Background: an optimization exercise with open tools, aiming at small area and a short achievable clock period. Do not read the settings as production practice. Not every run is shown, and edits may drop behaviour that the tests do not exercise. Function was not checked in any run shown here: the RTL went through the layout flow alone.

### flow/config.mk
export PLATFORM = sky130hd
export DESIGN_NAME = mult_man
export DESIGN_NICKNAME = mult_man
export VERILOG_FILES = /design/flow/design.v
export SDC_FILE = /design/flow/constraint.sdc
export NUM_CORES = 4
export LEC_CHECK = 0
export CAP_MARGIN = 20
export CORE_MARGIN = 2
export CORE_UTILIZATION = 40
export SLEW_MARGIN = 20
### flow/constraint.sdc
create_clock -name core_clock -period 4.5 [get_ports {clk}]
set_input_delay 0.9000 -clock core_clock [delete_from_list [all_inputs] [get_ports {clk}]]
set_output_delay 0.9000 -clock core_clock [all_outputs]
set_load 0.01 [all_outputs]
### flow/design.v
module    mult_cell
  #(parameter N=4,
    parameter M=4)
 (
      input                     clk,
      input                     rstn,
      input                     en,
      input [M+N-1:0]           mult1,
      input [M-1:0]             mult2,
      input [M+N-1:0]           mult1_acci,
      input                     flag      ,
      output reg [M+N-1:0]      mult1_o,
      output reg [M-1:0]        mult2_shift,  
      output reg [N+M-1:0]      mult1_acco,    
      output reg                rdy,
      output reg                flag_r    
  );
   always @(posedge clk or negedge rstn) begin
      if (!rstn) begin
         rdy            <= 'b0 ;
         mult1_o        <= 'b0 ;
         mult1_acco     <= 'b0 ;
         mult2_shift    <= 'b0 ;
         flag_r         <= 'b0 ;
      end
      else if (en) begin
         rdy            <= 1'b1 ;
         mult2_shift    <= mult2 >> 1 ;
         mult1_o        <= mult1 << 1 ;
         flag_r         <= flag        ;
         if (mult2[0]) begin
            mult1_acco  <= mult1_acci + mult1 ;
         end
         else begin
            mult1_acco  <= mult1_acci ;
         end
      end
      else begin
         rdy            <= 'b0 ;
         mult1_o        <= 'b0 ;
         mult1_acco     <= 'b0 ;
         mult2_shift    <= 'b0 ;
         flag_r         <= 'b0 ;
      end
   end  
endmodule
module mult_man (
  input clk, input rstn, input data_rdy,
  input [16:0] mult1_signed, input [16:0] mult2_signed,
  output [31:0] res, output [33:0] res_signed, output res_rdy, output [32:0] res_final);
  wire v0 = data_rdy;
  reg p1_a_0; always @(posedge clk) p1_a_0 <= mult1_signed[0];
  reg p1_a_1; always @(posedge clk) p1_a_1 <= mult1_signed[1];
  reg p1_a_2; always @(posedge clk) p1_a_2 <= mult1_signed[2];
  reg p1_a_3; always @(posedge clk) p1_a_3 <= mult1_signed[3];
  reg p1_a_4; always @(posedge clk) p1_a_4 <= mult1_signed[4];
  reg p1_a_5; always @(posedge clk) p1_a_5 <= mult1_signed[5];
  reg p1_a_6; always @(posedge clk) p1_a_6 <= mult1_signed[6];
  reg p1_a_7; always @(posedge clk) p1_a_7 <= mult1_signed[7];
  reg p1_a_8; always @(posedge clk) p1_a_8 <= mult1_signed[8];
  reg p1_a_9; always @(posedge clk) p1_a_9 <= mult1_signed[9];
  reg p1_a_10; always @(posedge clk) p1_a_10 <= mult1_signed[10];
  reg p1_a_11; always @(posedge clk) p1_a_11 <= mult1_signed[11];
  reg p1_a_12; always @(posedge clk) p1_a_12 <= mult1_signed[12];
  reg p1_a_13; always @(posedge clk) p1_a_13 <= mult1_signed[13];
  reg p1_a_14; always @(posedge clk) p1_a_14 <= mult1_signed[14];
  reg p1_a_15; always @(posedge clk) p1_a_15 <= mult1_signed[15];
  reg p1_a_16; always @(posedge clk) p1_a_16 <= mult1_signed[16];
  reg p1_b_0; always @(posedge clk) p1_b_0 <= mult2_signed[0];
  reg p1_b_1; always @(posedge clk) p1_b_1 <= mult2_signed[1];
  reg p1_b_2; always @(posedge clk) p1_b_2 <= mult2_signed[2];
  reg p1_b_3; always @(posedge clk) p1_b_3 <= mult2_signed[3];
  reg p1_b_4; always @(posedge clk) p1_b_4 <= mult2_signed[4];
  reg p1_b_5; always @(posedge clk) p1_b_5 <= mult2_signed[5];
  reg p1_b_6; always @(posedge clk) p1_b_6 <= mult2_signed[6];
  reg p1_b_7; always @(posedge clk) p1_b_7 <= mult2_signed[7];
  reg p1_b_8; always @(posedge clk) p1_b_8 <= mult2_signed[8];
  reg p1_b_9; always @(posedge clk) p1_b_9 <= mult2_signed[9];
  reg p1_b_10; always @(posedge clk) p1_b_10 <= mult2_signed[10];
  reg p1_b_11; always @(posedge clk) p1_b_11 <= mult2_signed[11];
  reg p1_b_12; always @(posedge clk) p1_b_12 <= mult2_signed[12];
  reg p1_b_13; always @(posedge clk) p1_b_13 <= mult2_signed[13];
  reg p1_b_14; always @(posedge clk) p1_b_14 <= mult2_signed[14];
  reg p1_b_15; always @(posedge clk) p1_b_15 <= mult2_signed[15];
  reg p1_b_16; always @(posedge clk) p1_b_16 <= mult2_signed[16];
  reg v1; always @(posedge clk or negedge rstn) if (!rstn) v1 <= 1'b0; else v1 <= v0;
  wire [16:0] ain = {p1_a_16,p1_a_15,p1_a_14,p1_a_13,p1_a_12,p1_a_11,p1_a_10,p1_a_9,p1_a_8,p1_a_7,p1_a_6,p1_a_5,p1_a_4,p1_a_3,p1_a_2,p1_a_1,p1_a_0};
  wire [16:0] bin = {p1_b_16,p1_b_15,p1_b_14,p1_b_13,p1_b_12,p1_b_11,p1_b_10,p1_b_9,p1_b_8,p1_b_7,p1_b_6,p1_b_5,p1_b_4,p1_b_3,p1_b_2,p1_b_1,p1_b_0};
  wire [15:0] amag = ain[16] ? ~(ain[15:0] - 16'd1) : ain[15:0];
  wire [15:0] bmag = bin[16] ? ~(bin[15:0] - 16'd1) : bin[15:0];
  wire neg0 = (ain[16] ^ bin[16]) & (|ain[15:0]) & (|bin[15:0]);
  wire pp_0_0 = amag[0] & bmag[0];
  wire pp_0_1 = amag[0] & bmag[1];
  wire pp_0_2 = amag[0] & bmag[2];
  wire pp_0_3 = amag[0] & bmag[3];
  wire pp_0_4 = amag[0] & bmag[4];
  wire pp_0_5 = amag[0] & bmag[5];
  wire pp_0_6 = amag[0] & bmag[6];
  wire pp_0_7 = amag[0] & bmag[7];
  wire pp_0_8 = amag[0] & bmag[8];
  wire pp_0_9 = amag[0] & bmag[9];
  wire pp_0_10 = amag[0] & bmag[10];
  wire pp_0_11 = amag[0] & bmag[11];
  wire pp_0_12 = amag[0] & bmag[12];
  wire pp_0_13 = amag[0] & bmag[13];
  wire pp_0_14 = amag[0] & bmag[14];
  wire pp_0_15 = amag[0] & bmag[15];
  wire pp_1_0 = amag[1] & bmag[0];
  wire pp_1_1 = amag[1] & bmag[1];
  wire pp_1_2 = amag[1] & bmag[2];
  wire pp_1_3 = amag[1] & bmag[3];
  wire pp_1_4 = amag[1] & bmag[4];
  wire pp_1_5 = amag[1] & bmag[5];
  wire pp_1_6 = amag[1] & bmag[6];
  wire pp_1_7 = amag[1] & bmag[7];
  wire pp_1_8 = amag[1] & bmag[8];
  wire pp_1_9 = amag[1] & bmag[9];
  wire pp_1_10 = amag[1] & bmag[10];
  wire pp_1_11 = amag[1] & bmag[11];
  wire pp_1_12 = amag[1] & bmag[12];
  wire pp_1_13 = amag[1] & bmag[13];
  wire pp_1_14 = amag[1] & bmag[14];
  wire pp_1_15 = amag[1] & bmag[15];
  wire pp_2_0 = amag[2] & bmag[0];
  wire pp_2_1 = amag[2] & bmag[1];
  wire pp_2_2 = amag[2] & bmag[2];
  wire pp_2_3 = amag[2] & bmag[3];
  wire pp_2_4 = amag[2] & bmag[4];
  wire pp_2_5 = amag[2] & bmag[5];
  wire pp_2_6 = amag[2] & bmag[6];
  wire pp_2_7 = amag[2] & bmag[7];
  wire pp_2_8 = amag[2] & bmag[8];
  wire pp_2_9 = amag[2] & bmag[9];
  wire pp_2_10 = amag[2] & bmag[10];
  wire pp_2_11 = amag[2] & bmag[11];
  wire pp_2_12 = amag[2] & bmag[12];
  wire pp_2_13 = amag[2] & bmag[13];
  wire pp_2_14 = amag[2] & bmag[14];
  wire pp_2_15 = amag[2] & bmag[15];
  wire pp_3_0 = amag[3] & bmag[0];
  wire pp_3_1 = amag[3] & bmag[1];
  wire pp_3_2 = amag[3] & bmag[2];
  wire pp_3_3 = amag[3] & bmag[3];
  wire pp_3_4 = amag[3] & bmag[4];
  wire pp_3_5 = amag[3] & bmag[5];
  wire pp_3_6 = amag[3] & bmag[6];
  wire pp_3_7 = amag[3] & bmag[7];
  wire pp_3_8 = amag[3] & bmag[8];
  wire pp_3_9 = amag[3] & bmag[9];
  wire pp_3_10 = amag[3] & bmag[10];
  wire pp_3_11 = amag[3] & bmag[11];
  wire pp_3_12 = amag[3] & bmag[12];
  wire pp_3_13 = amag[3] & bmag[13];
  wire pp_3_14 = amag[3] & bmag[14];
  wire pp_3_15 = amag[3] & bmag[15];
  wire pp_4_0 = amag[4] & bmag[0];
  wire pp_4_1 = amag[4] & bmag[1];
  wire pp_4_2 = amag[4] & bmag[2];
  wire pp_4_3 = amag[4] & bmag[3];
  wire pp_4_4 = amag[4] & bmag[4];
  wire pp_4_5 = amag[4] & bmag[5];
  wire pp_4_6 = amag[4] & bmag[6];
  wire pp_4_7 = amag[4] & bmag[7];
  wire pp_4_8 = amag[4] & bmag[8];
  wire pp_4_9 = amag[4] & bmag[9];
  wire pp_4_10 = amag[4] & bmag[10];
  wire pp_4_11 = amag[4] & bmag[11];
  wire pp_4_12 = amag[4] & bmag[12];
  wire pp_4_13 = amag[4] & bmag[13];
  wire pp_4_14 = amag[4] & bmag[14];
  wire pp_4_15 = amag[4] & bmag[15];
  wire pp_5_0 = amag[5] & bmag[0];
  wire pp_5_1 = amag[5] & bmag[1];
  wire pp_5_2 = amag[5] & bmag[2];
  wire pp_5_3 = amag[5] & bmag[3];
  wire pp_5_4 = amag[5] & bmag[4];
  wire pp_5_5 = amag[5] & bmag[5];
  wire pp_5_6 = amag[5] & bmag[6];
  wire pp_5_7 = amag[5] & bmag[7];
  wire pp_5_8 = amag[5] & bmag[8];
  wire pp_5_9 = amag[5] & bmag[9];
  wire pp_5_10 = amag[5] & bmag[10];
  wire pp_5_11 = amag[5] & bmag[11];
  wire pp_5_12 = amag[5] & bmag[12];
  wire pp_5_13 = amag[5] & bmag[13];
  wire pp_5_14 = amag[5] & bmag[14];
  wire pp_5_15 = amag[5] & bmag[15];
  wire pp_6_0 = amag[6] & bmag[0];
  wire pp_6_1 = amag[6] & bmag[1];
  wire pp_6_2 = amag[6] & bmag[2];
  wire pp_6_3 = amag[6] & bmag[3];
  wire pp_6_4 = amag[6] & bmag[4];
  wire pp_6_5 = amag[6] & bmag[5];
  wire pp_6_6 = amag[6] & bmag[6];
  wire pp_6_7 = amag[6] & bmag[7];
  wire pp_6_8 = amag[6] & bmag[8];
  wire pp_6_9 = amag[6] & bmag[9];
  wire pp_6_10 = amag[6] & bmag[10];
  wire pp_6_11 = amag[6] & bmag[11];
  wire pp_6_12 = amag[6] & bmag[12];
  wire pp_6_13 = amag[6] & bmag[13];
  wire pp_6_14 = amag[6] & bmag[14];
  wire pp_6_15 = amag[6] & bmag[15];
  wire pp_7_0 = amag[7] & bmag[0];
  wire pp_7_1 = amag[7] & bmag[1];
  wire pp_7_2 = amag[7] & bmag[2];
  wire pp_7_3 = amag[7] & bmag[3];
  wire pp_7_4 = amag[7] & bmag[4];
  wire pp_7_5 = amag[7] & bmag[5];
  wire pp_7_6 = amag[7] & bmag[6];
  wire pp_7_7 = amag[7] & bmag[7];
  wire pp_7_8 = amag[7] & bmag[8];
  wire pp_7_9 = amag[7] & bmag[9];
  wire pp_7_10 = amag[7] & bmag[10];
  wire pp_7_11 = amag[7] & bmag[11];
  wire pp_7_12 = amag[7] & bmag[12];
  wire pp_7_13 = amag[7] & bmag[13];
  wire pp_7_14 = amag[7] & bmag[14];
  wire pp_7_15 = amag[7] & bmag[15];
  wire pp_8_0 = amag[8] & bmag[0];
  wire pp_8_1 = amag[8] & bmag[1];
  wire pp_8_2 = amag[8] & bmag[2];
  wire pp_8_3 = amag[8] & bmag[3];
  wire pp_8_4 = amag[8] & bmag[4];
  wire pp_8_5 = amag[8] & bmag[5];
  wire pp_8_6 = amag[8] & bmag[6];
  wire pp_8_7 = amag[8] & bmag[7];
  wire pp_8_8 = amag[8] & bmag[8];
  wire pp_8_9 = amag[8] & bmag[9];
  wire pp_8_10 = amag[8] & bmag[10];
  wire pp_8_11 = amag[8] & bmag[11];
  wire pp_8_12 = amag[8] & bmag[12];
  wire pp_8_13 = amag[8] & bmag[13];
  wire pp_8_14 = amag[8] & bmag[14];
  wire pp_8_15 = amag[8] & bmag[15];
  wire pp_9_0 = amag[9] & bmag[0];
  wire pp_9_1 = amag[9] & bmag[1];
  wire pp_9_2 = amag[9] & bmag[2];
  wire pp_9_3 = amag[9] & bmag[3];
  wire pp_9_4 = amag[9] & bmag[4];
  wire pp_9_5 = amag[9] & bmag[5];
  wire pp_9_6 = amag[9] & bmag[6];
  wire pp_9_7 = amag[9] & bmag[7];
  wire pp_9_8 = amag[9] & bmag[8];
  wire pp_9_9 = amag[9] & bmag[9];
  wire pp_9_10 = amag[9] & bmag[10];
  wire pp_9_11 = amag[9] & bmag[11];
  wire pp_9_12 = amag[9] & bmag[12];
  wire pp_9_13 = amag[9] & bmag[13];
  wire pp_9_14 = amag[9] & bmag[14];
  wire pp_9_15 = amag[9] & bmag[15];
  wire pp_10_0 = amag[10] & bmag[0];
  wire pp_10_1 = amag[10] & bmag[1];
  wire pp_10_2 = amag[10] & bmag[2];
  wire pp_10_3 = amag[10] & bmag[3];
  wire pp_10_4 = amag[10] & bmag[4];
  wire pp_10_5 = amag[10] & bmag[5];
  wire pp_10_6 = amag[10] & bmag[6];
  wire pp_10_7 = amag[10] & bmag[7];
  wire pp_10_8 = amag[10] & bmag[8];
  wire pp_10_9 = amag[10] & bmag[9];
  wire pp_10_10 = amag[10] & bmag[10];
  wire pp_10_11 = amag[10] & bmag[11];
  wire pp_10_12 = amag[10] & bmag[12];
  wire pp_10_13 = amag[10] & bmag[13];
  wire pp_10_14 = amag[10] & bmag[14];
  wire pp_10_15 = amag[10] & bmag[15];
  wire pp_11_0 = amag[11] & bmag[0];
  wire pp_11_1 = amag[11] & bmag[1];
  wire pp_11_2 = amag[11] & bmag[2];
  wire pp_11_3 = amag[11] & bmag[3];
  wire pp_11_4 = amag[11] & bmag[4];
  wire pp_11_5 = amag[11] & bmag[5];
  wire pp_11_6 = amag[11] & bmag[6];
  wire pp_11_7 = amag[11] & bmag[7];
  wire pp_11_8 = amag[11] & bmag[8];
  wire pp_11_9 = amag[11] & bmag[9];
  wire pp_11_10 = amag[11] & bmag[10];
  wire pp_11_11 = amag[11] & bmag[11];
  wire pp_11_12 = amag[11] & bmag[12];
  wire pp_11_13 = amag[11] & bmag[13];
  wire pp_11_14 = amag[11] & bmag[14];
  wire pp_11_15 = amag[11] & bmag[15];
  wire pp_12_0 = amag[12] & bmag[0];
  wire pp_12_1 = amag[12] & bmag[1];
  wire pp_12_2 = amag[12] & bmag[2];
  wire pp_12_3 = amag[12] & bmag[3];
  wire pp_12_4 = amag[12] & bmag[4];
  wire pp_12_5 = amag[12] & bmag[5];
  wire pp_12_6 = amag[12] & bmag[6];
  wire pp_12_7 = amag[12] & bmag[7];
  wire pp_12_8 = amag[12] & bmag[8];
  wire pp_12_9 = amag[12] & bmag[9];
  wire pp_12_10 = amag[12] & bmag[10];
  wire pp_12_11 = amag[12] & bmag[11];
  wire pp_12_12 = amag[12] & bmag[12];
  wire pp_12_13 = amag[12] & bmag[13];
  wire pp_12_14 = amag[12] & bmag[14];
  wire pp_12_15 = amag[12] & bmag[15];
  wire pp_13_0 = amag[13] & bmag[0];
  wire pp_13_1 = amag[13] & bmag[1];
  wire pp_13_2 = amag[13] & bmag[2];
  wire pp_13_3 = amag[13] & bmag[3];
  wire pp_13_4 = amag[13] & bmag[4];
  wire pp_13_5 = amag[13] & bmag[5];
  wire pp_13_6 = amag[13] & bmag[6];
  wire pp_13_7 = amag[13] & bmag[7];
  wire pp_13_8 = amag[13] & bmag[8];
  wire pp_13_9 = amag[13] & bmag[9];
  wire pp_13_10 = amag[13] & bmag[10];
  wire pp_13_11 = amag[13] & bmag[11];
  wire pp_13_12 = amag[13] & bmag[12];
  wire pp_13_13 = amag[13] & bmag[13];
  wire pp_13_14 = amag[13] & bmag[14];
  wire pp_13_15 = amag[13] & bmag[15];
  wire pp_14_0 = amag[14] & bmag[0];
  wire pp_14_1 = amag[14] & bmag[1];
  wire pp_14_2 = amag[14] & bmag[2];
  wire pp_14_3 = amag[14] & bmag[3];
  wire pp_14_4 = amag[14] & bmag[4];
  wire pp_14_5 = amag[14] & bmag[5];
  wire pp_14_6 = amag[14] & bmag[6];
  wire pp_14_7 = amag[14] & bmag[7];
  wire pp_14_8 = amag[14] & bmag[8];
  wire pp_14_9 = amag[14] & bmag[9];
  wire pp_14_10 = amag[14] & bmag[10];
  wire pp_14_11 = amag[14] & bmag[11];
  wire pp_14_12 = amag[14] & bmag[12];
  wire pp_14_13 = amag[14] & bmag[13];
  wire pp_14_14 = amag[14] & bmag[14];
  wire pp_14_15 = amag[14] & bmag[15];
  wire pp_15_0 = amag[15] & bmag[0];
  wire pp_15_1 = amag[15] & bmag[1];
  wire pp_15_2 = amag[15] & bmag[2];
  wire pp_15_3 = amag[15] & bmag[3];
  wire pp_15_4 = amag[15] & bmag[4];
  wire pp_15_5 = amag[15] & bmag[5];
  wire pp_15_6 = amag[15] & bmag[6];
  wire pp_15_7 = amag[15] & bmag[7];
  wire pp_15_8 = amag[15] & bmag[8];
  wire pp_15_9 = amag[15] & bmag[9];
  wire pp_15_10 = amag[15] & bmag[10];
  wire pp_15_11 = amag[15] & bmag[11];
  wire pp_15_12 = amag[15] & bmag[12];
  wire pp_15_13 = amag[15] & bmag[13];
  wire pp_15_14 = amag[15] & bmag[14];
  wire pp_15_15 = amag[15] & bmag[15];
  wire s1 = pp_0_13 ^ pp_1_12;
  wire c2 = pp_0_13 & pp_1_12;
  wire s3 = pp_0_14 ^ pp_1_13 ^ pp_2_12;
  wire c4 = (pp_0_14 & pp_1_13) | (pp_0_14 & pp_2_12) | (pp_1_13 & pp_2_12);
  wire s5 = pp_3_11 ^ pp_4_10;
  wire c6 = pp_3_11 & pp_4_10;
  wire s7 = pp_0_15 ^ pp_1_14 ^ pp_2_13;
  wire c8 = (pp_0_15 & pp_1_14) | (pp_0_15 & pp_2_13) | (pp_1_14 & pp_2_13);
  wire s9 = pp_3_12 ^ pp_4_11 ^ pp_5_10;
  wire c10 = (pp_3_12 & pp_4_11) | (pp_3_12 & pp_5_10) | (pp_4_11 & pp_5_10);
  wire s11 = pp_6_9 ^ pp_7_8;
  wire c12 = pp_6_9 & pp_7_8;
  wire s13 = pp_1_15 ^ pp_2_14 ^ pp_3_13;
  wire c14 = (pp_1_15 & pp_2_14) | (pp_1_15 & pp_3_13) | (pp_2_14 & pp_3_13);
  wire s15 = pp_4_12 ^ pp_5_11 ^ pp_6_10;
  wire c16 = (pp_4_12 & pp_5_11) | (pp_4_12 & pp_6_10) | (pp_5_11 & pp_6_10);
  wire s17 = pp_7_9 ^ pp_8_8;
  wire c18 = pp_7_9 & pp_8_8;
  wire s19 = pp_2_15 ^ pp_3_14 ^ pp_4_13;
  wire c20 = (pp_2_15 & pp_3_14) | (pp_2_15 & pp_4_13) | (pp_3_14 & pp_4_13);
  wire s21 = pp_5_12 ^ pp_6_11 ^ pp_7_10;
  wire c22 = (pp_5_12 & pp_6_11) | (pp_5_12 & pp_7_10) | (pp_6_11 & pp_7_10);
  wire s23 = pp_3_15 ^ pp_4_14 ^ pp_5_13;
  wire c24 = (pp_3_15 & pp_4_14) | (pp_3_15 & pp_5_13) | (pp_4_14 & pp_5_13);
  wire s25 = pp_0_9 ^ pp_1_8;
  wire c26 = pp_0_9 & pp_1_8;
  wire s27 = pp_0_10 ^ pp_1_9 ^ pp_2_8;
  wire c28 = (pp_0_10 & pp_1_9) | (pp_0_10 & pp_2_8) | (pp_1_9 & pp_2_8);
  wire s29 = pp_3_7 ^ pp_4_6;
  wire c30 = pp_3_7 & pp_4_6;
  wire s31 = pp_0_11 ^ pp_1_10 ^ pp_2_9;
  wire c32 = (pp_0_11 & pp_1_10) | (pp_0_11 & pp_2_9) | (pp_1_10 & pp_2_9);
  wire s33 = pp_3_8 ^ pp_4_7 ^ pp_5_6;
  wire c34 = (pp_3_8 & pp_4_7) | (pp_3_8 & pp_5_6) | (pp_4_7 & pp_5_6);
  wire s35 = pp_6_5 ^ pp_7_4;
  wire c36 = pp_6_5 & pp_7_4;
  wire s37 = pp_0_12 ^ pp_1_11 ^ pp_2_10;
  wire c38 = (pp_0_12 & pp_1_11) | (pp_0_12 & pp_2_10) | (pp_1_11 & pp_2_10);
  wire s39 = pp_3_9 ^ pp_4_8 ^ pp_5_7;
  wire c40 = (pp_3_9 & pp_4_8) | (pp_3_9 & pp_5_7) | (pp_4_8 & pp_5_7);
  wire s41 = pp_6_6 ^ pp_7_5 ^ pp_8_4;
  wire c42 = (pp_6_6 & pp_7_5) | (pp_6_6 & pp_8_4) | (pp_7_5 & pp_8_4);
  wire s43 = pp_9_3 ^ pp_10_2;
  wire c44 = pp_9_3 & pp_10_2;
  wire s45 = pp_2_11 ^ pp_3_10 ^ pp_4_9;
  wire c46 = (pp_2_11 & pp_3_10) | (pp_2_11 & pp_4_9) | (pp_3_10 & pp_4_9);
  wire s47 = pp_5_8 ^ pp_6_7 ^ pp_7_6;
  wire c48 = (pp_5_8 & pp_6_7) | (pp_5_8 & pp_7_6) | (pp_6_7 & pp_7_6);
  wire s49 = pp_8_5 ^ pp_9_4 ^ pp_10_3;
  wire c50 = (pp_8_5 & pp_9_4) | (pp_8_5 & pp_10_3) | (pp_9_4 & pp_10_3);
  wire s51 = pp_11_2 ^ pp_12_1 ^ pp_13_0;
  wire c52 = (pp_11_2 & pp_12_1) | (pp_11_2 & pp_13_0) | (pp_12_1 & pp_13_0);
  wire s53 = pp_5_9 ^ pp_6_8 ^ pp_7_7;
  wire c54 = (pp_5_9 & pp_6_8) | (pp_5_9 & pp_7_7) | (pp_6_8 & pp_7_7);
  wire s55 = pp_8_6 ^ pp_9_5 ^ pp_10_4;
  wire c56 = (pp_8_6 & pp_9_5) | (pp_8_6 & pp_10_4) | (pp_9_5 & pp_10_4);
  wire s57 = pp_11_3 ^ pp_12_2 ^ pp_13_1;
  wire c58 = (pp_11_3 & pp_12_2) | (pp_11_3 & pp_13_1) | (pp_12_2 & pp_13_1);
  wire s59 = pp_14_0 ^ c2 ^ s3;
  wire c60 = (pp_14_0 & c2) | (pp_14_0 & s3) | (c2 & s3);
  wire s61 = pp_8_7 ^ pp_9_6 ^ pp_10_5;
  wire c62 = (pp_8_7 & pp_9_6) | (pp_8_7 & pp_10_5) | (pp_9_6 & pp_10_5);
  wire s63 = pp_11_4 ^ pp_12_3 ^ pp_13_2;
  wire c64 = (pp_11_4 & pp_12_3) | (pp_11_4 & pp_13_2) | (pp_12_3 & pp_13_2);
  wire s65 = pp_14_1 ^ pp_15_0 ^ c4;
  wire c66 = (pp_14_1 & pp_15_0) | (pp_14_1 & c4) | (pp_15_0 & c4);
  wire s67 = c6 ^ s7 ^ s9;
  wire c68 = (c6 & s7) | (c6 & s9) | (s7 & s9);
  wire s69 = pp_9_7 ^ pp_10_6 ^ pp_11_5;
  wire c70 = (pp_9_7 & pp_10_6) | (pp_9_7 & pp_11_5) | (pp_10_6 & pp_11_5);
  wire s71 = pp_12_4 ^ pp_13_3 ^ pp_14_2;
  wire c72 = (pp_12_4 & pp_13_3) | (pp_12_4 & pp_14_2) | (pp_13_3 & pp_14_2);
  wire s73 = pp_15_1 ^ c8 ^ c10;
  wire c74 = (pp_15_1 & c8) | (pp_15_1 & c10) | (c8 & c10);
  wire s75 = c12 ^ s13 ^ s15;
  wire c76 = (c12 & s13) | (c12 & s15) | (s13 & s15);
  wire s77 = pp_8_9 ^ pp_9_8 ^ pp_10_7;
  wire c78 = (pp_8_9 & pp_9_8) | (pp_8_9 & pp_10_7) | (pp_9_8 & pp_10_7);
  wire s79 = pp_11_6 ^ pp_12_5 ^ pp_13_4;
  wire c80 = (pp_11_6 & pp_12_5) | (pp_11_6 & pp_13_4) | (pp_12_5 & pp_13_4);
  wire s81 = pp_14_3 ^ pp_15_2 ^ c14;
  wire c82 = (pp_14_3 & pp_15_2) | (pp_14_3 & c14) | (pp_15_2 & c14);
  wire s83 = c16 ^ c18 ^ s19;
  wire c84 = (c16 & c18) | (c16 & s19) | (c18 & s19);
  wire s85 = pp_6_12 ^ pp_7_11 ^ pp_8_10;
  wire c86 = (pp_6_12 & pp_7_11) | (pp_6_12 & pp_8_10) | (pp_7_11 & pp_8_10);
  wire s87 = pp_9_9 ^ pp_10_8 ^ pp_11_7;
  wire c88 = (pp_9_9 & pp_10_8) | (pp_9_9 & pp_11_7) | (pp_10_8 & pp_11_7);
  wire s89 = pp_12_6 ^ pp_13_5 ^ pp_14_4;
  wire c90 = (pp_12_6 & pp_13_5) | (pp_12_6 & pp_14_4) | (pp_13_5 & pp_14_4);
  wire s91 = pp_15_3 ^ c20 ^ c22;
  wire c92 = (pp_15_3 & c20) | (pp_15_3 & c22) | (c20 & c22);
  wire s93 = pp_4_15 ^ pp_5_14 ^ pp_6_13;
  wire c94 = (pp_4_15 & pp_5_14) | (pp_4_15 & pp_6_13) | (pp_5_14 & pp_6_13);
  wire s95 = pp_7_12 ^ pp_8_11 ^ pp_9_10;
  wire c96 = (pp_7_12 & pp_8_11) | (pp_7_12 & pp_9_10) | (pp_8_11 & pp_9_10);
  wire s97 = pp_10_9 ^ pp_11_8 ^ pp_12_7;
  wire c98 = (pp_10_9 & pp_11_8) | (pp_10_9 & pp_12_7) | (pp_11_8 & pp_12_7);
  wire s99 = pp_13_6 ^ pp_14_5 ^ pp_15_4;
  wire c100 = (pp_13_6 & pp_14_5) | (pp_13_6 & pp_15_4) | (pp_14_5 & pp_15_4);
  wire s101 = pp_5_15 ^ pp_6_14 ^ pp_7_13;
  wire c102 = (pp_5_15 & pp_6_14) | (pp_5_15 & pp_7_13) | (pp_6_14 & pp_7_13);
  wire s103 = pp_8_12 ^ pp_9_11 ^ pp_10_10;
  wire c104 = (pp_8_12 & pp_9_11) | (pp_8_12 & pp_10_10) | (pp_9_11 & pp_10_10);
  wire s105 = pp_11_9 ^ pp_12_8 ^ pp_13_7;
  wire c106 = (pp_11_9 & pp_12_8) | (pp_11_9 & pp_13_7) | (pp_12_8 & pp_13_7);
  wire s107 = pp_6_15 ^ pp_7_14 ^ pp_8_13;
  wire c108 = (pp_6_15 & pp_7_14) | (pp_6_15 & pp_8_13) | (pp_7_14 & pp_8_13);
  wire s109 = pp_9_12 ^ pp_10_11 ^ pp_11_10;
  wire c110 = (pp_9_12 & pp_10_11) | (pp_9_12 & pp_11_10) | (pp_10_11 & pp_11_10);
  wire s111 = pp_7_15 ^ pp_8_14 ^ pp_9_13;
  wire c112 = (pp_7_15 & pp_8_14) | (pp_7_15 & pp_9_13) | (pp_8_14 & pp_9_13);
  wire s113 = pp_0_6 ^ pp_1_5;
  wire c114 = pp_0_6 & pp_1_5;
  wire s115 = pp_0_7 ^ pp_1_6 ^ pp_2_5;
  wire c116 = (pp_0_7 & pp_1_6) | (pp_0_7 & pp_2_5) | (pp_1_6 & pp_2_5);
  wire s117 = pp_3_4 ^ pp_4_3;
  wire c118 = pp_3_4 & pp_4_3;
  wire s119 = pp_0_8 ^ pp_1_7 ^ pp_2_6;
  wire c120 = (pp_0_8 & pp_1_7) | (pp_0_8 & pp_2_6) | (pp_1_7 & pp_2_6);
  wire s121 = pp_3_5 ^ pp_4_4 ^ pp_5_3;
  wire c122 = (pp_3_5 & pp_4_4) | (pp_3_5 & pp_5_3) | (pp_4_4 & pp_5_3);
  wire s123 = pp_6_2 ^ pp_7_1;
  wire c124 = pp_6_2 & pp_7_1;
  wire s125 = pp_2_7 ^ pp_3_6 ^ pp_4_5;
  wire c126 = (pp_2_7 & pp_3_6) | (pp_2_7 & pp_4_5) | (pp_3_6 & pp_4_5);
  wire s127 = pp_5_4 ^ pp_6_3 ^ pp_7_2;
  wire c128 = (pp_5_4 & pp_6_3) | (pp_5_4 & pp_7_2) | (pp_6_3 & pp_7_2);
  wire s129 = pp_8_1 ^ pp_9_0 ^ s25;
  wire c130 = (pp_8_1 & pp_9_0) | (pp_8_1 & s25) | (pp_9_0 & s25);
  wire s131 = pp_5_5 ^ pp_6_4 ^ pp_7_3;
  wire c132 = (pp_5_5 & pp_6_4) | (pp_5_5 & pp_7_3) | (pp_6_4 & pp_7_3);
  wire s133 = pp_8_2 ^ pp_9_1 ^ pp_10_0;
  wire c134 = (pp_8_2 & pp_9_1) | (pp_8_2 & pp_10_0) | (pp_9_1 & pp_10_0);
  wire s135 = c26 ^ s27 ^ s29;
  wire c136 = (c26 & s27) | (c26 & s29) | (s27 & s29);
  wire s137 = pp_8_3 ^ pp_9_2 ^ pp_10_1;
  wire c138 = (pp_8_3 & pp_9_2) | (pp_8_3 & pp_10_1) | (pp_9_2 & pp_10_1);
  wire s139 = pp_11_0 ^ c28 ^ c30;
  wire c140 = (pp_11_0 & c28) | (pp_11_0 & c30) | (c28 & c30);
  wire s141 = s31 ^ s33 ^ s35;
  wire c142 = (s31 & s33) | (s31 & s35) | (s33 & s35);
  wire s143 = pp_11_1 ^ pp_12_0 ^ c32;
  wire c144 = (pp_11_1 & pp_12_0) | (pp_11_1 & c32) | (pp_12_0 & c32);
  wire s145 = c34 ^ c36 ^ s37;
  wire c146 = (c34 & c36) | (c34 & s37) | (c36 & s37);
  wire s147 = s39 ^ s41 ^ s43;
  wire c148 = (s39 & s41) | (s39 & s43) | (s41 & s43);
  wire s149 = s1 ^ c38 ^ c40;
  wire c150 = (s1 & c38) | (s1 & c40) | (c38 & c40);
  wire s151 = c42 ^ c44 ^ s45;
  wire c152 = (c42 & c44) | (c42 & s45) | (c44 & s45);
  wire s153 = s47 ^ s49 ^ s51;
  wire c154 = (s47 & s49) | (s47 & s51) | (s49 & s51);
  wire s155 = s5 ^ c46 ^ c48;
  wire c156 = (s5 & c46) | (s5 & c48) | (c46 & c48);
  wire s157 = c50 ^ c52 ^ s53;
  wire c158 = (c50 & c52) | (c50 & s53) | (c52 & s53);
  wire s159 = s55 ^ s57 ^ s59;
  wire c160 = (s55 & s57) | (s55 & s59) | (s57 & s59);
  wire s161 = s11 ^ c54 ^ c56;
  wire c162 = (s11 & c54) | (s11 & c56) | (c54 & c56);
  wire s163 = c58 ^ c60 ^ s61;
  wire c164 = (c58 & c60) | (c58 & s61) | (c60 & s61);
  wire s165 = s63 ^ s65 ^ s67;
  wire c166 = (s63 & s65) | (s63 & s67) | (s65 & s67);
  wire s167 = s17 ^ c62 ^ c64;
  wire c168 = (s17 & c62) | (s17 & c64) | (c62 & c64);
  wire s169 = c66 ^ c68 ^ s69;
  wire c170 = (c66 & c68) | (c66 & s69) | (c68 & s69);
  wire s171 = s71 ^ s73 ^ s75;
  wire c172 = (s71 & s73) | (s71 & s75) | (s73 & s75);
  wire s173 = s21 ^ c70 ^ c72;
  wire c174 = (s21 & c70) | (s21 & c72) | (c70 & c72);
  wire s175 = c74 ^ c76 ^ s77;
  wire c176 = (c74 & c76) | (c74 & s77) | (c76 & s77);
  wire s177 = s79 ^ s81 ^ s83;
  wire c178 = (s79 & s81) | (s79 & s83) | (s81 & s83);
  wire s179 = s23 ^ c78 ^ c80;
  wire c180 = (s23 & c78) | (s23 & c80) | (c78 & c80);
  wire s181 = c82 ^ c84 ^ s85;
  wire c182 = (c82 & c84) | (c82 & s85) | (c84 & s85);
  wire s183 = s87 ^ s89 ^ s91;
  wire c184 = (s87 & s89) | (s87 & s91) | (s89 & s91);
  wire s185 = c24 ^ c86 ^ c88;
  wire c186 = (c24 & c86) | (c24 & c88) | (c86 & c88);
  wire s187 = c90 ^ c92 ^ s93;
  wire c188 = (c90 & c92) | (c90 & s93) | (c92 & s93);
  wire s189 = s95 ^ s97 ^ s99;
  wire c190 = (s95 & s97) | (s95 & s99) | (s97 & s99);
  wire s191 = pp_14_6 ^ pp_15_5 ^ c94;
  wire c192 = (pp_14_6 & pp_15_5) | (pp_14_6 & c94) | (pp_15_5 & c94);
  wire s193 = c96 ^ c98 ^ c100;
  wire c194 = (c96 & c98) | (c96 & c100) | (c98 & c100);
  wire s195 = s101 ^ s103 ^ s105;
  wire c196 = (s101 & s103) | (s101 & s105) | (s103 & s105);
  wire s197 = pp_12_9 ^ pp_13_8 ^ pp_14_7;
  wire c198 = (pp_12_9 & pp_13_8) | (pp_12_9 & pp_14_7) | (pp_13_8 & pp_14_7);
  wire s199 = pp_15_6 ^ c102 ^ c104;
  wire c200 = (pp_15_6 & c102) | (pp_15_6 & c104) | (c102 & c104);
  wire s201 = c106 ^ s107 ^ s109;
  wire c202 = (c106 & s107) | (c106 & s109) | (s107 & s109);
  wire s203 = pp_10_12 ^ pp_11_11 ^ pp_12_10;
  wire c204 = (pp_10_12 & pp_11_11) | (pp_10_12 & pp_12_10) | (pp_11_11 & pp_12_10);
  wire s205 = pp_13_9 ^ pp_14_8 ^ pp_15_7;
  wire c206 = (pp_13_9 & pp_14_8) | (pp_13_9 & pp_15_7) | (pp_14_8 & pp_15_7);
  wire s207 = c108 ^ c110 ^ s111;
  wire c208 = (c108 & c110) | (c108 & s111) | (c110 & s111);
  wire s209 = pp_8_15 ^ pp_9_14 ^ pp_10_13;
  wire c210 = (pp_8_15 & pp_9_14) | (pp_8_15 & pp_10_13) | (pp_9_14 & pp_10_13);
  wire s211 = pp_11_12 ^ pp_12_11 ^ pp_13_10;
  wire c212 = (pp_11_12 & pp_12_11) | (pp_11_12 & pp_13_10) | (pp_12_11 & pp_13_10);
  wire s213 = pp_14_9 ^ pp_15_8 ^ c112;
  wire c214 = (pp_14_9 & pp_15_8) | (pp_14_9 & c112) | (pp_15_8 & c112);
  wire s215 = pp_9_15 ^ pp_10_14 ^ pp_11_13;
  wire c216 = (pp_9_15 & pp_10_14) | (pp_9_15 & pp_11_13) | (pp_10_14 & pp_11_13);
  wire s217 = pp_12_12 ^ pp_13_11 ^ pp_14_10;
  wire c218 = (pp_12_12 & pp_13_11) | (pp_12_12 & pp_14_10) | (pp_13_11 & pp_14_10);
  wire s219 = pp_10_15 ^ pp_11_14 ^ pp_12_13;
  wire c220 = (pp_10_15 & pp_11_14) | (pp_10_15 & pp_12_13) | (pp_11_14 & pp_12_13);
  wire s221 = pp_0_4 ^ pp_1_3;
  wire c222 = pp_0_4 & pp_1_3;
  wire s223 = pp_0_5 ^ pp_1_4 ^ pp_2_3;
  wire c224 = (pp_0_5 & pp_1_4) | (pp_0_5 & pp_2_3) | (pp_1_4 & pp_2_3);
  wire s225 = pp_3_2 ^ pp_4_1;
  wire c226 = pp_3_2 & pp_4_1;
  wire s227 = pp_2_4 ^ pp_3_3 ^ pp_4_2;
  wire c228 = (pp_2_4 & pp_3_3) | (pp_2_4 & pp_4_2) | (pp_3_3 & pp_4_2);
  wire s229 = pp_5_1 ^ pp_6_0 ^ s113;
  wire c230 = (pp_5_1 & pp_6_0) | (pp_5_1 & s113) | (pp_6_0 & s113);
  wire s231 = pp_5_2 ^ pp_6_1 ^ pp_7_0;
  wire c232 = (pp_5_2 & pp_6_1) | (pp_5_2 & pp_7_0) | (pp_6_1 & pp_7_0);
  wire s233 = c114 ^ s115 ^ s117;
  wire c234 = (c114 & s115) | (c114 & s117) | (s115 & s117);
  wire s235 = pp_8_0 ^ c116 ^ c118;
  wire c236 = (pp_8_0 & c116) | (pp_8_0 & c118) | (c116 & c118);
  wire s237 = s119 ^ s121 ^ s123;
  wire c238 = (s119 & s121) | (s119 & s123) | (s121 & s123);
  wire s239 = c120 ^ c122 ^ c124;
  wire c240 = (c120 & c122) | (c120 & c124) | (c122 & c124);
  wire s241 = s125 ^ s127 ^ s129;
  wire c242 = (s125 & s127) | (s125 & s129) | (s127 & s129);
  wire s243 = c126 ^ c128 ^ c130;
  wire c244 = (c126 & c128) | (c126 & c130) | (c128 & c130);
  wire s245 = s131 ^ s133 ^ s135;
  wire c246 = (s131 & s133) | (s131 & s135) | (s133 & s135);
  wire s247 = c132 ^ c134 ^ c136;
  wire c248 = (c132 & c134) | (c132 & c136) | (c134 & c136);
  wire s249 = s137 ^ s139 ^ s141;
  wire c250 = (s137 & s139) | (s137 & s141) | (s139 & s141);
  wire s251 = c138 ^ c140 ^ c142;
  wire c252 = (c138 & c140) | (c138 & c142) | (c140 & c142);
  wire s253 = s143 ^ s145 ^ s147;
  wire c254 = (s143 & s145) | (s143 & s147) | (s145 & s147);
  wire s255 = c144 ^ c146 ^ c148;
  wire c256 = (c144 & c146) | (c144 & c148) | (c146 & c148);
  wire s257 = s149 ^ s151 ^ s153;
  wire c258 = (s149 & s151) | (s149 & s153) | (s151 & s153);
  wire s259 = c150 ^ c152 ^ c154;
  wire c260 = (c150 & c152) | (c150 & c154) | (c152 & c154);
  wire s261 = s155 ^ s157 ^ s159;
  wire c262 = (s155 & s157) | (s155 & s159) | (s157 & s159);
  wire s263 = c156 ^ c158 ^ c160;
  wire c264 = (c156 & c158) | (c156 & c160) | (c158 & c160);
  wire s265 = s161 ^ s163 ^ s165;
  wire c266 = (s161 & s163) | (s161 & s165) | (s163 & s165);
  wire s267 = c162 ^ c164 ^ c166;
  wire c268 = (c162 & c164) | (c162 & c166) | (c164 & c166);
  wire s269 = s167 ^ s169 ^ s171;
  wire c270 = (s167 & s169) | (s167 & s171) | (s169 & s171);
  wire s271 = c168 ^ c170 ^ c172;
  wire c272 = (c168 & c170) | (c168 & c172) | (c170 & c172);
  wire s273 = s173 ^ s175 ^ s177;
  wire c274 = (s173 & s175) | (s173 & s177) | (s175 & s177);
  wire s275 = c174 ^ c176 ^ c178;
  wire c276 = (c174 & c176) | (c174 & c178) | (c176 & c178);
  wire s277 = s179 ^ s181 ^ s183;
  wire c278 = (s179 & s181) | (s179 & s183) | (s181 & s183);
  wire s279 = c180 ^ c182 ^ c184;
  wire c280 = (c180 & c182) | (c180 & c184) | (c182 & c184);
  wire s281 = s185 ^ s187 ^ s189;
  wire c282 = (s185 & s187) | (s185 & s189) | (s187 & s189);
  wire s283 = c186 ^ c188 ^ c190;
  wire c284 = (c186 & c188) | (c186 & c190) | (c188 & c190);
  wire s285 = s191 ^ s193 ^ s195;
  wire c286 = (s191 & s193) | (s191 & s195) | (s193 & s195);
  wire s287 = c192 ^ c194 ^ c196;
  wire c288 = (c192 & c194) | (c192 & c196) | (c194 & c196);
  wire s289 = s197 ^ s199 ^ s201;
  wire c290 = (s197 & s199) | (s197 & s201) | (s199 & s201);
  wire s291 = c198 ^ c200 ^ c202;
  wire c292 = (c198 & c200) | (c198 & c202) | (c200 & c202);
  wire s293 = s203 ^ s205 ^ s207;
  wire c294 = (s203 & s205) | (s203 & s207) | (s205 & s207);
  wire s295 = c204 ^ c206 ^ c208;
  wire c296 = (c204 & c206) | (c204 & c208) | (c206 & c208);
  wire s297 = s209 ^ s211 ^ s213;
  wire c298 = (s209 & s211) | (s209 & s213) | (s211 & s213);
  wire s299 = pp_15_9 ^ c210 ^ c212;
  wire c300 = (pp_15_9 & c210) | (pp_15_9 & c212) | (c210 & c212);
  wire s301 = c214 ^ s215 ^ s217;
  wire c302 = (c214 & s215) | (c214 & s217) | (s215 & s217);
  wire s303 = pp_13_12 ^ pp_14_11 ^ pp_15_10;
  wire c304 = (pp_13_12 & pp_14_11) | (pp_13_12 & pp_15_10) | (pp_14_11 & pp_15_10);
  wire s305 = c216 ^ c218 ^ s219;
  wire c306 = (c216 & c218) | (c216 & s219) | (c218 & s219);
  wire s307 = pp_11_15 ^ pp_12_14 ^ pp_13_13;
  wire c308 = (pp_11_15 & pp_12_14) | (pp_11_15 & pp_13_13) | (pp_12_14 & pp_13_13);
  wire s309 = pp_14_12 ^ pp_15_11 ^ c220;
  wire c310 = (pp_14_12 & pp_15_11) | (pp_14_12 & c220) | (pp_15_11 & c220);
  wire s311 = pp_12_15 ^ pp_13_14 ^ pp_14_13;
  wire c312 = (pp_12_15 & pp_13_14) | (pp_12_15 & pp_14_13) | (pp_13_14 & pp_14_13);
  reg p2_col0_0; always @(posedge clk) p2_col0_0 <= pp_0_0;
  reg p2_col1_0; always @(posedge clk) p2_col1_0 <= pp_0_1;
  reg p2_col1_1; always @(posedge clk) p2_col1_1 <= pp_1_0;
  reg p2_col2_0; always @(posedge clk) p2_col2_0 <= pp_0_2;
  reg p2_col2_1; always @(posedge clk) p2_col2_1 <= pp_1_1;
  reg p2_col2_2; always @(posedge clk) p2_col2_2 <= pp_2_0;
  reg p2_col3_0; always @(posedge clk) p2_col3_0 <= pp_0_3;
  reg p2_col3_1; always @(posedge clk) p2_col3_1 <= pp_1_2;
  reg p2_col3_2; always @(posedge clk) p2_col3_2 <= pp_2_1;
  reg p2_col3_3; always @(posedge clk) p2_col3_3 <= pp_3_0;
  reg p2_col4_0; always @(posedge clk) p2_col4_0 <= pp_2_2;
  reg p2_col4_1; always @(posedge clk) p2_col4_1 <= pp_3_1;
  reg p2_col4_2; always @(posedge clk) p2_col4_2 <= pp_4_0;
  reg p2_col4_3; always @(posedge clk) p2_col4_3 <= s221;
  reg p2_col5_0; always @(posedge clk) p2_col5_0 <= pp_5_0;
  reg p2_col5_1; always @(posedge clk) p2_col5_1 <= c222;
  reg p2_col5_2; always @(posedge clk) p2_col5_2 <= s223;
  reg p2_col5_3; always @(posedge clk) p2_col5_3 <= s225;
  reg p2_col6_0; always @(posedge clk) p2_col6_0 <= c224;
  reg p2_col6_1; always @(posedge clk) p2_col6_1 <= c226;
  reg p2_col6_2; always @(posedge clk) p2_col6_2 <= s227;
  reg p2_col6_3; always @(posedge clk) p2_col6_3 <= s229;
  reg p2_col7_0; always @(posedge clk) p2_col7_0 <= c228;
  reg p2_col7_1; always @(posedge clk) p2_col7_1 <= c230;
  reg p2_col7_2; always @(posedge clk) p2_col7_2 <= s231;
  reg p2_col7_3; always @(posedge clk) p2_col7_3 <= s233;
  reg p2_col8_0; always @(posedge clk) p2_col8_0 <= c232;
  reg p2_col8_1; always @(posedge clk) p2_col8_1 <= c234;
  reg p2_col8_2; always @(posedge clk) p2_col8_2 <= s235;
  reg p2_col8_3; always @(posedge clk) p2_col8_3 <= s237;
  reg p2_col9_0; always @(posedge clk) p2_col9_0 <= c236;
  reg p2_col9_1; always @(posedge clk) p2_col9_1 <= c238;
  reg p2_col9_2; always @(posedge clk) p2_col9_2 <= s239;
  reg p2_col9_3; always @(posedge clk) p2_col9_3 <= s241;
  reg p2_col10_0; always @(posedge clk) p2_col10_0 <= c240;
  reg p2_col10_1; always @(posedge clk) p2_col10_1 <= c242;
  reg p2_col10_2; always @(posedge clk) p2_col10_2 <= s243;
  reg p2_col10_3; always @(posedge clk) p2_col10_3 <= s245;
  reg p2_col11_0; always @(posedge clk) p2_col11_0 <= c244;
  reg p2_col11_1; always @(posedge clk) p2_col11_1 <= c246;
  reg p2_col11_2; always @(posedge clk) p2_col11_2 <= s247;
  reg p2_col11_3; always @(posedge clk) p2_col11_3 <= s249;
  reg p2_col12_0; always @(posedge clk) p2_col12_0 <= c248;
  reg p2_col12_1; always @(posedge clk) p2_col12_1 <= c250;
  reg p2_col12_2; always @(posedge clk) p2_col12_2 <= s251;
  reg p2_col12_3; always @(posedge clk) p2_col12_3 <= s253;
  reg p2_col13_0; always @(posedge clk) p2_col13_0 <= c252;
  reg p2_col13_1; always @(posedge clk) p2_col13_1 <= c254;
  reg p2_col13_2; always @(posedge clk) p2_col13_2 <= s255;
  reg p2_col13_3; always @(posedge clk) p2_col13_3 <= s257;
  reg p2_col14_0; always @(posedge clk) p2_col14_0 <= c256;
  reg p2_col14_1; always @(posedge clk) p2_col14_1 <= c258;
  reg p2_col14_2; always @(posedge clk) p2_col14_2 <= s259;
  reg p2_col14_3; always @(posedge clk) p2_col14_3 <= s261;
  reg p2_col15_0; always @(posedge clk) p2_col15_0 <= c260;
  reg p2_col15_1; always @(posedge clk) p2_col15_1 <= c262;
  reg p2_col15_2; always @(posedge clk) p2_col15_2 <= s263;
  reg p2_col15_3; always @(posedge clk) p2_col15_3 <= s265;
  reg p2_col16_0; always @(posedge clk) p2_col16_0 <= c264;
  reg p2_col16_1; always @(posedge clk) p2_col16_1 <= c266;
  reg p2_col16_2; always @(posedge clk) p2_col16_2 <= s267;
  reg p2_col16_3; always @(posedge clk) p2_col16_3 <= s269;
  reg p2_col17_0; always @(posedge clk) p2_col17_0 <= c268;
  reg p2_col17_1; always @(posedge clk) p2_col17_1 <= c270;
  reg p2_col17_2; always @(posedge clk) p2_col17_2 <= s271;
  reg p2_col17_3; always @(posedge clk) p2_col17_3 <= s273;
  reg p2_col18_0; always @(posedge clk) p2_col18_0 <= c272;
  reg p2_col18_1; always @(posedge clk) p2_col18_1 <= c274;
  reg p2_col18_2; always @(posedge clk) p2_col18_2 <= s275;
  reg p2_col18_3; always @(posedge clk) p2_col18_3 <= s277;
  reg p2_col19_0; always @(posedge clk) p2_col19_0 <= c276;
  reg p2_col19_1; always @(posedge clk) p2_col19_1 <= c278;
  reg p2_col19_2; always @(posedge clk) p2_col19_2 <= s279;
  reg p2_col19_3; always @(posedge clk) p2_col19_3 <= s281;
  reg p2_col20_0; always @(posedge clk) p2_col20_0 <= c280;
  reg p2_col20_1; always @(posedge clk) p2_col20_1 <= c282;
  reg p2_col20_2; always @(posedge clk) p2_col20_2 <= s283;
  reg p2_col20_3; always @(posedge clk) p2_col20_3 <= s285;
  reg p2_col21_0; always @(posedge clk) p2_col21_0 <= c284;
  reg p2_col21_1; always @(posedge clk) p2_col21_1 <= c286;
  reg p2_col21_2; always @(posedge clk) p2_col21_2 <= s287;
  reg p2_col21_3; always @(posedge clk) p2_col21_3 <= s289;
  reg p2_col22_0; always @(posedge clk) p2_col22_0 <= c288;
  reg p2_col22_1; always @(posedge clk) p2_col22_1 <= c290;
  reg p2_col22_2; always @(posedge clk) p2_col22_2 <= s291;
  reg p2_col22_3; always @(posedge clk) p2_col22_3 <= s293;
  reg p2_col23_0; always @(posedge clk) p2_col23_0 <= c292;
  reg p2_col23_1; always @(posedge clk) p2_col23_1 <= c294;
  reg p2_col23_2; always @(posedge clk) p2_col23_2 <= s295;
  reg p2_col23_3; always @(posedge clk) p2_col23_3 <= s297;
  reg p2_col24_0; always @(posedge clk) p2_col24_0 <= c296;
  reg p2_col24_1; always @(posedge clk) p2_col24_1 <= c298;
  reg p2_col24_2; always @(posedge clk) p2_col24_2 <= s299;
  reg p2_col24_3; always @(posedge clk) p2_col24_3 <= s301;
  reg p2_col25_0; always @(posedge clk) p2_col25_0 <= c300;
  reg p2_col25_1; always @(posedge clk) p2_col25_1 <= c302;
  reg p2_col25_2; always @(posedge clk) p2_col25_2 <= s303;
  reg p2_col25_3; always @(posedge clk) p2_col25_3 <= s305;
  reg p2_col26_0; always @(posedge clk) p2_col26_0 <= c304;
  reg p2_col26_1; always @(posedge clk) p2_col26_1 <= c306;
  reg p2_col26_2; always @(posedge clk) p2_col26_2 <= s307;
  reg p2_col26_3; always @(posedge clk) p2_col26_3 <= s309;
  reg p2_col27_0; always @(posedge clk) p2_col27_0 <= pp_15_12;
  reg p2_col27_1; always @(posedge clk) p2_col27_1 <= c308;
  reg p2_col27_2; always @(posedge clk) p2_col27_2 <= c310;
  reg p2_col27_3; always @(posedge clk) p2_col27_3 <= s311;
  reg p2_col28_0; always @(posedge clk) p2_col28_0 <= pp_13_15;
  reg p2_col28_1; always @(posedge clk) p2_col28_1 <= pp_14_14;
  reg p2_col28_2; always @(posedge clk) p2_col28_2 <= pp_15_13;
  reg p2_col28_3; always @(posedge clk) p2_col28_3 <= c312;
  reg p2_col29_0; always @(posedge clk) p2_col29_0 <= pp_14_15;
  reg p2_col29_1; always @(posedge clk) p2_col29_1 <= pp_15_14;
  reg p2_col30_0; always @(posedge clk) p2_col30_0 <= pp_15_15;
  reg p2_n_0; always @(posedge clk) p2_n_0 <= neg0;
  reg v2; always @(posedge clk or negedge rstn) if (!rstn) v2 <= 1'b0; else v2 <= v1;
  wire s313 = p2_col3_0 ^ p2_col3_1;
  wire c314 = p2_col3_0 & p2_col3_1;
  wire s315 = p2_col4_0 ^ p2_col4_1 ^ p2_col4_2;
  wire c316 = (p2_col4_0 & p2_col4_1) | (p2_col4_0 & p2_col4_2) | (p2_col4_1 & p2_col4_2);
  wire s317 = p2_col5_0 ^ p2_col5_1 ^ p2_col5_2;
  wire c318 = (p2_col5_0 & p2_col5_1) | (p2_col5_0 & p2_col5_2) | (p2_col5_1 & p2_col5_2);
  wire s319 = p2_col6_0 ^ p2_col6_1 ^ p2_col6_2;
  wire c320 = (p2_col6_0 & p2_col6_1) | (p2_col6_0 & p2_col6_2) | (p2_col6_1 & p2_col6_2);
  wire s321 = p2_col7_0 ^ p2_col7_1 ^ p2_col7_2;
  wire c322 = (p2_col7_0 & p2_col7_1) | (p2_col7_0 & p2_col7_2) | (p2_col7_1 & p2_col7_2);
  wire s323 = p2_col8_0 ^ p2_col8_1 ^ p2_col8_2;
  wire c324 = (p2_col8_0 & p2_col8_1) | (p2_col8_0 & p2_col8_2) | (p2_col8_1 & p2_col8_2);
  wire s325 = p2_col9_0 ^ p2_col9_1 ^ p2_col9_2;
  wire c326 = (p2_col9_0 & p2_col9_1) | (p2_col9_0 & p2_col9_2) | (p2_col9_1 & p2_col9_2);
  wire s327 = p2_col10_0 ^ p2_col10_1 ^ p2_col10_2;
  wire c328 = (p2_col10_0 & p2_col10_1) | (p2_col10_0 & p2_col10_2) | (p2_col10_1 & p2_col10_2);
  wire s329 = p2_col11_0 ^ p2_col11_1 ^ p2_col11_2;
  wire c330 = (p2_col11_0 & p2_col11_1) | (p2_col11_0 & p2_col11_2) | (p2_col11_1 & p2_col11_2);
  wire s331 = p2_col12_0 ^ p2_col12_1 ^ p2_col12_2;
  wire c332 = (p2_col12_0 & p2_col12_1) | (p2_col12_0 & p2_col12_2) | (p2_col12_1 & p2_col12_2);
  wire s333 = p2_col13_0 ^ p2_col13_1 ^ p2_col13_2;
  wire c334 = (p2_col13_0 & p2_col13_1) | (p2_col13_0 & p2_col13_2) | (p2_col13_1 & p2_col13_2);
  wire s335 = p2_col14_0 ^ p2_col14_1 ^ p2_col14_2;
  wire c336 = (p2_col14_0 & p2_col14_1) | (p2_col14_0 & p2_col14_2) | (p2_col14_1 & p2_col14_2);
  wire s337 = p2_col15_0 ^ p2_col15_1 ^ p2_col15_2;
  wire c338 = (p2_col15_0 & p2_col15_1) | (p2_col15_0 & p2_col15_2) | (p2_col15_1 & p2_col15_2);
  wire s339 = p2_col16_0 ^ p2_col16_1 ^ p2_col16_2;
  wire c340 = (p2_col16_0 & p2_col16_1) | (p2_col16_0 & p2_col16_2) | (p2_col16_1 & p2_col16_2);
  wire s341 = p2_col17_0 ^ p2_col17_1 ^ p2_col17_2;
  wire c342 = (p2_col17_0 & p2_col17_1) | (p2_col17_0 & p2_col17_2) | (p2_col17_1 & p2_col17_2);
  wire s343 = p2_col18_0 ^ p2_col18_1 ^ p2_col18_2;
  wire c344 = (p2_col18_0 & p2_col18_1) | (p2_col18_0 & p2_col18_2) | (p2_col18_1 & p2_col18_2);
  wire s345 = p2_col19_0 ^ p2_col19_1 ^ p2_col19_2;
  wire c346 = (p2_col19_0 & p2_col19_1) | (p2_col19_0 & p2_col19_2) | (p2_col19_1 & p2_col19_2);
  wire s347 = p2_col20_0 ^ p2_col20_1 ^ p2_col20_2;
  wire c348 = (p2_col20_0 & p2_col20_1) | (p2_col20_0 & p2_col20_2) | (p2_col20_1 & p2_col20_2);
  wire s349 = p2_col21_0 ^ p2_col21_1 ^ p2_col21_2;
  wire c350 = (p2_col21_0 & p2_col21_1) | (p2_col21_0 & p2_col21_2) | (p2_col21_1 & p2_col21_2);
  wire s351 = p2_col22_0 ^ p2_col22_1 ^ p2_col22_2;
  wire c352 = (p2_col22_0 & p2_col22_1) | (p2_col22_0 & p2_col22_2) | (p2_col22_1 & p2_col22_2);
  wire s353 = p2_col23_0 ^ p2_col23_1 ^ p2_col23_2;
  wire c354 = (p2_col23_0 & p2_col23_1) | (p2_col23_0 & p2_col23_2) | (p2_col23_1 & p2_col23_2);
  wire s355 = p2_col24_0 ^ p2_col24_1 ^ p2_col24_2;
  wire c356 = (p2_col24_0 & p2_col24_1) | (p2_col24_0 & p2_col24_2) | (p2_col24_1 & p2_col24_2);
  wire s357 = p2_col25_0 ^ p2_col25_1 ^ p2_col25_2;
  wire c358 = (p2_col25_0 & p2_col25_1) | (p2_col25_0 & p2_col25_2) | (p2_col25_1 & p2_col25_2);
  wire s359 = p2_col26_0 ^ p2_col26_1 ^ p2_col26_2;
  wire c360 = (p2_col26_0 & p2_col26_1) | (p2_col26_0 & p2_col26_2) | (p2_col26_1 & p2_col26_2);
  wire s361 = p2_col27_0 ^ p2_col27_1 ^ p2_col27_2;
  wire c362 = (p2_col27_0 & p2_col27_1) | (p2_col27_0 & p2_col27_2) | (p2_col27_1 & p2_col27_2);
  wire s363 = p2_col28_0 ^ p2_col28_1 ^ p2_col28_2;
  wire c364 = (p2_col28_0 & p2_col28_1) | (p2_col28_0 & p2_col28_2) | (p2_col28_1 & p2_col28_2);
  wire s365 = p2_col2_0 ^ p2_col2_1;
  wire c366 = p2_col2_0 & p2_col2_1;
  wire s367 = p2_col3_2 ^ p2_col3_3 ^ s313;
  wire c368 = (p2_col3_2 & p2_col3_3) | (p2_col3_2 & s313) | (p2_col3_3 & s313);
  wire s369 = p2_col4_3 ^ c314 ^ s315;
  wire c370 = (p2_col4_3 & c314) | (p2_col4_3 & s315) | (c314 & s315);
  wire s371 = p2_col5_3 ^ c316 ^ s317;
  wire c372 = (p2_col5_3 & c316) | (p2_col5_3 & s317) | (c316 & s317);
  wire s373 = p2_col6_3 ^ c318 ^ s319;
  wire c374 = (p2_col6_3 & c318) | (p2_col6_3 & s319) | (c318 & s319);
  wire s375 = p2_col7_3 ^ c320 ^ s321;
  wire c376 = (p2_col7_3 & c320) | (p2_col7_3 & s321) | (c320 & s321);
  wire s377 = p2_col8_3 ^ c322 ^ s323;
  wire c378 = (p2_col8_3 & c322) | (p2_col8_3 & s323) | (c322 & s323);
  wire s379 = p2_col9_3 ^ c324 ^ s325;
  wire c380 = (p2_col9_3 & c324) | (p2_col9_3 & s325) | (c324 & s325);
  wire s381 = p2_col10_3 ^ c326 ^ s327;
  wire c382 = (p2_col10_3 & c326) | (p2_col10_3 & s327) | (c326 & s327);
  wire s383 = p2_col11_3 ^ c328 ^ s329;
  wire c384 = (p2_col11_3 & c328) | (p2_col11_3 & s329) | (c328 & s329);
  wire s385 = p2_col12_3 ^ c330 ^ s331;
  wire c386 = (p2_col12_3 & c330) | (p2_col12_3 & s331) | (c330 & s331);
  wire s387 = p2_col13_3 ^ c332 ^ s333;
  wire c388 = (p2_col13_3 & c332) | (p2_col13_3 & s333) | (c332 & s333);
  wire s389 = p2_col14_3 ^ c334 ^ s335;
  wire c390 = (p2_col14_3 & c334) | (p2_col14_3 & s335) | (c334 & s335);
  wire s391 = p2_col15_3 ^ c336 ^ s337;
  wire c392 = (p2_col15_3 & c336) | (p2_col15_3 & s337) | (c336 & s337);
  wire s393 = p2_col16_3 ^ c338 ^ s339;
  wire c394 = (p2_col16_3 & c338) | (p2_col16_3 & s339) | (c338 & s339);
  wire s395 = p2_col17_3 ^ c340 ^ s341;
  wire c396 = (p2_col17_3 & c340) | (p2_col17_3 & s341) | (c340 & s341);
  wire s397 = p2_col18_3 ^ c342 ^ s343;
  wire c398 = (p2_col18_3 & c342) | (p2_col18_3 & s343) | (c342 & s343);
  wire s399 = p2_col19_3 ^ c344 ^ s345;
  wire c400 = (p2_col19_3 & c344) | (p2_col19_3 & s345) | (c344 & s345);
  wire s401 = p2_col20_3 ^ c346 ^ s347;
  wire c402 = (p2_col20_3 & c346) | (p2_col20_3 & s347) | (c346 & s347);
  wire s403 = p2_col21_3 ^ c348 ^ s349;
  wire c404 = (p2_col21_3 & c348) | (p2_col21_3 & s349) | (c348 & s349);
  wire s405 = p2_col22_3 ^ c350 ^ s351;
  wire c406 = (p2_col22_3 & c350) | (p2_col22_3 & s351) | (c350 & s351);
  wire s407 = p2_col23_3 ^ c352 ^ s353;
  wire c408 = (p2_col23_3 & c352) | (p2_col23_3 & s353) | (c352 & s353);
  wire s409 = p2_col24_3 ^ c354 ^ s355;
  wire c410 = (p2_col24_3 & c354) | (p2_col24_3 & s355) | (c354 & s355);
  wire s411 = p2_col25_3 ^ c356 ^ s357;
  wire c412 = (p2_col25_3 & c356) | (p2_col25_3 & s357) | (c356 & s357);
  wire s413 = p2_col26_3 ^ c358 ^ s359;
  wire c414 = (p2_col26_3 & c358) | (p2_col26_3 & s359) | (c358 & s359);
  wire s415 = p2_col27_3 ^ c360 ^ s361;
  wire c416 = (p2_col27_3 & c360) | (p2_col27_3 & s361) | (c360 & s361);
  wire s417 = p2_col28_3 ^ c362 ^ s363;
  wire c418 = (p2_col28_3 & c362) | (p2_col28_3 & s363) | (c362 & s363);
  wire s419 = p2_col29_0 ^ p2_col29_1 ^ c364;
  wire c420 = (p2_col29_0 & p2_col29_1) | (p2_col29_0 & c364) | (p2_col29_1 & c364);
  wire [31:0] cx = {1'b0,p2_col30_0,c418,c416,c414,c412,c410,c408,c406,c404,c402,c400,c398,c396,c394,c392,c390,c388,c386,c384,c382,c380,c378,c376,c374,c372,c370,c368,c366,p2_col2_2,p2_col1_0,p2_col0_0};
  wire [31:0] cy = {1'b0,c420,s419,s417,s415,s413,s411,s409,s407,s405,s403,s401,s399,s397,s395,s393,s391,s389,s387,s385,s383,s381,s379,s377,s375,s373,s371,s369,s367,s365,p2_col1_1,1'b0};
  wire [31:0] prod = cx + cy;
  wire [31:0] pf = {prod[31],prod[30],prod[29],prod[28],prod[27],prod[26],prod[25],prod[24],prod[23],prod[22],prod[21],prod[20],prod[19],prod[18],prod[17],prod[16],prod[15],prod[14],prod[13],prod[12],prod[11],prod[10],prod[9],prod[8],prod[7],prod[6],prod[5],prod[4],prod[3],prod[2],prod[1],prod[0]};
  wire nf = p2_n_0;
  wire vf = v2;
  wire [33:0] sgn = nf ? (34'd0 - {2'b00, pf}) : {2'b00, pf};
  reg [31:0] r_q; reg [33:0] rs_q; reg rdy_q;
  always @(posedge clk or negedge rstn)
    if (!rstn) begin r_q <= 32'd0; rs_q <= 34'd0; rdy_q <= 1'b0; end
    else begin rdy_q <= vf; r_q <= vf ? pf : 32'd0; rs_q <= vf ? sgn : 34'd0; end
  assign res = r_q; assign res_signed = rs_q; assign res_rdy = rdy_q;
  assign res_final = {1'b0, r_q};
endmodule
### flow/run.sh
#!/bin/bash
# synth_recipe.tcl (not shown) runs the flow's synth.tcl, then flattens the netlist and writes it again
# the make line also repeats each setting of config.mk as NAME=value (left out here)
make -C /OpenROAD-flow-scripts/flow DESIGN_CONFIG=/design/flow/config.mk WORK_HOME=/design/flow/orfs CLKGATE_MAP_FILE= SYNTH_SCRIPT=/design/flow/synth_recipe.tcl finish
==> run_1/top_view.png <==
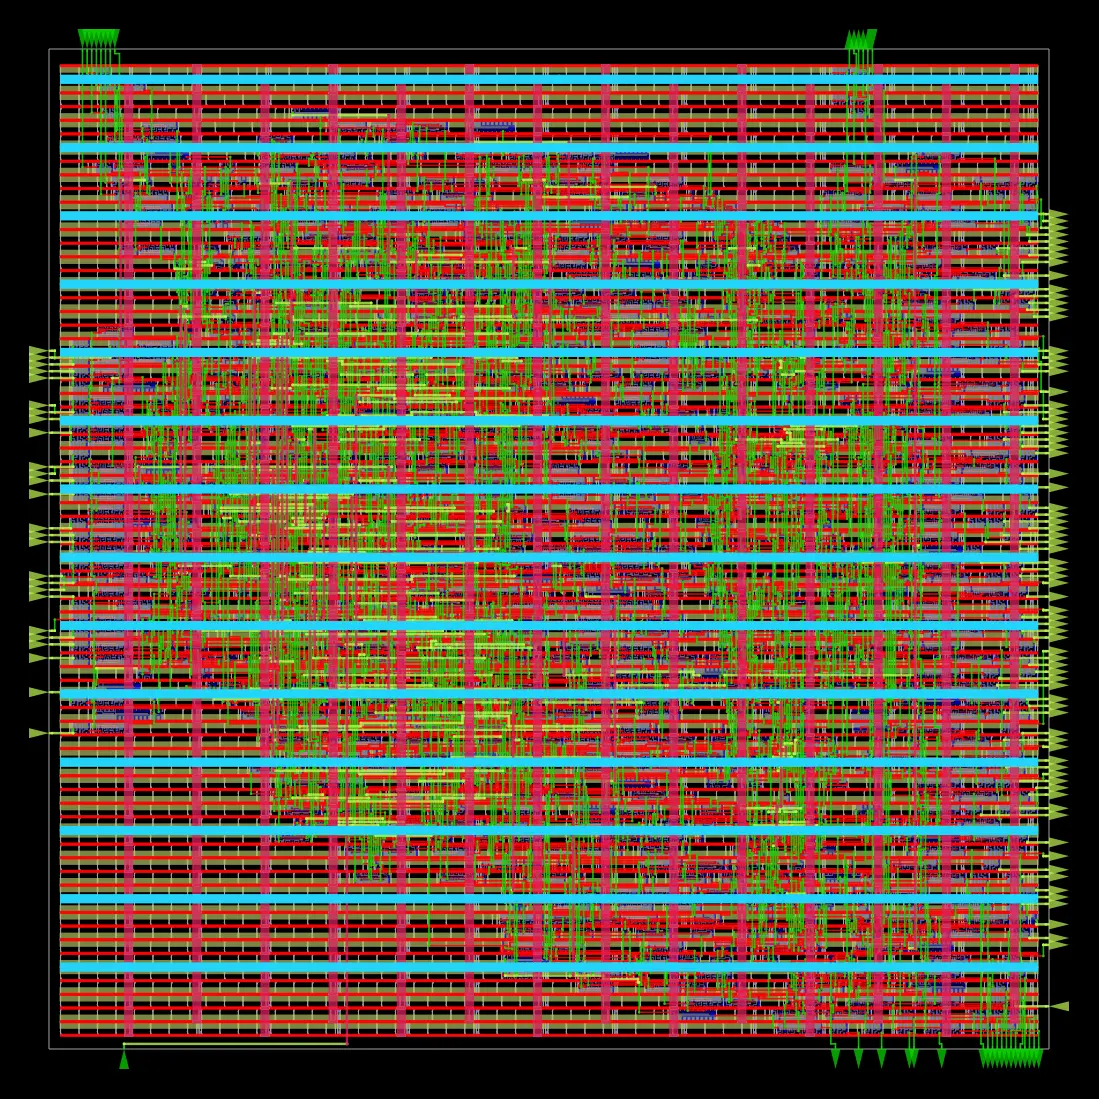
die height: 199 µm
# IOs: 137

==> run_1/layers.png <==
Drawn at 2 px/µm. Two of the layers only.
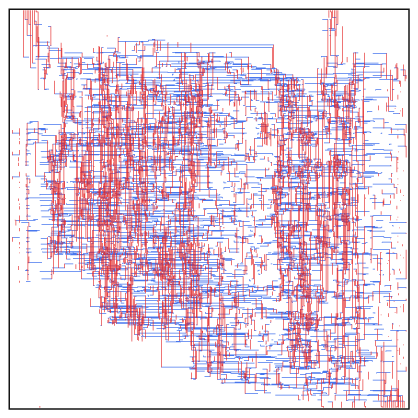
legend:
  red:
    layer: M2
    wire_length: 16300 µm
  blue:
    layer: M1
    wire_length: 16300 µm

==> results.txt, run 1 <==
status complete, no violations; vias per cell 4.85; first-pass GRT wire length 59100 µm; Starting Density 0.405; Initial DRT Pass Iterations 6; dpl hpwl 28600 µm; chip width 199 µm; RePlAce Congestion 0.880; synthesized area per cell 9.39 µm²; fraction of layout cells with a size suffix above 1 0.103; synth warn 1; CP Launch Type flop; clock buffer depth 3; count of final hold-check violations 0; HP Class flop to flop; GR Overflow Total 0; ant diodes 0; Std-Cell Rows 71; most frequent cells in the layout 280 x inv_1, 258 x nor2_1, 196 x fa_1, 148 x dfxtp_1, 134 x clkdlybuf4s50_1; # DRC 0; Critical Path, Cell by Cell inv_1 -> fa_1 -> inv_1 -> fa_1 -> ha_1 -> and2_1 -> and3_1 -> o211ai_1 -> buf_4 -> a21o_1 -> a211oi_1 -> a211oi_2 -> nand4_1 -> buf_4 -> o21ai_1 -> xnor2_1 -> nor2_1; commonest non-fill, non-tap cell in the layout inv_1; clock sink total 215; worst skew pair latency 0.55 ns; largest net degree at the start of global routing 43; max reg flops 33; Total Die Area 39700 µm²; fill count 3598; Top Registers rs_q: 33 flops, r_q: 31 flops; Starting DRT DRC Count 793; Crit path largest cell delay 0.59 ns; nets@finish 2038; Routed Antenna Nets 0; Main synth FF type dfxtp_1; Slew headroom 0.417; Post-synth EDFFs 0; crit path capture type flop; max-cap viol count 0; Worst Path Max Fanout 7; root buffer cell clkbuf_16; Worst Max-Slew Pin Slew 0.874 ns; clock-pin slew on the worst setup and hold paths 0.06 ns; WP data required 4.92 ns; Mapped Area 15200 µm²; Syn Nets 1905; Yosys reg bits 215; area grow syn2layout 19.0%; CP arrival 4.75 ns; Seq/Total Area, Yosys 0.305; Placeable Area 37600 µm²; Synth cell types 86; vias in the first global route 11200; Slew Limit Fails 0; async set-reset flop share out of synthesis 0.312; achievable clock frequency 0.231 GHz; RSZ-0062 raised after global routing true; CTS Buf Count 25; Final period util 0.962; Hold-fix buffers, CTS 0; Mapped Cells 1623; initial antenna violation count 1; Final setup violation count 0; largest register by flop count rs_q; CTS tree yes; Setup CP Type flop to flop; IO buf count 135; Placed Cells 2237; H-tree Lvls 1; Worst Skew 0.0174 ns; Worst path slowest cell a211oi_1; Post-Place Setup Slack -0.00947 ns
==> run_1/route_heat.png <==
Drawn at 2 px/µm. 40 x 40 tiles, from dark blue (low) to red (high), scaled to the fullest tile. Values are wire area over tile area, all layers added.
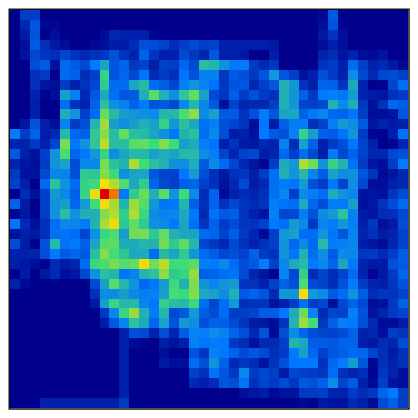
nearly empty tiles: 22%
fullest tile: 0.90
mean over tiles: 0.15
densest ninth of the die: west
vias: 11100
wire length per cell: 16.1 µm
GRT Total Usage: 0.190
WL final: 36800 µm

==> run_1/critical_path.png <==
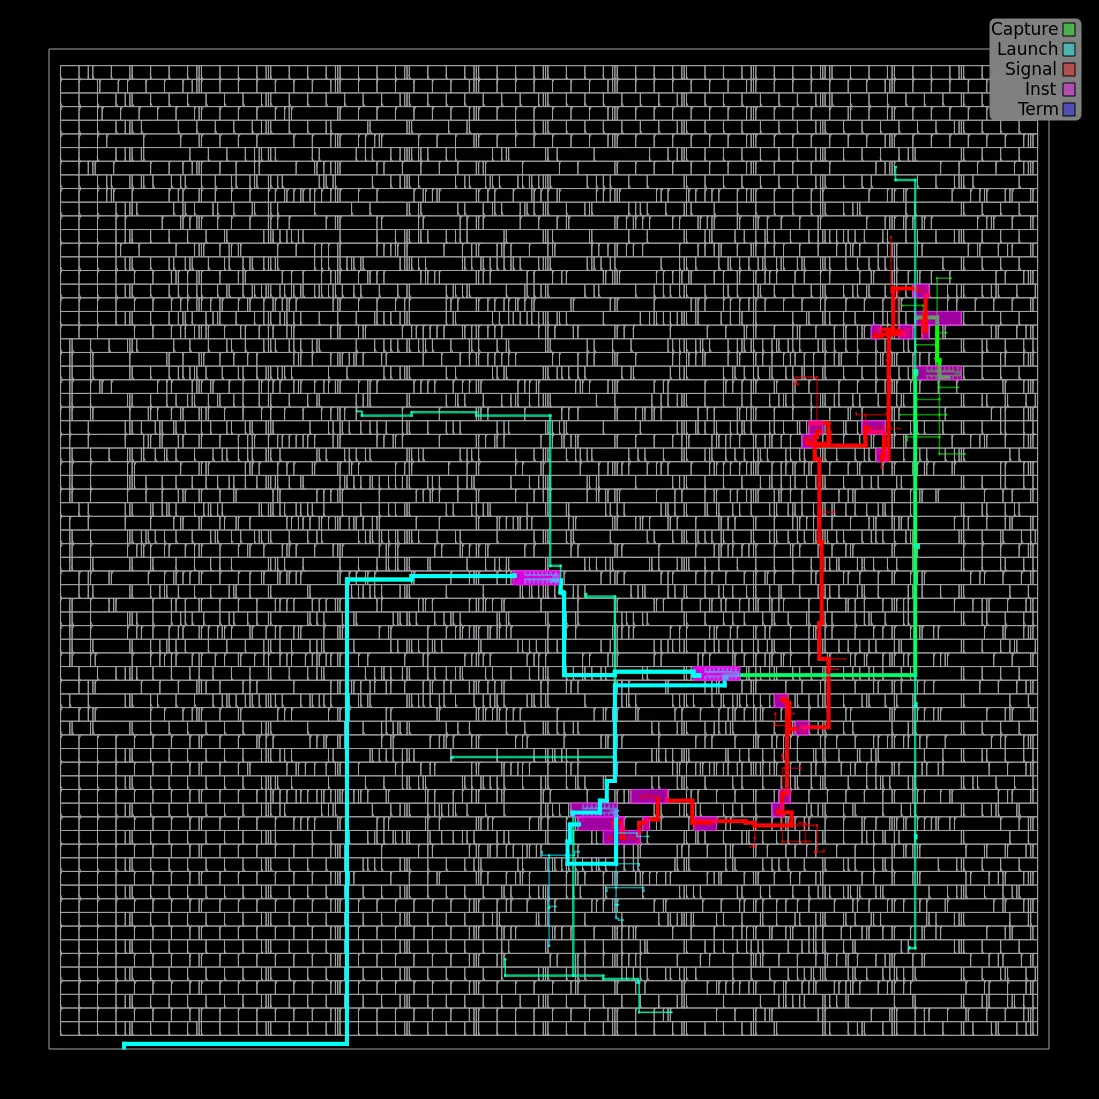
Layout Utilization: 0.482
worst setup margin: 0.170 ns
Setup TNS Final: 0 ns
min Tclk post-route: 4.33 ns
Cell Count, Final, Fillers Out: 2286

==> run 1: worst max-delay path, delay by kind of cell (launching register included) <==
| kind | cells | cell delay, ns |
|---|---|---|
| AO/OA/AOI/OAI | 5 | 1.10 |
| buffers and inverters | 4 | 0.44 |
| flip-flops | 1 | 0.30 |
| adder cells (fa/ha/maj) | 3 | 1.40 |
| AND/OR/NAND/NOR | 4 | 0.79 |
| XOR/XNOR | 1 | 0.17 |
==> run 1: kinds of logic after synthesis <==
| group | synth area share |
|---|---|
| buffers and inverters | 0.104 |
| muxes | 0.00542 |
| other | 0.000246 |
| DFF | 0.305 |
| adders and majority gates | 0.298 |
| and+or+nand+nor | 0.158 |
| xor gates and xnor gates | 0.0476 |
| AOI/OAI and AO/OA | 0.0819 |
==> run 1: cell usage after synthesis (8+ instances only) <==
cell type,number,share of area
dfxtp_1,148,0.19
o21ai_0,44,0.014
o211ai_1,8,0.0039
nand3_1,17,0.0056
and3_1,9,0.0037
o31ai_1,13,0.0064
or2_2,25,0.010
a21o_1,12,0.0059
inv_1,280,0.069
buf_4,36,0.018
nand2_1,90,0.022
clkbuf_1,46,0.011
xor2_1,52,0.030
fa_1,196,0.26
a21oi_1,34,0.011
nor3_1,15,0.0049
ha_1,49,0.040
and2_1,22,0.0090
nand4_1,10,0.0041
nor2_1,259,0.064
nand2b_1,29,0.012
a211oi_1,13,0.0064
xnor2_1,29,0.017
dfrtp_1,67,0.11
nor4_1,12,0.0049
==> run 1: per-stage QoR <==
stage                     hold WS, ns  area, µm²
after floorplan                 0.331      15200
after global placement          0.337      17100
after detailed placement        0.337      17100
after CTS                       0.351      18000
after global routing            0.374      18100
final                           0.350      18100
==> run 1: final timing paths <==
check / slack (ns) / depth (start not counted) / start / endpoint
worst min register to register: 0.35 / 0 / v1$_DFF_PN0_ / v2$_DFF_PN0_
worst max-delay path: 0.17 / 17 / p2_col7_0$_DFF_P_ / rs_q[27]$_DFF_PN0_
max in group asynchronous: 3.15 / 2 / rstn / rs_q[23]$_DFF_PN0_
worst max register to register: 0.17 / 17 / p2_col7_0$_DFF_P_ / rs_q[27]$_DFF_PN0_
min in group asynchronous: 0.48 / 1 / rstn / r_q[1]$_DFF_PN0_
worst min-delay path: 0.35 / 0 / v1$_DFF_PN0_ / v2$_DFF_PN0_
==> run 1: cell type report <==
| cell class | instances | area [µm²] | share of cell area |
|---|---|---|---|
| clock inverters | 14 | 160 | 0.00884 |
| repair buffers | 199 | 1830 | 0.101 |
| clock buffers | 32 | 662 | 0.0365 |
| flip-flops and latches | 215 | 4640 | 0.256 |
| inverters | 281 | 1050 | 0.0582 |
| multi-input cells | 1034 | 9140 | 0.504 |
| well taps | 511 | 639 | 0.0353 |
==> run 1: per-layer routing <==
layer | vias to the layer above | share of wire | global-route usage | wire length, µm
li1 | 5245 | - | - | -
met1 | 5322 | 0.44 | 0.258 | 16300
met2 | 431 | 0.44 | 0.308 | 16300
met3 | 85 | 0.077 | 0.0295 | 2810
met4 | 0 | 0.036 | 0.0694 | 1340
met5 | - | 0 | 0 | 0
==> run 1: repair_timing <==
item | 4_1_cts | 5_1_grt
resized for setup | 1 | 30
pin swaps | 0 | 4
buffers inserted | 0 | 3
setup endpoints to repair | 1 | 12
==> run_1/pinout.png <==
Drawn at 2 px/µm. Pins as bars across the die edge, other pins in grey.
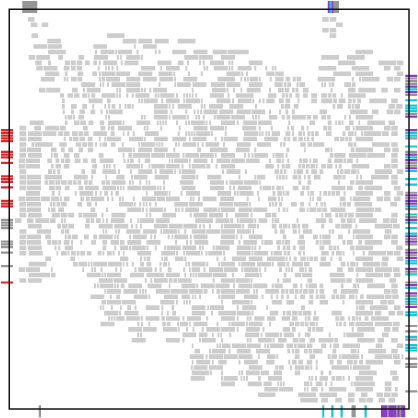

==> run 2: changes to the inputs <==
--- a/flow/design.v
+++ b/flow/design.v
@@ -51,39 +51,4 @@
   wire v0 = data_rdy;
-  reg p1_a_0; always @(posedge clk) p1_a_0 <= mult1_signed[0];
-  reg p1_a_1; always @(posedge clk) p1_a_1 <= mult1_signed[1];
-  reg p1_a_2; always @(posedge clk) p1_a_2 <= mult1_signed[2];
-  reg p1_a_3; always @(posedge clk) p1_a_3 <= mult1_signed[3];
-  reg p1_a_4; always @(posedge clk) p1_a_4 <= mult1_signed[4];
-  reg p1_a_5; always @(posedge clk) p1_a_5 <= mult1_signed[5];
-  reg p1_a_6; always @(posedge clk) p1_a_6 <= mult1_signed[6];
-  reg p1_a_7; always @(posedge clk) p1_a_7 <= mult1_signed[7];
-  reg p1_a_8; always @(posedge clk) p1_a_8 <= mult1_signed[8];
-  reg p1_a_9; always @(posedge clk) p1_a_9 <= mult1_signed[9];
-  reg p1_a_10; always @(posedge clk) p1_a_10 <= mult1_signed[10];
-  reg p1_a_11; always @(posedge clk) p1_a_11 <= mult1_signed[11];
-  reg p1_a_12; always @(posedge clk) p1_a_12 <= mult1_signed[12];
-  reg p1_a_13; always @(posedge clk) p1_a_13 <= mult1_signed[13];
-  reg p1_a_14; always @(posedge clk) p1_a_14 <= mult1_signed[14];
-  reg p1_a_15; always @(posedge clk) p1_a_15 <= mult1_signed[15];
-  reg p1_a_16; always @(posedge clk) p1_a_16 <= mult1_signed[16];
-  reg p1_b_0; always @(posedge clk) p1_b_0 <= mult2_signed[0];
-  reg p1_b_1; always @(posedge clk) p1_b_1 <= mult2_signed[1];
-  reg p1_b_2; always @(posedge clk) p1_b_2 <= mult2_signed[2];
-  reg p1_b_3; always @(posedge clk) p1_b_3 <= mult2_signed[3];
-  reg p1_b_4; always @(posedge clk) p1_b_4 <= mult2_signed[4];
-  reg p1_b_5; always @(posedge clk) p1_b_5 <= mult2_signed[5];
-  reg p1_b_6; always @(posedge clk) p1_b_6 <= mult2_signed[6];
-  reg p1_b_7; always @(posedge clk) p1_b_7 <= mult2_signed[7];
-  reg p1_b_8; always @(posedge clk) p1_b_8 <= mult2_signed[8];
-  reg p1_b_9; always @(posedge clk) p1_b_9 <= mult2_signed[9];
-  reg p1_b_10; always @(posedge clk) p1_b_10 <= mult2_signed[10];
-  reg p1_b_11; always @(posedge clk) p1_b_11 <= mult2_signed[11];
-  reg p1_b_12; always @(posedge clk) p1_b_12 <= mult2_signed[12];
-  reg p1_b_13; always @(posedge clk) p1_b_13 <= mult2_signed[13];
-  reg p1_b_14; always @(posedge clk) p1_b_14 <= mult2_signed[14];
-  reg p1_b_15; always @(posedge clk) p1_b_15 <= mult2_signed[15];
-  reg p1_b_16; always @(posedge clk) p1_b_16 <= mult2_signed[16];
-  reg v1; always @(posedge clk or negedge rstn) if (!rstn) v1 <= 1'b0; else v1 <= v0;
-  wire [16:0] ain = {p1_a_16,p1_a_15,p1_a_14,p1_a_13,p1_a_12,p1_a_11,p1_a_10,p1_a_9,p1_a_8,p1_a_7,p1_a_6,p1_a_5,p1_a_4,p1_a_3,p1_a_2,p1_a_1,p1_a_0};
-  wire [16:0] bin = {p1_b_16,p1_b_15,p1_b_14,p1_b_13,p1_b_12,p1_b_11,p1_b_10,p1_b_9,p1_b_8,p1_b_7,p1_b_6,p1_b_5,p1_b_4,p1_b_3,p1_b_2,p1_b_1,p1_b_0};
+  wire [16:0] ain = {mult1_signed[16],mult1_signed[15],mult1_signed[14],mult1_signed[13],mult1_signed[12],mult1_signed[11],mult1_signed[10],mult1_signed[9],mult1_signed[8],mult1_signed[7],mult1_signed[6],mult1_signed[5],mult1_signed[4],mult1_signed[3],mult1_signed[2],mult1_signed[1],mult1_signed[0]};
+  wire [16:0] bin = {mult2_signed[16],mult2_signed[15],mult2_signed[14],mult2_signed[13],mult2_signed[12],mult2_signed[11],mult2_signed[10],mult2_signed[9],mult2_signed[8],mult2_signed[7],mult2_signed[6],mult2_signed[5],mult2_signed[4],mult2_signed[3],mult2_signed[2],mult2_signed[1],mult2_signed[0]};
   wire [15:0] amag = ain[16] ? ~(ain[15:0] - 16'd1) : ain[15:0];
@@ -91,258 +56,292 @@
   wire neg0 = (ain[16] ^ bin[16]) & (|ain[15:0]) & (|bin[15:0]);
-  wire pp_0_0 = amag[0] & bmag[0];
-  wire pp_0_1 = amag[0] & bmag[1];
-  wire pp_0_2 = amag[0] & bmag[2];
-  wire pp_0_3 = amag[0] & bmag[3];
-  wire pp_0_4 = amag[0] & bmag[4];
-  wire pp_0_5 = amag[0] & bmag[5];
-  wire pp_0_6 = amag[0] & bmag[6];
-  wire pp_0_7 = amag[0] & bmag[7];
-  wire pp_0_8 = amag[0] & bmag[8];
-  wire pp_0_9 = amag[0] & bmag[9];
-  wire pp_0_10 = amag[0] & bmag[10];
-  wire pp_0_11 = amag[0] & bmag[11];
-  wire pp_0_12 = amag[0] & bmag[12];
-  wire pp_0_13 = amag[0] & bmag[13];
-  wire pp_0_14 = amag[0] & bmag[14];
-  wire pp_0_15 = amag[0] & bmag[15];
-  wire pp_1_0 = amag[1] & bmag[0];
-  wire pp_1_1 = amag[1] & bmag[1];
-  wire pp_1_2 = amag[1] & bmag[2];
-  wire pp_1_3 = amag[1] & bmag[3];
-  wire pp_1_4 = amag[1] & bmag[4];
-  wire pp_1_5 = amag[1] & bmag[5];
-  wire pp_1_6 = amag[1] & bmag[6];
-  wire pp_1_7 = amag[1] & bmag[7];
-  wire pp_1_8 = amag[1] & bmag[8];
-  wire pp_1_9 = amag[1] & bmag[9];
-  wire pp_1_10 = amag[1] & bmag[10];
-  wire pp_1_11 = amag[1] & bmag[11];
-  wire pp_1_12 = amag[1] & bmag[12];
-  wire pp_1_13 = amag[1] & bmag[13];
-  wire pp_1_14 = amag[1] & bmag[14];
-  wire pp_1_15 = amag[1] & bmag[15];
-  wire pp_2_0 = amag[2] & bmag[0];
-  wire pp_2_1 = amag[2] & bmag[1];
-  wire pp_2_2 = amag[2] & bmag[2];
-  wire pp_2_3 = amag[2] & bmag[3];
-  wire pp_2_4 = amag[2] & bmag[4];
-  wire pp_2_5 = amag[2] & bmag[5];
-  wire pp_2_6 = amag[2] & bmag[6];
-  wire pp_2_7 = amag[2] & bmag[7];
-  wire pp_2_8 = amag[2] & bmag[8];
-  wire pp_2_9 = amag[2] & bmag[9];
-  wire pp_2_10 = amag[2] & bmag[10];
-  wire pp_2_11 = amag[2] & bmag[11];
-  wire pp_2_12 = amag[2] & bmag[12];
-  wire pp_2_13 = amag[2] & bmag[13];
-  wire pp_2_14 = amag[2] & bmag[14];
-  wire pp_2_15 = amag[2] & bmag[15];
-  wire pp_3_0 = amag[3] & bmag[0];
-  wire pp_3_1 = amag[3] & bmag[1];
-  wire pp_3_2 = amag[3] & bmag[2];
-  wire pp_3_3 = amag[3] & bmag[3];
-  wire pp_3_4 = amag[3] & bmag[4];
-  wire pp_3_5 = amag[3] & bmag[5];
-  wire pp_3_6 = amag[3] & bmag[6];
-  wire pp_3_7 = amag[3] & bmag[7];
-  wire pp_3_8 = amag[3] & bmag[8];
-  wire pp_3_9 = amag[3] & bmag[9];
-  wire pp_3_10 = amag[3] & bmag[10];
-  wire pp_3_11 = amag[3] & bmag[11];
-  wire pp_3_12 = amag[3] & bmag[12];
-  wire pp_3_13 = amag[3] & bmag[13];
-  wire pp_3_14 = amag[3] & bmag[14];
-  wire pp_3_15 = amag[3] & bmag[15];
-  wire pp_4_0 = amag[4] & bmag[0];
-  wire pp_4_1 = amag[4] & bmag[1];
-  wire pp_4_2 = amag[4] & bmag[2];
-  wire pp_4_3 = amag[4] & bmag[3];
-  wire pp_4_4 = amag[4] & bmag[4];
-  wire pp_4_5 = amag[4] & bmag[5];
-  wire pp_4_6 = amag[4] & bmag[6];
-  wire pp_4_7 = amag[4] & bmag[7];
-  wire pp_4_8 = amag[4] & bmag[8];
-  wire pp_4_9 = amag[4] & bmag[9];
-  wire pp_4_10 = amag[4] & bmag[10];
-  wire pp_4_11 = amag[4] & bmag[11];
-  wire pp_4_12 = amag[4] & bmag[12];
-  wire pp_4_13 = amag[4] & bmag[13];
-  wire pp_4_14 = amag[4] & bmag[14];
-  wire pp_4_15 = amag[4] & bmag[15];
-  wire pp_5_0 = amag[5] & bmag[0];
-  wire pp_5_1 = amag[5] & bmag[1];
-  wire pp_5_2 = amag[5] & bmag[2];
-  wire pp_5_3 = amag[5] & bmag[3];
-  wire pp_5_4 = amag[5] & bmag[4];
-  wire pp_5_5 = amag[5] & bmag[5];
-  wire pp_5_6 = amag[5] & bmag[6];
-  wire pp_5_7 = amag[5] & bmag[7];
-  wire pp_5_8 = amag[5] & bmag[8];
-  wire pp_5_9 = amag[5] & bmag[9];
-  wire pp_5_10 = amag[5] & bmag[10];
-  wire pp_5_11 = amag[5] & bmag[11];
-  wire pp_5_12 = amag[5] & bmag[12];
-  wire pp_5_13 = amag[5] & bmag[13];
-  wire pp_5_14 = amag[5] & bmag[14];
-  wire pp_5_15 = amag[5] & bmag[15];
-  wire pp_6_0 = amag[6] & bmag[0];
-  wire pp_6_1 = amag[6] & bmag[1];
-  wire pp_6_2 = amag[6] & bmag[2];
-  wire pp_6_3 = amag[6] & bmag[3];
-  wire pp_6_4 = amag[6] & bmag[4];
-  wire pp_6_5 = amag[6] & bmag[5];
-  wire pp_6_6 = amag[6] & bmag[6];
-  wire pp_6_7 = amag[6] & bmag[7];
-  wire pp_6_8 = amag[6] & bmag[8];
-  wire pp_6_9 = amag[6] & bmag[9];
-  wire pp_6_10 = amag[6] & bmag[10];
-  wire pp_6_11 = amag[6] & bmag[11];
-  wire pp_6_12 = amag[6] & bmag[12];
-  wire pp_6_13 = amag[6] & bmag[13];
-  wire pp_6_14 = amag[6] & bmag[14];
-  wire pp_6_15 = amag[6] & bmag[15];
-  wire pp_7_0 = amag[7] & bmag[0];
-  wire pp_7_1 = amag[7] & bmag[1];
-  wire pp_7_2 = amag[7] & bmag[2];
-  wire pp_7_3 = amag[7] & bmag[3];
-  wire pp_7_4 = amag[7] & bmag[4];
-  wire pp_7_5 = amag[7] & bmag[5];
-  wire pp_7_6 = amag[7] & bmag[6];
-  wire pp_7_7 = amag[7] & bmag[7];
-  wire pp_7_8 = amag[7] & bmag[8];
-  wire pp_7_9 = amag[7] & bmag[9];
-  wire pp_7_10 = amag[7] & bmag[10];
-  wire pp_7_11 = amag[7] & bmag[11];
-  wire pp_7_12 = amag[7] & bmag[12];
-  wire pp_7_13 = amag[7] & bmag[13];
-  wire pp_7_14 = amag[7] & bmag[14];
-  wire pp_7_15 = amag[7] & bmag[15];
-  wire pp_8_0 = amag[8] & bmag[0];
-  wire pp_8_1 = amag[8] & bmag[1];
-  wire pp_8_2 = amag[8] & bmag[2];
-  wire pp_8_3 = amag[8] & bmag[3];
-  wire pp_8_4 = amag[8] & bmag[4];
-  wire pp_8_5 = amag[8] & bmag[5];
-  wire pp_8_6 = amag[8] & bmag[6];
-  wire pp_8_7 = amag[8] & bmag[7];
-  wire pp_8_8 = amag[8] & bmag[8];
-  wire pp_8_9 = amag[8] & bmag[9];
-  wire pp_8_10 = amag[8] & bmag[10];
-  wire pp_8_11 = amag[8] & bmag[11];
-  wire pp_8_12 = amag[8] & bmag[12];
-  wire pp_8_13 = amag[8] & bmag[13];
-  wire pp_8_14 = amag[8] & bmag[14];
-  wire pp_8_15 = amag[8] & bmag[15];
-  wire pp_9_0 = amag[9] & bmag[0];
-  wire pp_9_1 = amag[9] & bmag[1];
-  wire pp_9_2 = amag[9] & bmag[2];
-  wire pp_9_3 = amag[9] & bmag[3];
-  wire pp_9_4 = amag[9] & bmag[4];
-  wire pp_9_5 = amag[9] & bmag[5];
-  wire pp_9_6 = amag[9] & bmag[6];
-  wire pp_9_7 = amag[9] & bmag[7];
-  wire pp_9_8 = amag[9] & bmag[8];
-  wire pp_9_9 = amag[9] & bmag[9];
-  wire pp_9_10 = amag[9] & bmag[10];
-  wire pp_9_11 = amag[9] & bmag[11];
-  wire pp_9_12 = amag[9] & bmag[12];
-  wire pp_9_13 = amag[9] & bmag[13];
-  wire pp_9_14 = amag[9] & bmag[14];
-  wire pp_9_15 = amag[9] & bmag[15];
-  wire pp_10_0 = amag[10] & bmag[0];
-  wire pp_10_1 = amag[10] & bmag[1];
-  wire pp_10_2 = amag[10] & bmag[2];
-  wire pp_10_3 = amag[10] & bmag[3];
-  wire pp_10_4 = amag[10] & bmag[4];
-  wire pp_10_5 = amag[10] & bmag[5];
-  wire pp_10_6 = amag[10] & bmag[6];
-  wire pp_10_7 = amag[10] & bmag[7];
-  wire pp_10_8 = amag[10] & bmag[8];
-  wire pp_10_9 = amag[10] & bmag[9];
-  wire pp_10_10 = amag[10] & bmag[10];
-  wire pp_10_11 = amag[10] & bmag[11];
-  wire pp_10_12 = amag[10] & bmag[12];
-  wire pp_10_13 = amag[10] & bmag[13];
-  wire pp_10_14 = amag[10] & bmag[14];
-  wire pp_10_15 = amag[10] & bmag[15];
-  wire pp_11_0 = amag[11] & bmag[0];
-  wire pp_11_1 = amag[11] & bmag[1];
-  wire pp_11_2 = amag[11] & bmag[2];
-  wire pp_11_3 = amag[11] & bmag[3];
-  wire pp_11_4 = amag[11] & bmag[4];
-  wire pp_11_5 = amag[11] & bmag[5];
-  wire pp_11_6 = amag[11] & bmag[6];
-  wire pp_11_7 = amag[11] & bmag[7];
-  wire pp_11_8 = amag[11] & bmag[8];
-  wire pp_11_9 = amag[11] & bmag[9];
-  wire pp_11_10 = amag[11] & bmag[10];
-  wire pp_11_11 = amag[11] & bmag[11];
-  wire pp_11_12 = amag[11] & bmag[12];
-  wire pp_11_13 = amag[11] & bmag[13];
-  wire pp_11_14 = amag[11] & bmag[14];
-  wire pp_11_15 = amag[11] & bmag[15];
-  wire pp_12_0 = amag[12] & bmag[0];
-  wire pp_12_1 = amag[12] & bmag[1];
-  wire pp_12_2 = amag[12] & bmag[2];
-  wire pp_12_3 = amag[12] & bmag[3];
-  wire pp_12_4 = amag[12] & bmag[4];
-  wire pp_12_5 = amag[12] & bmag[5];
-  wire pp_12_6 = amag[12] & bmag[6];
-  wire pp_12_7 = amag[12] & bmag[7];
-  wire pp_12_8 = amag[12] & bmag[8];
-  wire pp_12_9 = amag[12] & bmag[9];
-  wire pp_12_10 = amag[12] & bmag[10];
-  wire pp_12_11 = amag[12] & bmag[11];
-  wire pp_12_12 = amag[12] & bmag[12];
-  wire pp_12_13 = amag[12] & bmag[13];
-  wire pp_12_14 = amag[12] & bmag[14];
-  wire pp_12_15 = amag[12] & bmag[15];
-  wire pp_13_0 = amag[13] & bmag[0];
-  wire pp_13_1 = amag[13] & bmag[1];
-  wire pp_13_2 = amag[13] & bmag[2];
-  wire pp_13_3 = amag[13] & bmag[3];
-  wire pp_13_4 = amag[13] & bmag[4];
-  wire pp_13_5 = amag[13] & bmag[5];
-  wire pp_13_6 = amag[13] & bmag[6];
-  wire pp_13_7 = amag[13] & bmag[7];
-  wire pp_13_8 = amag[13] & bmag[8];
-  wire pp_13_9 = amag[13] & bmag[9];
-  wire pp_13_10 = amag[13] & bmag[10];
-  wire pp_13_11 = amag[13] & bmag[11];
-  wire pp_13_12 = amag[13] & bmag[12];
-  wire pp_13_13 = amag[13] & bmag[13];
-  wire pp_13_14 = amag[13] & bmag[14];
-  wire pp_13_15 = amag[13] & bmag[15];
-  wire pp_14_0 = amag[14] & bmag[0];
-  wire pp_14_1 = amag[14] & bmag[1];
-  wire pp_14_2 = amag[14] & bmag[2];
-  wire pp_14_3 = amag[14] & bmag[3];
-  wire pp_14_4 = amag[14] & bmag[4];
-  wire pp_14_5 = amag[14] & bmag[5];
-  wire pp_14_6 = amag[14] & bmag[6];
-  wire pp_14_7 = amag[14] & bmag[7];
-  wire pp_14_8 = amag[14] & bmag[8];
-  wire pp_14_9 = amag[14] & bmag[9];
-  wire pp_14_10 = amag[14] & bmag[10];
-  wire pp_14_11 = amag[14] & bmag[11];
-  wire pp_14_12 = amag[14] & bmag[12];
-  wire pp_14_13 = amag[14] & bmag[13];
-  wire pp_14_14 = amag[14] & bmag[14];
-  wire pp_14_15 = amag[14] & bmag[15];
-  wire pp_15_0 = amag[15] & bmag[0];
-  wire pp_15_1 = amag[15] & bmag[1];
-  wire pp_15_2 = amag[15] & bmag[2];
-  wire pp_15_3 = amag[15] & bmag[3];
-  wire pp_15_4 = amag[15] & bmag[4];
-  wire pp_15_5 = amag[15] & bmag[5];
-  wire pp_15_6 = amag[15] & bmag[6];
-  wire pp_15_7 = amag[15] & bmag[7];
-  wire pp_15_8 = amag[15] & bmag[8];
-  wire pp_15_9 = amag[15] & bmag[9];
-  wire pp_15_10 = amag[15] & bmag[10];
-  wire pp_15_11 = amag[15] & bmag[11];
-  wire pp_15_12 = amag[15] & bmag[12];
-  wire pp_15_13 = amag[15] & bmag[13];
-  wire pp_15_14 = amag[15] & bmag[14];
-  wire pp_15_15 = amag[15] & bmag[15];
+  reg p1_am_0; always @(posedge clk) p1_am_0 <= amag[0];
+  reg p1_am_1; always @(posedge clk) p1_am_1 <= amag[1];
+  reg p1_am_2; always @(posedge clk) p1_am_2 <= amag[2];
+  reg p1_am_3; always @(posedge clk) p1_am_3 <= amag[3];
+  reg p1_am_4; always @(posedge clk) p1_am_4 <= amag[4];
+  reg p1_am_5; always @(posedge clk) p1_am_5 <= amag[5];
+  reg p1_am_6; always @(posedge clk) p1_am_6 <= amag[6];
+  reg p1_am_7; always @(posedge clk) p1_am_7 <= amag[7];
+  reg p1_am_8; always @(posedge clk) p1_am_8 <= amag[8];
+  reg p1_am_9; always @(posedge clk) p1_am_9 <= amag[9];
+  reg p1_am_10; always @(posedge clk) p1_am_10 <= amag[10];
+  reg p1_am_11; always @(posedge clk) p1_am_11 <= amag[11];
+  reg p1_am_12; always @(posedge clk) p1_am_12 <= amag[12];
+  reg p1_am_13; always @(posedge clk) p1_am_13 <= amag[13];
+  reg p1_am_14; always @(posedge clk) p1_am_14 <= amag[14];
+  reg p1_am_15; always @(posedge clk) p1_am_15 <= amag[15];
+  reg p1_bm_0; always @(posedge clk) p1_bm_0 <= bmag[0];
+  reg p1_bm_1; always @(posedge clk) p1_bm_1 <= bmag[1];
+  reg p1_bm_2; always @(posedge clk) p1_bm_2 <= bmag[2];
+  reg p1_bm_3; always @(posedge clk) p1_bm_3 <= bmag[3];
+  reg p1_bm_4; always @(posedge clk) p1_bm_4 <= bmag[4];
+  reg p1_bm_5; always @(posedge clk) p1_bm_5 <= bmag[5];
+  reg p1_bm_6; always @(posedge clk) p1_bm_6 <= bmag[6];
+  reg p1_bm_7; always @(posedge clk) p1_bm_7 <= bmag[7];
+  reg p1_bm_8; always @(posedge clk) p1_bm_8 <= bmag[8];
+  reg p1_bm_9; always @(posedge clk) p1_bm_9 <= bmag[9];
+  reg p1_bm_10; always @(posedge clk) p1_bm_10 <= bmag[10];
+  reg p1_bm_11; always @(posedge clk) p1_bm_11 <= bmag[11];
+  reg p1_bm_12; always @(posedge clk) p1_bm_12 <= bmag[12];
+  reg p1_bm_13; always @(posedge clk) p1_bm_13 <= bmag[13];
+  reg p1_bm_14; always @(posedge clk) p1_bm_14 <= bmag[14];
+  reg p1_bm_15; always @(posedge clk) p1_bm_15 <= bmag[15];
+  reg p1_n_0; always @(posedge clk) p1_n_0 <= neg0;
+  reg v1; always @(posedge clk or negedge rstn) if (!rstn) v1 <= 1'b0; else v1 <= v0;
+  wire pp_0_0 = p1_am_0 & p1_bm_0;
+  wire pp_0_1 = p1_am_0 & p1_bm_1;
+  wire pp_0_2 = p1_am_0 & p1_bm_2;
+  wire pp_0_3 = p1_am_0 & p1_bm_3;
+  wire pp_0_4 = p1_am_0 & p1_bm_4;
+  wire pp_0_5 = p1_am_0 & p1_bm_5;
+  wire pp_0_6 = p1_am_0 & p1_bm_6;
+  wire pp_0_7 = p1_am_0 & p1_bm_7;
+  wire pp_0_8 = p1_am_0 & p1_bm_8;
+  wire pp_0_9 = p1_am_0 & p1_bm_9;
+  wire pp_0_10 = p1_am_0 & p1_bm_10;
+  wire pp_0_11 = p1_am_0 & p1_bm_11;
+  wire pp_0_12 = p1_am_0 & p1_bm_12;
+  wire pp_0_13 = p1_am_0 & p1_bm_13;
+  wire pp_0_14 = p1_am_0 & p1_bm_14;
+  wire pp_0_15 = p1_am_0 & p1_bm_15;
+  wire pp_1_0 = p1_am_1 & p1_bm_0;
+  wire pp_1_1 = p1_am_1 & p1_bm_1;
+  wire pp_1_2 = p1_am_1 & p1_bm_2;
+  wire pp_1_3 = p1_am_1 & p1_bm_3;
+  wire pp_1_4 = p1_am_1 & p1_bm_4;
+  wire pp_1_5 = p1_am_1 & p1_bm_5;
+  wire pp_1_6 = p1_am_1 & p1_bm_6;
+  wire pp_1_7 = p1_am_1 & p1_bm_7;
+  wire pp_1_8 = p1_am_1 & p1_bm_8;
+  wire pp_1_9 = p1_am_1 & p1_bm_9;
+  wire pp_1_10 = p1_am_1 & p1_bm_10;
+  wire pp_1_11 = p1_am_1 & p1_bm_11;
+  wire pp_1_12 = p1_am_1 & p1_bm_12;
+  wire pp_1_13 = p1_am_1 & p1_bm_13;
+  wire pp_1_14 = p1_am_1 & p1_bm_14;
+  wire pp_1_15 = p1_am_1 & p1_bm_15;
+  wire pp_2_0 = p1_am_2 & p1_bm_0;
+  wire pp_2_1 = p1_am_2 & p1_bm_1;
+  wire pp_2_2 = p1_am_2 & p1_bm_2;
+  wire pp_2_3 = p1_am_2 & p1_bm_3;
+  wire pp_2_4 = p1_am_2 & p1_bm_4;
+  wire pp_2_5 = p1_am_2 & p1_bm_5;
+  wire pp_2_6 = p1_am_2 & p1_bm_6;
+  wire pp_2_7 = p1_am_2 & p1_bm_7;
+  wire pp_2_8 = p1_am_2 & p1_bm_8;
+  wire pp_2_9 = p1_am_2 & p1_bm_9;
+  wire pp_2_10 = p1_am_2 & p1_bm_10;
+  wire pp_2_11 = p1_am_2 & p1_bm_11;
+  wire pp_2_12 = p1_am_2 & p1_bm_12;
+  wire pp_2_13 = p1_am_2 & p1_bm_13;
+  wire pp_2_14 = p1_am_2 & p1_bm_14;
+  wire pp_2_15 = p1_am_2 & p1_bm_15;
+  wire pp_3_0 = p1_am_3 & p1_bm_0;
+  wire pp_3_1 = p1_am_3 & p1_bm_1;
+  wire pp_3_2 = p1_am_3 & p1_bm_2;
+  wire pp_3_3 = p1_am_3 & p1_bm_3;
+  wire pp_3_4 = p1_am_3 & p1_bm_4;
+  wire pp_3_5 = p1_am_3 & p1_bm_5;
+  wire pp_3_6 = p1_am_3 & p1_bm_6;
+  wire pp_3_7 = p1_am_3 & p1_bm_7;
+  wire pp_3_8 = p1_am_3 & p1_bm_8;
+  wire pp_3_9 = p1_am_3 & p1_bm_9;
+  wire pp_3_10 = p1_am_3 & p1_bm_10;
+  wire pp_3_11 = p1_am_3 & p1_bm_11;
+  wire pp_3_12 = p1_am_3 & p1_bm_12;
+  wire pp_3_13 = p1_am_3 & p1_bm_13;
+  wire pp_3_14 = p1_am_3 & p1_bm_14;
+  wire pp_3_15 = p1_am_3 & p1_bm_15;
+  wire pp_4_0 = p1_am_4 & p1_bm_0;
+  wire pp_4_1 = p1_am_4 & p1_bm_1;
+  wire pp_4_2 = p1_am_4 & p1_bm_2;
+  wire pp_4_3 = p1_am_4 & p1_bm_3;
+  wire pp_4_4 = p1_am_4 & p1_bm_4;
+  wire pp_4_5 = p1_am_4 & p1_bm_5;
+  wire pp_4_6 = p1_am_4 & p1_bm_6;
+  wire pp_4_7 = p1_am_4 & p1_bm_7;
+  wire pp_4_8 = p1_am_4 & p1_bm_8;
+  wire pp_4_9 = p1_am_4 & p1_bm_9;
+  wire pp_4_10 = p1_am_4 & p1_bm_10;
+  wire pp_4_11 = p1_am_4 & p1_bm_11;
+  wire pp_4_12 = p1_am_4 & p1_bm_12;
+  wire pp_4_13 = p1_am_4 & p1_bm_13;
+  wire pp_4_14 = p1_am_4 & p1_bm_14;
+  wire pp_4_15 = p1_am_4 & p1_bm_15;
+  wire pp_5_0 = p1_am_5 & p1_bm_0;
+  wire pp_5_1 = p1_am_5 & p1_bm_1;
+  wire pp_5_2 = p1_am_5 & p1_bm_2;
+  wire pp_5_3 = p1_am_5 & p1_bm_3;
+  wire pp_5_4 = p1_am_5 & p1_bm_4;
+  wire pp_5_5 = p1_am_5 & p1_bm_5;
+  wire pp_5_6 = p1_am_5 & p1_bm_6;
+  wire pp_5_7 = p1_am_5 & p1_bm_7;
+  wire pp_5_8 = p1_am_5 & p1_bm_8;
+  wire pp_5_9 = p1_am_5 & p1_bm_9;
+  wire pp_5_10 = p1_am_5 & p1_bm_10;
+  wire pp_5_11 = p1_am_5 & p1_bm_11;
+  wire pp_5_12 = p1_am_5 & p1_bm_12;
+  wire pp_5_13 = p1_am_5 & p1_bm_13;
+  wire pp_5_14 = p1_am_5 & p1_bm_14;
+  wire pp_5_15 = p1_am_5 & p1_bm_15;
+  wire pp_6_0 = p1_am_6 & p1_bm_0;
+  wire pp_6_1 = p1_am_6 & p1_bm_1;
+  wire pp_6_2 = p1_am_6 & p1_bm_2;
+  wire pp_6_3 = p1_am_6 & p1_bm_3;
+  wire pp_6_4 = p1_am_6 & p1_bm_4;
+  wire pp_6_5 = p1_am_6 & p1_bm_5;
+  wire pp_6_6 = p1_am_6 & p1_bm_6;
+  wire pp_6_7 = p1_am_6 & p1_bm_7;
+  wire pp_6_8 = p1_am_6 & p1_bm_8;
+  wire pp_6_9 = p1_am_6 & p1_bm_9;
+  wire pp_6_10 = p1_am_6 & p1_bm_10;
+  wire pp_6_11 = p1_am_6 & p1_bm_11;
+  wire pp_6_12 = p1_am_6 & p1_bm_12;
+  wire pp_6_13 = p1_am_6 & p1_bm_13;
+  wire pp_6_14 = p1_am_6 & p1_bm_14;
+  wire pp_6_15 = p1_am_6 & p1_bm_15;
+  wire pp_7_0 = p1_am_7 & p1_bm_0;
+  wire pp_7_1 = p1_am_7 & p1_bm_1;
+  wire pp_7_2 = p1_am_7 & p1_bm_2;
+  wire pp_7_3 = p1_am_7 & p1_bm_3;
+  wire pp_7_4 = p1_am_7 & p1_bm_4;
+  wire pp_7_5 = p1_am_7 & p1_bm_5;
+  wire pp_7_6 = p1_am_7 & p1_bm_6;
+  wire pp_7_7 = p1_am_7 & p1_bm_7;
+  wire pp_7_8 = p1_am_7 & p1_bm_8;
+  wire pp_7_9 = p1_am_7 & p1_bm_9;
+  wire pp_7_10 = p1_am_7 & p1_bm_10;
+  wire pp_7_11 = p1_am_7 & p1_bm_11;
+  wire pp_7_12 = p1_am_7 & p1_bm_12;
+  wire pp_7_13 = p1_am_7 & p1_bm_13;
+  wire pp_7_14 = p1_am_7 & p1_bm_14;
+  wire pp_7_15 = p1_am_7 & p1_bm_15;
+  wire pp_8_0 = p1_am_8 & p1_bm_0;
+  wire pp_8_1 = p1_am_8 & p1_bm_1;
+  wire pp_8_2 = p1_am_8 & p1_bm_2;
+  wire pp_8_3 = p1_am_8 & p1_bm_3;
+  wire pp_8_4 = p1_am_8 & p1_bm_4;
+  wire pp_8_5 = p1_am_8 & p1_bm_5;
+  wire pp_8_6 = p1_am_8 & p1_bm_6;
+  wire pp_8_7 = p1_am_8 & p1_bm_7;
+  wire pp_8_8 = p1_am_8 & p1_bm_8;
+  wire pp_8_9 = p1_am_8 & p1_bm_9;
+  wire pp_8_10 = p1_am_8 & p1_bm_10;
+  wire pp_8_11 = p1_am_8 & p1_bm_11;
+  wire pp_8_12 = p1_am_8 & p1_bm_12;
+  wire pp_8_13 = p1_am_8 & p1_bm_13;
+  wire pp_8_14 = p1_am_8 & p1_bm_14;
+  wire pp_8_15 = p1_am_8 & p1_bm_15;
+  wire pp_9_0 = p1_am_9 & p1_bm_0;
+  wire pp_9_1 = p1_am_9 & p1_bm_1;
+  wire pp_9_2 = p1_am_9 & p1_bm_2;
+  wire pp_9_3 = p1_am_9 & p1_bm_3;
+  wire pp_9_4 = p1_am_9 & p1_bm_4;
+  wire pp_9_5 = p1_am_9 & p1_bm_5;
+  wire pp_9_6 = p1_am_9 & p1_bm_6;
+  wire pp_9_7 = p1_am_9 & p1_bm_7;
+  wire pp_9_8 = p1_am_9 & p1_bm_8;
+  wire pp_9_9 = p1_am_9 & p1_bm_9;
+  wire pp_9_10 = p1_am_9 & p1_bm_10;
+  wire pp_9_11 = p1_am_9 & p1_bm_11;
+  wire pp_9_12 = p1_am_9 & p1_bm_12;
+  wire pp_9_13 = p1_am_9 & p1_bm_13;
+  wire pp_9_14 = p1_am_9 & p1_bm_14;
+  wire pp_9_15 = p1_am_9 & p1_bm_15;
+  wire pp_10_0 = p1_am_10 & p1_bm_0;
+  wire pp_10_1 = p1_am_10 & p1_bm_1;
+  wire pp_10_2 = p1_am_10 & p1_bm_2;
+  wire pp_10_3 = p1_am_10 & p1_bm_3;
+  wire pp_10_4 = p1_am_10 & p1_bm_4;
+  wire pp_10_5 = p1_am_10 & p1_bm_5;
+  wire pp_10_6 = p1_am_10 & p1_bm_6;
+  wire pp_10_7 = p1_am_10 & p1_bm_7;
+  wire pp_10_8 = p1_am_10 & p1_bm_8;
+  wire pp_10_9 = p1_am_10 & p1_bm_9;
+  wire pp_10_10 = p1_am_10 & p1_bm_10;
+  wire pp_10_11 = p1_am_10 & p1_bm_11;
+  wire pp_10_12 = p1_am_10 & p1_bm_12;
+  wire pp_10_13 = p1_am_10 & p1_bm_13;
+  wire pp_10_14 = p1_am_10 & p1_bm_14;
+  wire pp_10_15 = p1_am_10 & p1_bm_15;
+  wire pp_11_0 = p1_am_11 & p1_bm_0;
+  wire pp_11_1 = p1_am_11 & p1_bm_1;
+  wire pp_11_2 = p1_am_11 & p1_bm_2;
+  wire pp_11_3 = p1_am_11 & p1_bm_3;
+  wire pp_11_4 = p1_am_11 & p1_bm_4;
+  wire pp_11_5 = p1_am_11 & p1_bm_5;
+  wire pp_11_6 = p1_am_11 & p1_bm_6;
+  wire pp_11_7 = p1_am_11 & p1_bm_7;
+  wire pp_11_8 = p1_am_11 & p1_bm_8;
+  wire pp_11_9 = p1_am_11 & p1_bm_9;
+  wire pp_11_10 = p1_am_11 & p1_bm_10;
+  wire pp_11_11 = p1_am_11 & p1_bm_11;
+  wire pp_11_12 = p1_am_11 & p1_bm_12;
+  wire pp_11_13 = p1_am_11 & p1_bm_13;
+  wire pp_11_14 = p1_am_11 & p1_bm_14;
+  wire pp_11_15 = p1_am_11 & p1_bm_15;
+  wire pp_12_0 = p1_am_12 & p1_bm_0;
+  wire pp_12_1 = p1_am_12 & p1_bm_1;
+  wire pp_12_2 = p1_am_12 & p1_bm_2;
+  wire pp_12_3 = p1_am_12 & p1_bm_3;
+  wire pp_12_4 = p1_am_12 & p1_bm_4;
+  wire pp_12_5 = p1_am_12 & p1_bm_5;
+  wire pp_12_6 = p1_am_12 & p1_bm_6;
+  wire pp_12_7 = p1_am_12 & p1_bm_7;
+  wire pp_12_8 = p1_am_12 & p1_bm_8;
+  wire pp_12_9 = p1_am_12 & p1_bm_9;
+  wire pp_12_10 = p1_am_12 & p1_bm_10;
+  wire pp_12_11 = p1_am_12 & p1_bm_11;
+  wire pp_12_12 = p1_am_12 & p1_bm_12;
+  wire pp_12_13 = p1_am_12 & p1_bm_13;
+  wire pp_12_14 = p1_am_12 & p1_bm_14;
+  wire pp_12_15 = p1_am_12 & p1_bm_15;
+  wire pp_13_0 = p1_am_13 & p1_bm_0;
+  wire pp_13_1 = p1_am_13 & p1_bm_1;
+  wire pp_13_2 = p1_am_13 & p1_bm_2;
+  wire pp_13_3 = p1_am_13 & p1_bm_3;
+  wire pp_13_4 = p1_am_13 & p1_bm_4;
+  wire pp_13_5 = p1_am_13 & p1_bm_5;
+  wire pp_13_6 = p1_am_13 & p1_bm_6;
+  wire pp_13_7 = p1_am_13 & p1_bm_7;
+  wire pp_13_8 = p1_am_13 & p1_bm_8;
+  wire pp_13_9 = p1_am_13 & p1_bm_9;
+  wire pp_13_10 = p1_am_13 & p1_bm_10;
+  wire pp_13_11 = p1_am_13 & p1_bm_11;
+  wire pp_13_12 = p1_am_13 & p1_bm_12;
+  wire pp_13_13 = p1_am_13 & p1_bm_13;
+  wire pp_13_14 = p1_am_13 & p1_bm_14;
+  wire pp_13_15 = p1_am_13 & p1_bm_15;
+  wire pp_14_0 = p1_am_14 & p1_bm_0;
+  wire pp_14_1 = p1_am_14 & p1_bm_1;
+  wire pp_14_2 = p1_am_14 & p1_bm_2;
+  wire pp_14_3 = p1_am_14 & p1_bm_3;
+  wire pp_14_4 = p1_am_14 & p1_bm_4;
+  wire pp_14_5 = p1_am_14 & p1_bm_5;
+  wire pp_14_6 = p1_am_14 & p1_bm_6;
+  wire pp_14_7 = p1_am_14 & p1_bm_7;
+  wire pp_14_8 = p1_am_14 & p1_bm_8;
+  wire pp_14_9 = p1_am_14 & p1_bm_9;
+  wire pp_14_10 = p1_am_14 & p1_bm_10;
+  wire pp_14_11 = p1_am_14 & p1_bm_11;
+  wire pp_14_12 = p1_am_14 & p1_bm_12;
+  wire pp_14_13 = p1_am_14 & p1_bm_13;
+  wire pp_14_14 = p1_am_14 & p1_bm_14;
+  wire pp_14_15 = p1_am_14 & p1_bm_15;
+  wire pp_15_0 = p1_am_15 & p1_bm_0;
+  wire pp_15_1 = p1_am_15 & p1_bm_1;
+  wire pp_15_2 = p1_am_15 & p1_bm_2;
+  wire pp_15_3 = p1_am_15 & p1_bm_3;
+  wire pp_15_4 = p1_am_15 & p1_bm_4;
+  wire pp_15_5 = p1_am_15 & p1_bm_5;
+  wire pp_15_6 = p1_am_15 & p1_bm_6;
+  wire pp_15_7 = p1_am_15 & p1_bm_7;
+  wire pp_15_8 = p1_am_15 & p1_bm_8;
+  wire pp_15_9 = p1_am_15 & p1_bm_9;
+  wire pp_15_10 = p1_am_15 & p1_bm_10;
+  wire pp_15_11 = p1_am_15 & p1_bm_11;
+  wire pp_15_12 = p1_am_15 & p1_bm_12;
+  wire pp_15_13 = p1_am_15 & p1_bm_13;
+  wire pp_15_14 = p1_am_15 & p1_bm_14;
+  wire pp_15_15 = p1_am_15 & p1_bm_15;
   wire s1 = pp_0_13 ^ pp_1_12;
@@ -772,3 +771,3 @@
   reg p2_col30_0; always @(posedge clk) p2_col30_0 <= pp_15_15;
-  reg p2_n_0; always @(posedge clk) p2_n_0 <= neg0;
+  reg p2_n_0; always @(posedge clk) p2_n_0 <= p1_n_0;
   reg v2; always @(posedge clk or negedge rstn) if (!rstn) v2 <= 1'b0; else v2 <= v1;
--- a/flow/config.mk
+++ b/flow/config.mk
@@ -7,2 +7,3 @@
 export LEC_CHECK = 0
+export ABC_CLOCK_PERIOD_IN_PS = 2500
 export CAP_MARGIN = 20
@@ -10,2 +11,3 @@
 export CORE_UTILIZATION = 40
+export SETUP_SLACK_MARGIN = 2.0
 export SLEW_MARGIN = 20
==> run_2/pinout.png <==
Drawn at 2 px/µm. Pins as bars across the die edge, other pins in grey.
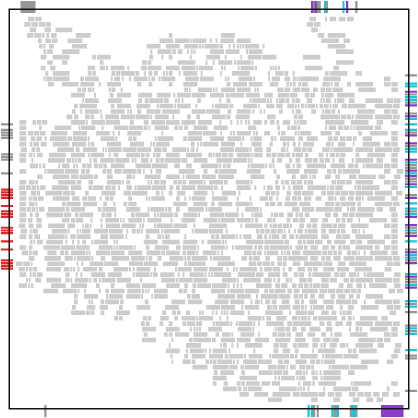
legend:
  purple:
    port: `res`
    pins: 32
    direction: output
    edge: 17 east, 12 south, 3 north
  red:
    port: `mult2_signed`
    pins: 17
    direction: input
    edge: west
  cyan:
    port: `res_signed`
    pins: 34
    direction: output
    edge: 26 east, 6 south, 2 north
all pins by edge: 68 east, 26 west, 25 south, 18 north
die height: 199 µm
chip width: 199 µm
IO buf count: 135

==> run_2/top_view.png <==
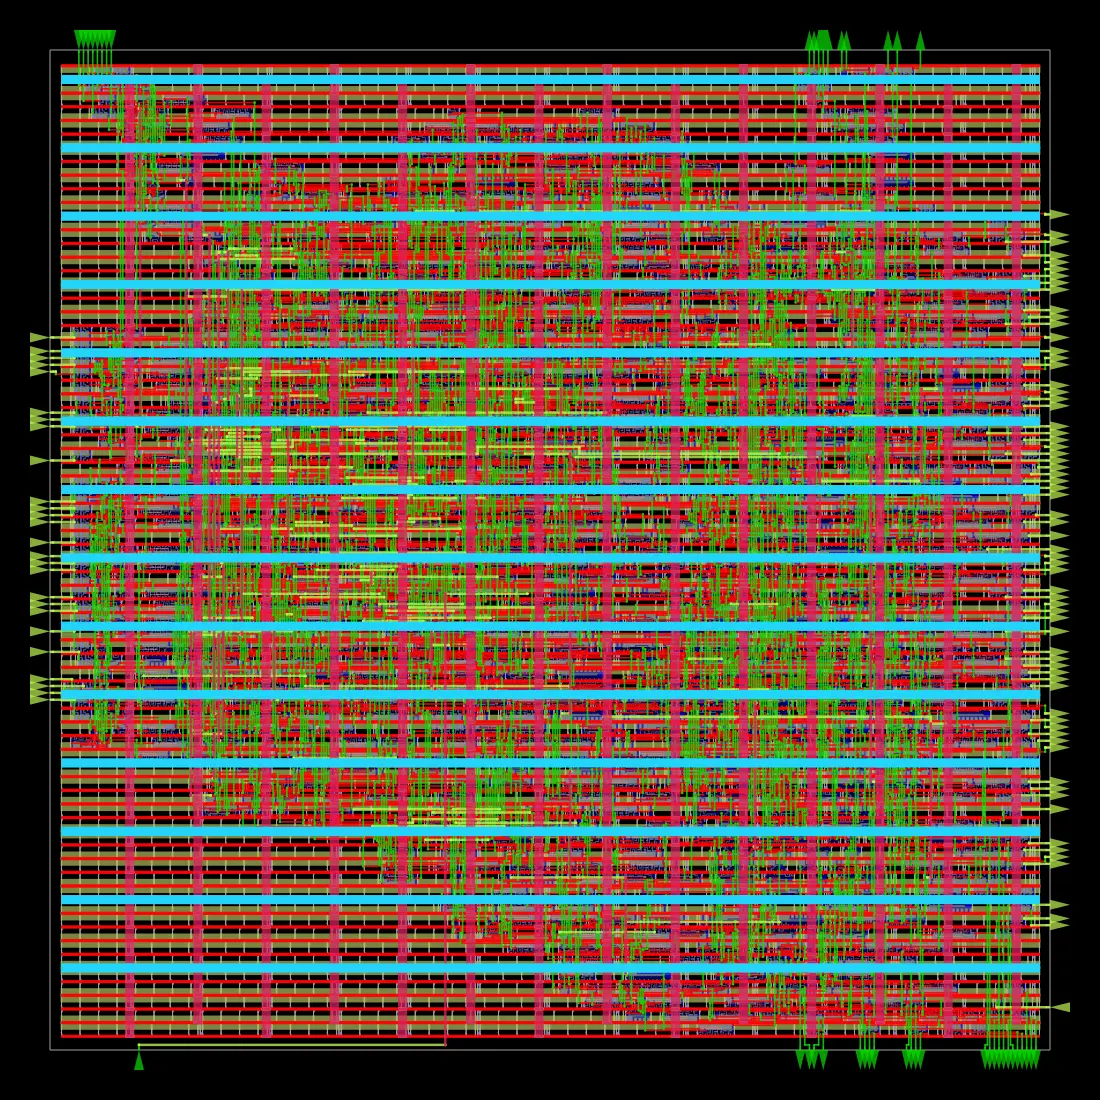
Cell Count, Final, Fillers Out: 2333
Total Die Area: 39600 µm²
WL final: 37500 µm
cell area after layout: 20300 µm²

==> run_2/critical_path.png <==
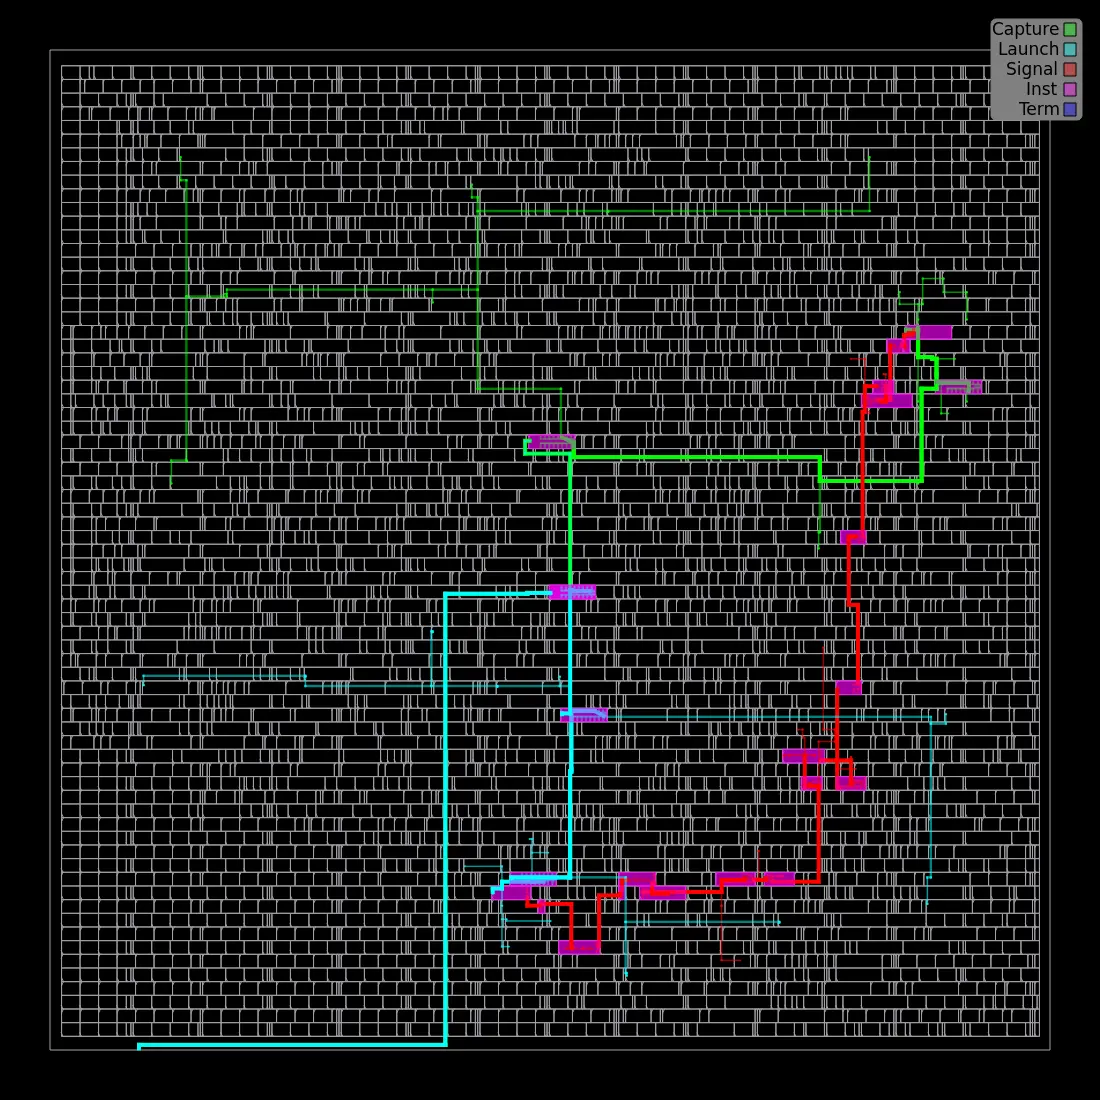
Layout Utilization: 0.540
worst setup margin: -0.132 ns

==> run_2/route_heat.png <==
Drawn at 2 px/µm. 40 x 40 tiles, from dark blue (low) to red (high), scaled to the fullest tile. Values are wire area over tile area, all layers added.
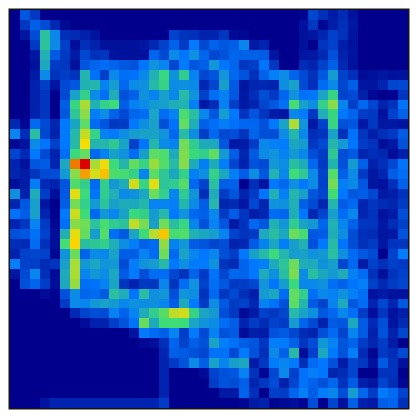
tiles over half the peak: 4.8%
fullest tile: 0.79
emptiest ninth of the die: south-west
mean over tiles: 0.15
vias: 11100
GRT Total Usage: 0.194
wire length per cell: 16.1 µm

==> run 2 against run 1 <==
  * Core utilization up 5.8 points
  * Synthesized cell count down 4.1%
  * Routed wire length up 2.1%
  * Critical path type unchanged
  * Die area down 0.17%
  * Clock skew up 0.010 ns
  * Highest routed layer unchanged
  * Now fails the layout checks on negative setup slack
  * Hold slack better by 0.0049 ns
  * Worst setup slack worse by 0.30 ns
  * Critical endpoint is now rs_q[26]$_DFF_PN0_
  * Via count up 0.17%
==> results.txt, run 2 <==
fill count 3309 (-8.0%); Seq/Total Area, Yosys 0.304 (-0.000790); Mapped Area 15200 µm² (-0.17%); clock sink total 214 (-0.47%); vias per cell 4.76 (-1.8%); vias in the first global route 11700 (+4.5%); largest register by flop count rs_q; top-area cell type share of the netlist area 0.258 (+0.000445); RSZ-0062 raised after global routing true; WP data required 4.90 ns (-0.02 ns); Setup CP Type flop to flop; Crit path largest cell delay 0.60 ns (about the same); RePlAce Congestion 0.831 (-5.6%); synthesized area per cell 9.77 µm² (+4.1%); Post-synth EDFFs 0 (unchanged); Worst Path Max Fanout 4 (-3); most area-hungry cell type in the Yosys netlist fa_1; dpl hpwl 26800 µm (-6.3%); Synth cell types 80 (-7.0%); synth warn 1 (unchanged); root buffer cell clkbuf_16; Top Registers rs_q: 33 flops, r_q: 31 flops; Syn Nets 1838 (-3.5%); Routed Antenna Nets 0 (unchanged); max reg flops 33 (unchanged); CTS Buf Count 24 (-4.0%); GR Overflow Total 0 (unchanged); min Tclk post-route 4.63 ns (+0.302 ns); achievable clock frequency 0.216 GHz (-6.5%); Critical Path, Cell by Cell inv_2 -> fa_2 -> inv_2 -> fa_1 -> ha_4 -> o211ai_4 -> a21oi_4 -> nor2_4 -> mux4_2 -> nor3_4 -> or4b_4 -> or4b_4 -> buf_6 -> o41ai_4 -> xor2_1 -> nor2_1; worst skew pair latency 0.53 ns (-0.02 ns); # DRC 0 (unchanged); ant diodes 0 (unchanged); H-tree Lvls 1 (unchanged); Worst Skew 0.0277 ns (+0.0103 ns); most frequent cell after synthesis inv_1; Slew Limit Fails 0 (unchanged); clock buffer depth 3 (unchanged); clock-pin slew on the worst setup and hold paths 0.06 ns (about the same); Worst path slowest cell or4b_4; most frequent cells in the layout 251 x inv_1, 199 x and2_1, 176 x fa_1, 134 x clkdlybuf4s50_1; initial antenna violation count 0 (-1); nets@finish 2085 (+2.3%); CP Launch Type flop; largest net degree at the start of global routing 38 (-12%); Synth area leaders fa_1 26%, dfxtp_1 19%, dfrtp_1 11%; Mapped Cells 1557 (-4.1%); CP arrival 5.03 ns (+0.28 ns); Yosys reg bits 214 (-0.47%); Std-Cell Rows 71 (unchanged); count of final hold-check violations 0 (unchanged); Final setup violation count 10 (+10); HP Class flop to flop; async set-reset flop share out of synthesis 0.313 (+0.00146); max-cap viol count 0 (unchanged); # IOs 137 (unchanged); Worst Max-Slew Pin Slew 0.924 ns (+0.0491 ns); Starting Density 0.405 (-0.000699); Final period util 1.03 (+0.0672); commonest non-fill, non-tap cell in the layout inv_1; status failed layout checks; Main synth FF type dfxtp_1; Slew headroom 0.383 (-0.0336); first-pass GRT wire length 60300 µm (+2.1%); violated checks negative setup slack; area grow syn2layout 33.4%; Initial DRT Pass Iterations 6 (unchanged); Post-synth top cells 280 x inv_1, 226 x and2_1, 196 x fa_1; crit path capture type flop; CTS tree yes; Starting DRT DRC Count 478 (-40%); Worst Path Buf+Inv 3 (-1); Top delay family on crit path simple AND/OR/NAND/NOR gates; Placeable Area 37600 µm² (unchanged); fraction of layout cells with a size suffix above 1 0.256 (+0.153); worst setup margin -0.132 ns (-0.302 ns)
run 2: cell type report:
class                      count  area (µm²)  area share
clock buffer                  34         753      0.0371
tap                          511         639      0.0315
clock inverter                10        71.3     0.00352
timing repair buffer         314        2960       0.146
sequential                   214        4730       0.233
inverter                     280        1050      0.0518
multi-input combinational    970       10100       0.497
run 2: cell families (layout without fill, tap and decap cells):
family	Yosys count	in the layout	synth area share
simple gates	480	480	0.172
other cells	1	1	0.000247
mux	4	4	0.00378
flops	214	214	0.304
compound gates	168	168	0.0792
xor+xnor	73	73	0.0420
buf+inv	373	638	0.102
fa+ha+maj	244	244	0.298
run 2: metrics by stage:
step	instances	cell area, µm²	worst slack, ns	TNS (ns)	hold WS, ns
floorplan	1557	15600	-0.0745	-0.150	0.310
global placement	2203	17700	-0.139	-0.447	0.333
detailed placement	2203	17700	-0.193	-0.675	0.339
CTS	2307	19600	-0.173	-0.873	0.357
global route	2333	20300	-0.292	-2.59	0.360
finish	2333	20300	-0.132	-0.660	0.355
run 2: worst paths after layout:
kind,startpoint,to,slack [ns],cells after the start
max,p2_col5_2$_DFF_P_,rs_q[26]$_DFF_PN0_,-0.13,16
min,v1$_DFF_PN0_,v2$_DFF_PN0_,0.35,0
max reg2reg,p2_col5_2$_DFF_P_,rs_q[26]$_DFF_PN0_,-0.13,16
min reg2reg,v1$_DFF_PN0_,v2$_DFF_PN0_,0.35,0
max in group asynchronous,rstn,r_q[14]$_DFF_PN0_,3.21,2
min in group asynchronous,rstn,r_q[2]$_DFF_PN0_,0.42,1
run 2: per-layer routing:
metal / wire [µm] / vias up / GRT usage
met5: 0 / - / 0
met4: 1050 / 0 / 0.0633
met3: 2060 / 75 / 0.0314
met2: 17800 / 316 / 0.329
met1: 16600 / 5470 / 0.252
li1: - / 5241 / -
run 2: timing repair:
item / 4_1_cts / 5_1_grt
setup endpoints to repair: 96 / 78
buffers inserted: 60 / 26
hold buffers: 0 / 0
resized for setup: 168 / 132
pin swaps: 65 / 86
==> run_2/layers.png <==
Drawn at 2 px/µm. Two of the layers only.
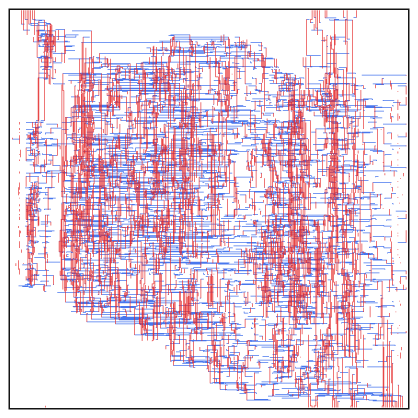

==> run 3: too many edits to list; what changed since run 2 <==
flow/design.v: 895 -> 973 lines; modules unchanged: 1
  mult_man: edited, 849 -> 927 lines
--- a/flow/config.mk
+++ b/flow/config.mk
@@ -6,8 +6,8 @@
 export NUM_CORES = 4
 export LEC_CHECK = 0
-export ABC_CLOCK_PERIOD_IN_PS = 2500
+export ABC_CLOCK_PERIOD_IN_PS = 2000
 export CAP_MARGIN = 20
 export CORE_MARGIN = 2
 export CORE_UTILIZATION = 40
-export SETUP_SLACK_MARGIN = 2.0
+export SETUP_SLACK_MARGIN = 2.5
 export SLEW_MARGIN = 20
==> run_3/layers.png <==
Drawn at 2 px/µm. Two of the layers only.
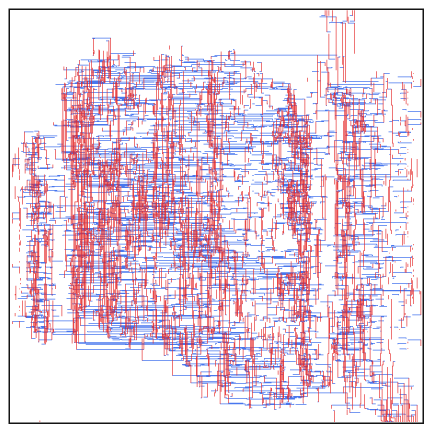
legend:
  red:
    layer: M2
    wire_length: 17300 µm
  blue:
    layer: M1
    wire_length: 17000 µm
GRT Total Usage: 0.182
wire length per cell: 16.3 µm

==> run_3/top_view.png <==
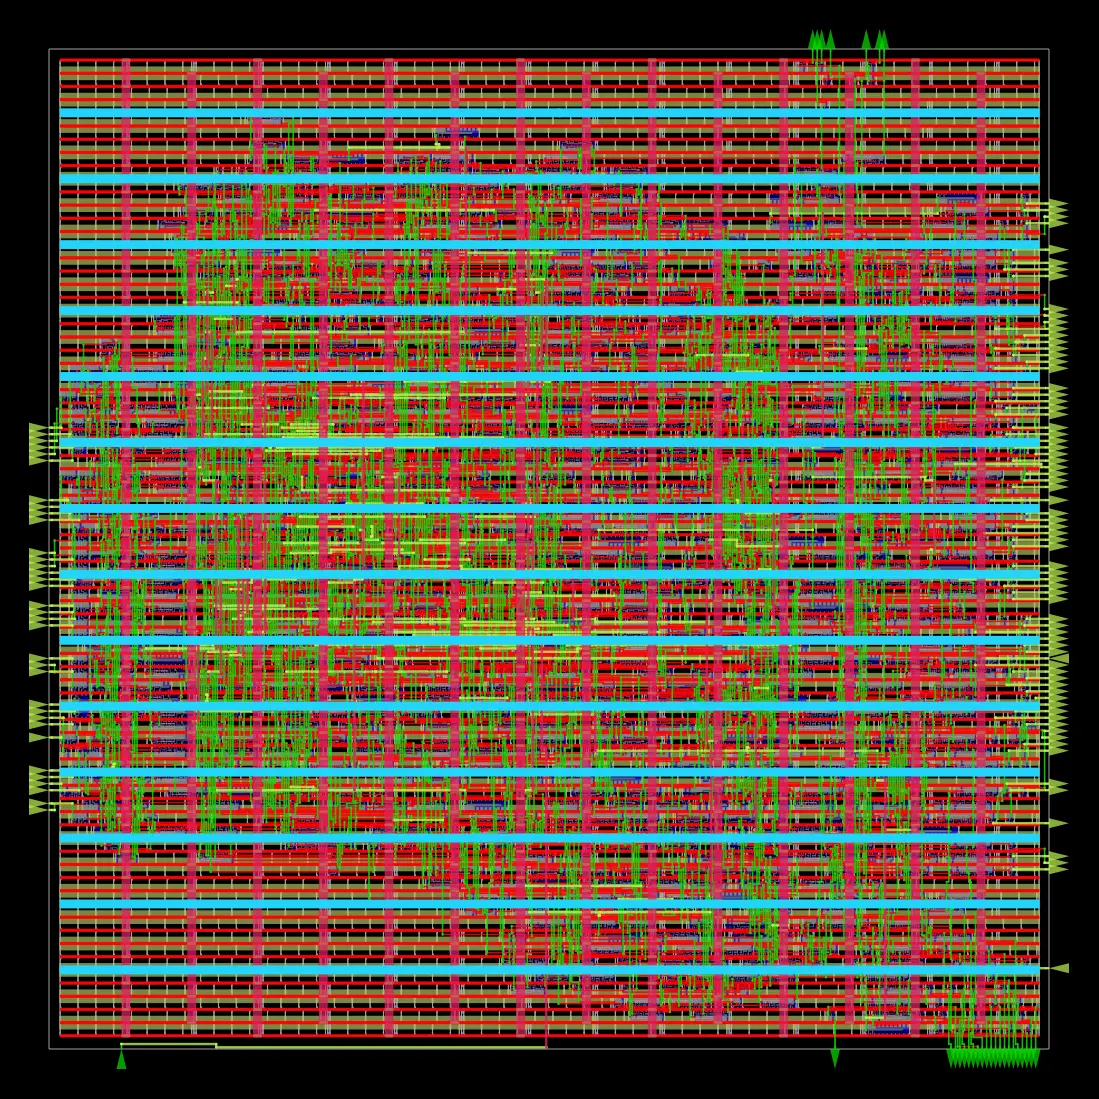
die height: 206 µm
chip width: 206 µm
Cell Count, Final, Fillers Out: 2324
Layout Utilization: 0.502
cell area after layout: 20400 µm²

==> run 3 against run 2 <==
  * Now clean on timing, DRC and antenna
  * Largest cell class unchanged
  * Clock skew decreased by 0.014 ns
  * Routed wire length increased by 0.66%
  * Critical endpoint is now p3_p_30$_DFF_P_
  * Fmax increased by 22%
  * Design area increased by 0.48%
  * Hold slack got worse by 0.041 ns
==> results.txt, run 3 <==
status complete, no violations; Final setup violation count 0 (-10); Mapped Area 16400 µm² (+7.6%); largest net degree at the start of global routing 66 (+74%); Post-synth EDFFs 0 (unchanged); Routed Antenna Nets 0 (unchanged); max-cap viol count 0 (unchanged); most frequent cell after synthesis inv_1; worst skew pair latency 0.52 ns (about the same); Placeable Area 40600 µm² (+8.2%); vias in the first global route 11400 (-2.9%); RR Startpoint p2_col11_0$_DFF_P_; Synth cell types 61 (-24%); WL final 37800 µm (+0.66%); GR Overflow Total 0 (unchanged); async set-reset flop share out of synthesis 0.233 (-0.0802); CP Launch Type flop; CTS tree yes; top-area cell type share of the netlist area 0.274 (+0.0159); Syn Nets 1874 (+2.0%); Synth area leaders dfxtp_1 27%, fa_1 24%, dfrtp_1 10%; Starting DRT DRC Count 557 (+17%); clock buffer depth 3 (unchanged); vias 10900 (-1.9%); Hold-fix buffers, CTS 0 (unchanged); most frequent cells in the layout 294 x inv_1, 197 x and2_1, 182 x dfxtp_1, 180 x fa_1, 132 x nand2_1; commonest non-fill, non-tap cell in the layout inv_1; Seq/Total Area, Yosys 0.378 (+0.0742); Setup CP Type flop to flop; Slew headroom 0.507 (+0.124); Total Die Area 42600 µm² (+7.5%); max reg flops 33 (unchanged); synth warn 1 (unchanged); IO buf count 135 (unchanged); root buffer cell clkbuf_16; # IOs 137 (unchanged); Post-Place Setup Slack 0.604 ns (+0.797 ns); Yosys reg bits 292 (+36%); reg2reg end p3_p_30$_DFF_P_; fraction of layout cells with a size suffix above 1 0.247 (-0.00855); Worst Max-Slew Pin Slew 0.737 ns (-0.187 ns); Slew Limit Fails 0 (unchanged); Initial DRT Pass Iterations 4 (-2); # DRC 0 (unchanged); achievable clock frequency 0.264 GHz (+22%); reg2reg path depth 13 (-3); Mapped Cells 1593 (+2.3%); RSZ-0062 raised after global routing true; HP Class input port to asynchronous set/reset pin; synthesized area per cell 10.3 µm² (+5.2%); largest register by flop count rs_q; count of final hold-check violations 0 (unchanged); dpl hpwl 25500 µm (-4.8%); Worst Path Max Fanout 5 (+1); RePlAce Congestion 0.811 (-2.4%); CP startpoint p2_col11_0$_DFF_P_; Worst Skew 0.0142 ns (-0.0135 ns); crit path capture type flop; CTS Buf Count 35 (+46%); area grow syn2layout 24.5%; WP data required 4.90 ns (about the same); first-pass GRT wire length 60300 µm (about the same); clock-pin slew on the worst setup and hold paths 0.06 ns (about the same); ant diodes 0 (unchanged); clock sink total 292 (+36%); Main synth FF type dfxtp_1
==> run_3/pinout.png <==
Drawn at 2 px/µm. Pins as bars across the die edge, other pins in grey.
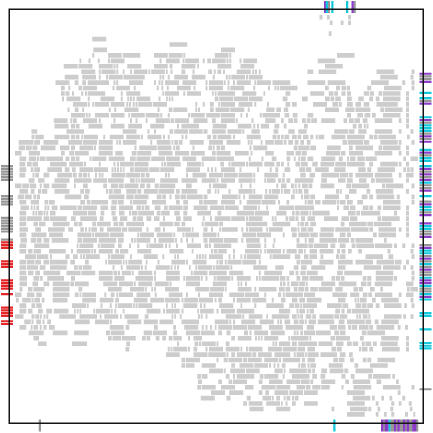
legend:
  red:
    port: `mult2_signed`
    pins: 17
    direction: input
    edge: west
  cyan:
    port: `res_signed`
    pins: 34
    direction: output
    edge: 29 east, 3 north, 2 south
  purple:
    port: `res`
    pins: 32
    direction: output
    edge: 21 east, 9 south, 2 north

==> run_3/critical_path.png <==
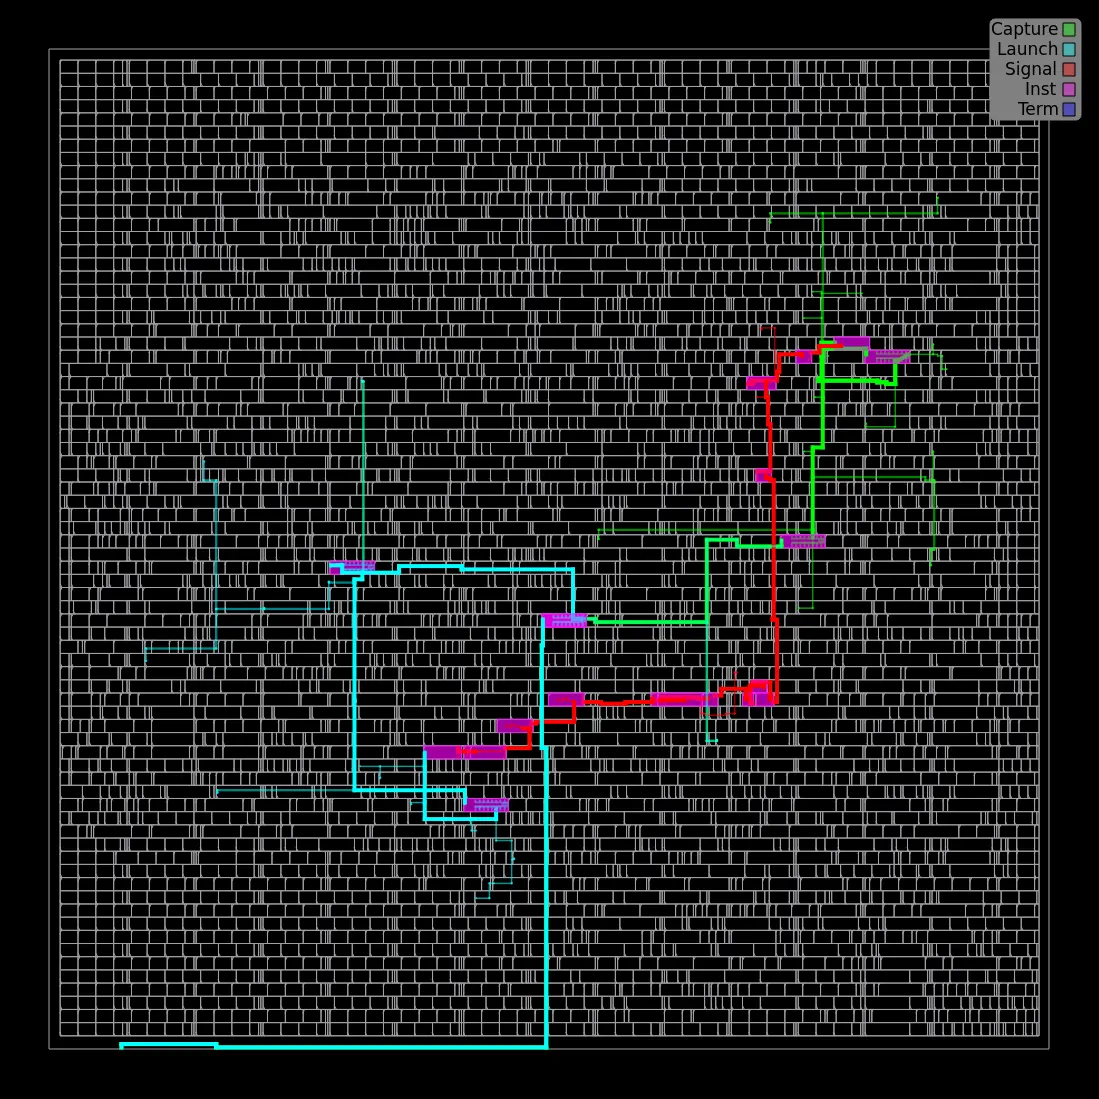
min Tclk post-route: 3.78 ns
worst setup margin: 0.717 ns

==> run 3: worst max path at each step <==
stage	to	slack, ns
finish	p3_p_30$_DFF_P_	0.72
global route	p3_p_30$_DFF_P_	0.63
CTS	p3_p_26$_DFF_P_	0.73
detailed placement	p3_p_26$_DFF_P_	0.60
global placement	p3_p_26$_DFF_P_	0.68
floorplan	p3_p_26$_DFF_P_	0.86
==> run 3: metal layers <==
metal / up-vias / track usage / routed length (µm)
met4: 0 / 0.0548 / 947
met1: 5341 / 0.244 / 17000
met3: 80 / 0.0344 / 2510
li1: 5125 / - / -
met5: - / 0 / 0
met2: 345 / 0.300 / 17300
==> run 3: cell families (layout without fill, tap and decap cells) <==
| kind of cell | Yosys count | count (layout) | synth area share |
|---|---|---|---|
| and+or+nand+nor | 433 | 433 | 0.143 |
| other | 1 | 1 | 0.000229 |
| AOI/OAI and AO/OA | 149 | 149 | 0.0599 |
| adders and majority gates | 244 | 244 | 0.276 |
| xor gates and xnor gates | 79 | 79 | 0.0423 |
| DFF | 292 | 292 | 0.378 |
| buffers and inverters | 393 | 592 | 0.0994 |
| muxes | 2 | 2 | 0.00130 |
==> run 3: cell type report <==
cell class	count	area, µm²
fillers	3685	20300
multi-input cells	908	9430
flip-flops and latches	292	6290
repair buffers	224	1700
inverters	307	1150
clock buffers	45	953
well taps	532	666
clock inverters	16	198
==> run 3: worst max-delay path, cell delays in order, from the launching register on <==
cell     delay (ns)
dfxtp_2        0.32
inv_2          0.03
fa_1           0.55
fa_1           0.44
fa_1           0.52
inv_2          0.05
ha_4           0.25
a21oi_2        0.14
nor2b_1        0.06
a211o_1        0.27
a221o_1        0.40
o31a_1         0.31
a41oi_2        0.22
xnor2_1        0.10
==> run 3: repair_timing <==
item                                    CTS  global route
pin swaps                                66            55
endpoints found under the setup margin  215            87
resized for setup                       536            81
buffers inserted                         64            22
==> run 3: per-stage QoR <==
stage,cells,hold WS [ns],area (µm²),util
4_1_cts,2302,0.309,19900,0.490
6_report,2324,0.314,20400,0.502
5_1_grt,2324,0.325,20400,0.502
3_3_place_gp,2177,0.312,18400,0.452
3_5_place_dp,2177,0.316,18400,0.452
2_1_floorplan,1593,0.310,16900,-
==> run_3/class_map.png <==
Drawn at 2 px/µm.
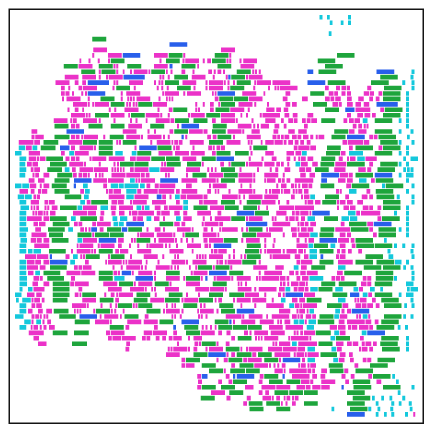

==> run 4: changes to the inputs <==
--- a/flow/design.v
+++ b/flow/design.v
@@ -928,39 +928,5 @@
   wire [31:0] prod = cx + cy;
-  reg p3_p_0; always @(posedge clk) p3_p_0 <= prod[0];
-  reg p3_p_1; always @(posedge clk) p3_p_1 <= prod[1];
-  reg p3_p_2; always @(posedge clk) p3_p_2 <= prod[2];
-  reg p3_p_3; always @(posedge clk) p3_p_3 <= prod[3];
-  reg p3_p_4; always @(posedge clk) p3_p_4 <= prod[4];
-  reg p3_p_5; always @(posedge clk) p3_p_5 <= prod[5];
-  reg p3_p_6; always @(posedge clk) p3_p_6 <= prod[6];
-  reg p3_p_7; always @(posedge clk) p3_p_7 <= prod[7];
-  reg p3_p_8; always @(posedge clk) p3_p_8 <= prod[8];
-  reg p3_p_9; always @(posedge clk) p3_p_9 <= prod[9];
-  reg p3_p_10; always @(posedge clk) p3_p_10 <= prod[10];
-  reg p3_p_11; always @(posedge clk) p3_p_11 <= prod[11];
-  reg p3_p_12; always @(posedge clk) p3_p_12 <= prod[12];
-  reg p3_p_13; always @(posedge clk) p3_p_13 <= prod[13];
-  reg p3_p_14; always @(posedge clk) p3_p_14 <= prod[14];
-  reg p3_p_15; always @(posedge clk) p3_p_15 <= prod[15];
-  reg p3_p_16; always @(posedge clk) p3_p_16 <= prod[16];
-  reg p3_p_17; always @(posedge clk) p3_p_17 <= prod[17];
-  reg p3_p_18; always @(posedge clk) p3_p_18 <= prod[18];
-  reg p3_p_19; always @(posedge clk) p3_p_19 <= prod[19];
-  reg p3_p_20; always @(posedge clk) p3_p_20 <= prod[20];
-  reg p3_p_21; always @(posedge clk) p3_p_21 <= prod[21];
-  reg p3_p_22; always @(posedge clk) p3_p_22 <= prod[22];
-  reg p3_p_23; always @(posedge clk) p3_p_23 <= prod[23];
-  reg p3_p_24; always @(posedge clk) p3_p_24 <= prod[24];
-  reg p3_p_25; always @(posedge clk) p3_p_25 <= prod[25];
-  reg p3_p_26; always @(posedge clk) p3_p_26 <= prod[26];
-  reg p3_p_27; always @(posedge clk) p3_p_27 <= prod[27];
-  reg p3_p_28; always @(posedge clk) p3_p_28 <= prod[28];
-  reg p3_p_29; always @(posedge clk) p3_p_29 <= prod[29];
-  reg p3_p_30; always @(posedge clk) p3_p_30 <= prod[30];
-  reg p3_p_31; always @(posedge clk) p3_p_31 <= prod[31];
-  reg p3_n_0; always @(posedge clk) p3_n_0 <= p2_n_0;
-  reg v3; always @(posedge clk or negedge rstn) if (!rstn) v3 <= 1'b0; else v3 <= v2;
-  wire [31:0] pf = {p3_p_31,p3_p_30,p3_p_29,p3_p_28,p3_p_27,p3_p_26,p3_p_25,p3_p_24,p3_p_23,p3_p_22,p3_p_21,p3_p_20,p3_p_19,p3_p_18,p3_p_17,p3_p_16,p3_p_15,p3_p_14,p3_p_13,p3_p_12,p3_p_11,p3_p_10,p3_p_9,p3_p_8,p3_p_7,p3_p_6,p3_p_5,p3_p_4,p3_p_3,p3_p_2,p3_p_1,p3_p_0};
-  wire nf = p3_n_0;
-  wire vf = v3;
+  wire [31:0] pf = {prod[31],prod[30],prod[29],prod[28],prod[27],prod[26],prod[25],prod[24],prod[23],prod[22],prod[21],prod[20],prod[19],prod[18],prod[17],prod[16],prod[15],prod[14],prod[13],prod[12],prod[11],prod[10],prod[9],prod[8],prod[7],prod[6],prod[5],prod[4],prod[3],prod[2],prod[1],prod[0]};
+  wire nf = p2_n_0;
+  wire vf = v2;
   wire [33:0] sgn = nf ? (34'd0 - {2'b00, pf}) : {2'b00, pf};
--- a/flow/config.mk
+++ b/flow/config.mk
@@ -7,3 +7,3 @@
 export LEC_CHECK = 0
-export ABC_CLOCK_PERIOD_IN_PS = 2000
+export ABC_CLOCK_PERIOD_IN_PS = 3000
 export CAP_MARGIN = 20
@@ -11,3 +11,3 @@
 export CORE_UTILIZATION = 40
-export SETUP_SLACK_MARGIN = 2.5
+export SETUP_SLACK_MARGIN = 1.5
 export SLEW_MARGIN = 20
==> run_4/class_map.png <==
Drawn at 2 px/µm.
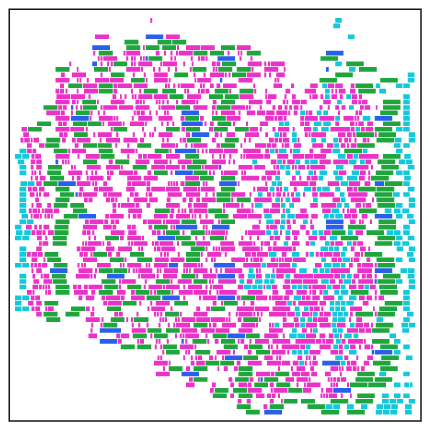
legend:
  green:
    class: registers
    cells: 258
  blue:
    class: clock drivers and dummy loads
    cells: 50
  cyan:
    class: remaining buffers and delay cells
    cells: 324
  magenta:
    class: remaining logic cells
    cells: 1314

==> run_4/pinout.png <==
Drawn at 2 px/µm. Pins as bars across the die edge, other pins in grey.
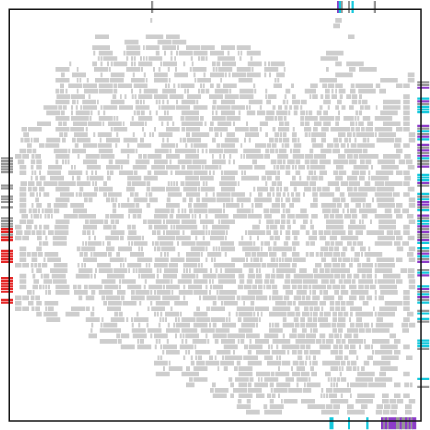
legend:
  red:
    port: `mult2_signed`
    pins: 17
    direction: input
    edge: west
  cyan:
    port: `res_signed`
    pins: 34
    direction: output
    edge: 28 east, 4 south, 2 north
  purple:
    port: `res`
    pins: 32
    direction: output
    edge: 20 east, 11 south, 1 north
chip width: 205 µm
die height: 205 µm

==> run_4/layers.png <==
Drawn at 2 px/µm. Two of the layers only.
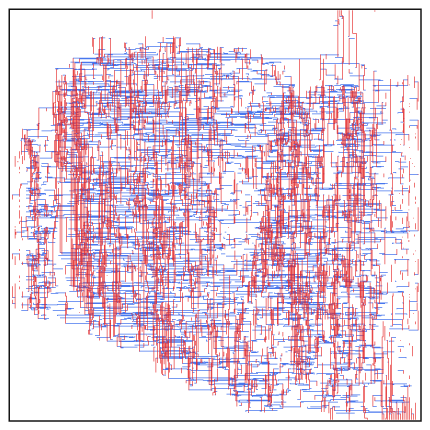
legend:
  blue:
    layer: M1
    wire_length: 17700 µm
  red:
    layer: M2
    wire_length: 18900 µm
GRT Total Usage: 0.194
WL final: 39500 µm
vias: 11600

==> run_4/top_view.png <==
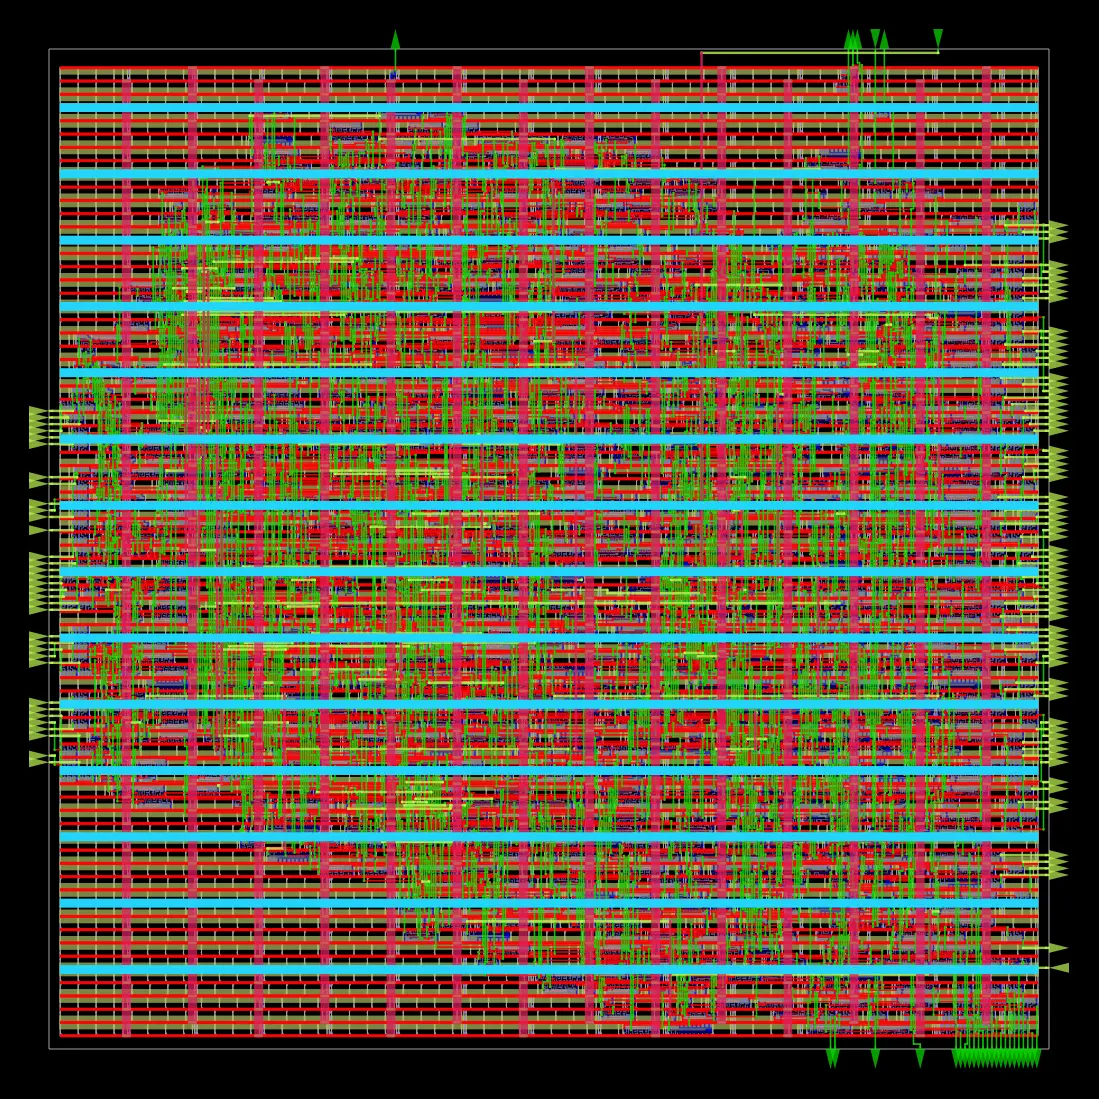
Total Die Area: 42100 µm²
Cell Count, Final, Fillers Out: 2471
Std-Cell Rows: 73

==> run 4 against run 3 <==
  * Now fails the layout checks on negative setup slack
  * Flip-flop and latch count down 34
  * Worst setup slack worse by 1.1 ns
  * Design area is 5.8% higher
  * Core utilization grew 4.0 points
  * First-iteration DRC count down 16%
  * Register-to-register slack got worse by 1.1 ns
  * Global-route usage grew 1.2 points
  * Critical path depth is 3 higher
==> results.txt, run 4 <==
CTS tree yes; Setup CP Type flop to flop; H-tree Lvls 1; Layout Utilization 0.541 (+0.0399); fraction of layout cells with a size suffix above 1 0.226 (-0.0211); reg2reg path depth 16 (+3); ant diodes 0 (unchanged); Placeable Area 39800 µm² (-2.0%); WP depth 16 (+3); Starting DRT DRC Count 469 (-16%); GR Overflow Total 0 (unchanged); Crit path largest cell delay 0.55 ns (about the same); Hold-fix buffers, CTS 0 (unchanged); Main synth FF type dfxtp_1; clock-pin slew on the worst setup and hold paths 0.06 ns (about the same); top-area cell type share of the netlist area 0.242 (-0.0315); Worst Path Buf+Inv 4 (+2); Synth area leaders fa_1 24%, dfxtp_1 24%, dfrtp_1 10%; Synth cell types 79 (+30%); Worst Max-Slew Pin Slew 0.951 ns (+0.214 ns); RSZ-0062 raised after global routing true; HP Class flop to flop; Top Registers rs_q: 33 flops, r_q: 31 flops; Critical Path, Cell by Cell inv_2 -> fa_1 -> fa_1 -> fa_1 -> inv_2 -> ha_4 -> buf_6 -> nand4_4 -> buf_4 -> a2111oi_4 -> o211a_1 -> nor3_2 -> or4_4 -> or4_4 -> o21a_1 -> mux2_4; Top delay family on crit path adder cells; area grow syn2layout 33.2%; worst setup margin -0.373 ns (-1.09 ns); Worst path slowest cell fa_1; Final setup violation count 18 (+18); Starting Density 0.406; Worst Skew 0.0291 ns (+0.0149 ns); CP Launch Type flop; max reg flops 33 (unchanged); Seq/Total Area, Yosys 0.340 (-0.0380); fill count 3557 (-3.5%); crit path capture type flop; hold path depth 0; CP arrival 5.32 ns; vias per cell 4.71; Yosys reg bits 258 (-12%); root buffer cell clkbuf_16; most frequent cell after synthesis inv_1; Mapped Cells 1660 (+4.2%); CTS Buf Count 28 (-20%); Slew headroom 0.365 (-0.142); dpl hpwl 28700 µm (+13%); most area-hungry cell type in the Yosys netlist fa_1; Mapped Area 16200 µm² (-1.1%); synth warn 1 (unchanged); initial antenna violation count 0; Worst Path Max Fanout 5 (unchanged); first-pass GRT wire length 64800 µm (+7.4%); Post-synth EDFFs 0 (unchanged); Routed Antenna Nets 0 (unchanged); achievable clock frequency 0.205 GHz (-22%); most frequent cells in the layout 299 x inv_1, 195 x fa_1, 182 x dfxtp_1, 167 x and2_1, 147 x nand2_1; # IOs 137 (unchanged); Syn Nets 1941 (+3.6%); Crit path top cell by count fa_1; worst skew pair latency 0.57 ns (+0.05 ns); status failed layout checks; largest net degree at the start of global routing 68 (+3.0%); nets@finish 2207; min Tclk post-route 4.87 ns (+1.09 ns); RePlAce Congestion 0.827 (+2.0%); Post-synth top cells 314 x inv_1, 196 x fa_1, 191 x dfxtp_1; vias in the first global route 12600 (+11%); wire length per cell 16.0 µm (-1.8%); Post-Place Setup Slack -0.434 ns (-1.04 ns); clock sink total 258 (-12%); WP data required 4.95 ns (+0.05 ns); async set-reset flop share out of synthesis 0.260 (+0.0268); IO buf count 135 (unchanged); Initial DRT Pass Iterations 5 (+1); synthesized area per cell 9.75 µm² (-5.1%); violated checks negative setup slack; max-cap viol count 0 (unchanged); Slew Limit Fails 0 (unchanged); commonest non-fill, non-tap cell in the layout inv_1; largest register by flop count rs_q; clock buffer depth 3 (unchanged); count of final hold-check violations 0 (unchanged); Final period util 1.08; # DRC 0 (unchanged)
[run 4: cell count changes in the layout (fill, tap and decap cells not counted), moves of 18 or more]
cell and change:
a21o_1 -18, and2_1 -30, buf_2 -98, buf_4 +85
clkdlybuf4s50_1 +110, dfxtp_4 -20, nor2_1 +46, xnor2_1 -30
[run 4: final cells by class]
class	instances	area [µm²]	area share
inverter	314	1180	0.0547
clock inverter	12	183	0.00847
sequential	258	5510	0.256
multi-input combinational	1000	10300	0.476
clock buffer	38	822	0.0381
timing repair buffer	324	2950	0.137
tap	525	657	0.0305
[run 4: cell families after synthesis]
| family | count (synthesis) | synth area share |
|---|---|---|
| adders and majority gates | 244 | 0.280 |
| buffers and inverters | 402 | 0.102 |
| muxes | 7 | 0.00487 |
| AOI/OAI and AO/OA | 177 | 0.0768 |
| and+or+nand+nor | 506 | 0.162 |
| xor gates and xnor gates | 65 | 0.0352 |
| other | 1 | 0.000232 |
| DFF | 258 | 0.340 |
[run 4: timing repair]
action | in CTS | in global routing
setup endpoints to repair | 53 | 54
endpoints found under the hold margin | 0 | 0
buffers inserted | 28 | 17
resized for setup | 154 | 81
pin swaps | 57 | 53
[run 4: final timing paths]
path,from,endpoint,slack [ns]
setup / recovery,p2_col12_0$_DFF_P_,rs_q[26]$_DFF_PN0_,-0.37
min in group asynchronous,rstn,r_q[11]$_DFF_PN0_,0.51
max in group asynchronous,rstn,rs_q[15]$_DFF_PN0_,3.48
hold reg to reg,v1$_DFF_PN0_,v2$_DFF_PN0_,0.35
setup reg to reg,p2_col12_0$_DFF_P_,rs_q[26]$_DFF_PN0_,-0.37
hold / removal,v1$_DFF_PN0_,v2$_DFF_PN0_,0.35
[run 4: stage by stage]
stage / cells / setup TNS (ns) / cell area [µm²] / hold slack [ns]
2_1_floorplan: 1660 / -0.477 / 16600 / 0.310
3_3_place_gp: 2376 / -2.52 / 19200 / 0.339
3_5_place_dp: 2376 / -3.66 / 19200 / 0.337
4_1_cts: 2454 / -2.24 / 21100 / 0.352
5_1_grt: 2471 / -7.00 / 21600 / 0.353
6_report: 2471 / -3.29 / 21600 / 0.349
[run 4: layer usage]
metal | vias up | global-route usage | share of wire
met5 | - | 0 | 0
met4 | 0 | 0.0560 | 0.021
met3 | 54 | 0.0296 | 0.052
met2 | 281 | 0.332 | 0.48
met1 | 5713 | 0.255 | 0.45
li1 | 5601 | - | -
==> run_4/critical_path.png <==
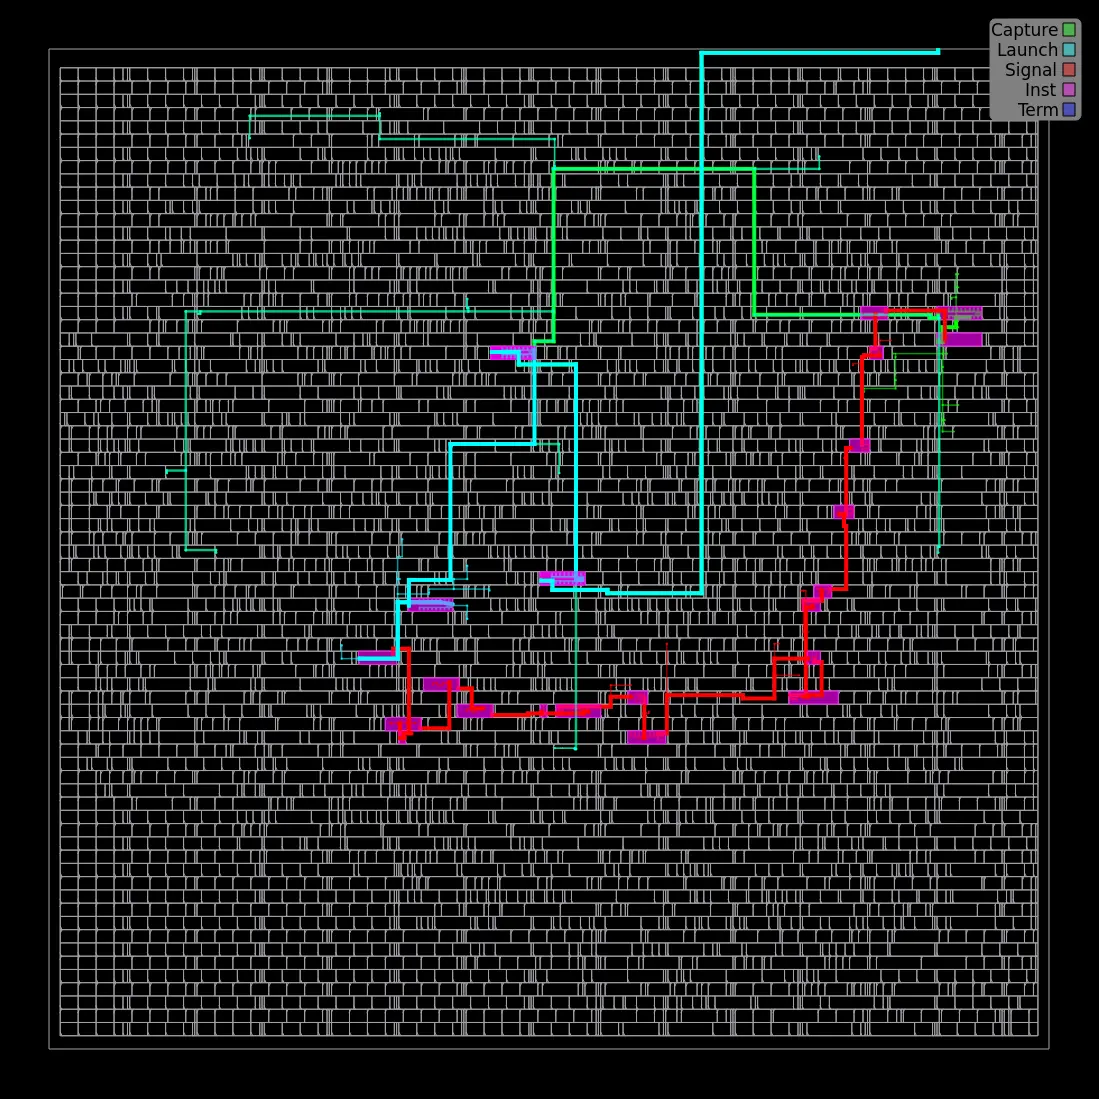

==> run 5: changes to the inputs <==
--- a/flow/design.v
+++ b/flow/design.v
@@ -925,9 +925,80 @@
   wire c420 = (p2_col29_0 & p2_col29_1) | (p2_col29_0 & c364) | (p2_col29_1 & c364);
-  wire [31:0] cx = {1'b0,p2_col30_0,c418,c416,c414,c412,c410,c408,c406,c404,c402,c400,c398,c396,c394,c392,c390,c388,c386,c384,c382,c380,c378,c376,c374,c372,c370,c368,c366,p2_col2_2,p2_col1_0,p2_col0_0};
-  wire [31:0] cy = {1'b0,c420,s419,s417,s415,s413,s411,s409,s407,s405,s403,s401,s399,s397,s395,s393,s391,s389,s387,s385,s383,s381,s379,s377,s375,s373,s371,s369,s367,s365,p2_col1_1,1'b0};
+  reg p3_col0_0; always @(posedge clk) p3_col0_0 <= p2_col0_0;
+  reg p3_col1_0; always @(posedge clk) p3_col1_0 <= p2_col1_0;
+  reg p3_col1_1; always @(posedge clk) p3_col1_1 <= p2_col1_1;
+  reg p3_col2_0; always @(posedge clk) p3_col2_0 <= p2_col2_2;
+  reg p3_col2_1; always @(posedge clk) p3_col2_1 <= s365;
+  reg p3_col3_0; always @(posedge clk) p3_col3_0 <= c366;
+  reg p3_col3_1; always @(posedge clk) p3_col3_1 <= s367;
+  reg p3_col4_0; always @(posedge clk) p3_col4_0 <= c368;
+  reg p3_col4_1; always @(posedge clk) p3_col4_1 <= s369;
+  reg p3_col5_0; always @(posedge clk) p3_col5_0 <= c370;
+  reg p3_col5_1; always @(posedge clk) p3_col5_1 <= s371;
+  reg p3_col6_0; always @(posedge clk) p3_col6_0 <= c372;
+  reg p3_col6_1; always @(posedge clk) p3_col6_1 <= s373;
+  reg p3_col7_0; always @(posedge clk) p3_col7_0 <= c374;
+  reg p3_col7_1; always @(posedge clk) p3_col7_1 <= s375;
+  reg p3_col8_0; always @(posedge clk) p3_col8_0 <= c376;
+  reg p3_col8_1; always @(posedge clk) p3_col8_1 <= s377;
+  reg p3_col9_0; always @(posedge clk) p3_col9_0 <= c378;
+  reg p3_col9_1; always @(posedge clk) p3_col9_1 <= s379;
+  reg p3_col10_0; always @(posedge clk) p3_col10_0 <= c380;
+  reg p3_col10_1; always @(posedge clk) p3_col10_1 <= s381;
+  reg p3_col11_0; always @(posedge clk) p3_col11_0 <= c382;
+  reg p3_col11_1; always @(posedge clk) p3_col11_1 <= s383;
+  reg p3_col12_0; always @(posedge clk) p3_col12_0 <= c384;
+  reg p3_col12_1; always @(posedge clk) p3_col12_1 <= s385;
+  reg p3_col13_0; always @(posedge clk) p3_col13_0 <= c386;
+  reg p3_col13_1; always @(posedge clk) p3_col13_1 <= s387;
+  reg p3_col14_0; always @(posedge clk) p3_col14_0 <= c388;
+  reg p3_col14_1; always @(posedge clk) p3_col14_1 <= s389;
+  reg p3_col15_0; always @(posedge clk) p3_col15_0 <= c390;
+  reg p3_col15_1; always @(posedge clk) p3_col15_1 <= s391;
+  reg p3_col16_0; always @(posedge clk) p3_col16_0 <= c392;
+  reg p3_col16_1; always @(posedge clk) p3_col16_1 <= s393;
+  reg p3_col17_0; always @(posedge clk) p3_col17_0 <= c394;
+  reg p3_col17_1; always @(posedge clk) p3_col17_1 <= s395;
+  reg p3_col18_0; always @(posedge clk) p3_col18_0 <= c396;
+  reg p3_col18_1; always @(posedge clk) p3_col18_1 <= s397;
+  reg p3_col19_0; always @(posedge clk) p3_col19_0 <= c398;
+  reg p3_col19_1; always @(posedge clk) p3_col19_1 <= s399;
+  reg p3_col20_0; always @(posedge clk) p3_col20_0 <= c400;
+  reg p3_col20_1; always @(posedge clk) p3_col20_1 <= s401;
+  reg p3_col21_0; always @(posedge clk) p3_col21_0 <= c402;
+  reg p3_col21_1; always @(posedge clk) p3_col21_1 <= s403;
+  reg p3_col22_0; always @(posedge clk) p3_col22_0 <= c404;
+  reg p3_col22_1; always @(posedge clk) p3_col22_1 <= s405;
+  reg p3_col23_0; always @(posedge clk) p3_col23_0 <= c406;
+  reg p3_col23_1; always @(posedge clk) p3_col23_1 <= s407;
+  reg p3_col24_0; always @(posedge clk) p3_col24_0 <= c408;
+  reg p3_col24_1; always @(posedge clk) p3_col24_1 <= s409;
+  reg p3_col25_0; always @(posedge clk) p3_col25_0 <= c410;
+  reg p3_col25_1; always @(posedge clk) p3_col25_1 <= s411;
+  reg p3_col26_0; always @(posedge clk) p3_col26_0 <= c412;
+  reg p3_col26_1; always @(posedge clk) p3_col26_1 <= s413;
+  reg p3_col27_0; always @(posedge clk) p3_col27_0 <= c414;
+  reg p3_col27_1; always @(posedge clk) p3_col27_1 <= s415;
+  reg p3_col28_0; always @(posedge clk) p3_col28_0 <= c416;
+  reg p3_col28_1; always @(posedge clk) p3_col28_1 <= s417;
+  reg p3_col29_0; always @(posedge clk) p3_col29_0 <= c418;
+  reg p3_col29_1; always @(posedge clk) p3_col29_1 <= s419;
+  reg p3_col30_0; always @(posedge clk) p3_col30_0 <= p2_col30_0;
+  reg p3_col30_1; always @(posedge clk) p3_col30_1 <= c420;
+  reg p3_n_0; always @(posedge clk) p3_n_0 <= p2_n_0;
+  reg v3; always @(posedge clk or negedge rstn) if (!rstn) v3 <= 1'b0; else v3 <= v2;
+  wire [31:0] cx = {1'b0,p3_col30_0,p3_col29_0,p3_col28_0,p3_col27_0,p3_col26_0,p3_col25_0,p3_col24_0,p3_col23_0,p3_col22_0,p3_col21_0,p3_col20_0,p3_col19_0,p3_col18_0,p3_col17_0,p3_col16_0,p3_col15_0,p3_col14_0,p3_col13_0,p3_col12_0,p3_col11_0,p3_col10_0,p3_col9_0,p3_col8_0,p3_col7_0,p3_col6_0,p3_col5_0,p3_col4_0,p3_col3_0,p3_col2_0,p3_col1_0,p3_col0_0};
+  wire [31:0] cy = {1'b0,p3_col30_1,p3_col29_1,p3_col28_1,p3_col27_1,p3_col26_1,p3_col25_1,p3_col24_1,p3_col23_1,p3_col22_1,p3_col21_1,p3_col20_1,p3_col19_1,p3_col18_1,p3_col17_1,p3_col16_1,p3_col15_1,p3_col14_1,p3_col13_1,p3_col12_1,p3_col11_1,p3_col10_1,p3_col9_1,p3_col8_1,p3_col7_1,p3_col6_1,p3_col5_1,p3_col4_1,p3_col3_1,p3_col2_1,p3_col1_1,1'b0};
   wire [31:0] prod = cx + cy;
   wire [31:0] pf = {prod[31],prod[30],prod[29],prod[28],prod[27],prod[26],prod[25],prod[24],prod[23],prod[22],prod[21],prod[20],prod[19],prod[18],prod[17],prod[16],prod[15],prod[14],prod[13],prod[12],prod[11],prod[10],prod[9],prod[8],prod[7],prod[6],prod[5],prod[4],prod[3],prod[2],prod[1],prod[0]};
-  wire nf = p2_n_0;
-  wire vf = v2;
-  wire [33:0] sgn = nf ? (34'd0 - {2'b00, pf}) : {2'b00, pf};
+  wire nf = p3_n_0;
+  wire vf = v3;
+  wire [31:0] zt = cx ^ cy;
+  wire [31:0] zo = {cx[30:0] | cy[30:0], 1'b0};
+  wire [31:0] ze = ~(zt ^ zo);
+  wire [31:0] nzp;
+  assign nzp[0] = 1'b0;
+  genvar gi; generate for (gi = 1; gi < 32; gi = gi + 1) begin : g_nz
+    assign nzp[gi] = ~&ze[gi-1:0];
+  end endgenerate
+  wire [33:0] sgn = {nf, nf, pf ^ ({32{nf}} & nzp)};
   reg [31:0] r_q; reg [33:0] rs_q; reg rdy_q;
--- a/flow/config.mk
+++ b/flow/config.mk
@@ -7,3 +7,3 @@
 export LEC_CHECK = 0
-export ABC_CLOCK_PERIOD_IN_PS = 3000
+export ABC_CLOCK_PERIOD_IN_PS = 2000
 export CAP_MARGIN = 20
@@ -11,3 +11,2 @@
 export CORE_UTILIZATION = 40
-export SETUP_SLACK_MARGIN = 1.5
 export SLEW_MARGIN = 20
==> run_5/critical_path.png <==
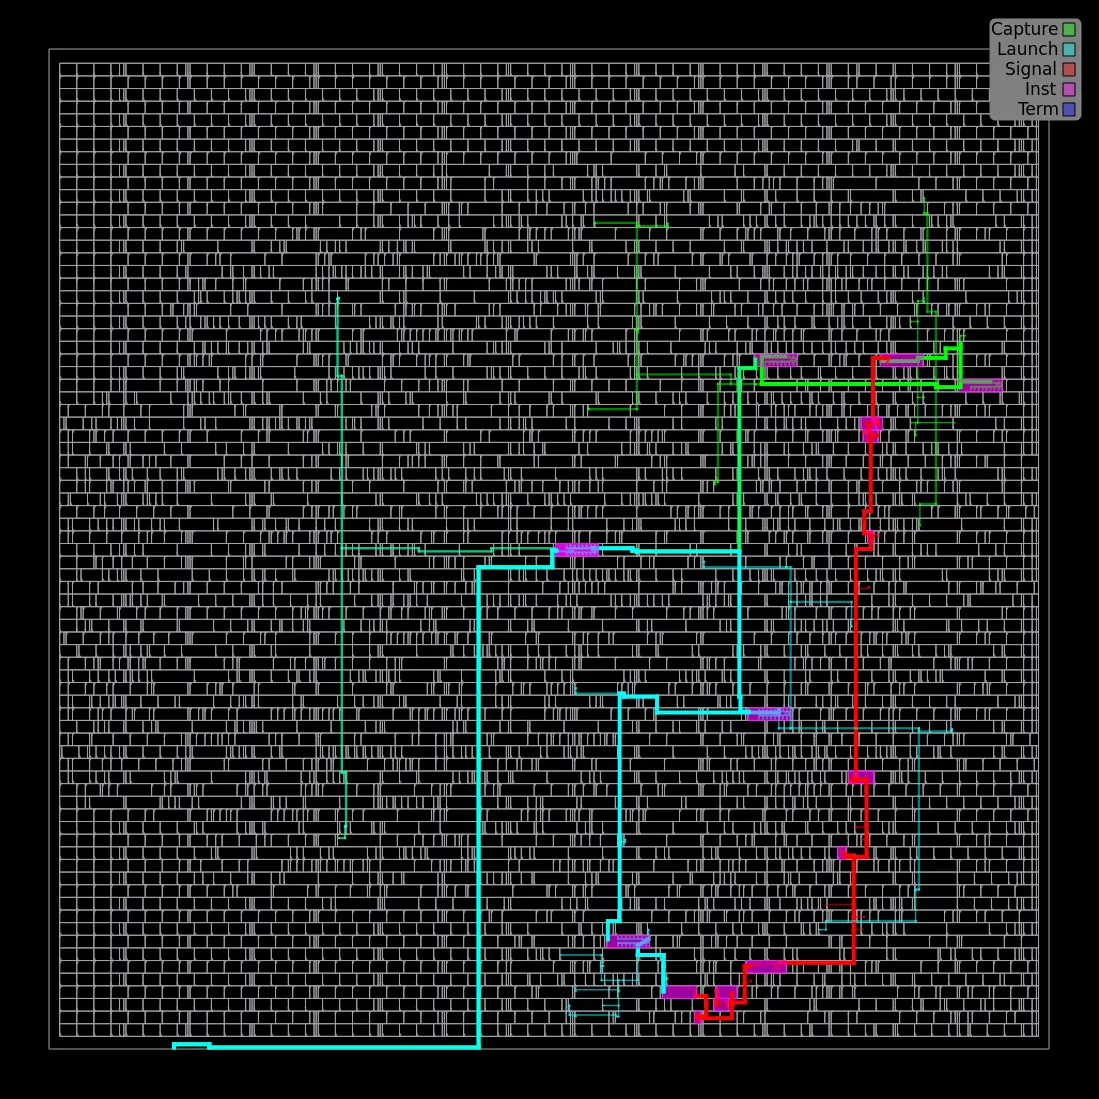
worst setup margin: 1.32 ns
min Tclk post-route: 3.18 ns
Layout Utilization: 0.469

==> run_5/route_heat.png <==
Drawn at 1.5 px/µm. 22 x 22 tiles, from dark blue (low) to red (high), scaled to the fullest tile. Values are wire area over tile area, all layers added.
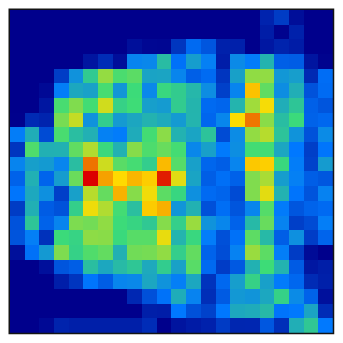
densest ninth of the die: centre
emptiest ninth of the die: north-west
tiles over half the peak: 18%
fullest tile: 0.48
nearly empty tiles: 19%
mean over tiles: 0.13

==> run_5/top_view.png <==
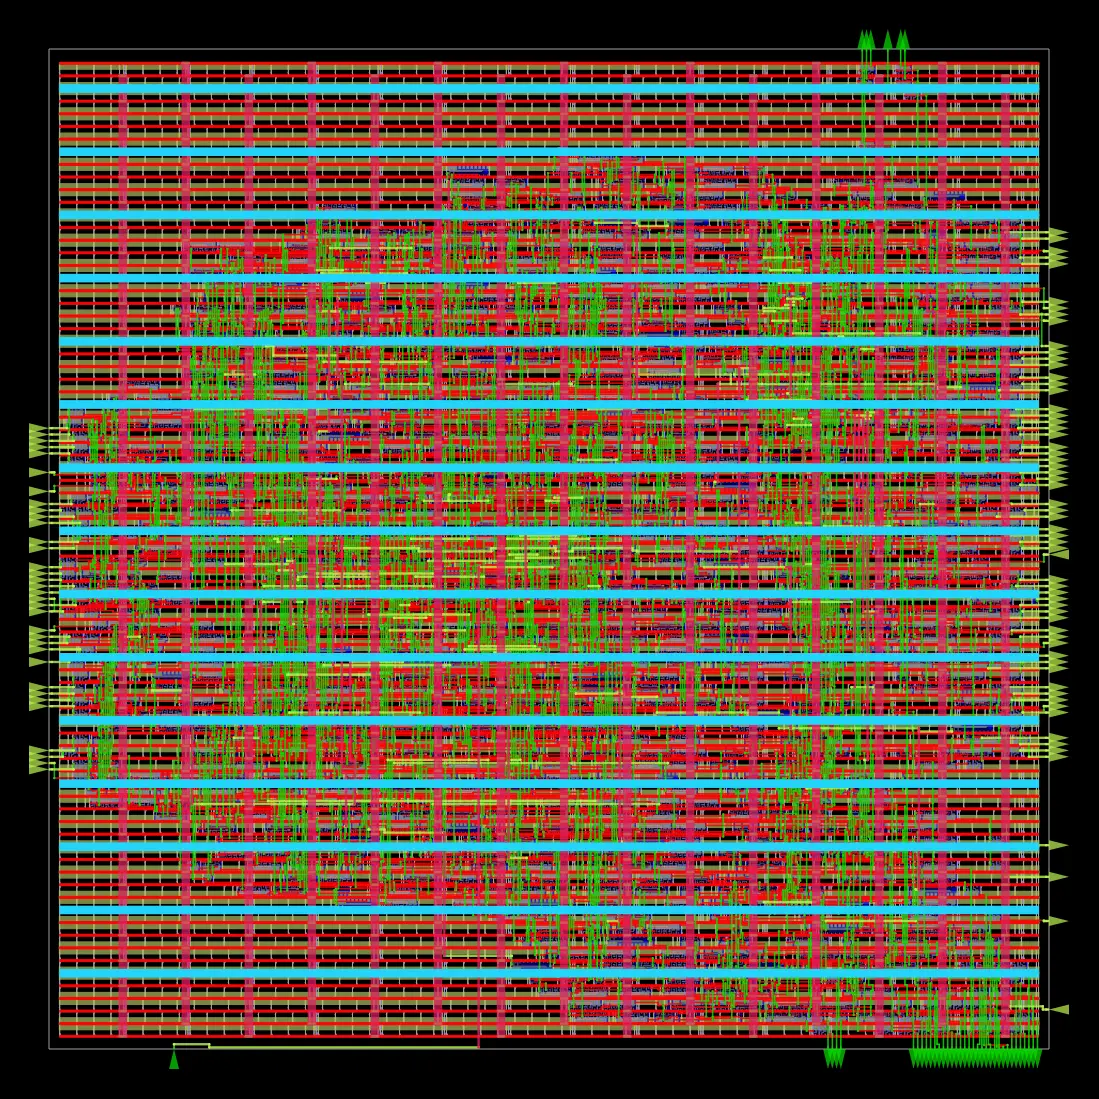
Total Die Area: 46300 µm²
WL final: 38800 µm
Std-Cell Rows: 77

==> run_5/pinout.png <==
Drawn at 2 px/µm. Pins as bars across the die edge, other pins in grey.
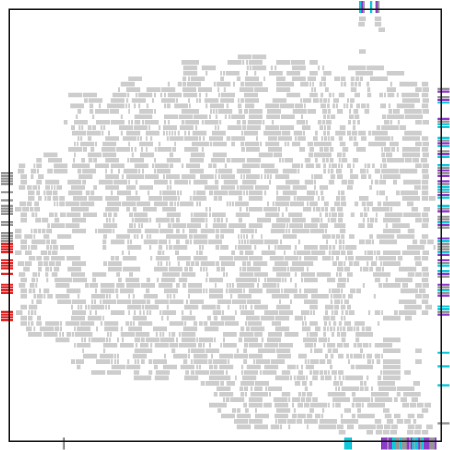
legend:
  red:
    port: `mult2_signed`
    pins: 17
    direction: input
    edge: west
  cyan:
    port: `res_signed`
    pins: 34
    direction: output
    edge: 22 east, 10 south, 2 north
  purple:
    port: `res`
    pins: 32
    direction: output
    edge: 18 east, 12 south, 2 north
all pins by edge: 62 east, 35 south, 34 west, 6 north

==> run 5 against run 4 <==
  * Synthesized area rose by 10%
  * Die area rose by 10%
  * Now clean on timing, DRC and antenna
  * Hold slack got worse by 0.037 ns
  * Non-clock buffer count fell by 183
  * Worst setup slack improved by 1.7 ns
  * Highest routed layer unchanged
  * Sequential share of layout area rose by 7.1 points
  * Register-to-register slack improved by 1.7 ns
==> results.txt, run 5 <==
status complete, no violations; largest net degree at the start of global routing 37 (-46%); Initial DRT Pass Iterations 5 (unchanged); clock buffer depth 3 (unchanged); GR Overflow Total 0 (unchanged); first-pass GRT wire length 63700 µm (-1.6%); Placed Cells 2394 (+0.76%); count of final hold-check violations 0 (unchanged); Placeable Area 44100 µm² (+11%); clock sink total 321 (+24%); WP data required 4.91 ns (-0.04 ns); async set-reset flop share out of synthesis 0.212 (-0.0479); Mapped Area 17800 µm² (+10%); die height 215 µm (+4.9%); Routed Antenna Nets 0 (unchanged); CTS Buf Count 36 (+29%); vias 11300 (-3.4%); largest register by flop count rs_q; max-cap viol count 0 (unchanged); Mapped Cells 1758 (+5.9%); cts repair resizes 0 (-100%); Starting DRT DRC Count 582 (+24%); worst skew pair latency 0.54 ns (-0.03 ns); Top Registers rs_q: 33 flops, r_q: 31 flops; fill count 4183 (+18%); Syn Nets 2067 (+6.5%); Setup CP Type flop to flop; Setup TNS Final 0 ns (+3.29 ns); Synth area leaders dfxtp_1 28%, fa_1 22%, dfrtp_1 9.5%; commonest non-fill, non-tap cell in the layout inv_1; clock-pin slew on the worst setup and hold paths 0.06 ns (about the same); GRT Total Usage 0.174 (-0.0205); achievable clock frequency 0.315 GHz (+53%); CP arrival 3.59 ns (-1.73 ns); H-tree Lvls 2 (+1); Main synth FF type dfxtp_1; HP Class flop to flop; Final setup violation count 0 (-18); Post-synth top cells 341 x inv_1, 253 x dfxtp_1, 196 x fa_1; # DRC 0 (unchanged); chip width 215 µm (+4.9%); Starting Density 0.404 (-0.00187); RePlAce Congestion 0.804 (-2.9%); root buffer cell clkbuf_16; IO buf count 135 (unchanged); post-CTS setup buffers 0 (-100%); fraction of layout cells with a size suffix above 1 0.0482 (-0.178); # IOs 137 (unchanged); Yosys reg bits 321 (+24%); synthesized area per cell 10.2 µm² (+4.1%); Worst Path Max Fanout 5 (unchanged); area grow syn2layout 16.0%; most frequent cells in the layout 341 x inv_1, 253 x dfxtp_1, 196 x fa_1, 170 x nand2_1, 170 x and2_1; Slew headroom 0.375 (+0.00975); synth warn 1 (unchanged); Synth cell types 65 (-18%); Final period util 0.706 (-0.377); dpl hpwl 27900 µm (-2.5%); CP Launch Type flop; Slew Limit Fails 0 (unchanged); RSZ-0062 raised after global routing false; ant diodes 0 (unchanged); max reg flops 33 (unchanged); Worst Max-Slew Pin Slew 0.936 ns (-0.0146 ns); wire length per cell 15.8 µm (-1.2%); Area after DPL 19400 µm² (+1.3%); cell area after layout 20700 µm² (-4.0%); vias in the first global route 12100 (-4.4%); nets@finish 2149 (-2.6%); Worst Skew 0.0236 ns (-0.00545 ns); crit path capture type flop; top-area cell type share of the netlist area 0.284 (+0.0413); Hold-fix buffers, CTS 0 (unchanged); most frequent cell after synthesis inv_1; initial antenna violation count 0 (unchanged); Cell Count, Final, Fillers Out 2458 (-0.53%); vias per cell 4.58 (-2.8%); most area-hungry cell type in the Yosys netlist dfxtp_1; Post-synth EDFFs 0 (unchanged); CTS tree yes; Seq/Total Area, Yosys 0.379 (+0.0392)
## run 5: logic make-up after synthesis
group,Yosys count,synth area share
other,1,0.000210
buffers and inverters,438,0.102
XOR/XNOR,104,0.0534
adder cells (fa/ha/maj),272,0.273
AO/OA/AOI/OAI,142,0.0508
flip-flops,321,0.379
AND/OR/NAND/NOR,472,0.137
multiplexers,8,0.00449
## run 5: critical path, stage by stage (launching register included)
cell and delay, ns:
dfxtp_1 0.33, inv_1 0.08, ha_1 0.32, xnor2_1 0.20, nor4b_4 0.46, nand3_1 0.26, nor4b_2 0.54, nand2_1 0.19
o41ai_1 0.44, xor2_1 0.17, nor2_1 0.06
## run 5: final cells by class
class	count	area [µm²]	share of cell area
clock inverter	11	174	0.00840
sequential	321	6770	0.327
tap	592	741	0.0358
clock buffer	53	1100	0.0530
inverter	341	1280	0.0618
timing repair buffer	141	1390	0.0672
multi-input combinational	999	9260	0.447
## run 5: worst paths after layout
path                                   start  cells after the start  slack [ns]            endpoint
setup / recovery           p3_col2_0$_DFF_P_                     10        1.32  rs_q[25]$_DFF_PN0_
hold / removal             p2_col0_0$_DFF_P_                      0        0.31   p3_col0_0$_DFF_P_
hold reg to reg            p2_col0_0$_DFF_P_                      0        0.31   p3_col0_0$_DFF_P_
max in group asynchronous               rstn                      2        3.19   r_q[31]$_DFF_PN0_
min in group asynchronous               rstn                      1        0.40    r_q[4]$_DFF_PN0_
setup reg to reg           p3_col2_0$_DFF_P_                     10        1.32  rs_q[25]$_DFF_PN0_
## run 5: per-stage QoR
stage | hold WS (ns) | worst slack (ns)
floorplan | 0.310 | 1.80
detailed placement | 0.312 | 1.24
finish | 0.312 | 1.32
global placement | 0.309 | 1.29
global route | 0.309 | 1.17
CTS | 0.306 | 1.35
## run 5: per-layer routing
| layer | GRT usage | vias to the layer above | routed length [µm] |
|---|---|---|---|
| met5 | 0 | - | 0 |
| met4 | 0.0655 | 0 | 1130 |
| met3 | 0.0299 | 72 | 2040 |
| met2 | 0.283 | 315 | 17600 |
| met1 | 0.232 | 5466 | 18000 |
| li1 | - | 5405 | - |
==> run_5/layers.png <==
Drawn at 2 px/µm. Two of the layers only.
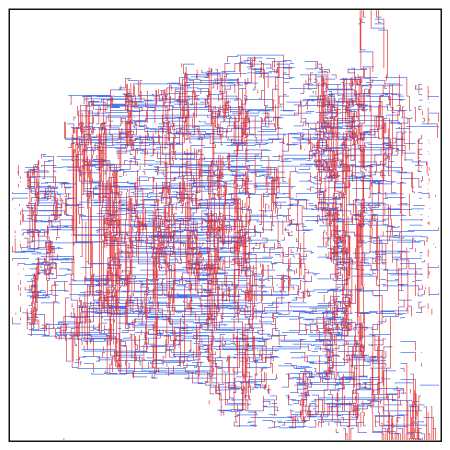

==> run 6: changes to the inputs <==
--- a/flow/config.mk
+++ b/flow/config.mk
@@ -11,2 +11,3 @@
 export CORE_UTILIZATION = 40
+export SETUP_SLACK_MARGIN = 2.4
 export SLEW_MARGIN = 20
==> run_6/layers.png <==
Drawn at 2 px/µm. Two of the layers only.
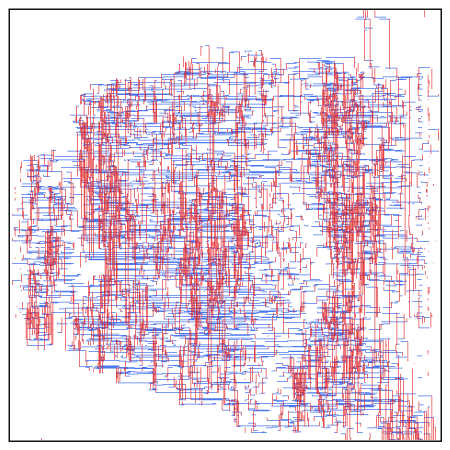
legend:
  red:
    layer: M2
    wire_length: 18500 µm
  blue:
    layer: M1
    wire_length: 18800 µm
wire length per cell: 15.8 µm
vias: 11700
WL final: 40400 µm

==> run_6/pinout.png <==
Drawn at 2 px/µm. Pins as bars across the die edge, other pins in grey.
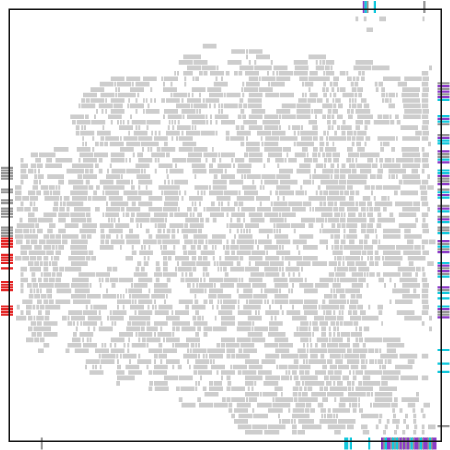
legend:
  cyan:
    port: `res_signed`
    pins: 34
    direction: output
    edge: 22 east, 10 south, 2 north
  red:
    port: `mult2_signed`
    pins: 17
    direction: input
    edge: west
  purple:
    port: `res`
    pins: 32
    direction: output
    edge: 19 east, 12 south, 1 north

==> run 6 against run 5 <==
  * First-iteration DRC count rose by 6.4%
  * Synthesized area unchanged
  * Clock skew fell by 0.0028 ns
  * Highest routed layer unchanged
  * Flip-flop and latch count is the same
  * Global-route usage up 0.45 points
  * Via count rose by 3.7%
==> results.txt, run 6 <==
status complete, no violations; # IOs 137 (unchanged); max reg flops 33 (unchanged); max-cap viol count 0 (unchanged); Seq/Total Area, Yosys 0.379 (unchanged); H-tree Lvls 2 (unchanged); commonest non-fill, non-tap cell in the layout inv_1; CP Launch Type flop; Post-synth EDFFs 0 (unchanged); die height 215 µm (unchanged); clock sink total 321 (unchanged); ant diodes 0 (unchanged); reg2reg path depth 10 (unchanged); footprint of the multi-input gates 10400 µm² (+13%); Synth cell types 65 (unchanged); nets@finish 2254 (+4.9%); Final period util 0.601 (-0.105); Worst Max-Slew Pin Slew 0.739 ns (-0.197 ns); async set-reset flop share out of synthesis 0.212 (unchanged); Critical Path End rs_q[23]$_DFF_PN0_; count of final hold-check violations 0 (unchanged); vias per cell 4.55 (-0.58%); Placeable Area 44100 µm² (unchanged); Top delay family on crit path simple AND/OR/NAND/NOR gates; RSZ-0062 raised after global routing true; Worst Skew 0.0209 ns (-0.00277 ns); reg2reg end rs_q[23]$_DFF_PN0_; CTS tree yes; root buffer cell clkbuf_16; Crit path largest cell delay 0.58 ns (+0.04 ns); vias in the first global route 12600 (+4.2%); Routed Antenna Nets 0 (unchanged); Setup TNS Final 0 ns (unchanged); initial antenna violation count 0 (unchanged); Setup CP Type flop to flop; Total Die Area 46300 µm² (unchanged); Final setup violation count 0 (unchanged); Starting DRT DRC Count 619 (+6.4%); Post-synth top cells 341 x inv_1, 253 x dfxtp_1, 196 x fa_1; IO buf count 135 (unchanged); crit path capture type flop; fraction of layout cells with a size suffix above 1 0.227 (+0.179); first-pass GRT wire length 65500 µm (+2.9%); Initial DRT Pass Iterations 4 (-1); Std-Cell Rows 77 (unchanged); Yosys reg bits 321 (unchanged); top-area cell type share of the netlist area 0.284 (unchanged); achievable clock frequency 0.370 GHz (+18%); most area-hungry cell type in the Yosys netlist dfxtp_1; chip width 215 µm (unchanged); Placed Cells 2394 (unchanged); reg-to-reg slack, setup 1.80 ns (+0.47 ns); Worst Path Buf+Inv 1 (unchanged); clock buffer depth 3 (unchanged); CTS Buf Count 36 (unchanged); Mapped Cells 1758 (unchanged); worst skew pair latency 0.54 ns (about the same); synth warn 1 (unchanged); fill count 3968 (-5.1%); Worst path slowest cell or4b_4; area grow syn2layout 26.9%; Post-Place Setup Slack 1.25 ns (+0.0195 ns); Synth area leaders dfxtp_1 28%, fa_1 22%, dfrtp_1 9.5%; Syn Nets 2067 (unchanged); Reg area 6860 µm² (+1.4%); Mapped Area 17800 µm² (unchanged); Slew headroom 0.506 (+0.132); GRT Total Usage 0.178 (+0.00454); largest net degree at the start of global routing 37 (unchanged); most frequent cells in the layout 329 x inv_1, 209 x dfxtp_1, 194 x fa_1, 167 x and2_1, 161 x nand2_1; HP Class flop to flop; dpl hpwl 28000 µm (about the same); Worst Path Max Fanout 6 (+1); Main synth FF type dfxtp_1; WP depth 10 (unchanged); GR Overflow Total 0 (unchanged); synthesized area per cell 10.2 µm² (unchanged); clock-pin slew on the worst setup and hold paths 0.06 ns (about the same); Critical Path, Cell by Cell inv_1 -> ha_4 -> xnor2_1 -> nor3_2 -> nand4_4 -> or2_4 -> or4b_4 -> o21ai_2 -> xor2_1 -> nor2_1; Slew Limit Fails 0 (unchanged); CP startpoint p3_col7_0$_DFF_P_; largest register by flop count rs_q; most frequent cell after synthesis inv_1; # DRC 0 (unchanged); RePlAce Congestion 0.806 (+0.32%); CP arrival 3.12 ns (-0.47 ns); WP data required 4.92 ns (about the same); Top Registers rs_q: 33 flops, r_q: 31 flops; Starting Density 0.404 (unchanged); RR Startpoint p3_col7_0$_DFF_P_
==> run_6/top_view.png <==
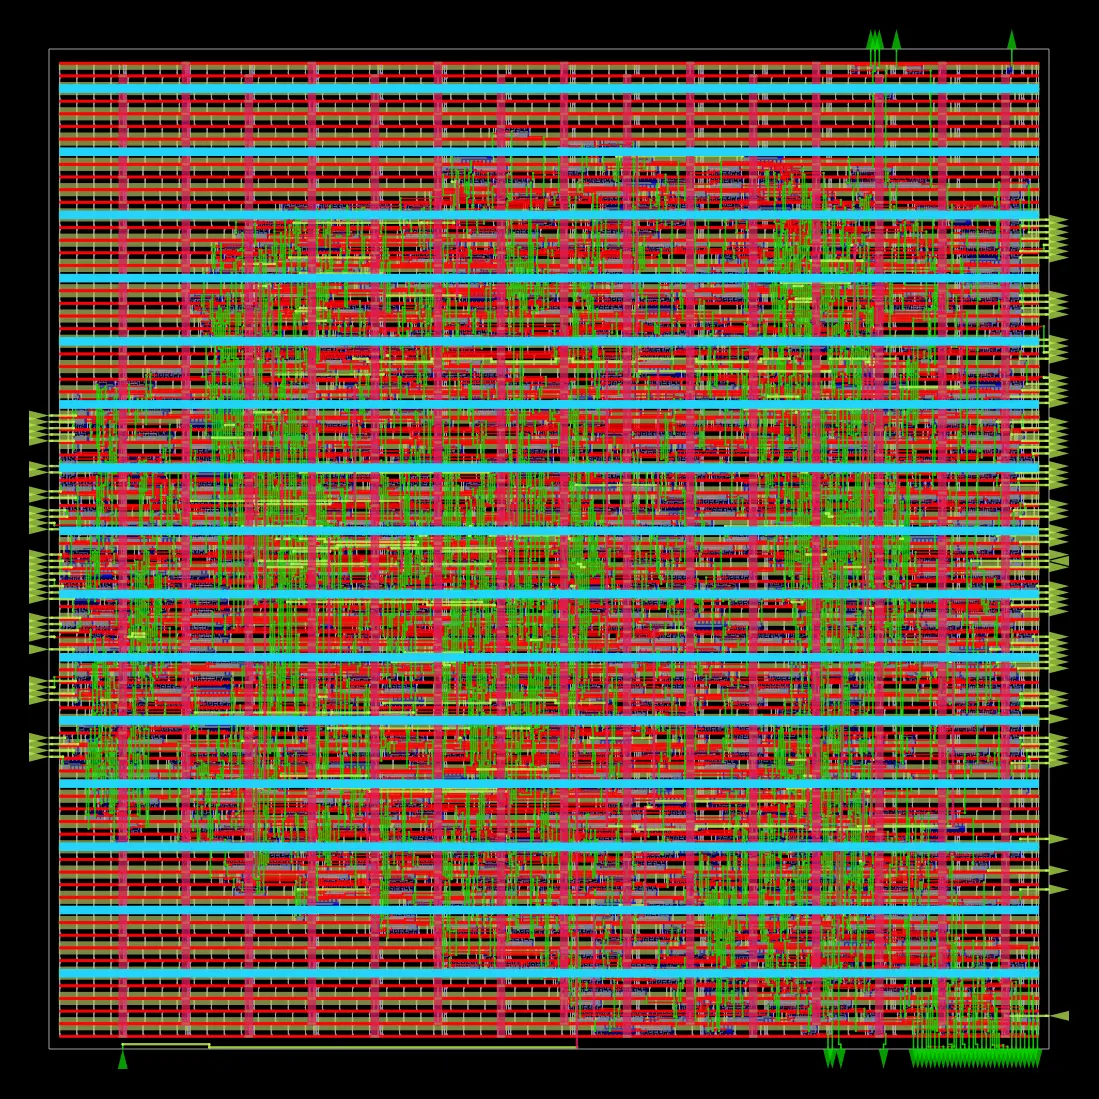
Layout Utilization: 0.513
cell area after layout: 22600 µm²

==> run_6/critical_path.png <==
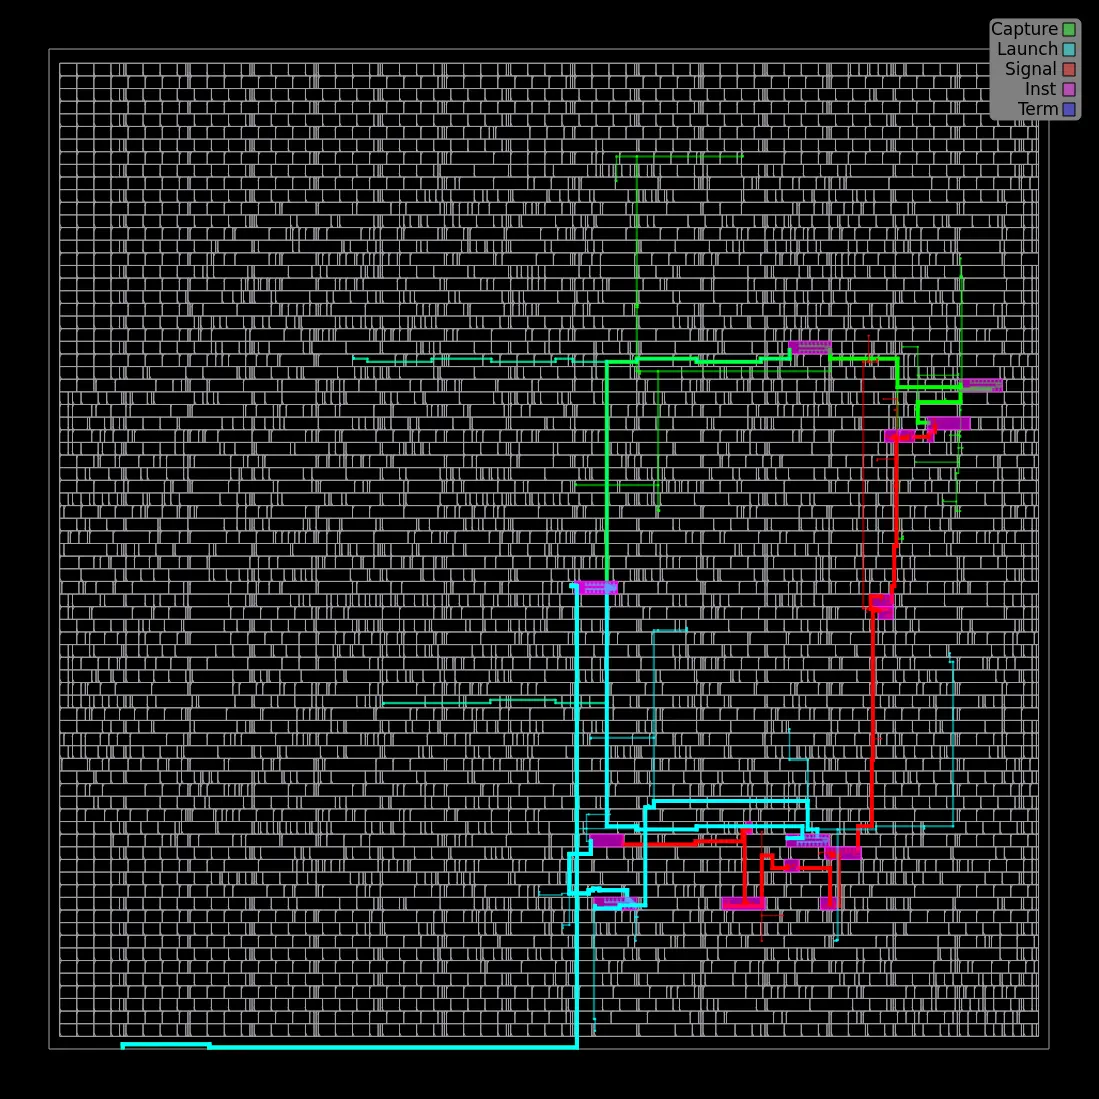
Cell Count, Final, Fillers Out: 2563
worst setup margin: 1.80 ns
min Tclk post-route: 2.70 ns

-- run 6: cell counts after synthesis --
Identical to the previous run, type by type.
-- run 6: worst min-delay path by stage --
stage / from / end / slack (ns) / cells after the start
3_5_place_dp: p2_col0_0$_DFF_P_ / p3_col0_0$_DFF_P_ / 0.31 / 0
5_1_grt: p2_col0_0$_DFF_P_ / p3_col0_0$_DFF_P_ / 0.33 / 0
6_report: p2_col30_0$_DFF_P_ / p3_col30_0$_DFF_P_ / 0.32 / 0
4_1_cts: p2_col30_0$_DFF_P_ / p3_col30_0$_DFF_P_ / 0.32 / 0
2_1_floorplan: p2_col1_0$_DFF_P_ / p3_col1_0$_DFF_P_ / 0.31 / 0
3_3_place_gp: p2_col0_0$_DFF_P_ / p3_col0_0$_DFF_P_ / 0.31 / 0
-- run 6: layer usage --
layer,wire length [µm],global-route usage
met2,18500,0.289
met3,1980,0.0309
met5,0,0
met4,1230,0.0641
met1,18800,0.241
-- run 6: cell type report --
cell class | instances | area share
sequential | 321 | 0.303
clock inverter | 14 | 0.00950
tap | 592 | 0.0327
multi-input combinational | 999 | 0.461
clock buffer | 50 | 0.0461
timing repair buffer | 246 | 0.0900
inverter | 341 | 0.0577
-- run 6: cell families (layout without fill, tap and decap cells) --
kind of cell | Yosys count | count (layout) | synth area share
other cells | 1 | 1 | 0.000210
xor+xnor | 104 | 104 | 0.0534
mux | 8 | 8 | 0.00449
fa+ha+maj | 272 | 272 | 0.273
compound gates | 142 | 142 | 0.0508
buf+inv | 438 | 651 | 0.102
flops | 321 | 321 | 0.379
simple gates | 472 | 472 | 0.137
-- run 6: stage by stage --
stage / instance area, µm² / hold slack, ns
after floorplan: 18400 / 0.310
after global placement: 19900 / 0.311
after detailed placement: 19900 / 0.312
after CTS: 22300 / 0.323
after global routing: 22600 / 0.331
final: 22600 / 0.324
-- run 6: timing repair --
| item | CTS | global route |
|---|---|---|
| pin swaps | 61 | 60 |
| gates resized for setup | 438 | 114 |
| endpoints found under the setup margin | 193 | 99 |
| endpoints found under the hold margin | 0 | 0 |
| hold buffers | 0 | 0 |
| buffers inserted | 81 | 24 |
==> run_6/route_heat.png <==
Drawn at 1.5 px/µm. 22 x 22 tiles, from dark blue (low) to red (high), scaled to the fullest tile. Values are wire area over tile area, all layers added.
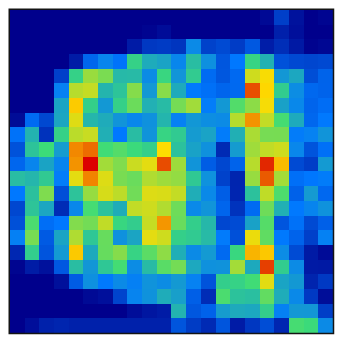

==> run 7: changes to the inputs <==
--- a/flow/design.v
+++ b/flow/design.v
@@ -991,8 +991,39 @@
   wire [31:0] prod = cx + cy;
-  wire [31:0] pf = {prod[31],prod[30],prod[29],prod[28],prod[27],prod[26],prod[25],prod[24],prod[23],prod[22],prod[21],prod[20],prod[19],prod[18],prod[17],prod[16],prod[15],prod[14],prod[13],prod[12],prod[11],prod[10],prod[9],prod[8],prod[7],prod[6],prod[5],prod[4],prod[3],prod[2],prod[1],prod[0]};
-  wire nf = p3_n_0;
-  wire vf = v3;
-  wire [31:0] zt = cx ^ cy;
-  wire [31:0] zo = {cx[30:0] | cy[30:0], 1'b0};
-  wire [31:0] ze = ~(zt ^ zo);
+  reg p4_p_0; always @(posedge clk) p4_p_0 <= prod[0];
+  reg p4_p_1; always @(posedge clk) p4_p_1 <= prod[1];
+  reg p4_p_2; always @(posedge clk) p4_p_2 <= prod[2];
+  reg p4_p_3; always @(posedge clk) p4_p_3 <= prod[3];
+  reg p4_p_4; always @(posedge clk) p4_p_4 <= prod[4];
+  reg p4_p_5; always @(posedge clk) p4_p_5 <= prod[5];
+  reg p4_p_6; always @(posedge clk) p4_p_6 <= prod[6];
+  reg p4_p_7; always @(posedge clk) p4_p_7 <= prod[7];
+  reg p4_p_8; always @(posedge clk) p4_p_8 <= prod[8];
+  reg p4_p_9; always @(posedge clk) p4_p_9 <= prod[9];
+  reg p4_p_10; always @(posedge clk) p4_p_10 <= prod[10];
+  reg p4_p_11; always @(posedge clk) p4_p_11 <= prod[11];
+  reg p4_p_12; always @(posedge clk) p4_p_12 <= prod[12];
+  reg p4_p_13; always @(posedge clk) p4_p_13 <= prod[13];
+  reg p4_p_14; always @(posedge clk) p4_p_14 <= prod[14];
+  reg p4_p_15; always @(posedge clk) p4_p_15 <= prod[15];
+  reg p4_p_16; always @(posedge clk) p4_p_16 <= prod[16];
+  reg p4_p_17; always @(posedge clk) p4_p_17 <= prod[17];
+  reg p4_p_18; always @(posedge clk) p4_p_18 <= prod[18];
+  reg p4_p_19; always @(posedge clk) p4_p_19 <= prod[19];
+  reg p4_p_20; always @(posedge clk) p4_p_20 <= prod[20];
+  reg p4_p_21; always @(posedge clk) p4_p_21 <= prod[21];
+  reg p4_p_22; always @(posedge clk) p4_p_22 <= prod[22];
+  reg p4_p_23; always @(posedge clk) p4_p_23 <= prod[23];
+  reg p4_p_24; always @(posedge clk) p4_p_24 <= prod[24];
+  reg p4_p_25; always @(posedge clk) p4_p_25 <= prod[25];
+  reg p4_p_26; always @(posedge clk) p4_p_26 <= prod[26];
+  reg p4_p_27; always @(posedge clk) p4_p_27 <= prod[27];
+  reg p4_p_28; always @(posedge clk) p4_p_28 <= prod[28];
+  reg p4_p_29; always @(posedge clk) p4_p_29 <= prod[29];
+  reg p4_p_30; always @(posedge clk) p4_p_30 <= prod[30];
+  reg p4_p_31; always @(posedge clk) p4_p_31 <= prod[31];
+  reg p4_n_0; always @(posedge clk) p4_n_0 <= p3_n_0;
+  reg v4; always @(posedge clk or negedge rstn) if (!rstn) v4 <= 1'b0; else v4 <= v3;
+  wire [31:0] pf = {p4_p_31,p4_p_30,p4_p_29,p4_p_28,p4_p_27,p4_p_26,p4_p_25,p4_p_24,p4_p_23,p4_p_22,p4_p_21,p4_p_20,p4_p_19,p4_p_18,p4_p_17,p4_p_16,p4_p_15,p4_p_14,p4_p_13,p4_p_12,p4_p_11,p4_p_10,p4_p_9,p4_p_8,p4_p_7,p4_p_6,p4_p_5,p4_p_4,p4_p_3,p4_p_2,p4_p_1,p4_p_0};
+  wire nf = p4_n_0;
+  wire vf = v4;
   wire [31:0] nzp;
@@ -1000,3 +1031,3 @@
   genvar gi; generate for (gi = 1; gi < 32; gi = gi + 1) begin : g_nz
-    assign nzp[gi] = ~&ze[gi-1:0];
+    assign nzp[gi] = |pf[gi-1:0];
   end endgenerate
--- a/flow/config.mk
+++ b/flow/config.mk
@@ -11,3 +11,2 @@
 export CORE_UTILIZATION = 40
-export SETUP_SLACK_MARGIN = 2.4
 export SLEW_MARGIN = 20
==> run_7/route_heat.png <==
Drawn at 2 px/µm. 21 x 21 tiles, from dark blue (low) to red (high), scaled to the fullest tile. Values are wire area over tile area, all layers added.
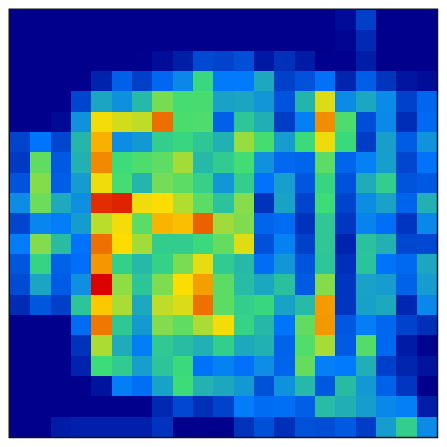
mean over tiles: 0.13
fullest tile: 0.45
tiles over half the peak: 19%
nearly empty tiles: 20%

==> run_7/pinout.png <==
Drawn at 2 px/µm. Pins as bars across the die edge, other pins in grey.
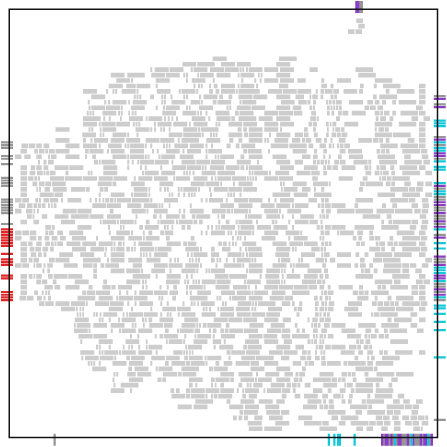
legend:
  cyan:
    port: `res_signed`
    pins: 34
    direction: output
    edge: 26 east, 8 south
  purple:
    port: `res`
    pins: 32
    direction: output
    edge: 18 east, 12 south, 2 north
  red:
    port: `mult2_signed`
    pins: 17
    direction: input
    edge: west
die height: 213 µm
chip width: 213 µm

==> run 7 against run 6 <==
  * Still clean on timing, DRC and antenna
  * Global-route usage shrank 1.1 points
  * Core utilization shrank 4.0 points
  * Final cell count shrank 7.5%
  * Synthesized cell count shrank 5.1%
  * Flip-flop and latch count grew 34
  * Critical path depth shrank 3
  * Count of clock-buffer cells in the layout grew 9
==> results.txt, run 7 <==
status complete, no violations; # DRC 0 (unchanged); worst skew pair latency 0.54 ns (about the same); Worst Max-Slew Pin Slew 0.999 ns (+0.260 ns); post-CTS setup buffers 0 (-100%); max-cap viol count 0 (unchanged); cts repair resizes 0 (-100%); wire length per cell 15.3 µm (-3.1%); Synth cell types 53 (-18%); Most Used Layer, Global Route met2; Slew Limit Fails 0 (unchanged); Placeable Area 43200 µm² (-2.2%); CP arrival 3.25 ns (+0.13 ns); vias 11000 (-6.1%); top-area cell type share of the netlist area 0.326 (+0.0426); clock-pin slew on the worst setup and hold paths 0.06 ns (about the same); CTS Buf Count 38 (+5.6%); crit path capture type flop; Setup TNS Final 0 ns (unchanged); met3 usage 0.0366 (+0.00576); Post-synth EDFFs 0 (unchanged); Main synth FF type dfxtp_1; Mapped Cells 1669 (-5.1%); largest register by flop count rs_q; Syn Nets 1951 (-5.6%); achievable clock frequency 0.353 GHz (-4.7%); # IOs 137 (unchanged); Final setup violation count 0 (unchanged); WP data required 4.92 ns (about the same); commonest non-fill, non-tap cell in the layout inv_1; root buffer cell clkbuf_16; GR Overflow Total 0 (unchanged); fill count 4020 (+1.3%); Synth area leaders dfxtp_1 33%, fa_1 22%, dfrtp_1 9.8%; Worst path slowest cell a2111oi_0; HP Class flop to flop; Routed Antenna Nets 0 (unchanged); RePlAce Congestion 0.832 (+3.2%); Crit path largest cell delay 0.75 ns (+0.17 ns); Starting Density 0.406 (+0.00192); Setup CP Type flop to flop; Post-synth top cells 312 x inv_1, 286 x dfxtp_1, 198 x nand2_1; nets@finish 2041 (-9.4%); vias per cell 4.62 (+1.4%); largest net degree at the start of global routing 45 (+22%); vias in the first global route 11500 (-8.5%); Hold-fix buffers, CTS 0 (unchanged); Starting DRT DRC Count 600 (-3.1%); most frequent cells in the layout 312 x inv_1, 285 x dfxtp_1, 198 x nand2_1, 196 x fa_1, 149 x and2_1; RSZ-0062 raised after global routing false; Total Die Area 45600 µm² (-1.7%); ant diodes 0 (unchanged); Slew headroom 0.333 (-0.173); fraction of layout cells with a size suffix above 1 0.0420 (-0.185); Crit path top cell by count a21oi_1; Mapped Area 17500 µm² (-1.7%); most frequent cell after synthesis inv_1; Final period util 0.630 (+0.0296); initial antenna violation count 1 (+1); met1 Use GR 0.226 (-0.0151); H-tree Lvls 2 (unchanged); count of final hold-check violations 0 (unchanged); min Tclk post-route 2.84 ns (+0.133 ns); GRT Total Usage 0.168 (-0.0107); async set-reset flop share out of synthesis 0.194 (-0.0175); Yosys reg bits 355 (+11%); Placed Cells 2304 (-3.8%); Seq/Total Area, Yosys 0.425 (+0.0456); WL final 36300 µm (-10%); CP Launch Type flop; synthesized area per cell 10.5 µm² (+3.5%); Worst Path Max Fanout 9 (+3); M2 GR Usage 0.271 (-0.0173); dpl hpwl 25700 µm (-8.2%); clock buffer depth 3 (unchanged); Critical Path, Cell by Cell ha_1 -> nand4_1 -> a2111oi_0 -> a21oi_1 -> a21oi_1 -> a21boi_0 -> xnor2_1; max reg flops 33 (unchanged); CTS tree yes; synth warn 1 (unchanged); area grow syn2layout 16.5%; first-pass GRT wire length 59900 µm (-8.7%); Top Registers rs_q: 33 flops, r_q: 31 flops; Initial DRT Pass Iterations 5 (+1); clock sink total 355 (+11%); most area-hungry cell type in the Yosys netlist dfxtp_1; Worst Skew 0.0213 ns (+0.000436 ns); IO buf count 135 (unchanged)
==> run_7/top_view.png <==
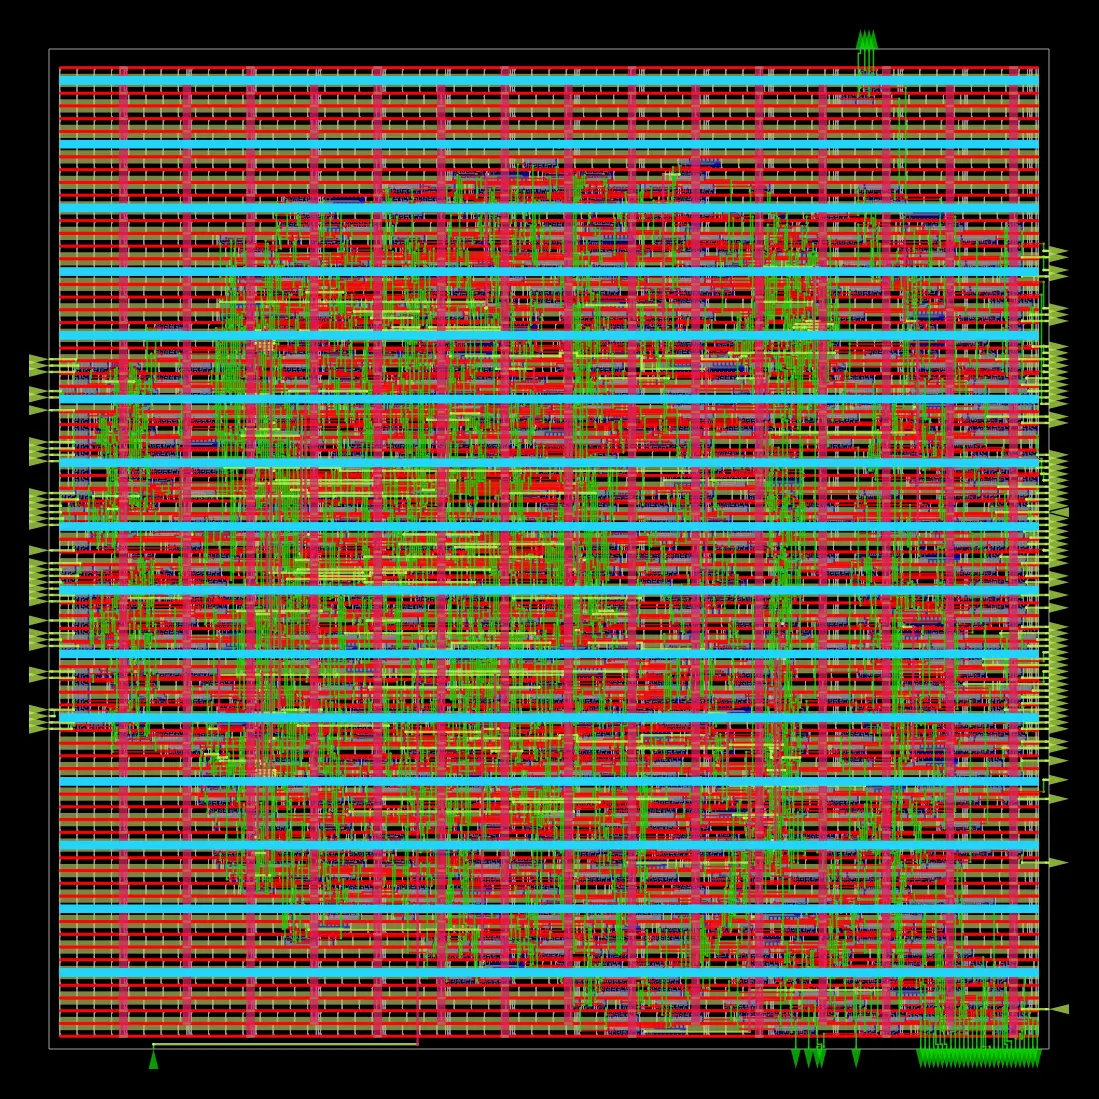
Cell Count, Final, Fillers Out: 2372
Std-Cell Rows: 76

==> run_7/class_map.png <==
Drawn at 2 px/µm.
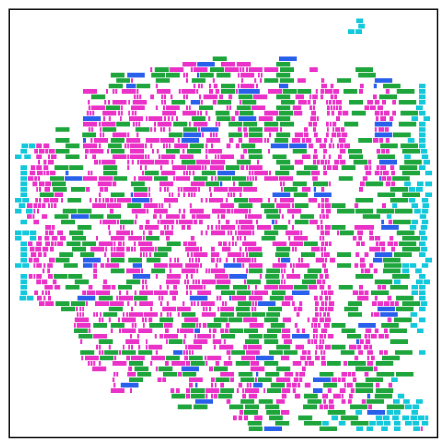
legend:
  green:
    class: registers
    cells: 355
  cyan:
    class: remaining buffers and delay cells
    cells: 137
  blue:
    class: clock drivers and dummy loads
    cells: 68
  magenta:
    class: remaining logic cells
    cells: 1227

[run 7: cell count changes in the layout (fill, tap and decap cells not counted), sizes merged, moves of 29 or more]
cell           before  now
clkdlybuf4s15      59    0
inv               342  313
clkdlybuf4s50      15  134
nor2               50   17
dfxtp             253  286
buf               148    3
[run 7: path summary, 6_finish.rpt]
kind,startpoint,end,slack (ns),cells past startpoint
max,p3_col12_0$_DFF_P_,p4_p_22$_DFF_P_,1.66,7
min,p1_n_0$_DFF_P_,p2_n_0$_DFF_P_,0.33,0
max reg2reg,p3_col12_0$_DFF_P_,p4_p_22$_DFF_P_,1.66,7
min reg2reg,p1_n_0$_DFF_P_,p2_n_0$_DFF_P_,0.33,0
max in group asynchronous,rstn,r_q[27]$_DFF_PN0_,3.12,2
min in group asynchronous,rstn,rs_q[0]$_DFF_PN0_,0.49,1
[run 7: area by class of cell]
cell class / instances / area [µm²] / share of cell area
timing repair buffer: 137 / 1360 / 0.0666
clock inverter: 9 / 73.8 / 0.00361
multi-input combinational: 915 / 8460 / 0.414
tap: 585 / 732 / 0.0358
inverter: 312 / 1170 / 0.0573
sequential: 355 / 7450 / 0.365
clock buffer: 59 / 1190 / 0.0584
[run 7: kinds of logic after synthesis]
family | share of synthesized area
simple gates | 0.127
buf+inv | 0.0933
flops | 0.425
fa+ha+maj | 0.259
other cells | 0.000214
compound gates | 0.0558
xor+xnor | 0.0399
[run 7: metrics by stage]
step	hold WS (ns)	worst slack, ns	instance area, µm²	util
floorplan	0.310	2.05	17500	-
global placement	0.314	1.50	19200	0.444
detailed placement	0.315	1.52	19200	0.444
CTS	0.327	1.58	20400	0.473
global route	0.338	1.37	20400	0.473
finish	0.326	1.66	20400	0.473
[run 7: critical path, delay by kind of cell (launching register included)]
family | cells | cell delay (ns)
flops | 1 | 0.31
simple gates | 1 | 0.14
xor+xnor | 1 | 0.16
compound gates | 4 | 1.68
fa+ha+maj | 1 | 0.44
[run 7: metal layers]
layer | vias up | part of all wire
met1 | 5343 | 0.46
met2 | 341 | 0.45
li1 | 5186 | -
met5 | - | 0
met4 | 0 | 0.028
met3 | 85 | 0.066
==> run_7/layers.png <==
Drawn at 2 px/µm. Two of the layers only.
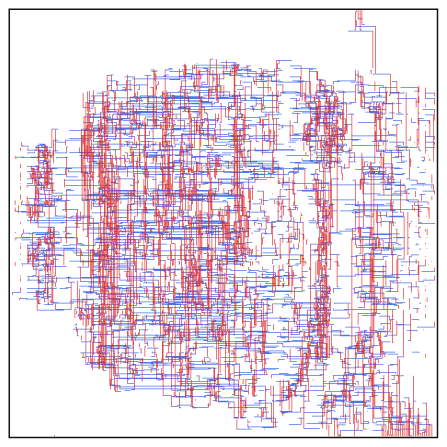

--- run 8: outline of the changes from run 7 ---
flow/design.v: 1041 -> 793 lines; modules unchanged: 0
  mult_cell: edited, 46 -> 4 lines
  mult_ha: new, 4 lines
  mult_man: edited, 995 -> 785 lines
==> module mult_ha as of run 8 <==
module mult_ha (input a, input b, output s, output co);
   assign s  = a ^ b;
   assign co = a & b;
endmodule
==> module mult_cell as of run 8 <==
module mult_cell (input a, input b, input ci, output s, output co);
   assign s  = a ^ b ^ ci;
   assign co = (a & b) | (a & ci) | (b & ci);
endmodule
--- a/flow/config.mk
+++ b/flow/config.mk
@@ -11,2 +11,3 @@
 export CORE_UTILIZATION = 40
 export SLEW_MARGIN = 20
+export SYNTH_HIERARCHICAL = 1
==> run_8/layers.png <==
Drawn at 2 px/µm. Two of the layers only.
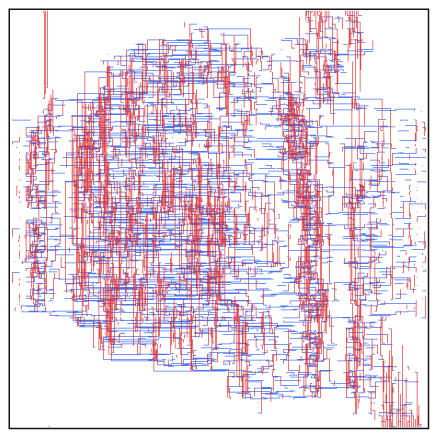
legend:
  blue:
    layer: M1
    wire_length: 16200 µm
  red:
    layer: M2
    wire_length: 16400 µm

==> run_8/top_view.png <==
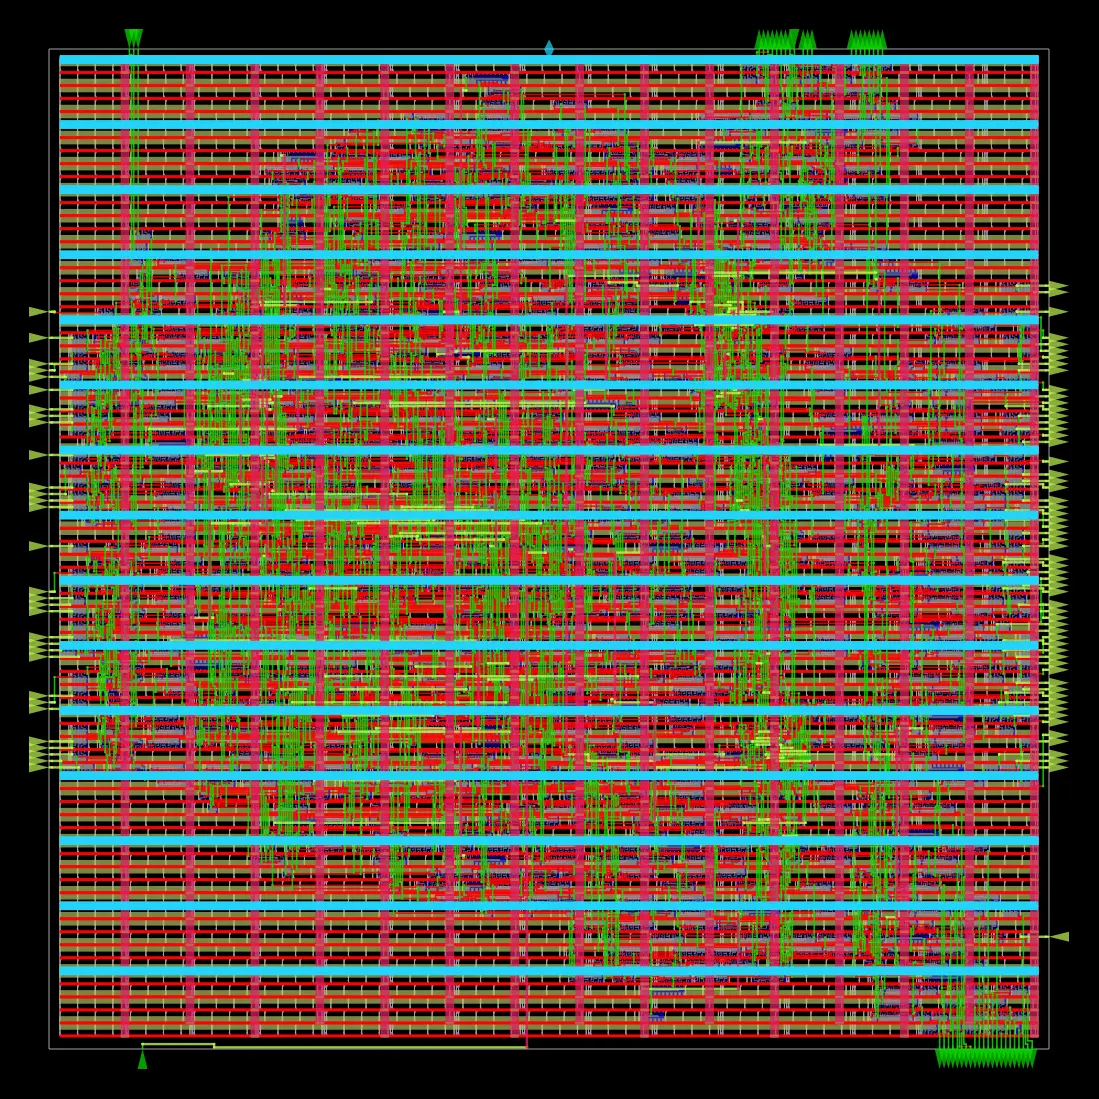
chip width: 209 µm
WL final: 35200 µm
Cell Count, Final, Fillers Out: 2015
Layout Utilization: 0.469

==> run 8 against run 7 <==
  * Critical path depth unchanged
  * Register-to-register slack got worse by 0.25 ns
  * First-iteration DRC count fell by 4.3%
  * Die area shrank 4.2%
  * Core utilization down 0.42 points
  * Count of clock-buffer cells in the layout down 6
  * Routed wire length fell by 3.0%
  * Still clean
  * Worst setup slack worse by 0.25 ns
==> results.txt, run 8 <==
Setup CP Type flop to flop; # DRC 0 (unchanged); min Tclk post-route 3.08 ns (+0.246 ns); Mapped Cells 1365 (-18%); CTS Buf Count 37 (-2.6%); vias in the first global route 10500 (-8.6%); Total Die Area 43600 µm² (-4.2%); GR Overflow Total 0 (unchanged); clock sink total 355 (unchanged); Hold-fix buffers, CTS 0 (unchanged); Setup TNS Final 0 ns (unchanged); CP arrival 3.50 ns (+0.25 ns); max-cap viol count 0 (unchanged); fill count 3803 (-5.4%); Final period util 0.685 (+0.0547); clock buffer depth 3 (unchanged); crit path capture type flop; cell area after layout 19600 µm² (-4.3%); largest net degree at the start of global routing 70 (+56%); Area after DPL 18400 µm² (-4.3%); Seq/Total Area, Yosys 0.444 (+0.0190); max reg flops 33 (unchanged); CTS tree yes; most frequent cell after synthesis and2_1; count of final hold-check violations 0 (unchanged); Top Registers rs_q: 33 flops, r_q: 31 flops; Slew Limit Fails 0 (unchanged); root buffer cell clkbuf_16; Placeable Area 41700 µm² (-3.5%); Std-Cell Rows 75 (-1.3%); Worst Skew 0.0244 ns (+0.00313 ns); Reg area 7450 µm² (unchanged); Post-synth EDFFs 0 (unchanged); Synth area leaders dfxtp_1 34%, fa_1 23%, and2_1 12%; Mapped Area 16800 µm² (-4.3%); achievable clock frequency 0.324 GHz (-8.0%); vias 9703 (-11%); Synth cell types 59 (+11%); Main synth FF type dfxtp_1; Slew headroom 0.441 (+0.108); RSZ-0062 raised after global routing false; HP Class flop to flop; Worst Path Max Fanout 7 (-2); post-CTS setup buffers 0 (unchanged); WP data required 4.92 ns (about the same); Initial DRT Pass Iterations 5 (unchanged); largest register by flop count rs_q; initial antenna violation count 0 (-1); IO buf count 135 (unchanged); Syn Nets 1647 (-16%); most area-hungry cell type in the Yosys netlist dfxtp_1; vias per cell 4.82 (+4.3%); cts repair resizes 0 (unchanged); area grow syn2layout 16.4% (about the same); Final setup violation count 0 (unchanged); Worst Max-Slew Pin Slew 0.837 ns (-0.162 ns); first-pass GRT wire length 57500 µm (-3.9%); Routed Antenna Nets 0 (unchanged); CP Launch Type flop; GRT Total Usage 0.168 (+0.000265); footprint of the multi-input gates 8830 µm² (+4.4%); RePlAce Congestion 0.784 (-5.8%); clock-pin slew on the worst setup and hold paths 0.06 ns (about the same); top-area cell type share of the netlist area 0.341 (+0.0146); async set-reset flop share out of synthesis 0.194 (unchanged); Post-synth top cells 321 x and2_1, 286 x dfxtp_1, 196 x fa_1; wire length per cell 17.5 µm (+14%); fraction of layout cells with a size suffix above 1 0.0475 (+0.00549); # IOs 137 (unchanged); Starting DRT DRC Count 574 (-4.3%); worst skew pair latency 0.54 ns (about the same); nets@finish 1732 (-15%); final hold slack 0.322 ns (-0.00413 ns); synthesized area per cell 12.3 µm² (+17%); status complete, no violations; most frequent cells in the layout 321 x and2_1, 285 x dfxtp_1, 196 x fa_1, 134 x clkdlybuf4s50_1, 72 x xnor2_1; Starting Density 0.403 (-0.00329); commonest non-fill, non-tap cell in the layout and2_1; reg-to-reg slack, setup 1.42 ns (-0.25 ns); dpl hpwl 24600 µm (-4.3%); Placed Cells 1950 (-15%); synth warn 7 (+6); Yosys reg bits 355 (unchanged); H-tree Lvls 2 (unchanged)
==> run_8/route_heat.png <==
Drawn at 2 px/µm. 21 x 21 tiles, from dark blue (low) to red (high), scaled to the fullest tile. Values are wire area over tile area, all layers added.
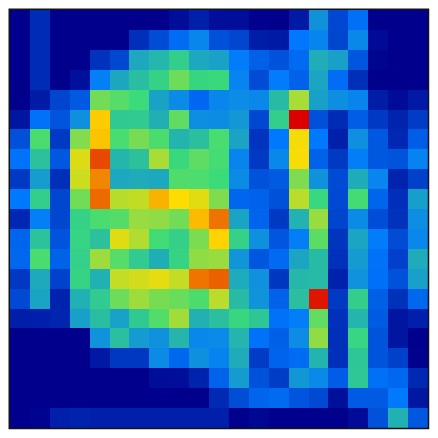
fullest tile: 0.47
nearly empty tiles: 15%
mean over tiles: 0.13

==> run_8/pinout.png <==
Drawn at 2 px/µm. Pins as bars across the die edge, other pins in grey.
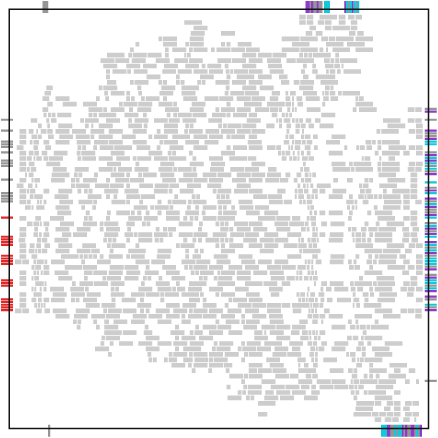
legend:
  red:
    port: `mult2_signed`
    pins: 17
    direction: input
    edge: west
  purple:
    port: `res`
    pins: 32
    direction: output
    edge: 19 east, 7 south, 6 north
  cyan:
    port: `res_signed`
    pins: 34
    direction: output
    edge: 20 east, 7 south, 7 north
all pins by edge: 60 east, 31 west, 23 south, 23 north

## run 8: changes by cell type in the layout (fill, tap and decap cells not counted), moves of 5 or more
| cell | delta |
|---|---|
| a21boi_0 | -5 |
| and2_1 | +172 |
| inv_1 | -301 |
| nand2_1 | -156 |
| nor2_1 | -5 |
| nor2b_1 | -11 |
| o21ai_0 | -6 |
| xnor2_1 | +18 |
| xor2_1 | -11 |
## run 8: final timing paths
check / cells past startpoint / startpoint / endpoint
worst max-delay path: 7 / p4_p_1$_DFF_P_ / rs_q[30]$_DFF_PN0_
worst min-delay path: 0 / p3_col0_0$_DFF_P_ / p4_p_0$_DFF_P_
worst max register to register: 7 / p4_p_1$_DFF_P_ / rs_q[30]$_DFF_PN0_
worst min register to register: 0 / p3_col0_0$_DFF_P_ / p4_p_0$_DFF_P_
max in group asynchronous: 2 / rstn / r_q[25]$_DFF_PN0_
min in group asynchronous: 2 / rstn / r_q[2]$_DFF_PN0_
## run 8: per-module statistics from Yosys (local to each module, per instance)
module	cells	cell area [µm²]	copies in the design	flops+latches
mult_man	1155	12700	1	355
mult_cell	1	20.0	195	0
mult_ha	1	12.5	15	0
## run 8: metal layers
| layer | up-vias | part of all wire | global-route usage |
|---|---|---|---|
| met1 | 4801 | 0.46 | 0.228 |
| met5 | - | 0 | 0 |
| met4 | 0 | 0.023 | 0.0495 |
| met3 | 66 | 0.051 | 0.0307 |
| li1 | 4546 | - | - |
| met2 | 290 | 0.47 | 0.275 |
## run 8: area by class of cell
type | instances | share of cell area
well taps | 539 | 0.0345
clock buffers | 53 | 0.0567
repair buffers | 137 | 0.0696
multi-input cells | 908 | 0.451
diodes | 1 | 0.000128
flip-flops and latches | 355 | 0.381
clock inverters | 11 | 0.00442
inverters | 11 | 0.00211
## run 8: logic make-up (layout without fill, tap and decap cells)
family,Yosys count,in the layout,synth area share
AND/OR/NAND/NOR,431,431,0.153
buffers and inverters,102,212,0.0308
AO/OA/AOI/OAI,144,144,0.0570
flip-flops,355,355,0.444
adder cells (fa/ha/maj),245,245,0.270
XOR/XNOR,87,87,0.0454
other,1,2,0.000223
## run 8: metrics by stage
step | util | setup WS [ns]
5_1_grt | 0.469 | 1.28
3_3_place_gp | 0.441 | 1.46
3_5_place_dp | 0.441 | 1.41
6_report | 0.469 | 1.42
2_1_floorplan | - | 1.61
4_1_cts | 0.469 | 1.39
## run 8: worst max-delay path: stages (launching register included)
cell and delay, ns:
dfxtp_1 0.34, or4_1 0.66, or3_1 0.52, or4_4 0.59, or3_4 0.39, o41ai_4 0.22, xnor2_1 0.09, and2_1 0.15
==> run_8/class_map.png <==
Drawn at 2 px/µm.
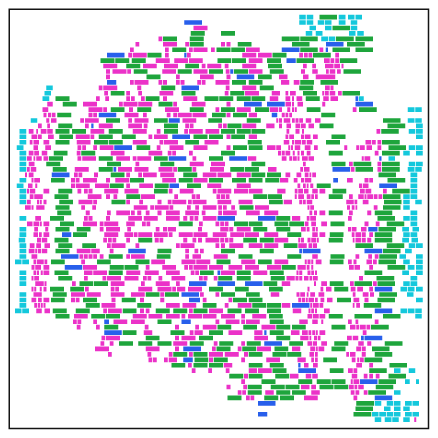

==> run 9: changes to the inputs <==
--- a/flow/config.mk
+++ b/flow/config.mk
@@ -7,3 +7,3 @@
 export LEC_CHECK = 0
-export ABC_CLOCK_PERIOD_IN_PS = 2000
+export ABC_CLOCK_PERIOD_IN_PS = 1500
 export CAP_MARGIN = 20
@@ -11,2 +11,3 @@
 export CORE_UTILIZATION = 40
+export SETUP_SLACK_MARGIN = 2.4
 export SLEW_MARGIN = 20
==> run_9/class_map.png <==
Drawn at 2 px/µm.
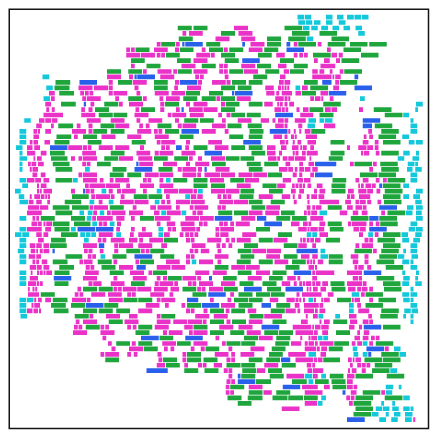
legend:
  green:
    class: registers
    cells: 355
  cyan:
    class: remaining buffers and delay cells
    cells: 194
  blue:
    class: clock drivers and dummy loads
    cells: 71
  magenta:
    class: remaining logic cells
    cells: 919

==> run_9/critical_path.png <==
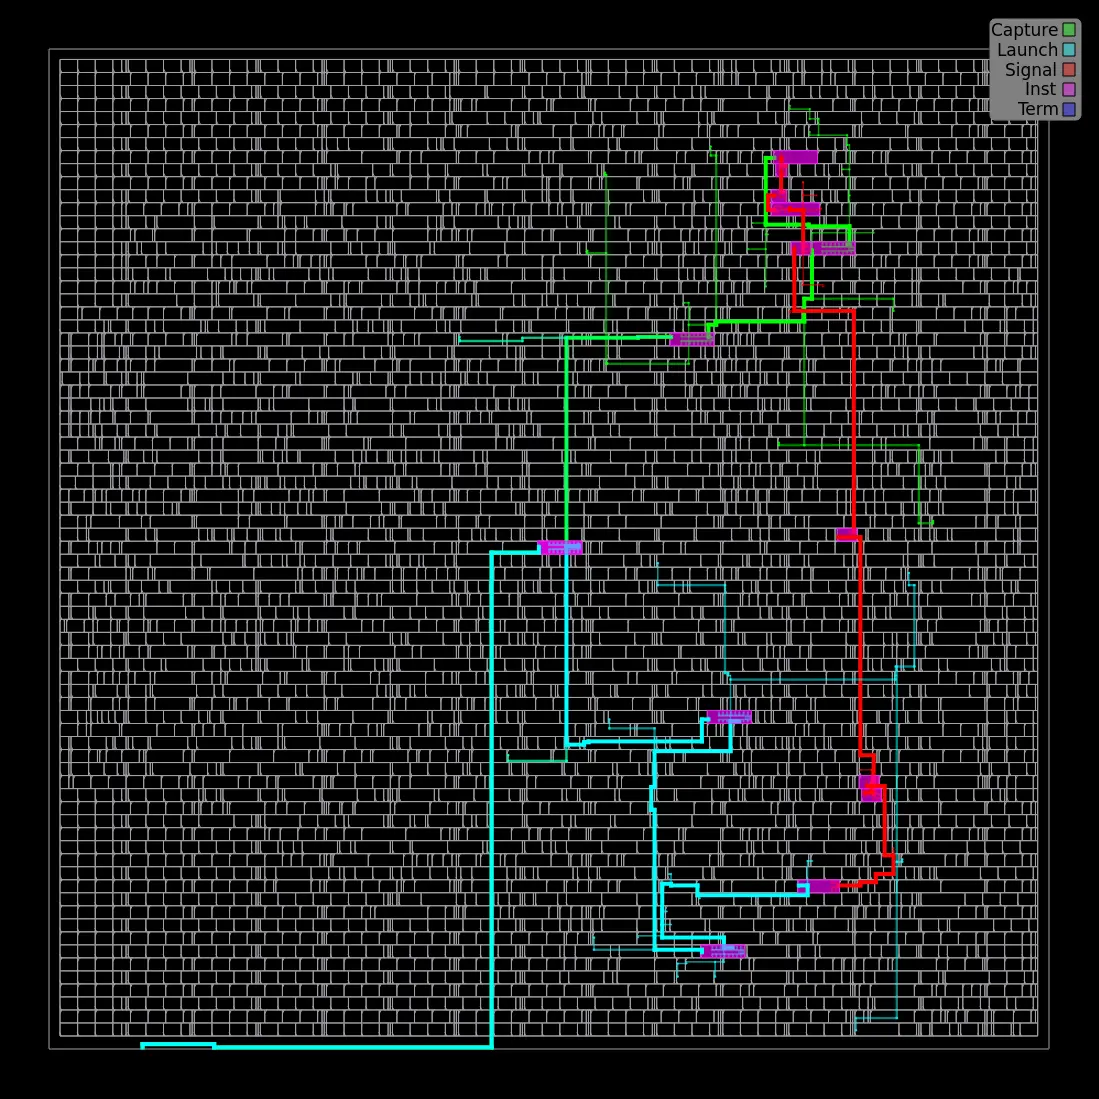
min Tclk post-route: 2.74 ns
worst setup margin: 1.76 ns
Cell Count, Final, Fillers Out: 2079
Layout Utilization: 0.498

==> run_9/route_heat.png <==
Drawn at 2 px/µm. 21 x 21 tiles, from dark blue (low) to red (high), scaled to the fullest tile. Values are wire area over tile area, all layers added.
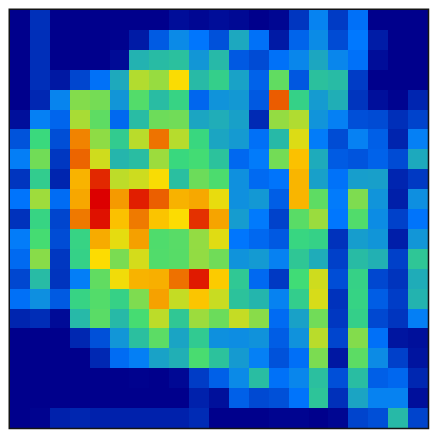
tiles over half the peak: 24%
nearly empty tiles: 15%
fullest tile: 0.44

==> run_9/pinout.png <==
Drawn at 2 px/µm. Pins as bars across the die edge, other pins in grey.
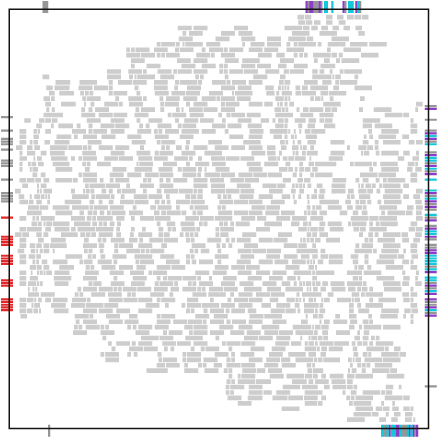
legend:
  red:
    port: `mult2_signed`
    pins: 17
    direction: input
    edge: west
  cyan:
    port: `res_signed`
    pins: 34
    direction: output
    edge: 20 east, 7 south, 7 north
  purple:
    port: `res`
    pins: 32
    direction: output
    edge: 20 east, 6 north, 6 south
all pins by edge: 62 east, 31 west, 23 north, 21 south

==> run 9 against run 8 <==
  * Core utilization increased by 2.8 points
  * First-iteration DRC count decreased by 35%
  * Clock skew decreased by 0.0034 ns
  * Highest routed layer is now met5
  * Register-to-register slack improved by 0.34 ns
  * Synthesized cell count unchanged
  * Fmax increased by 13%
  * Routed wire length increased by 5.5%
  * Largest cell class unchanged
==> results.txt, run 9 <==
clock buffer depth 3 (unchanged); Final setup violation count 0 (unchanged); fill count 3793 (-0.26%); # IOs 137 (unchanged); Final period util 0.608 (-0.0764); status complete, no violations; Post-synth EDFFs 0 (unchanged); vias 10000 (+3.5%); largest register by flop count rs_q; Mapped Cells 1365 (unchanged); Std-Cell Rows 75 (unchanged); clock-pin slew on the worst setup and hold paths 0.06 ns (about the same); Seq/Total Area, Yosys 0.444 (unchanged); top-area cell type share of the netlist area 0.341 (unchanged); Synth cell types 59 (unchanged); RePlAce Congestion 0.765 (-2.3%); # DRC 0 (unchanged); Worst Max-Slew Pin Slew 0.812 ns (-0.0249 ns); vias per cell 4.83 (+0.33%); Starting DRT DRC Count 373 (-35%); Hold-fix buffers, CTS 0 (unchanged); Starting Density 0.403 (unchanged); max-cap viol count 0 (unchanged); Worst Skew 0.0210 ns (-0.00341 ns); clock sink total 355 (unchanged); CTS tree yes; Synth area leaders dfxtp_1 34%, fa_1 23%, and2_1 12%; WL final 37100 µm (+5.5%); min-delay src p1_n_0$_DFF_P_; crit path capture type flop; Post-Place Setup Slack 1.43 ns (+0.0187 ns); fraction of layout cells with a size suffix above 1 0.179 (+0.131); async set-reset flop share out of synthesis 0.194 (unchanged); chip width 209 µm (unchanged); Slew Limit Fails 0 (unchanged); vias in the first global route 10900 (+3.6%); area grow syn2layout 23.5%; initial antenna violation count 1 (+1); Slew headroom 0.458 (+0.0174); reg-to-reg slack, setup 1.76 ns (+0.34 ns); synth warn 7 (unchanged); Worst Path Max Fanout 5 (-2); achievable clock frequency 0.365 GHz (+13%); H-tree Lvls 2 (unchanged); WP data required 4.92 ns (about the same); count of final hold-check violations 0 (unchanged); Top Registers rs_q: 33 flops, r_q: 31 flops; dpl hpwl 25000 µm (+1.8%); IO buf count 135 (unchanged); commonest non-fill, non-tap cell in the layout and2_1; HP Class flop to flop; Initial DRT Pass Iterations 5 (unchanged); CP arrival 3.16 ns (-0.34 ns); nets@finish 1791 (+3.4%); Critical Path, Cell by Cell or4_4 -> or3_4 -> or4_4 -> or3_4 -> o41ai_4 -> xnor2_1 -> and2_1; Yosys reg bits 355 (unchanged); Crit path largest cell delay 0.51 ns (-0.15 ns); synthesized area per cell 12.3 µm² (unchanged); root buffer cell clkbuf_16; final hold slack 0.326 ns (+0.00352 ns); GR Overflow Total 0 (unchanged); CP startpoint p4_p_4$_DFF_P_; max reg flops 33 (unchanged); Mapped Area 16800 µm² (unchanged); RR Startpoint p4_p_4$_DFF_P_; GRT Total Usage 0.174 (+0.00576); wire length per cell 17.8 µm (+2.2%); die height 209 µm; CTS Buf Count 39 (+5.4%); Worst path slowest cell or4_4; worst skew pair latency 0.54 ns (about the same); Syn Nets 1647 (unchanged); RSZ-0062 raised after global routing true; Post-synth top cells 321 x and2_1, 286 x dfxtp_1, 196 x fa_1; largest net degree at the start of global routing 53 (-24%); CP Launch Type flop; most frequent cells in the layout 314 x and2_1, 248 x dfxtp_1, 191 x fa_1, 74 x clkdlybuf4s15_1, 70 x xnor2_1; most area-hungry cell type in the Yosys netlist dfxtp_1; Routed Antenna Nets 0 (unchanged); most frequent cell after synthesis and2_1; first-pass GRT wire length 59000 µm (+2.6%); Total Die Area 43600 µm² (unchanged); Setup CP Type flop to flop; Setup TNS Final 0 ns (unchanged); Main synth FF type dfxtp_1; Placeable Area 41700 µm² (unchanged)
## run 9: cell counts after synthesis
No cell type changed its count.
## run 9: per-stage QoR
step | cells | util | instance area [µm²]
after floorplan | 1365 | - | 16900
after global placement | 1950 | 0.443 | 18500
after detailed placement | 1950 | 0.443 | 18500
after CTS | 2067 | 0.490 | 20400
after global routing | 2078 | 0.498 | 20700
final | 2079 | 0.498 | 20700
## run 9: critical path: cells and delay by family (launching register included)
family	cells	cell delay (ns)
flops	1	0.35
xor+xnor	1	0.09
compound gates	1	0.23
simple gates	5	1.95
## run 9: final cells by class
class	instances	area (µm²)	area share
well taps	539	674	0.0325
inverters	11	41.3	0.00199
flip-flops and latches	355	7540	0.363
diodes	1	2.50	0.000121
clock buffers	57	1160	0.0557
multi-input cells	908	9450	0.456
clock inverters	14	166	0.00802
repair buffers	194	1710	0.0825
## run 9: logic make-up (layout without fill, tap and decap cells)
| logic type | after synthesis | count (layout) | share of synthesized area |
|---|---|---|---|
| other | 1 | 2 | 0.000223 |
| and+or+nand+nor | 431 | 431 | 0.153 |
| AOI/OAI and AO/OA | 144 | 144 | 0.0570 |
| DFF | 355 | 355 | 0.444 |
| xor gates and xnor gates | 87 | 87 | 0.0454 |
| adders and majority gates | 245 | 245 | 0.270 |
| buffers and inverters | 102 | 276 | 0.0308 |
## run 9: final timing paths
kind,depth (start not counted),endpoint
worst min register to register,0,p2_n_0$_DFF_P_
worst max register to register,7,rs_q[30]$_DFF_PN0_
min in group asynchronous,1,r_q[7]$_DFF_PN0_
worst min-delay path,0,p2_n_0$_DFF_P_
worst max-delay path,7,rs_q[30]$_DFF_PN0_
max in group asynchronous,2,r_q[25]$_DFF_PN0_
## run 9: repair_timing
action                     CTS  global route
setup buffers               46            11
cloned                       0             0
resized for setup          295            93
setup endpoints to repair  175            85
pin swaps                   46            40
## run 9: metal layers
layer | wire, µm | GRT usage | up-vias
met2 | 17300 | 0.285 | 292
met4 | 1160 | 0.0643 | 2
met1 | 16500 | 0.227 | 5009
met3 | 2130 | 0.0365 | 84
met5 | 13 | 0 | -
li1 | - | - | 4657
## run 9: per-module statistics from Yosys (local to each module, per instance)
module | flops+latches | cells | area, µm²
mult_cell | 0 | 1 | 20.0
mult_ha | 0 | 1 | 12.5
mult_man | 355 | 1155 | 12700

==> gallery <==
Cell classes on the final placement.
Drawn at 2 px/µm.
image #1
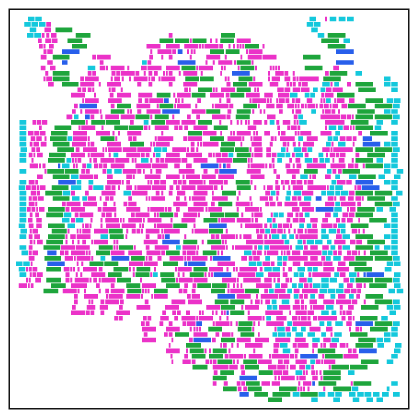
image #2
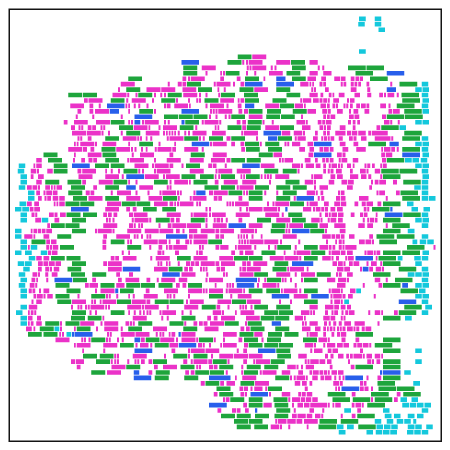
image #3
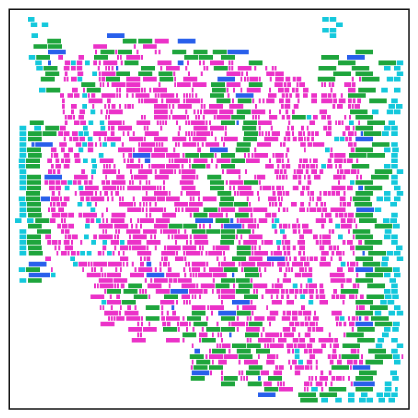
- most sequential cells: image #2
run 5 -> image #2
run 2 -> image #1
run 1 -> image #3

Key to image #1:
legend:
  blue:
    class: clock drivers and dummy loads
    cells: 44
  green:
    class: registers
    cells: 214
  cyan:
    class: remaining buffers and delay cells
    cells: 314
  magenta:
    class: remaining logic cells
    cells: 1250

==> what the ideal ports hide <==
Ports are ideal in the flow. The routed layouts listed here were re-timed in OpenROAD.
Step 1 sets driving cells, clkbuf_16 on the clock port and buf_2 on the other inputs (assumed; they add their load-dependent delay and slew).
Step 2 also shifts input and output timing later by t, the mid clock arrival at the registers, as if the neighbouring blocks saw the same clock.
Slacks: ideal ports / drivers / drivers and shift; pairs: ideal ports / drivers.
run | t, ns | setup slack, ns | worst data-port slew with drivers (ns) | cell pins on the clock port's net
run 1 | 0.593 | 0.170 / 0.170 / 0.170 | 0.05 | 1
run 2 | 0.566 | -0.132 / -0.132 / -0.132 | 0.03 | 1
run 3 | 0.554 | 0.717 / 0.717 / 0.717 | 0.04 | 1
run 4 | 0.607 | -0.373 / -0.373 / -0.373 | 0.03 | 1
run 5 | 0.583 | 1.324 / 1.324 / 1.229 | 0.04 | 1
run 6 | 0.583 | 1.798 / 1.798 / 1.787 | 0.06 | 1
run 7 | 0.575 | 1.664 / 1.664 / 1.508 | 0.03 | 1
run 8 | 0.578 | 1.418 / 1.418 / 1.418 | 0.05 | 1
run 9 | 0.577 | 1.762 / 1.762 / 1.762 | 0.05 | 1
For run 7, which loses most, drivers alone change the setup slack by 0.000 ns; drivers and shift together by -0.156 ns.
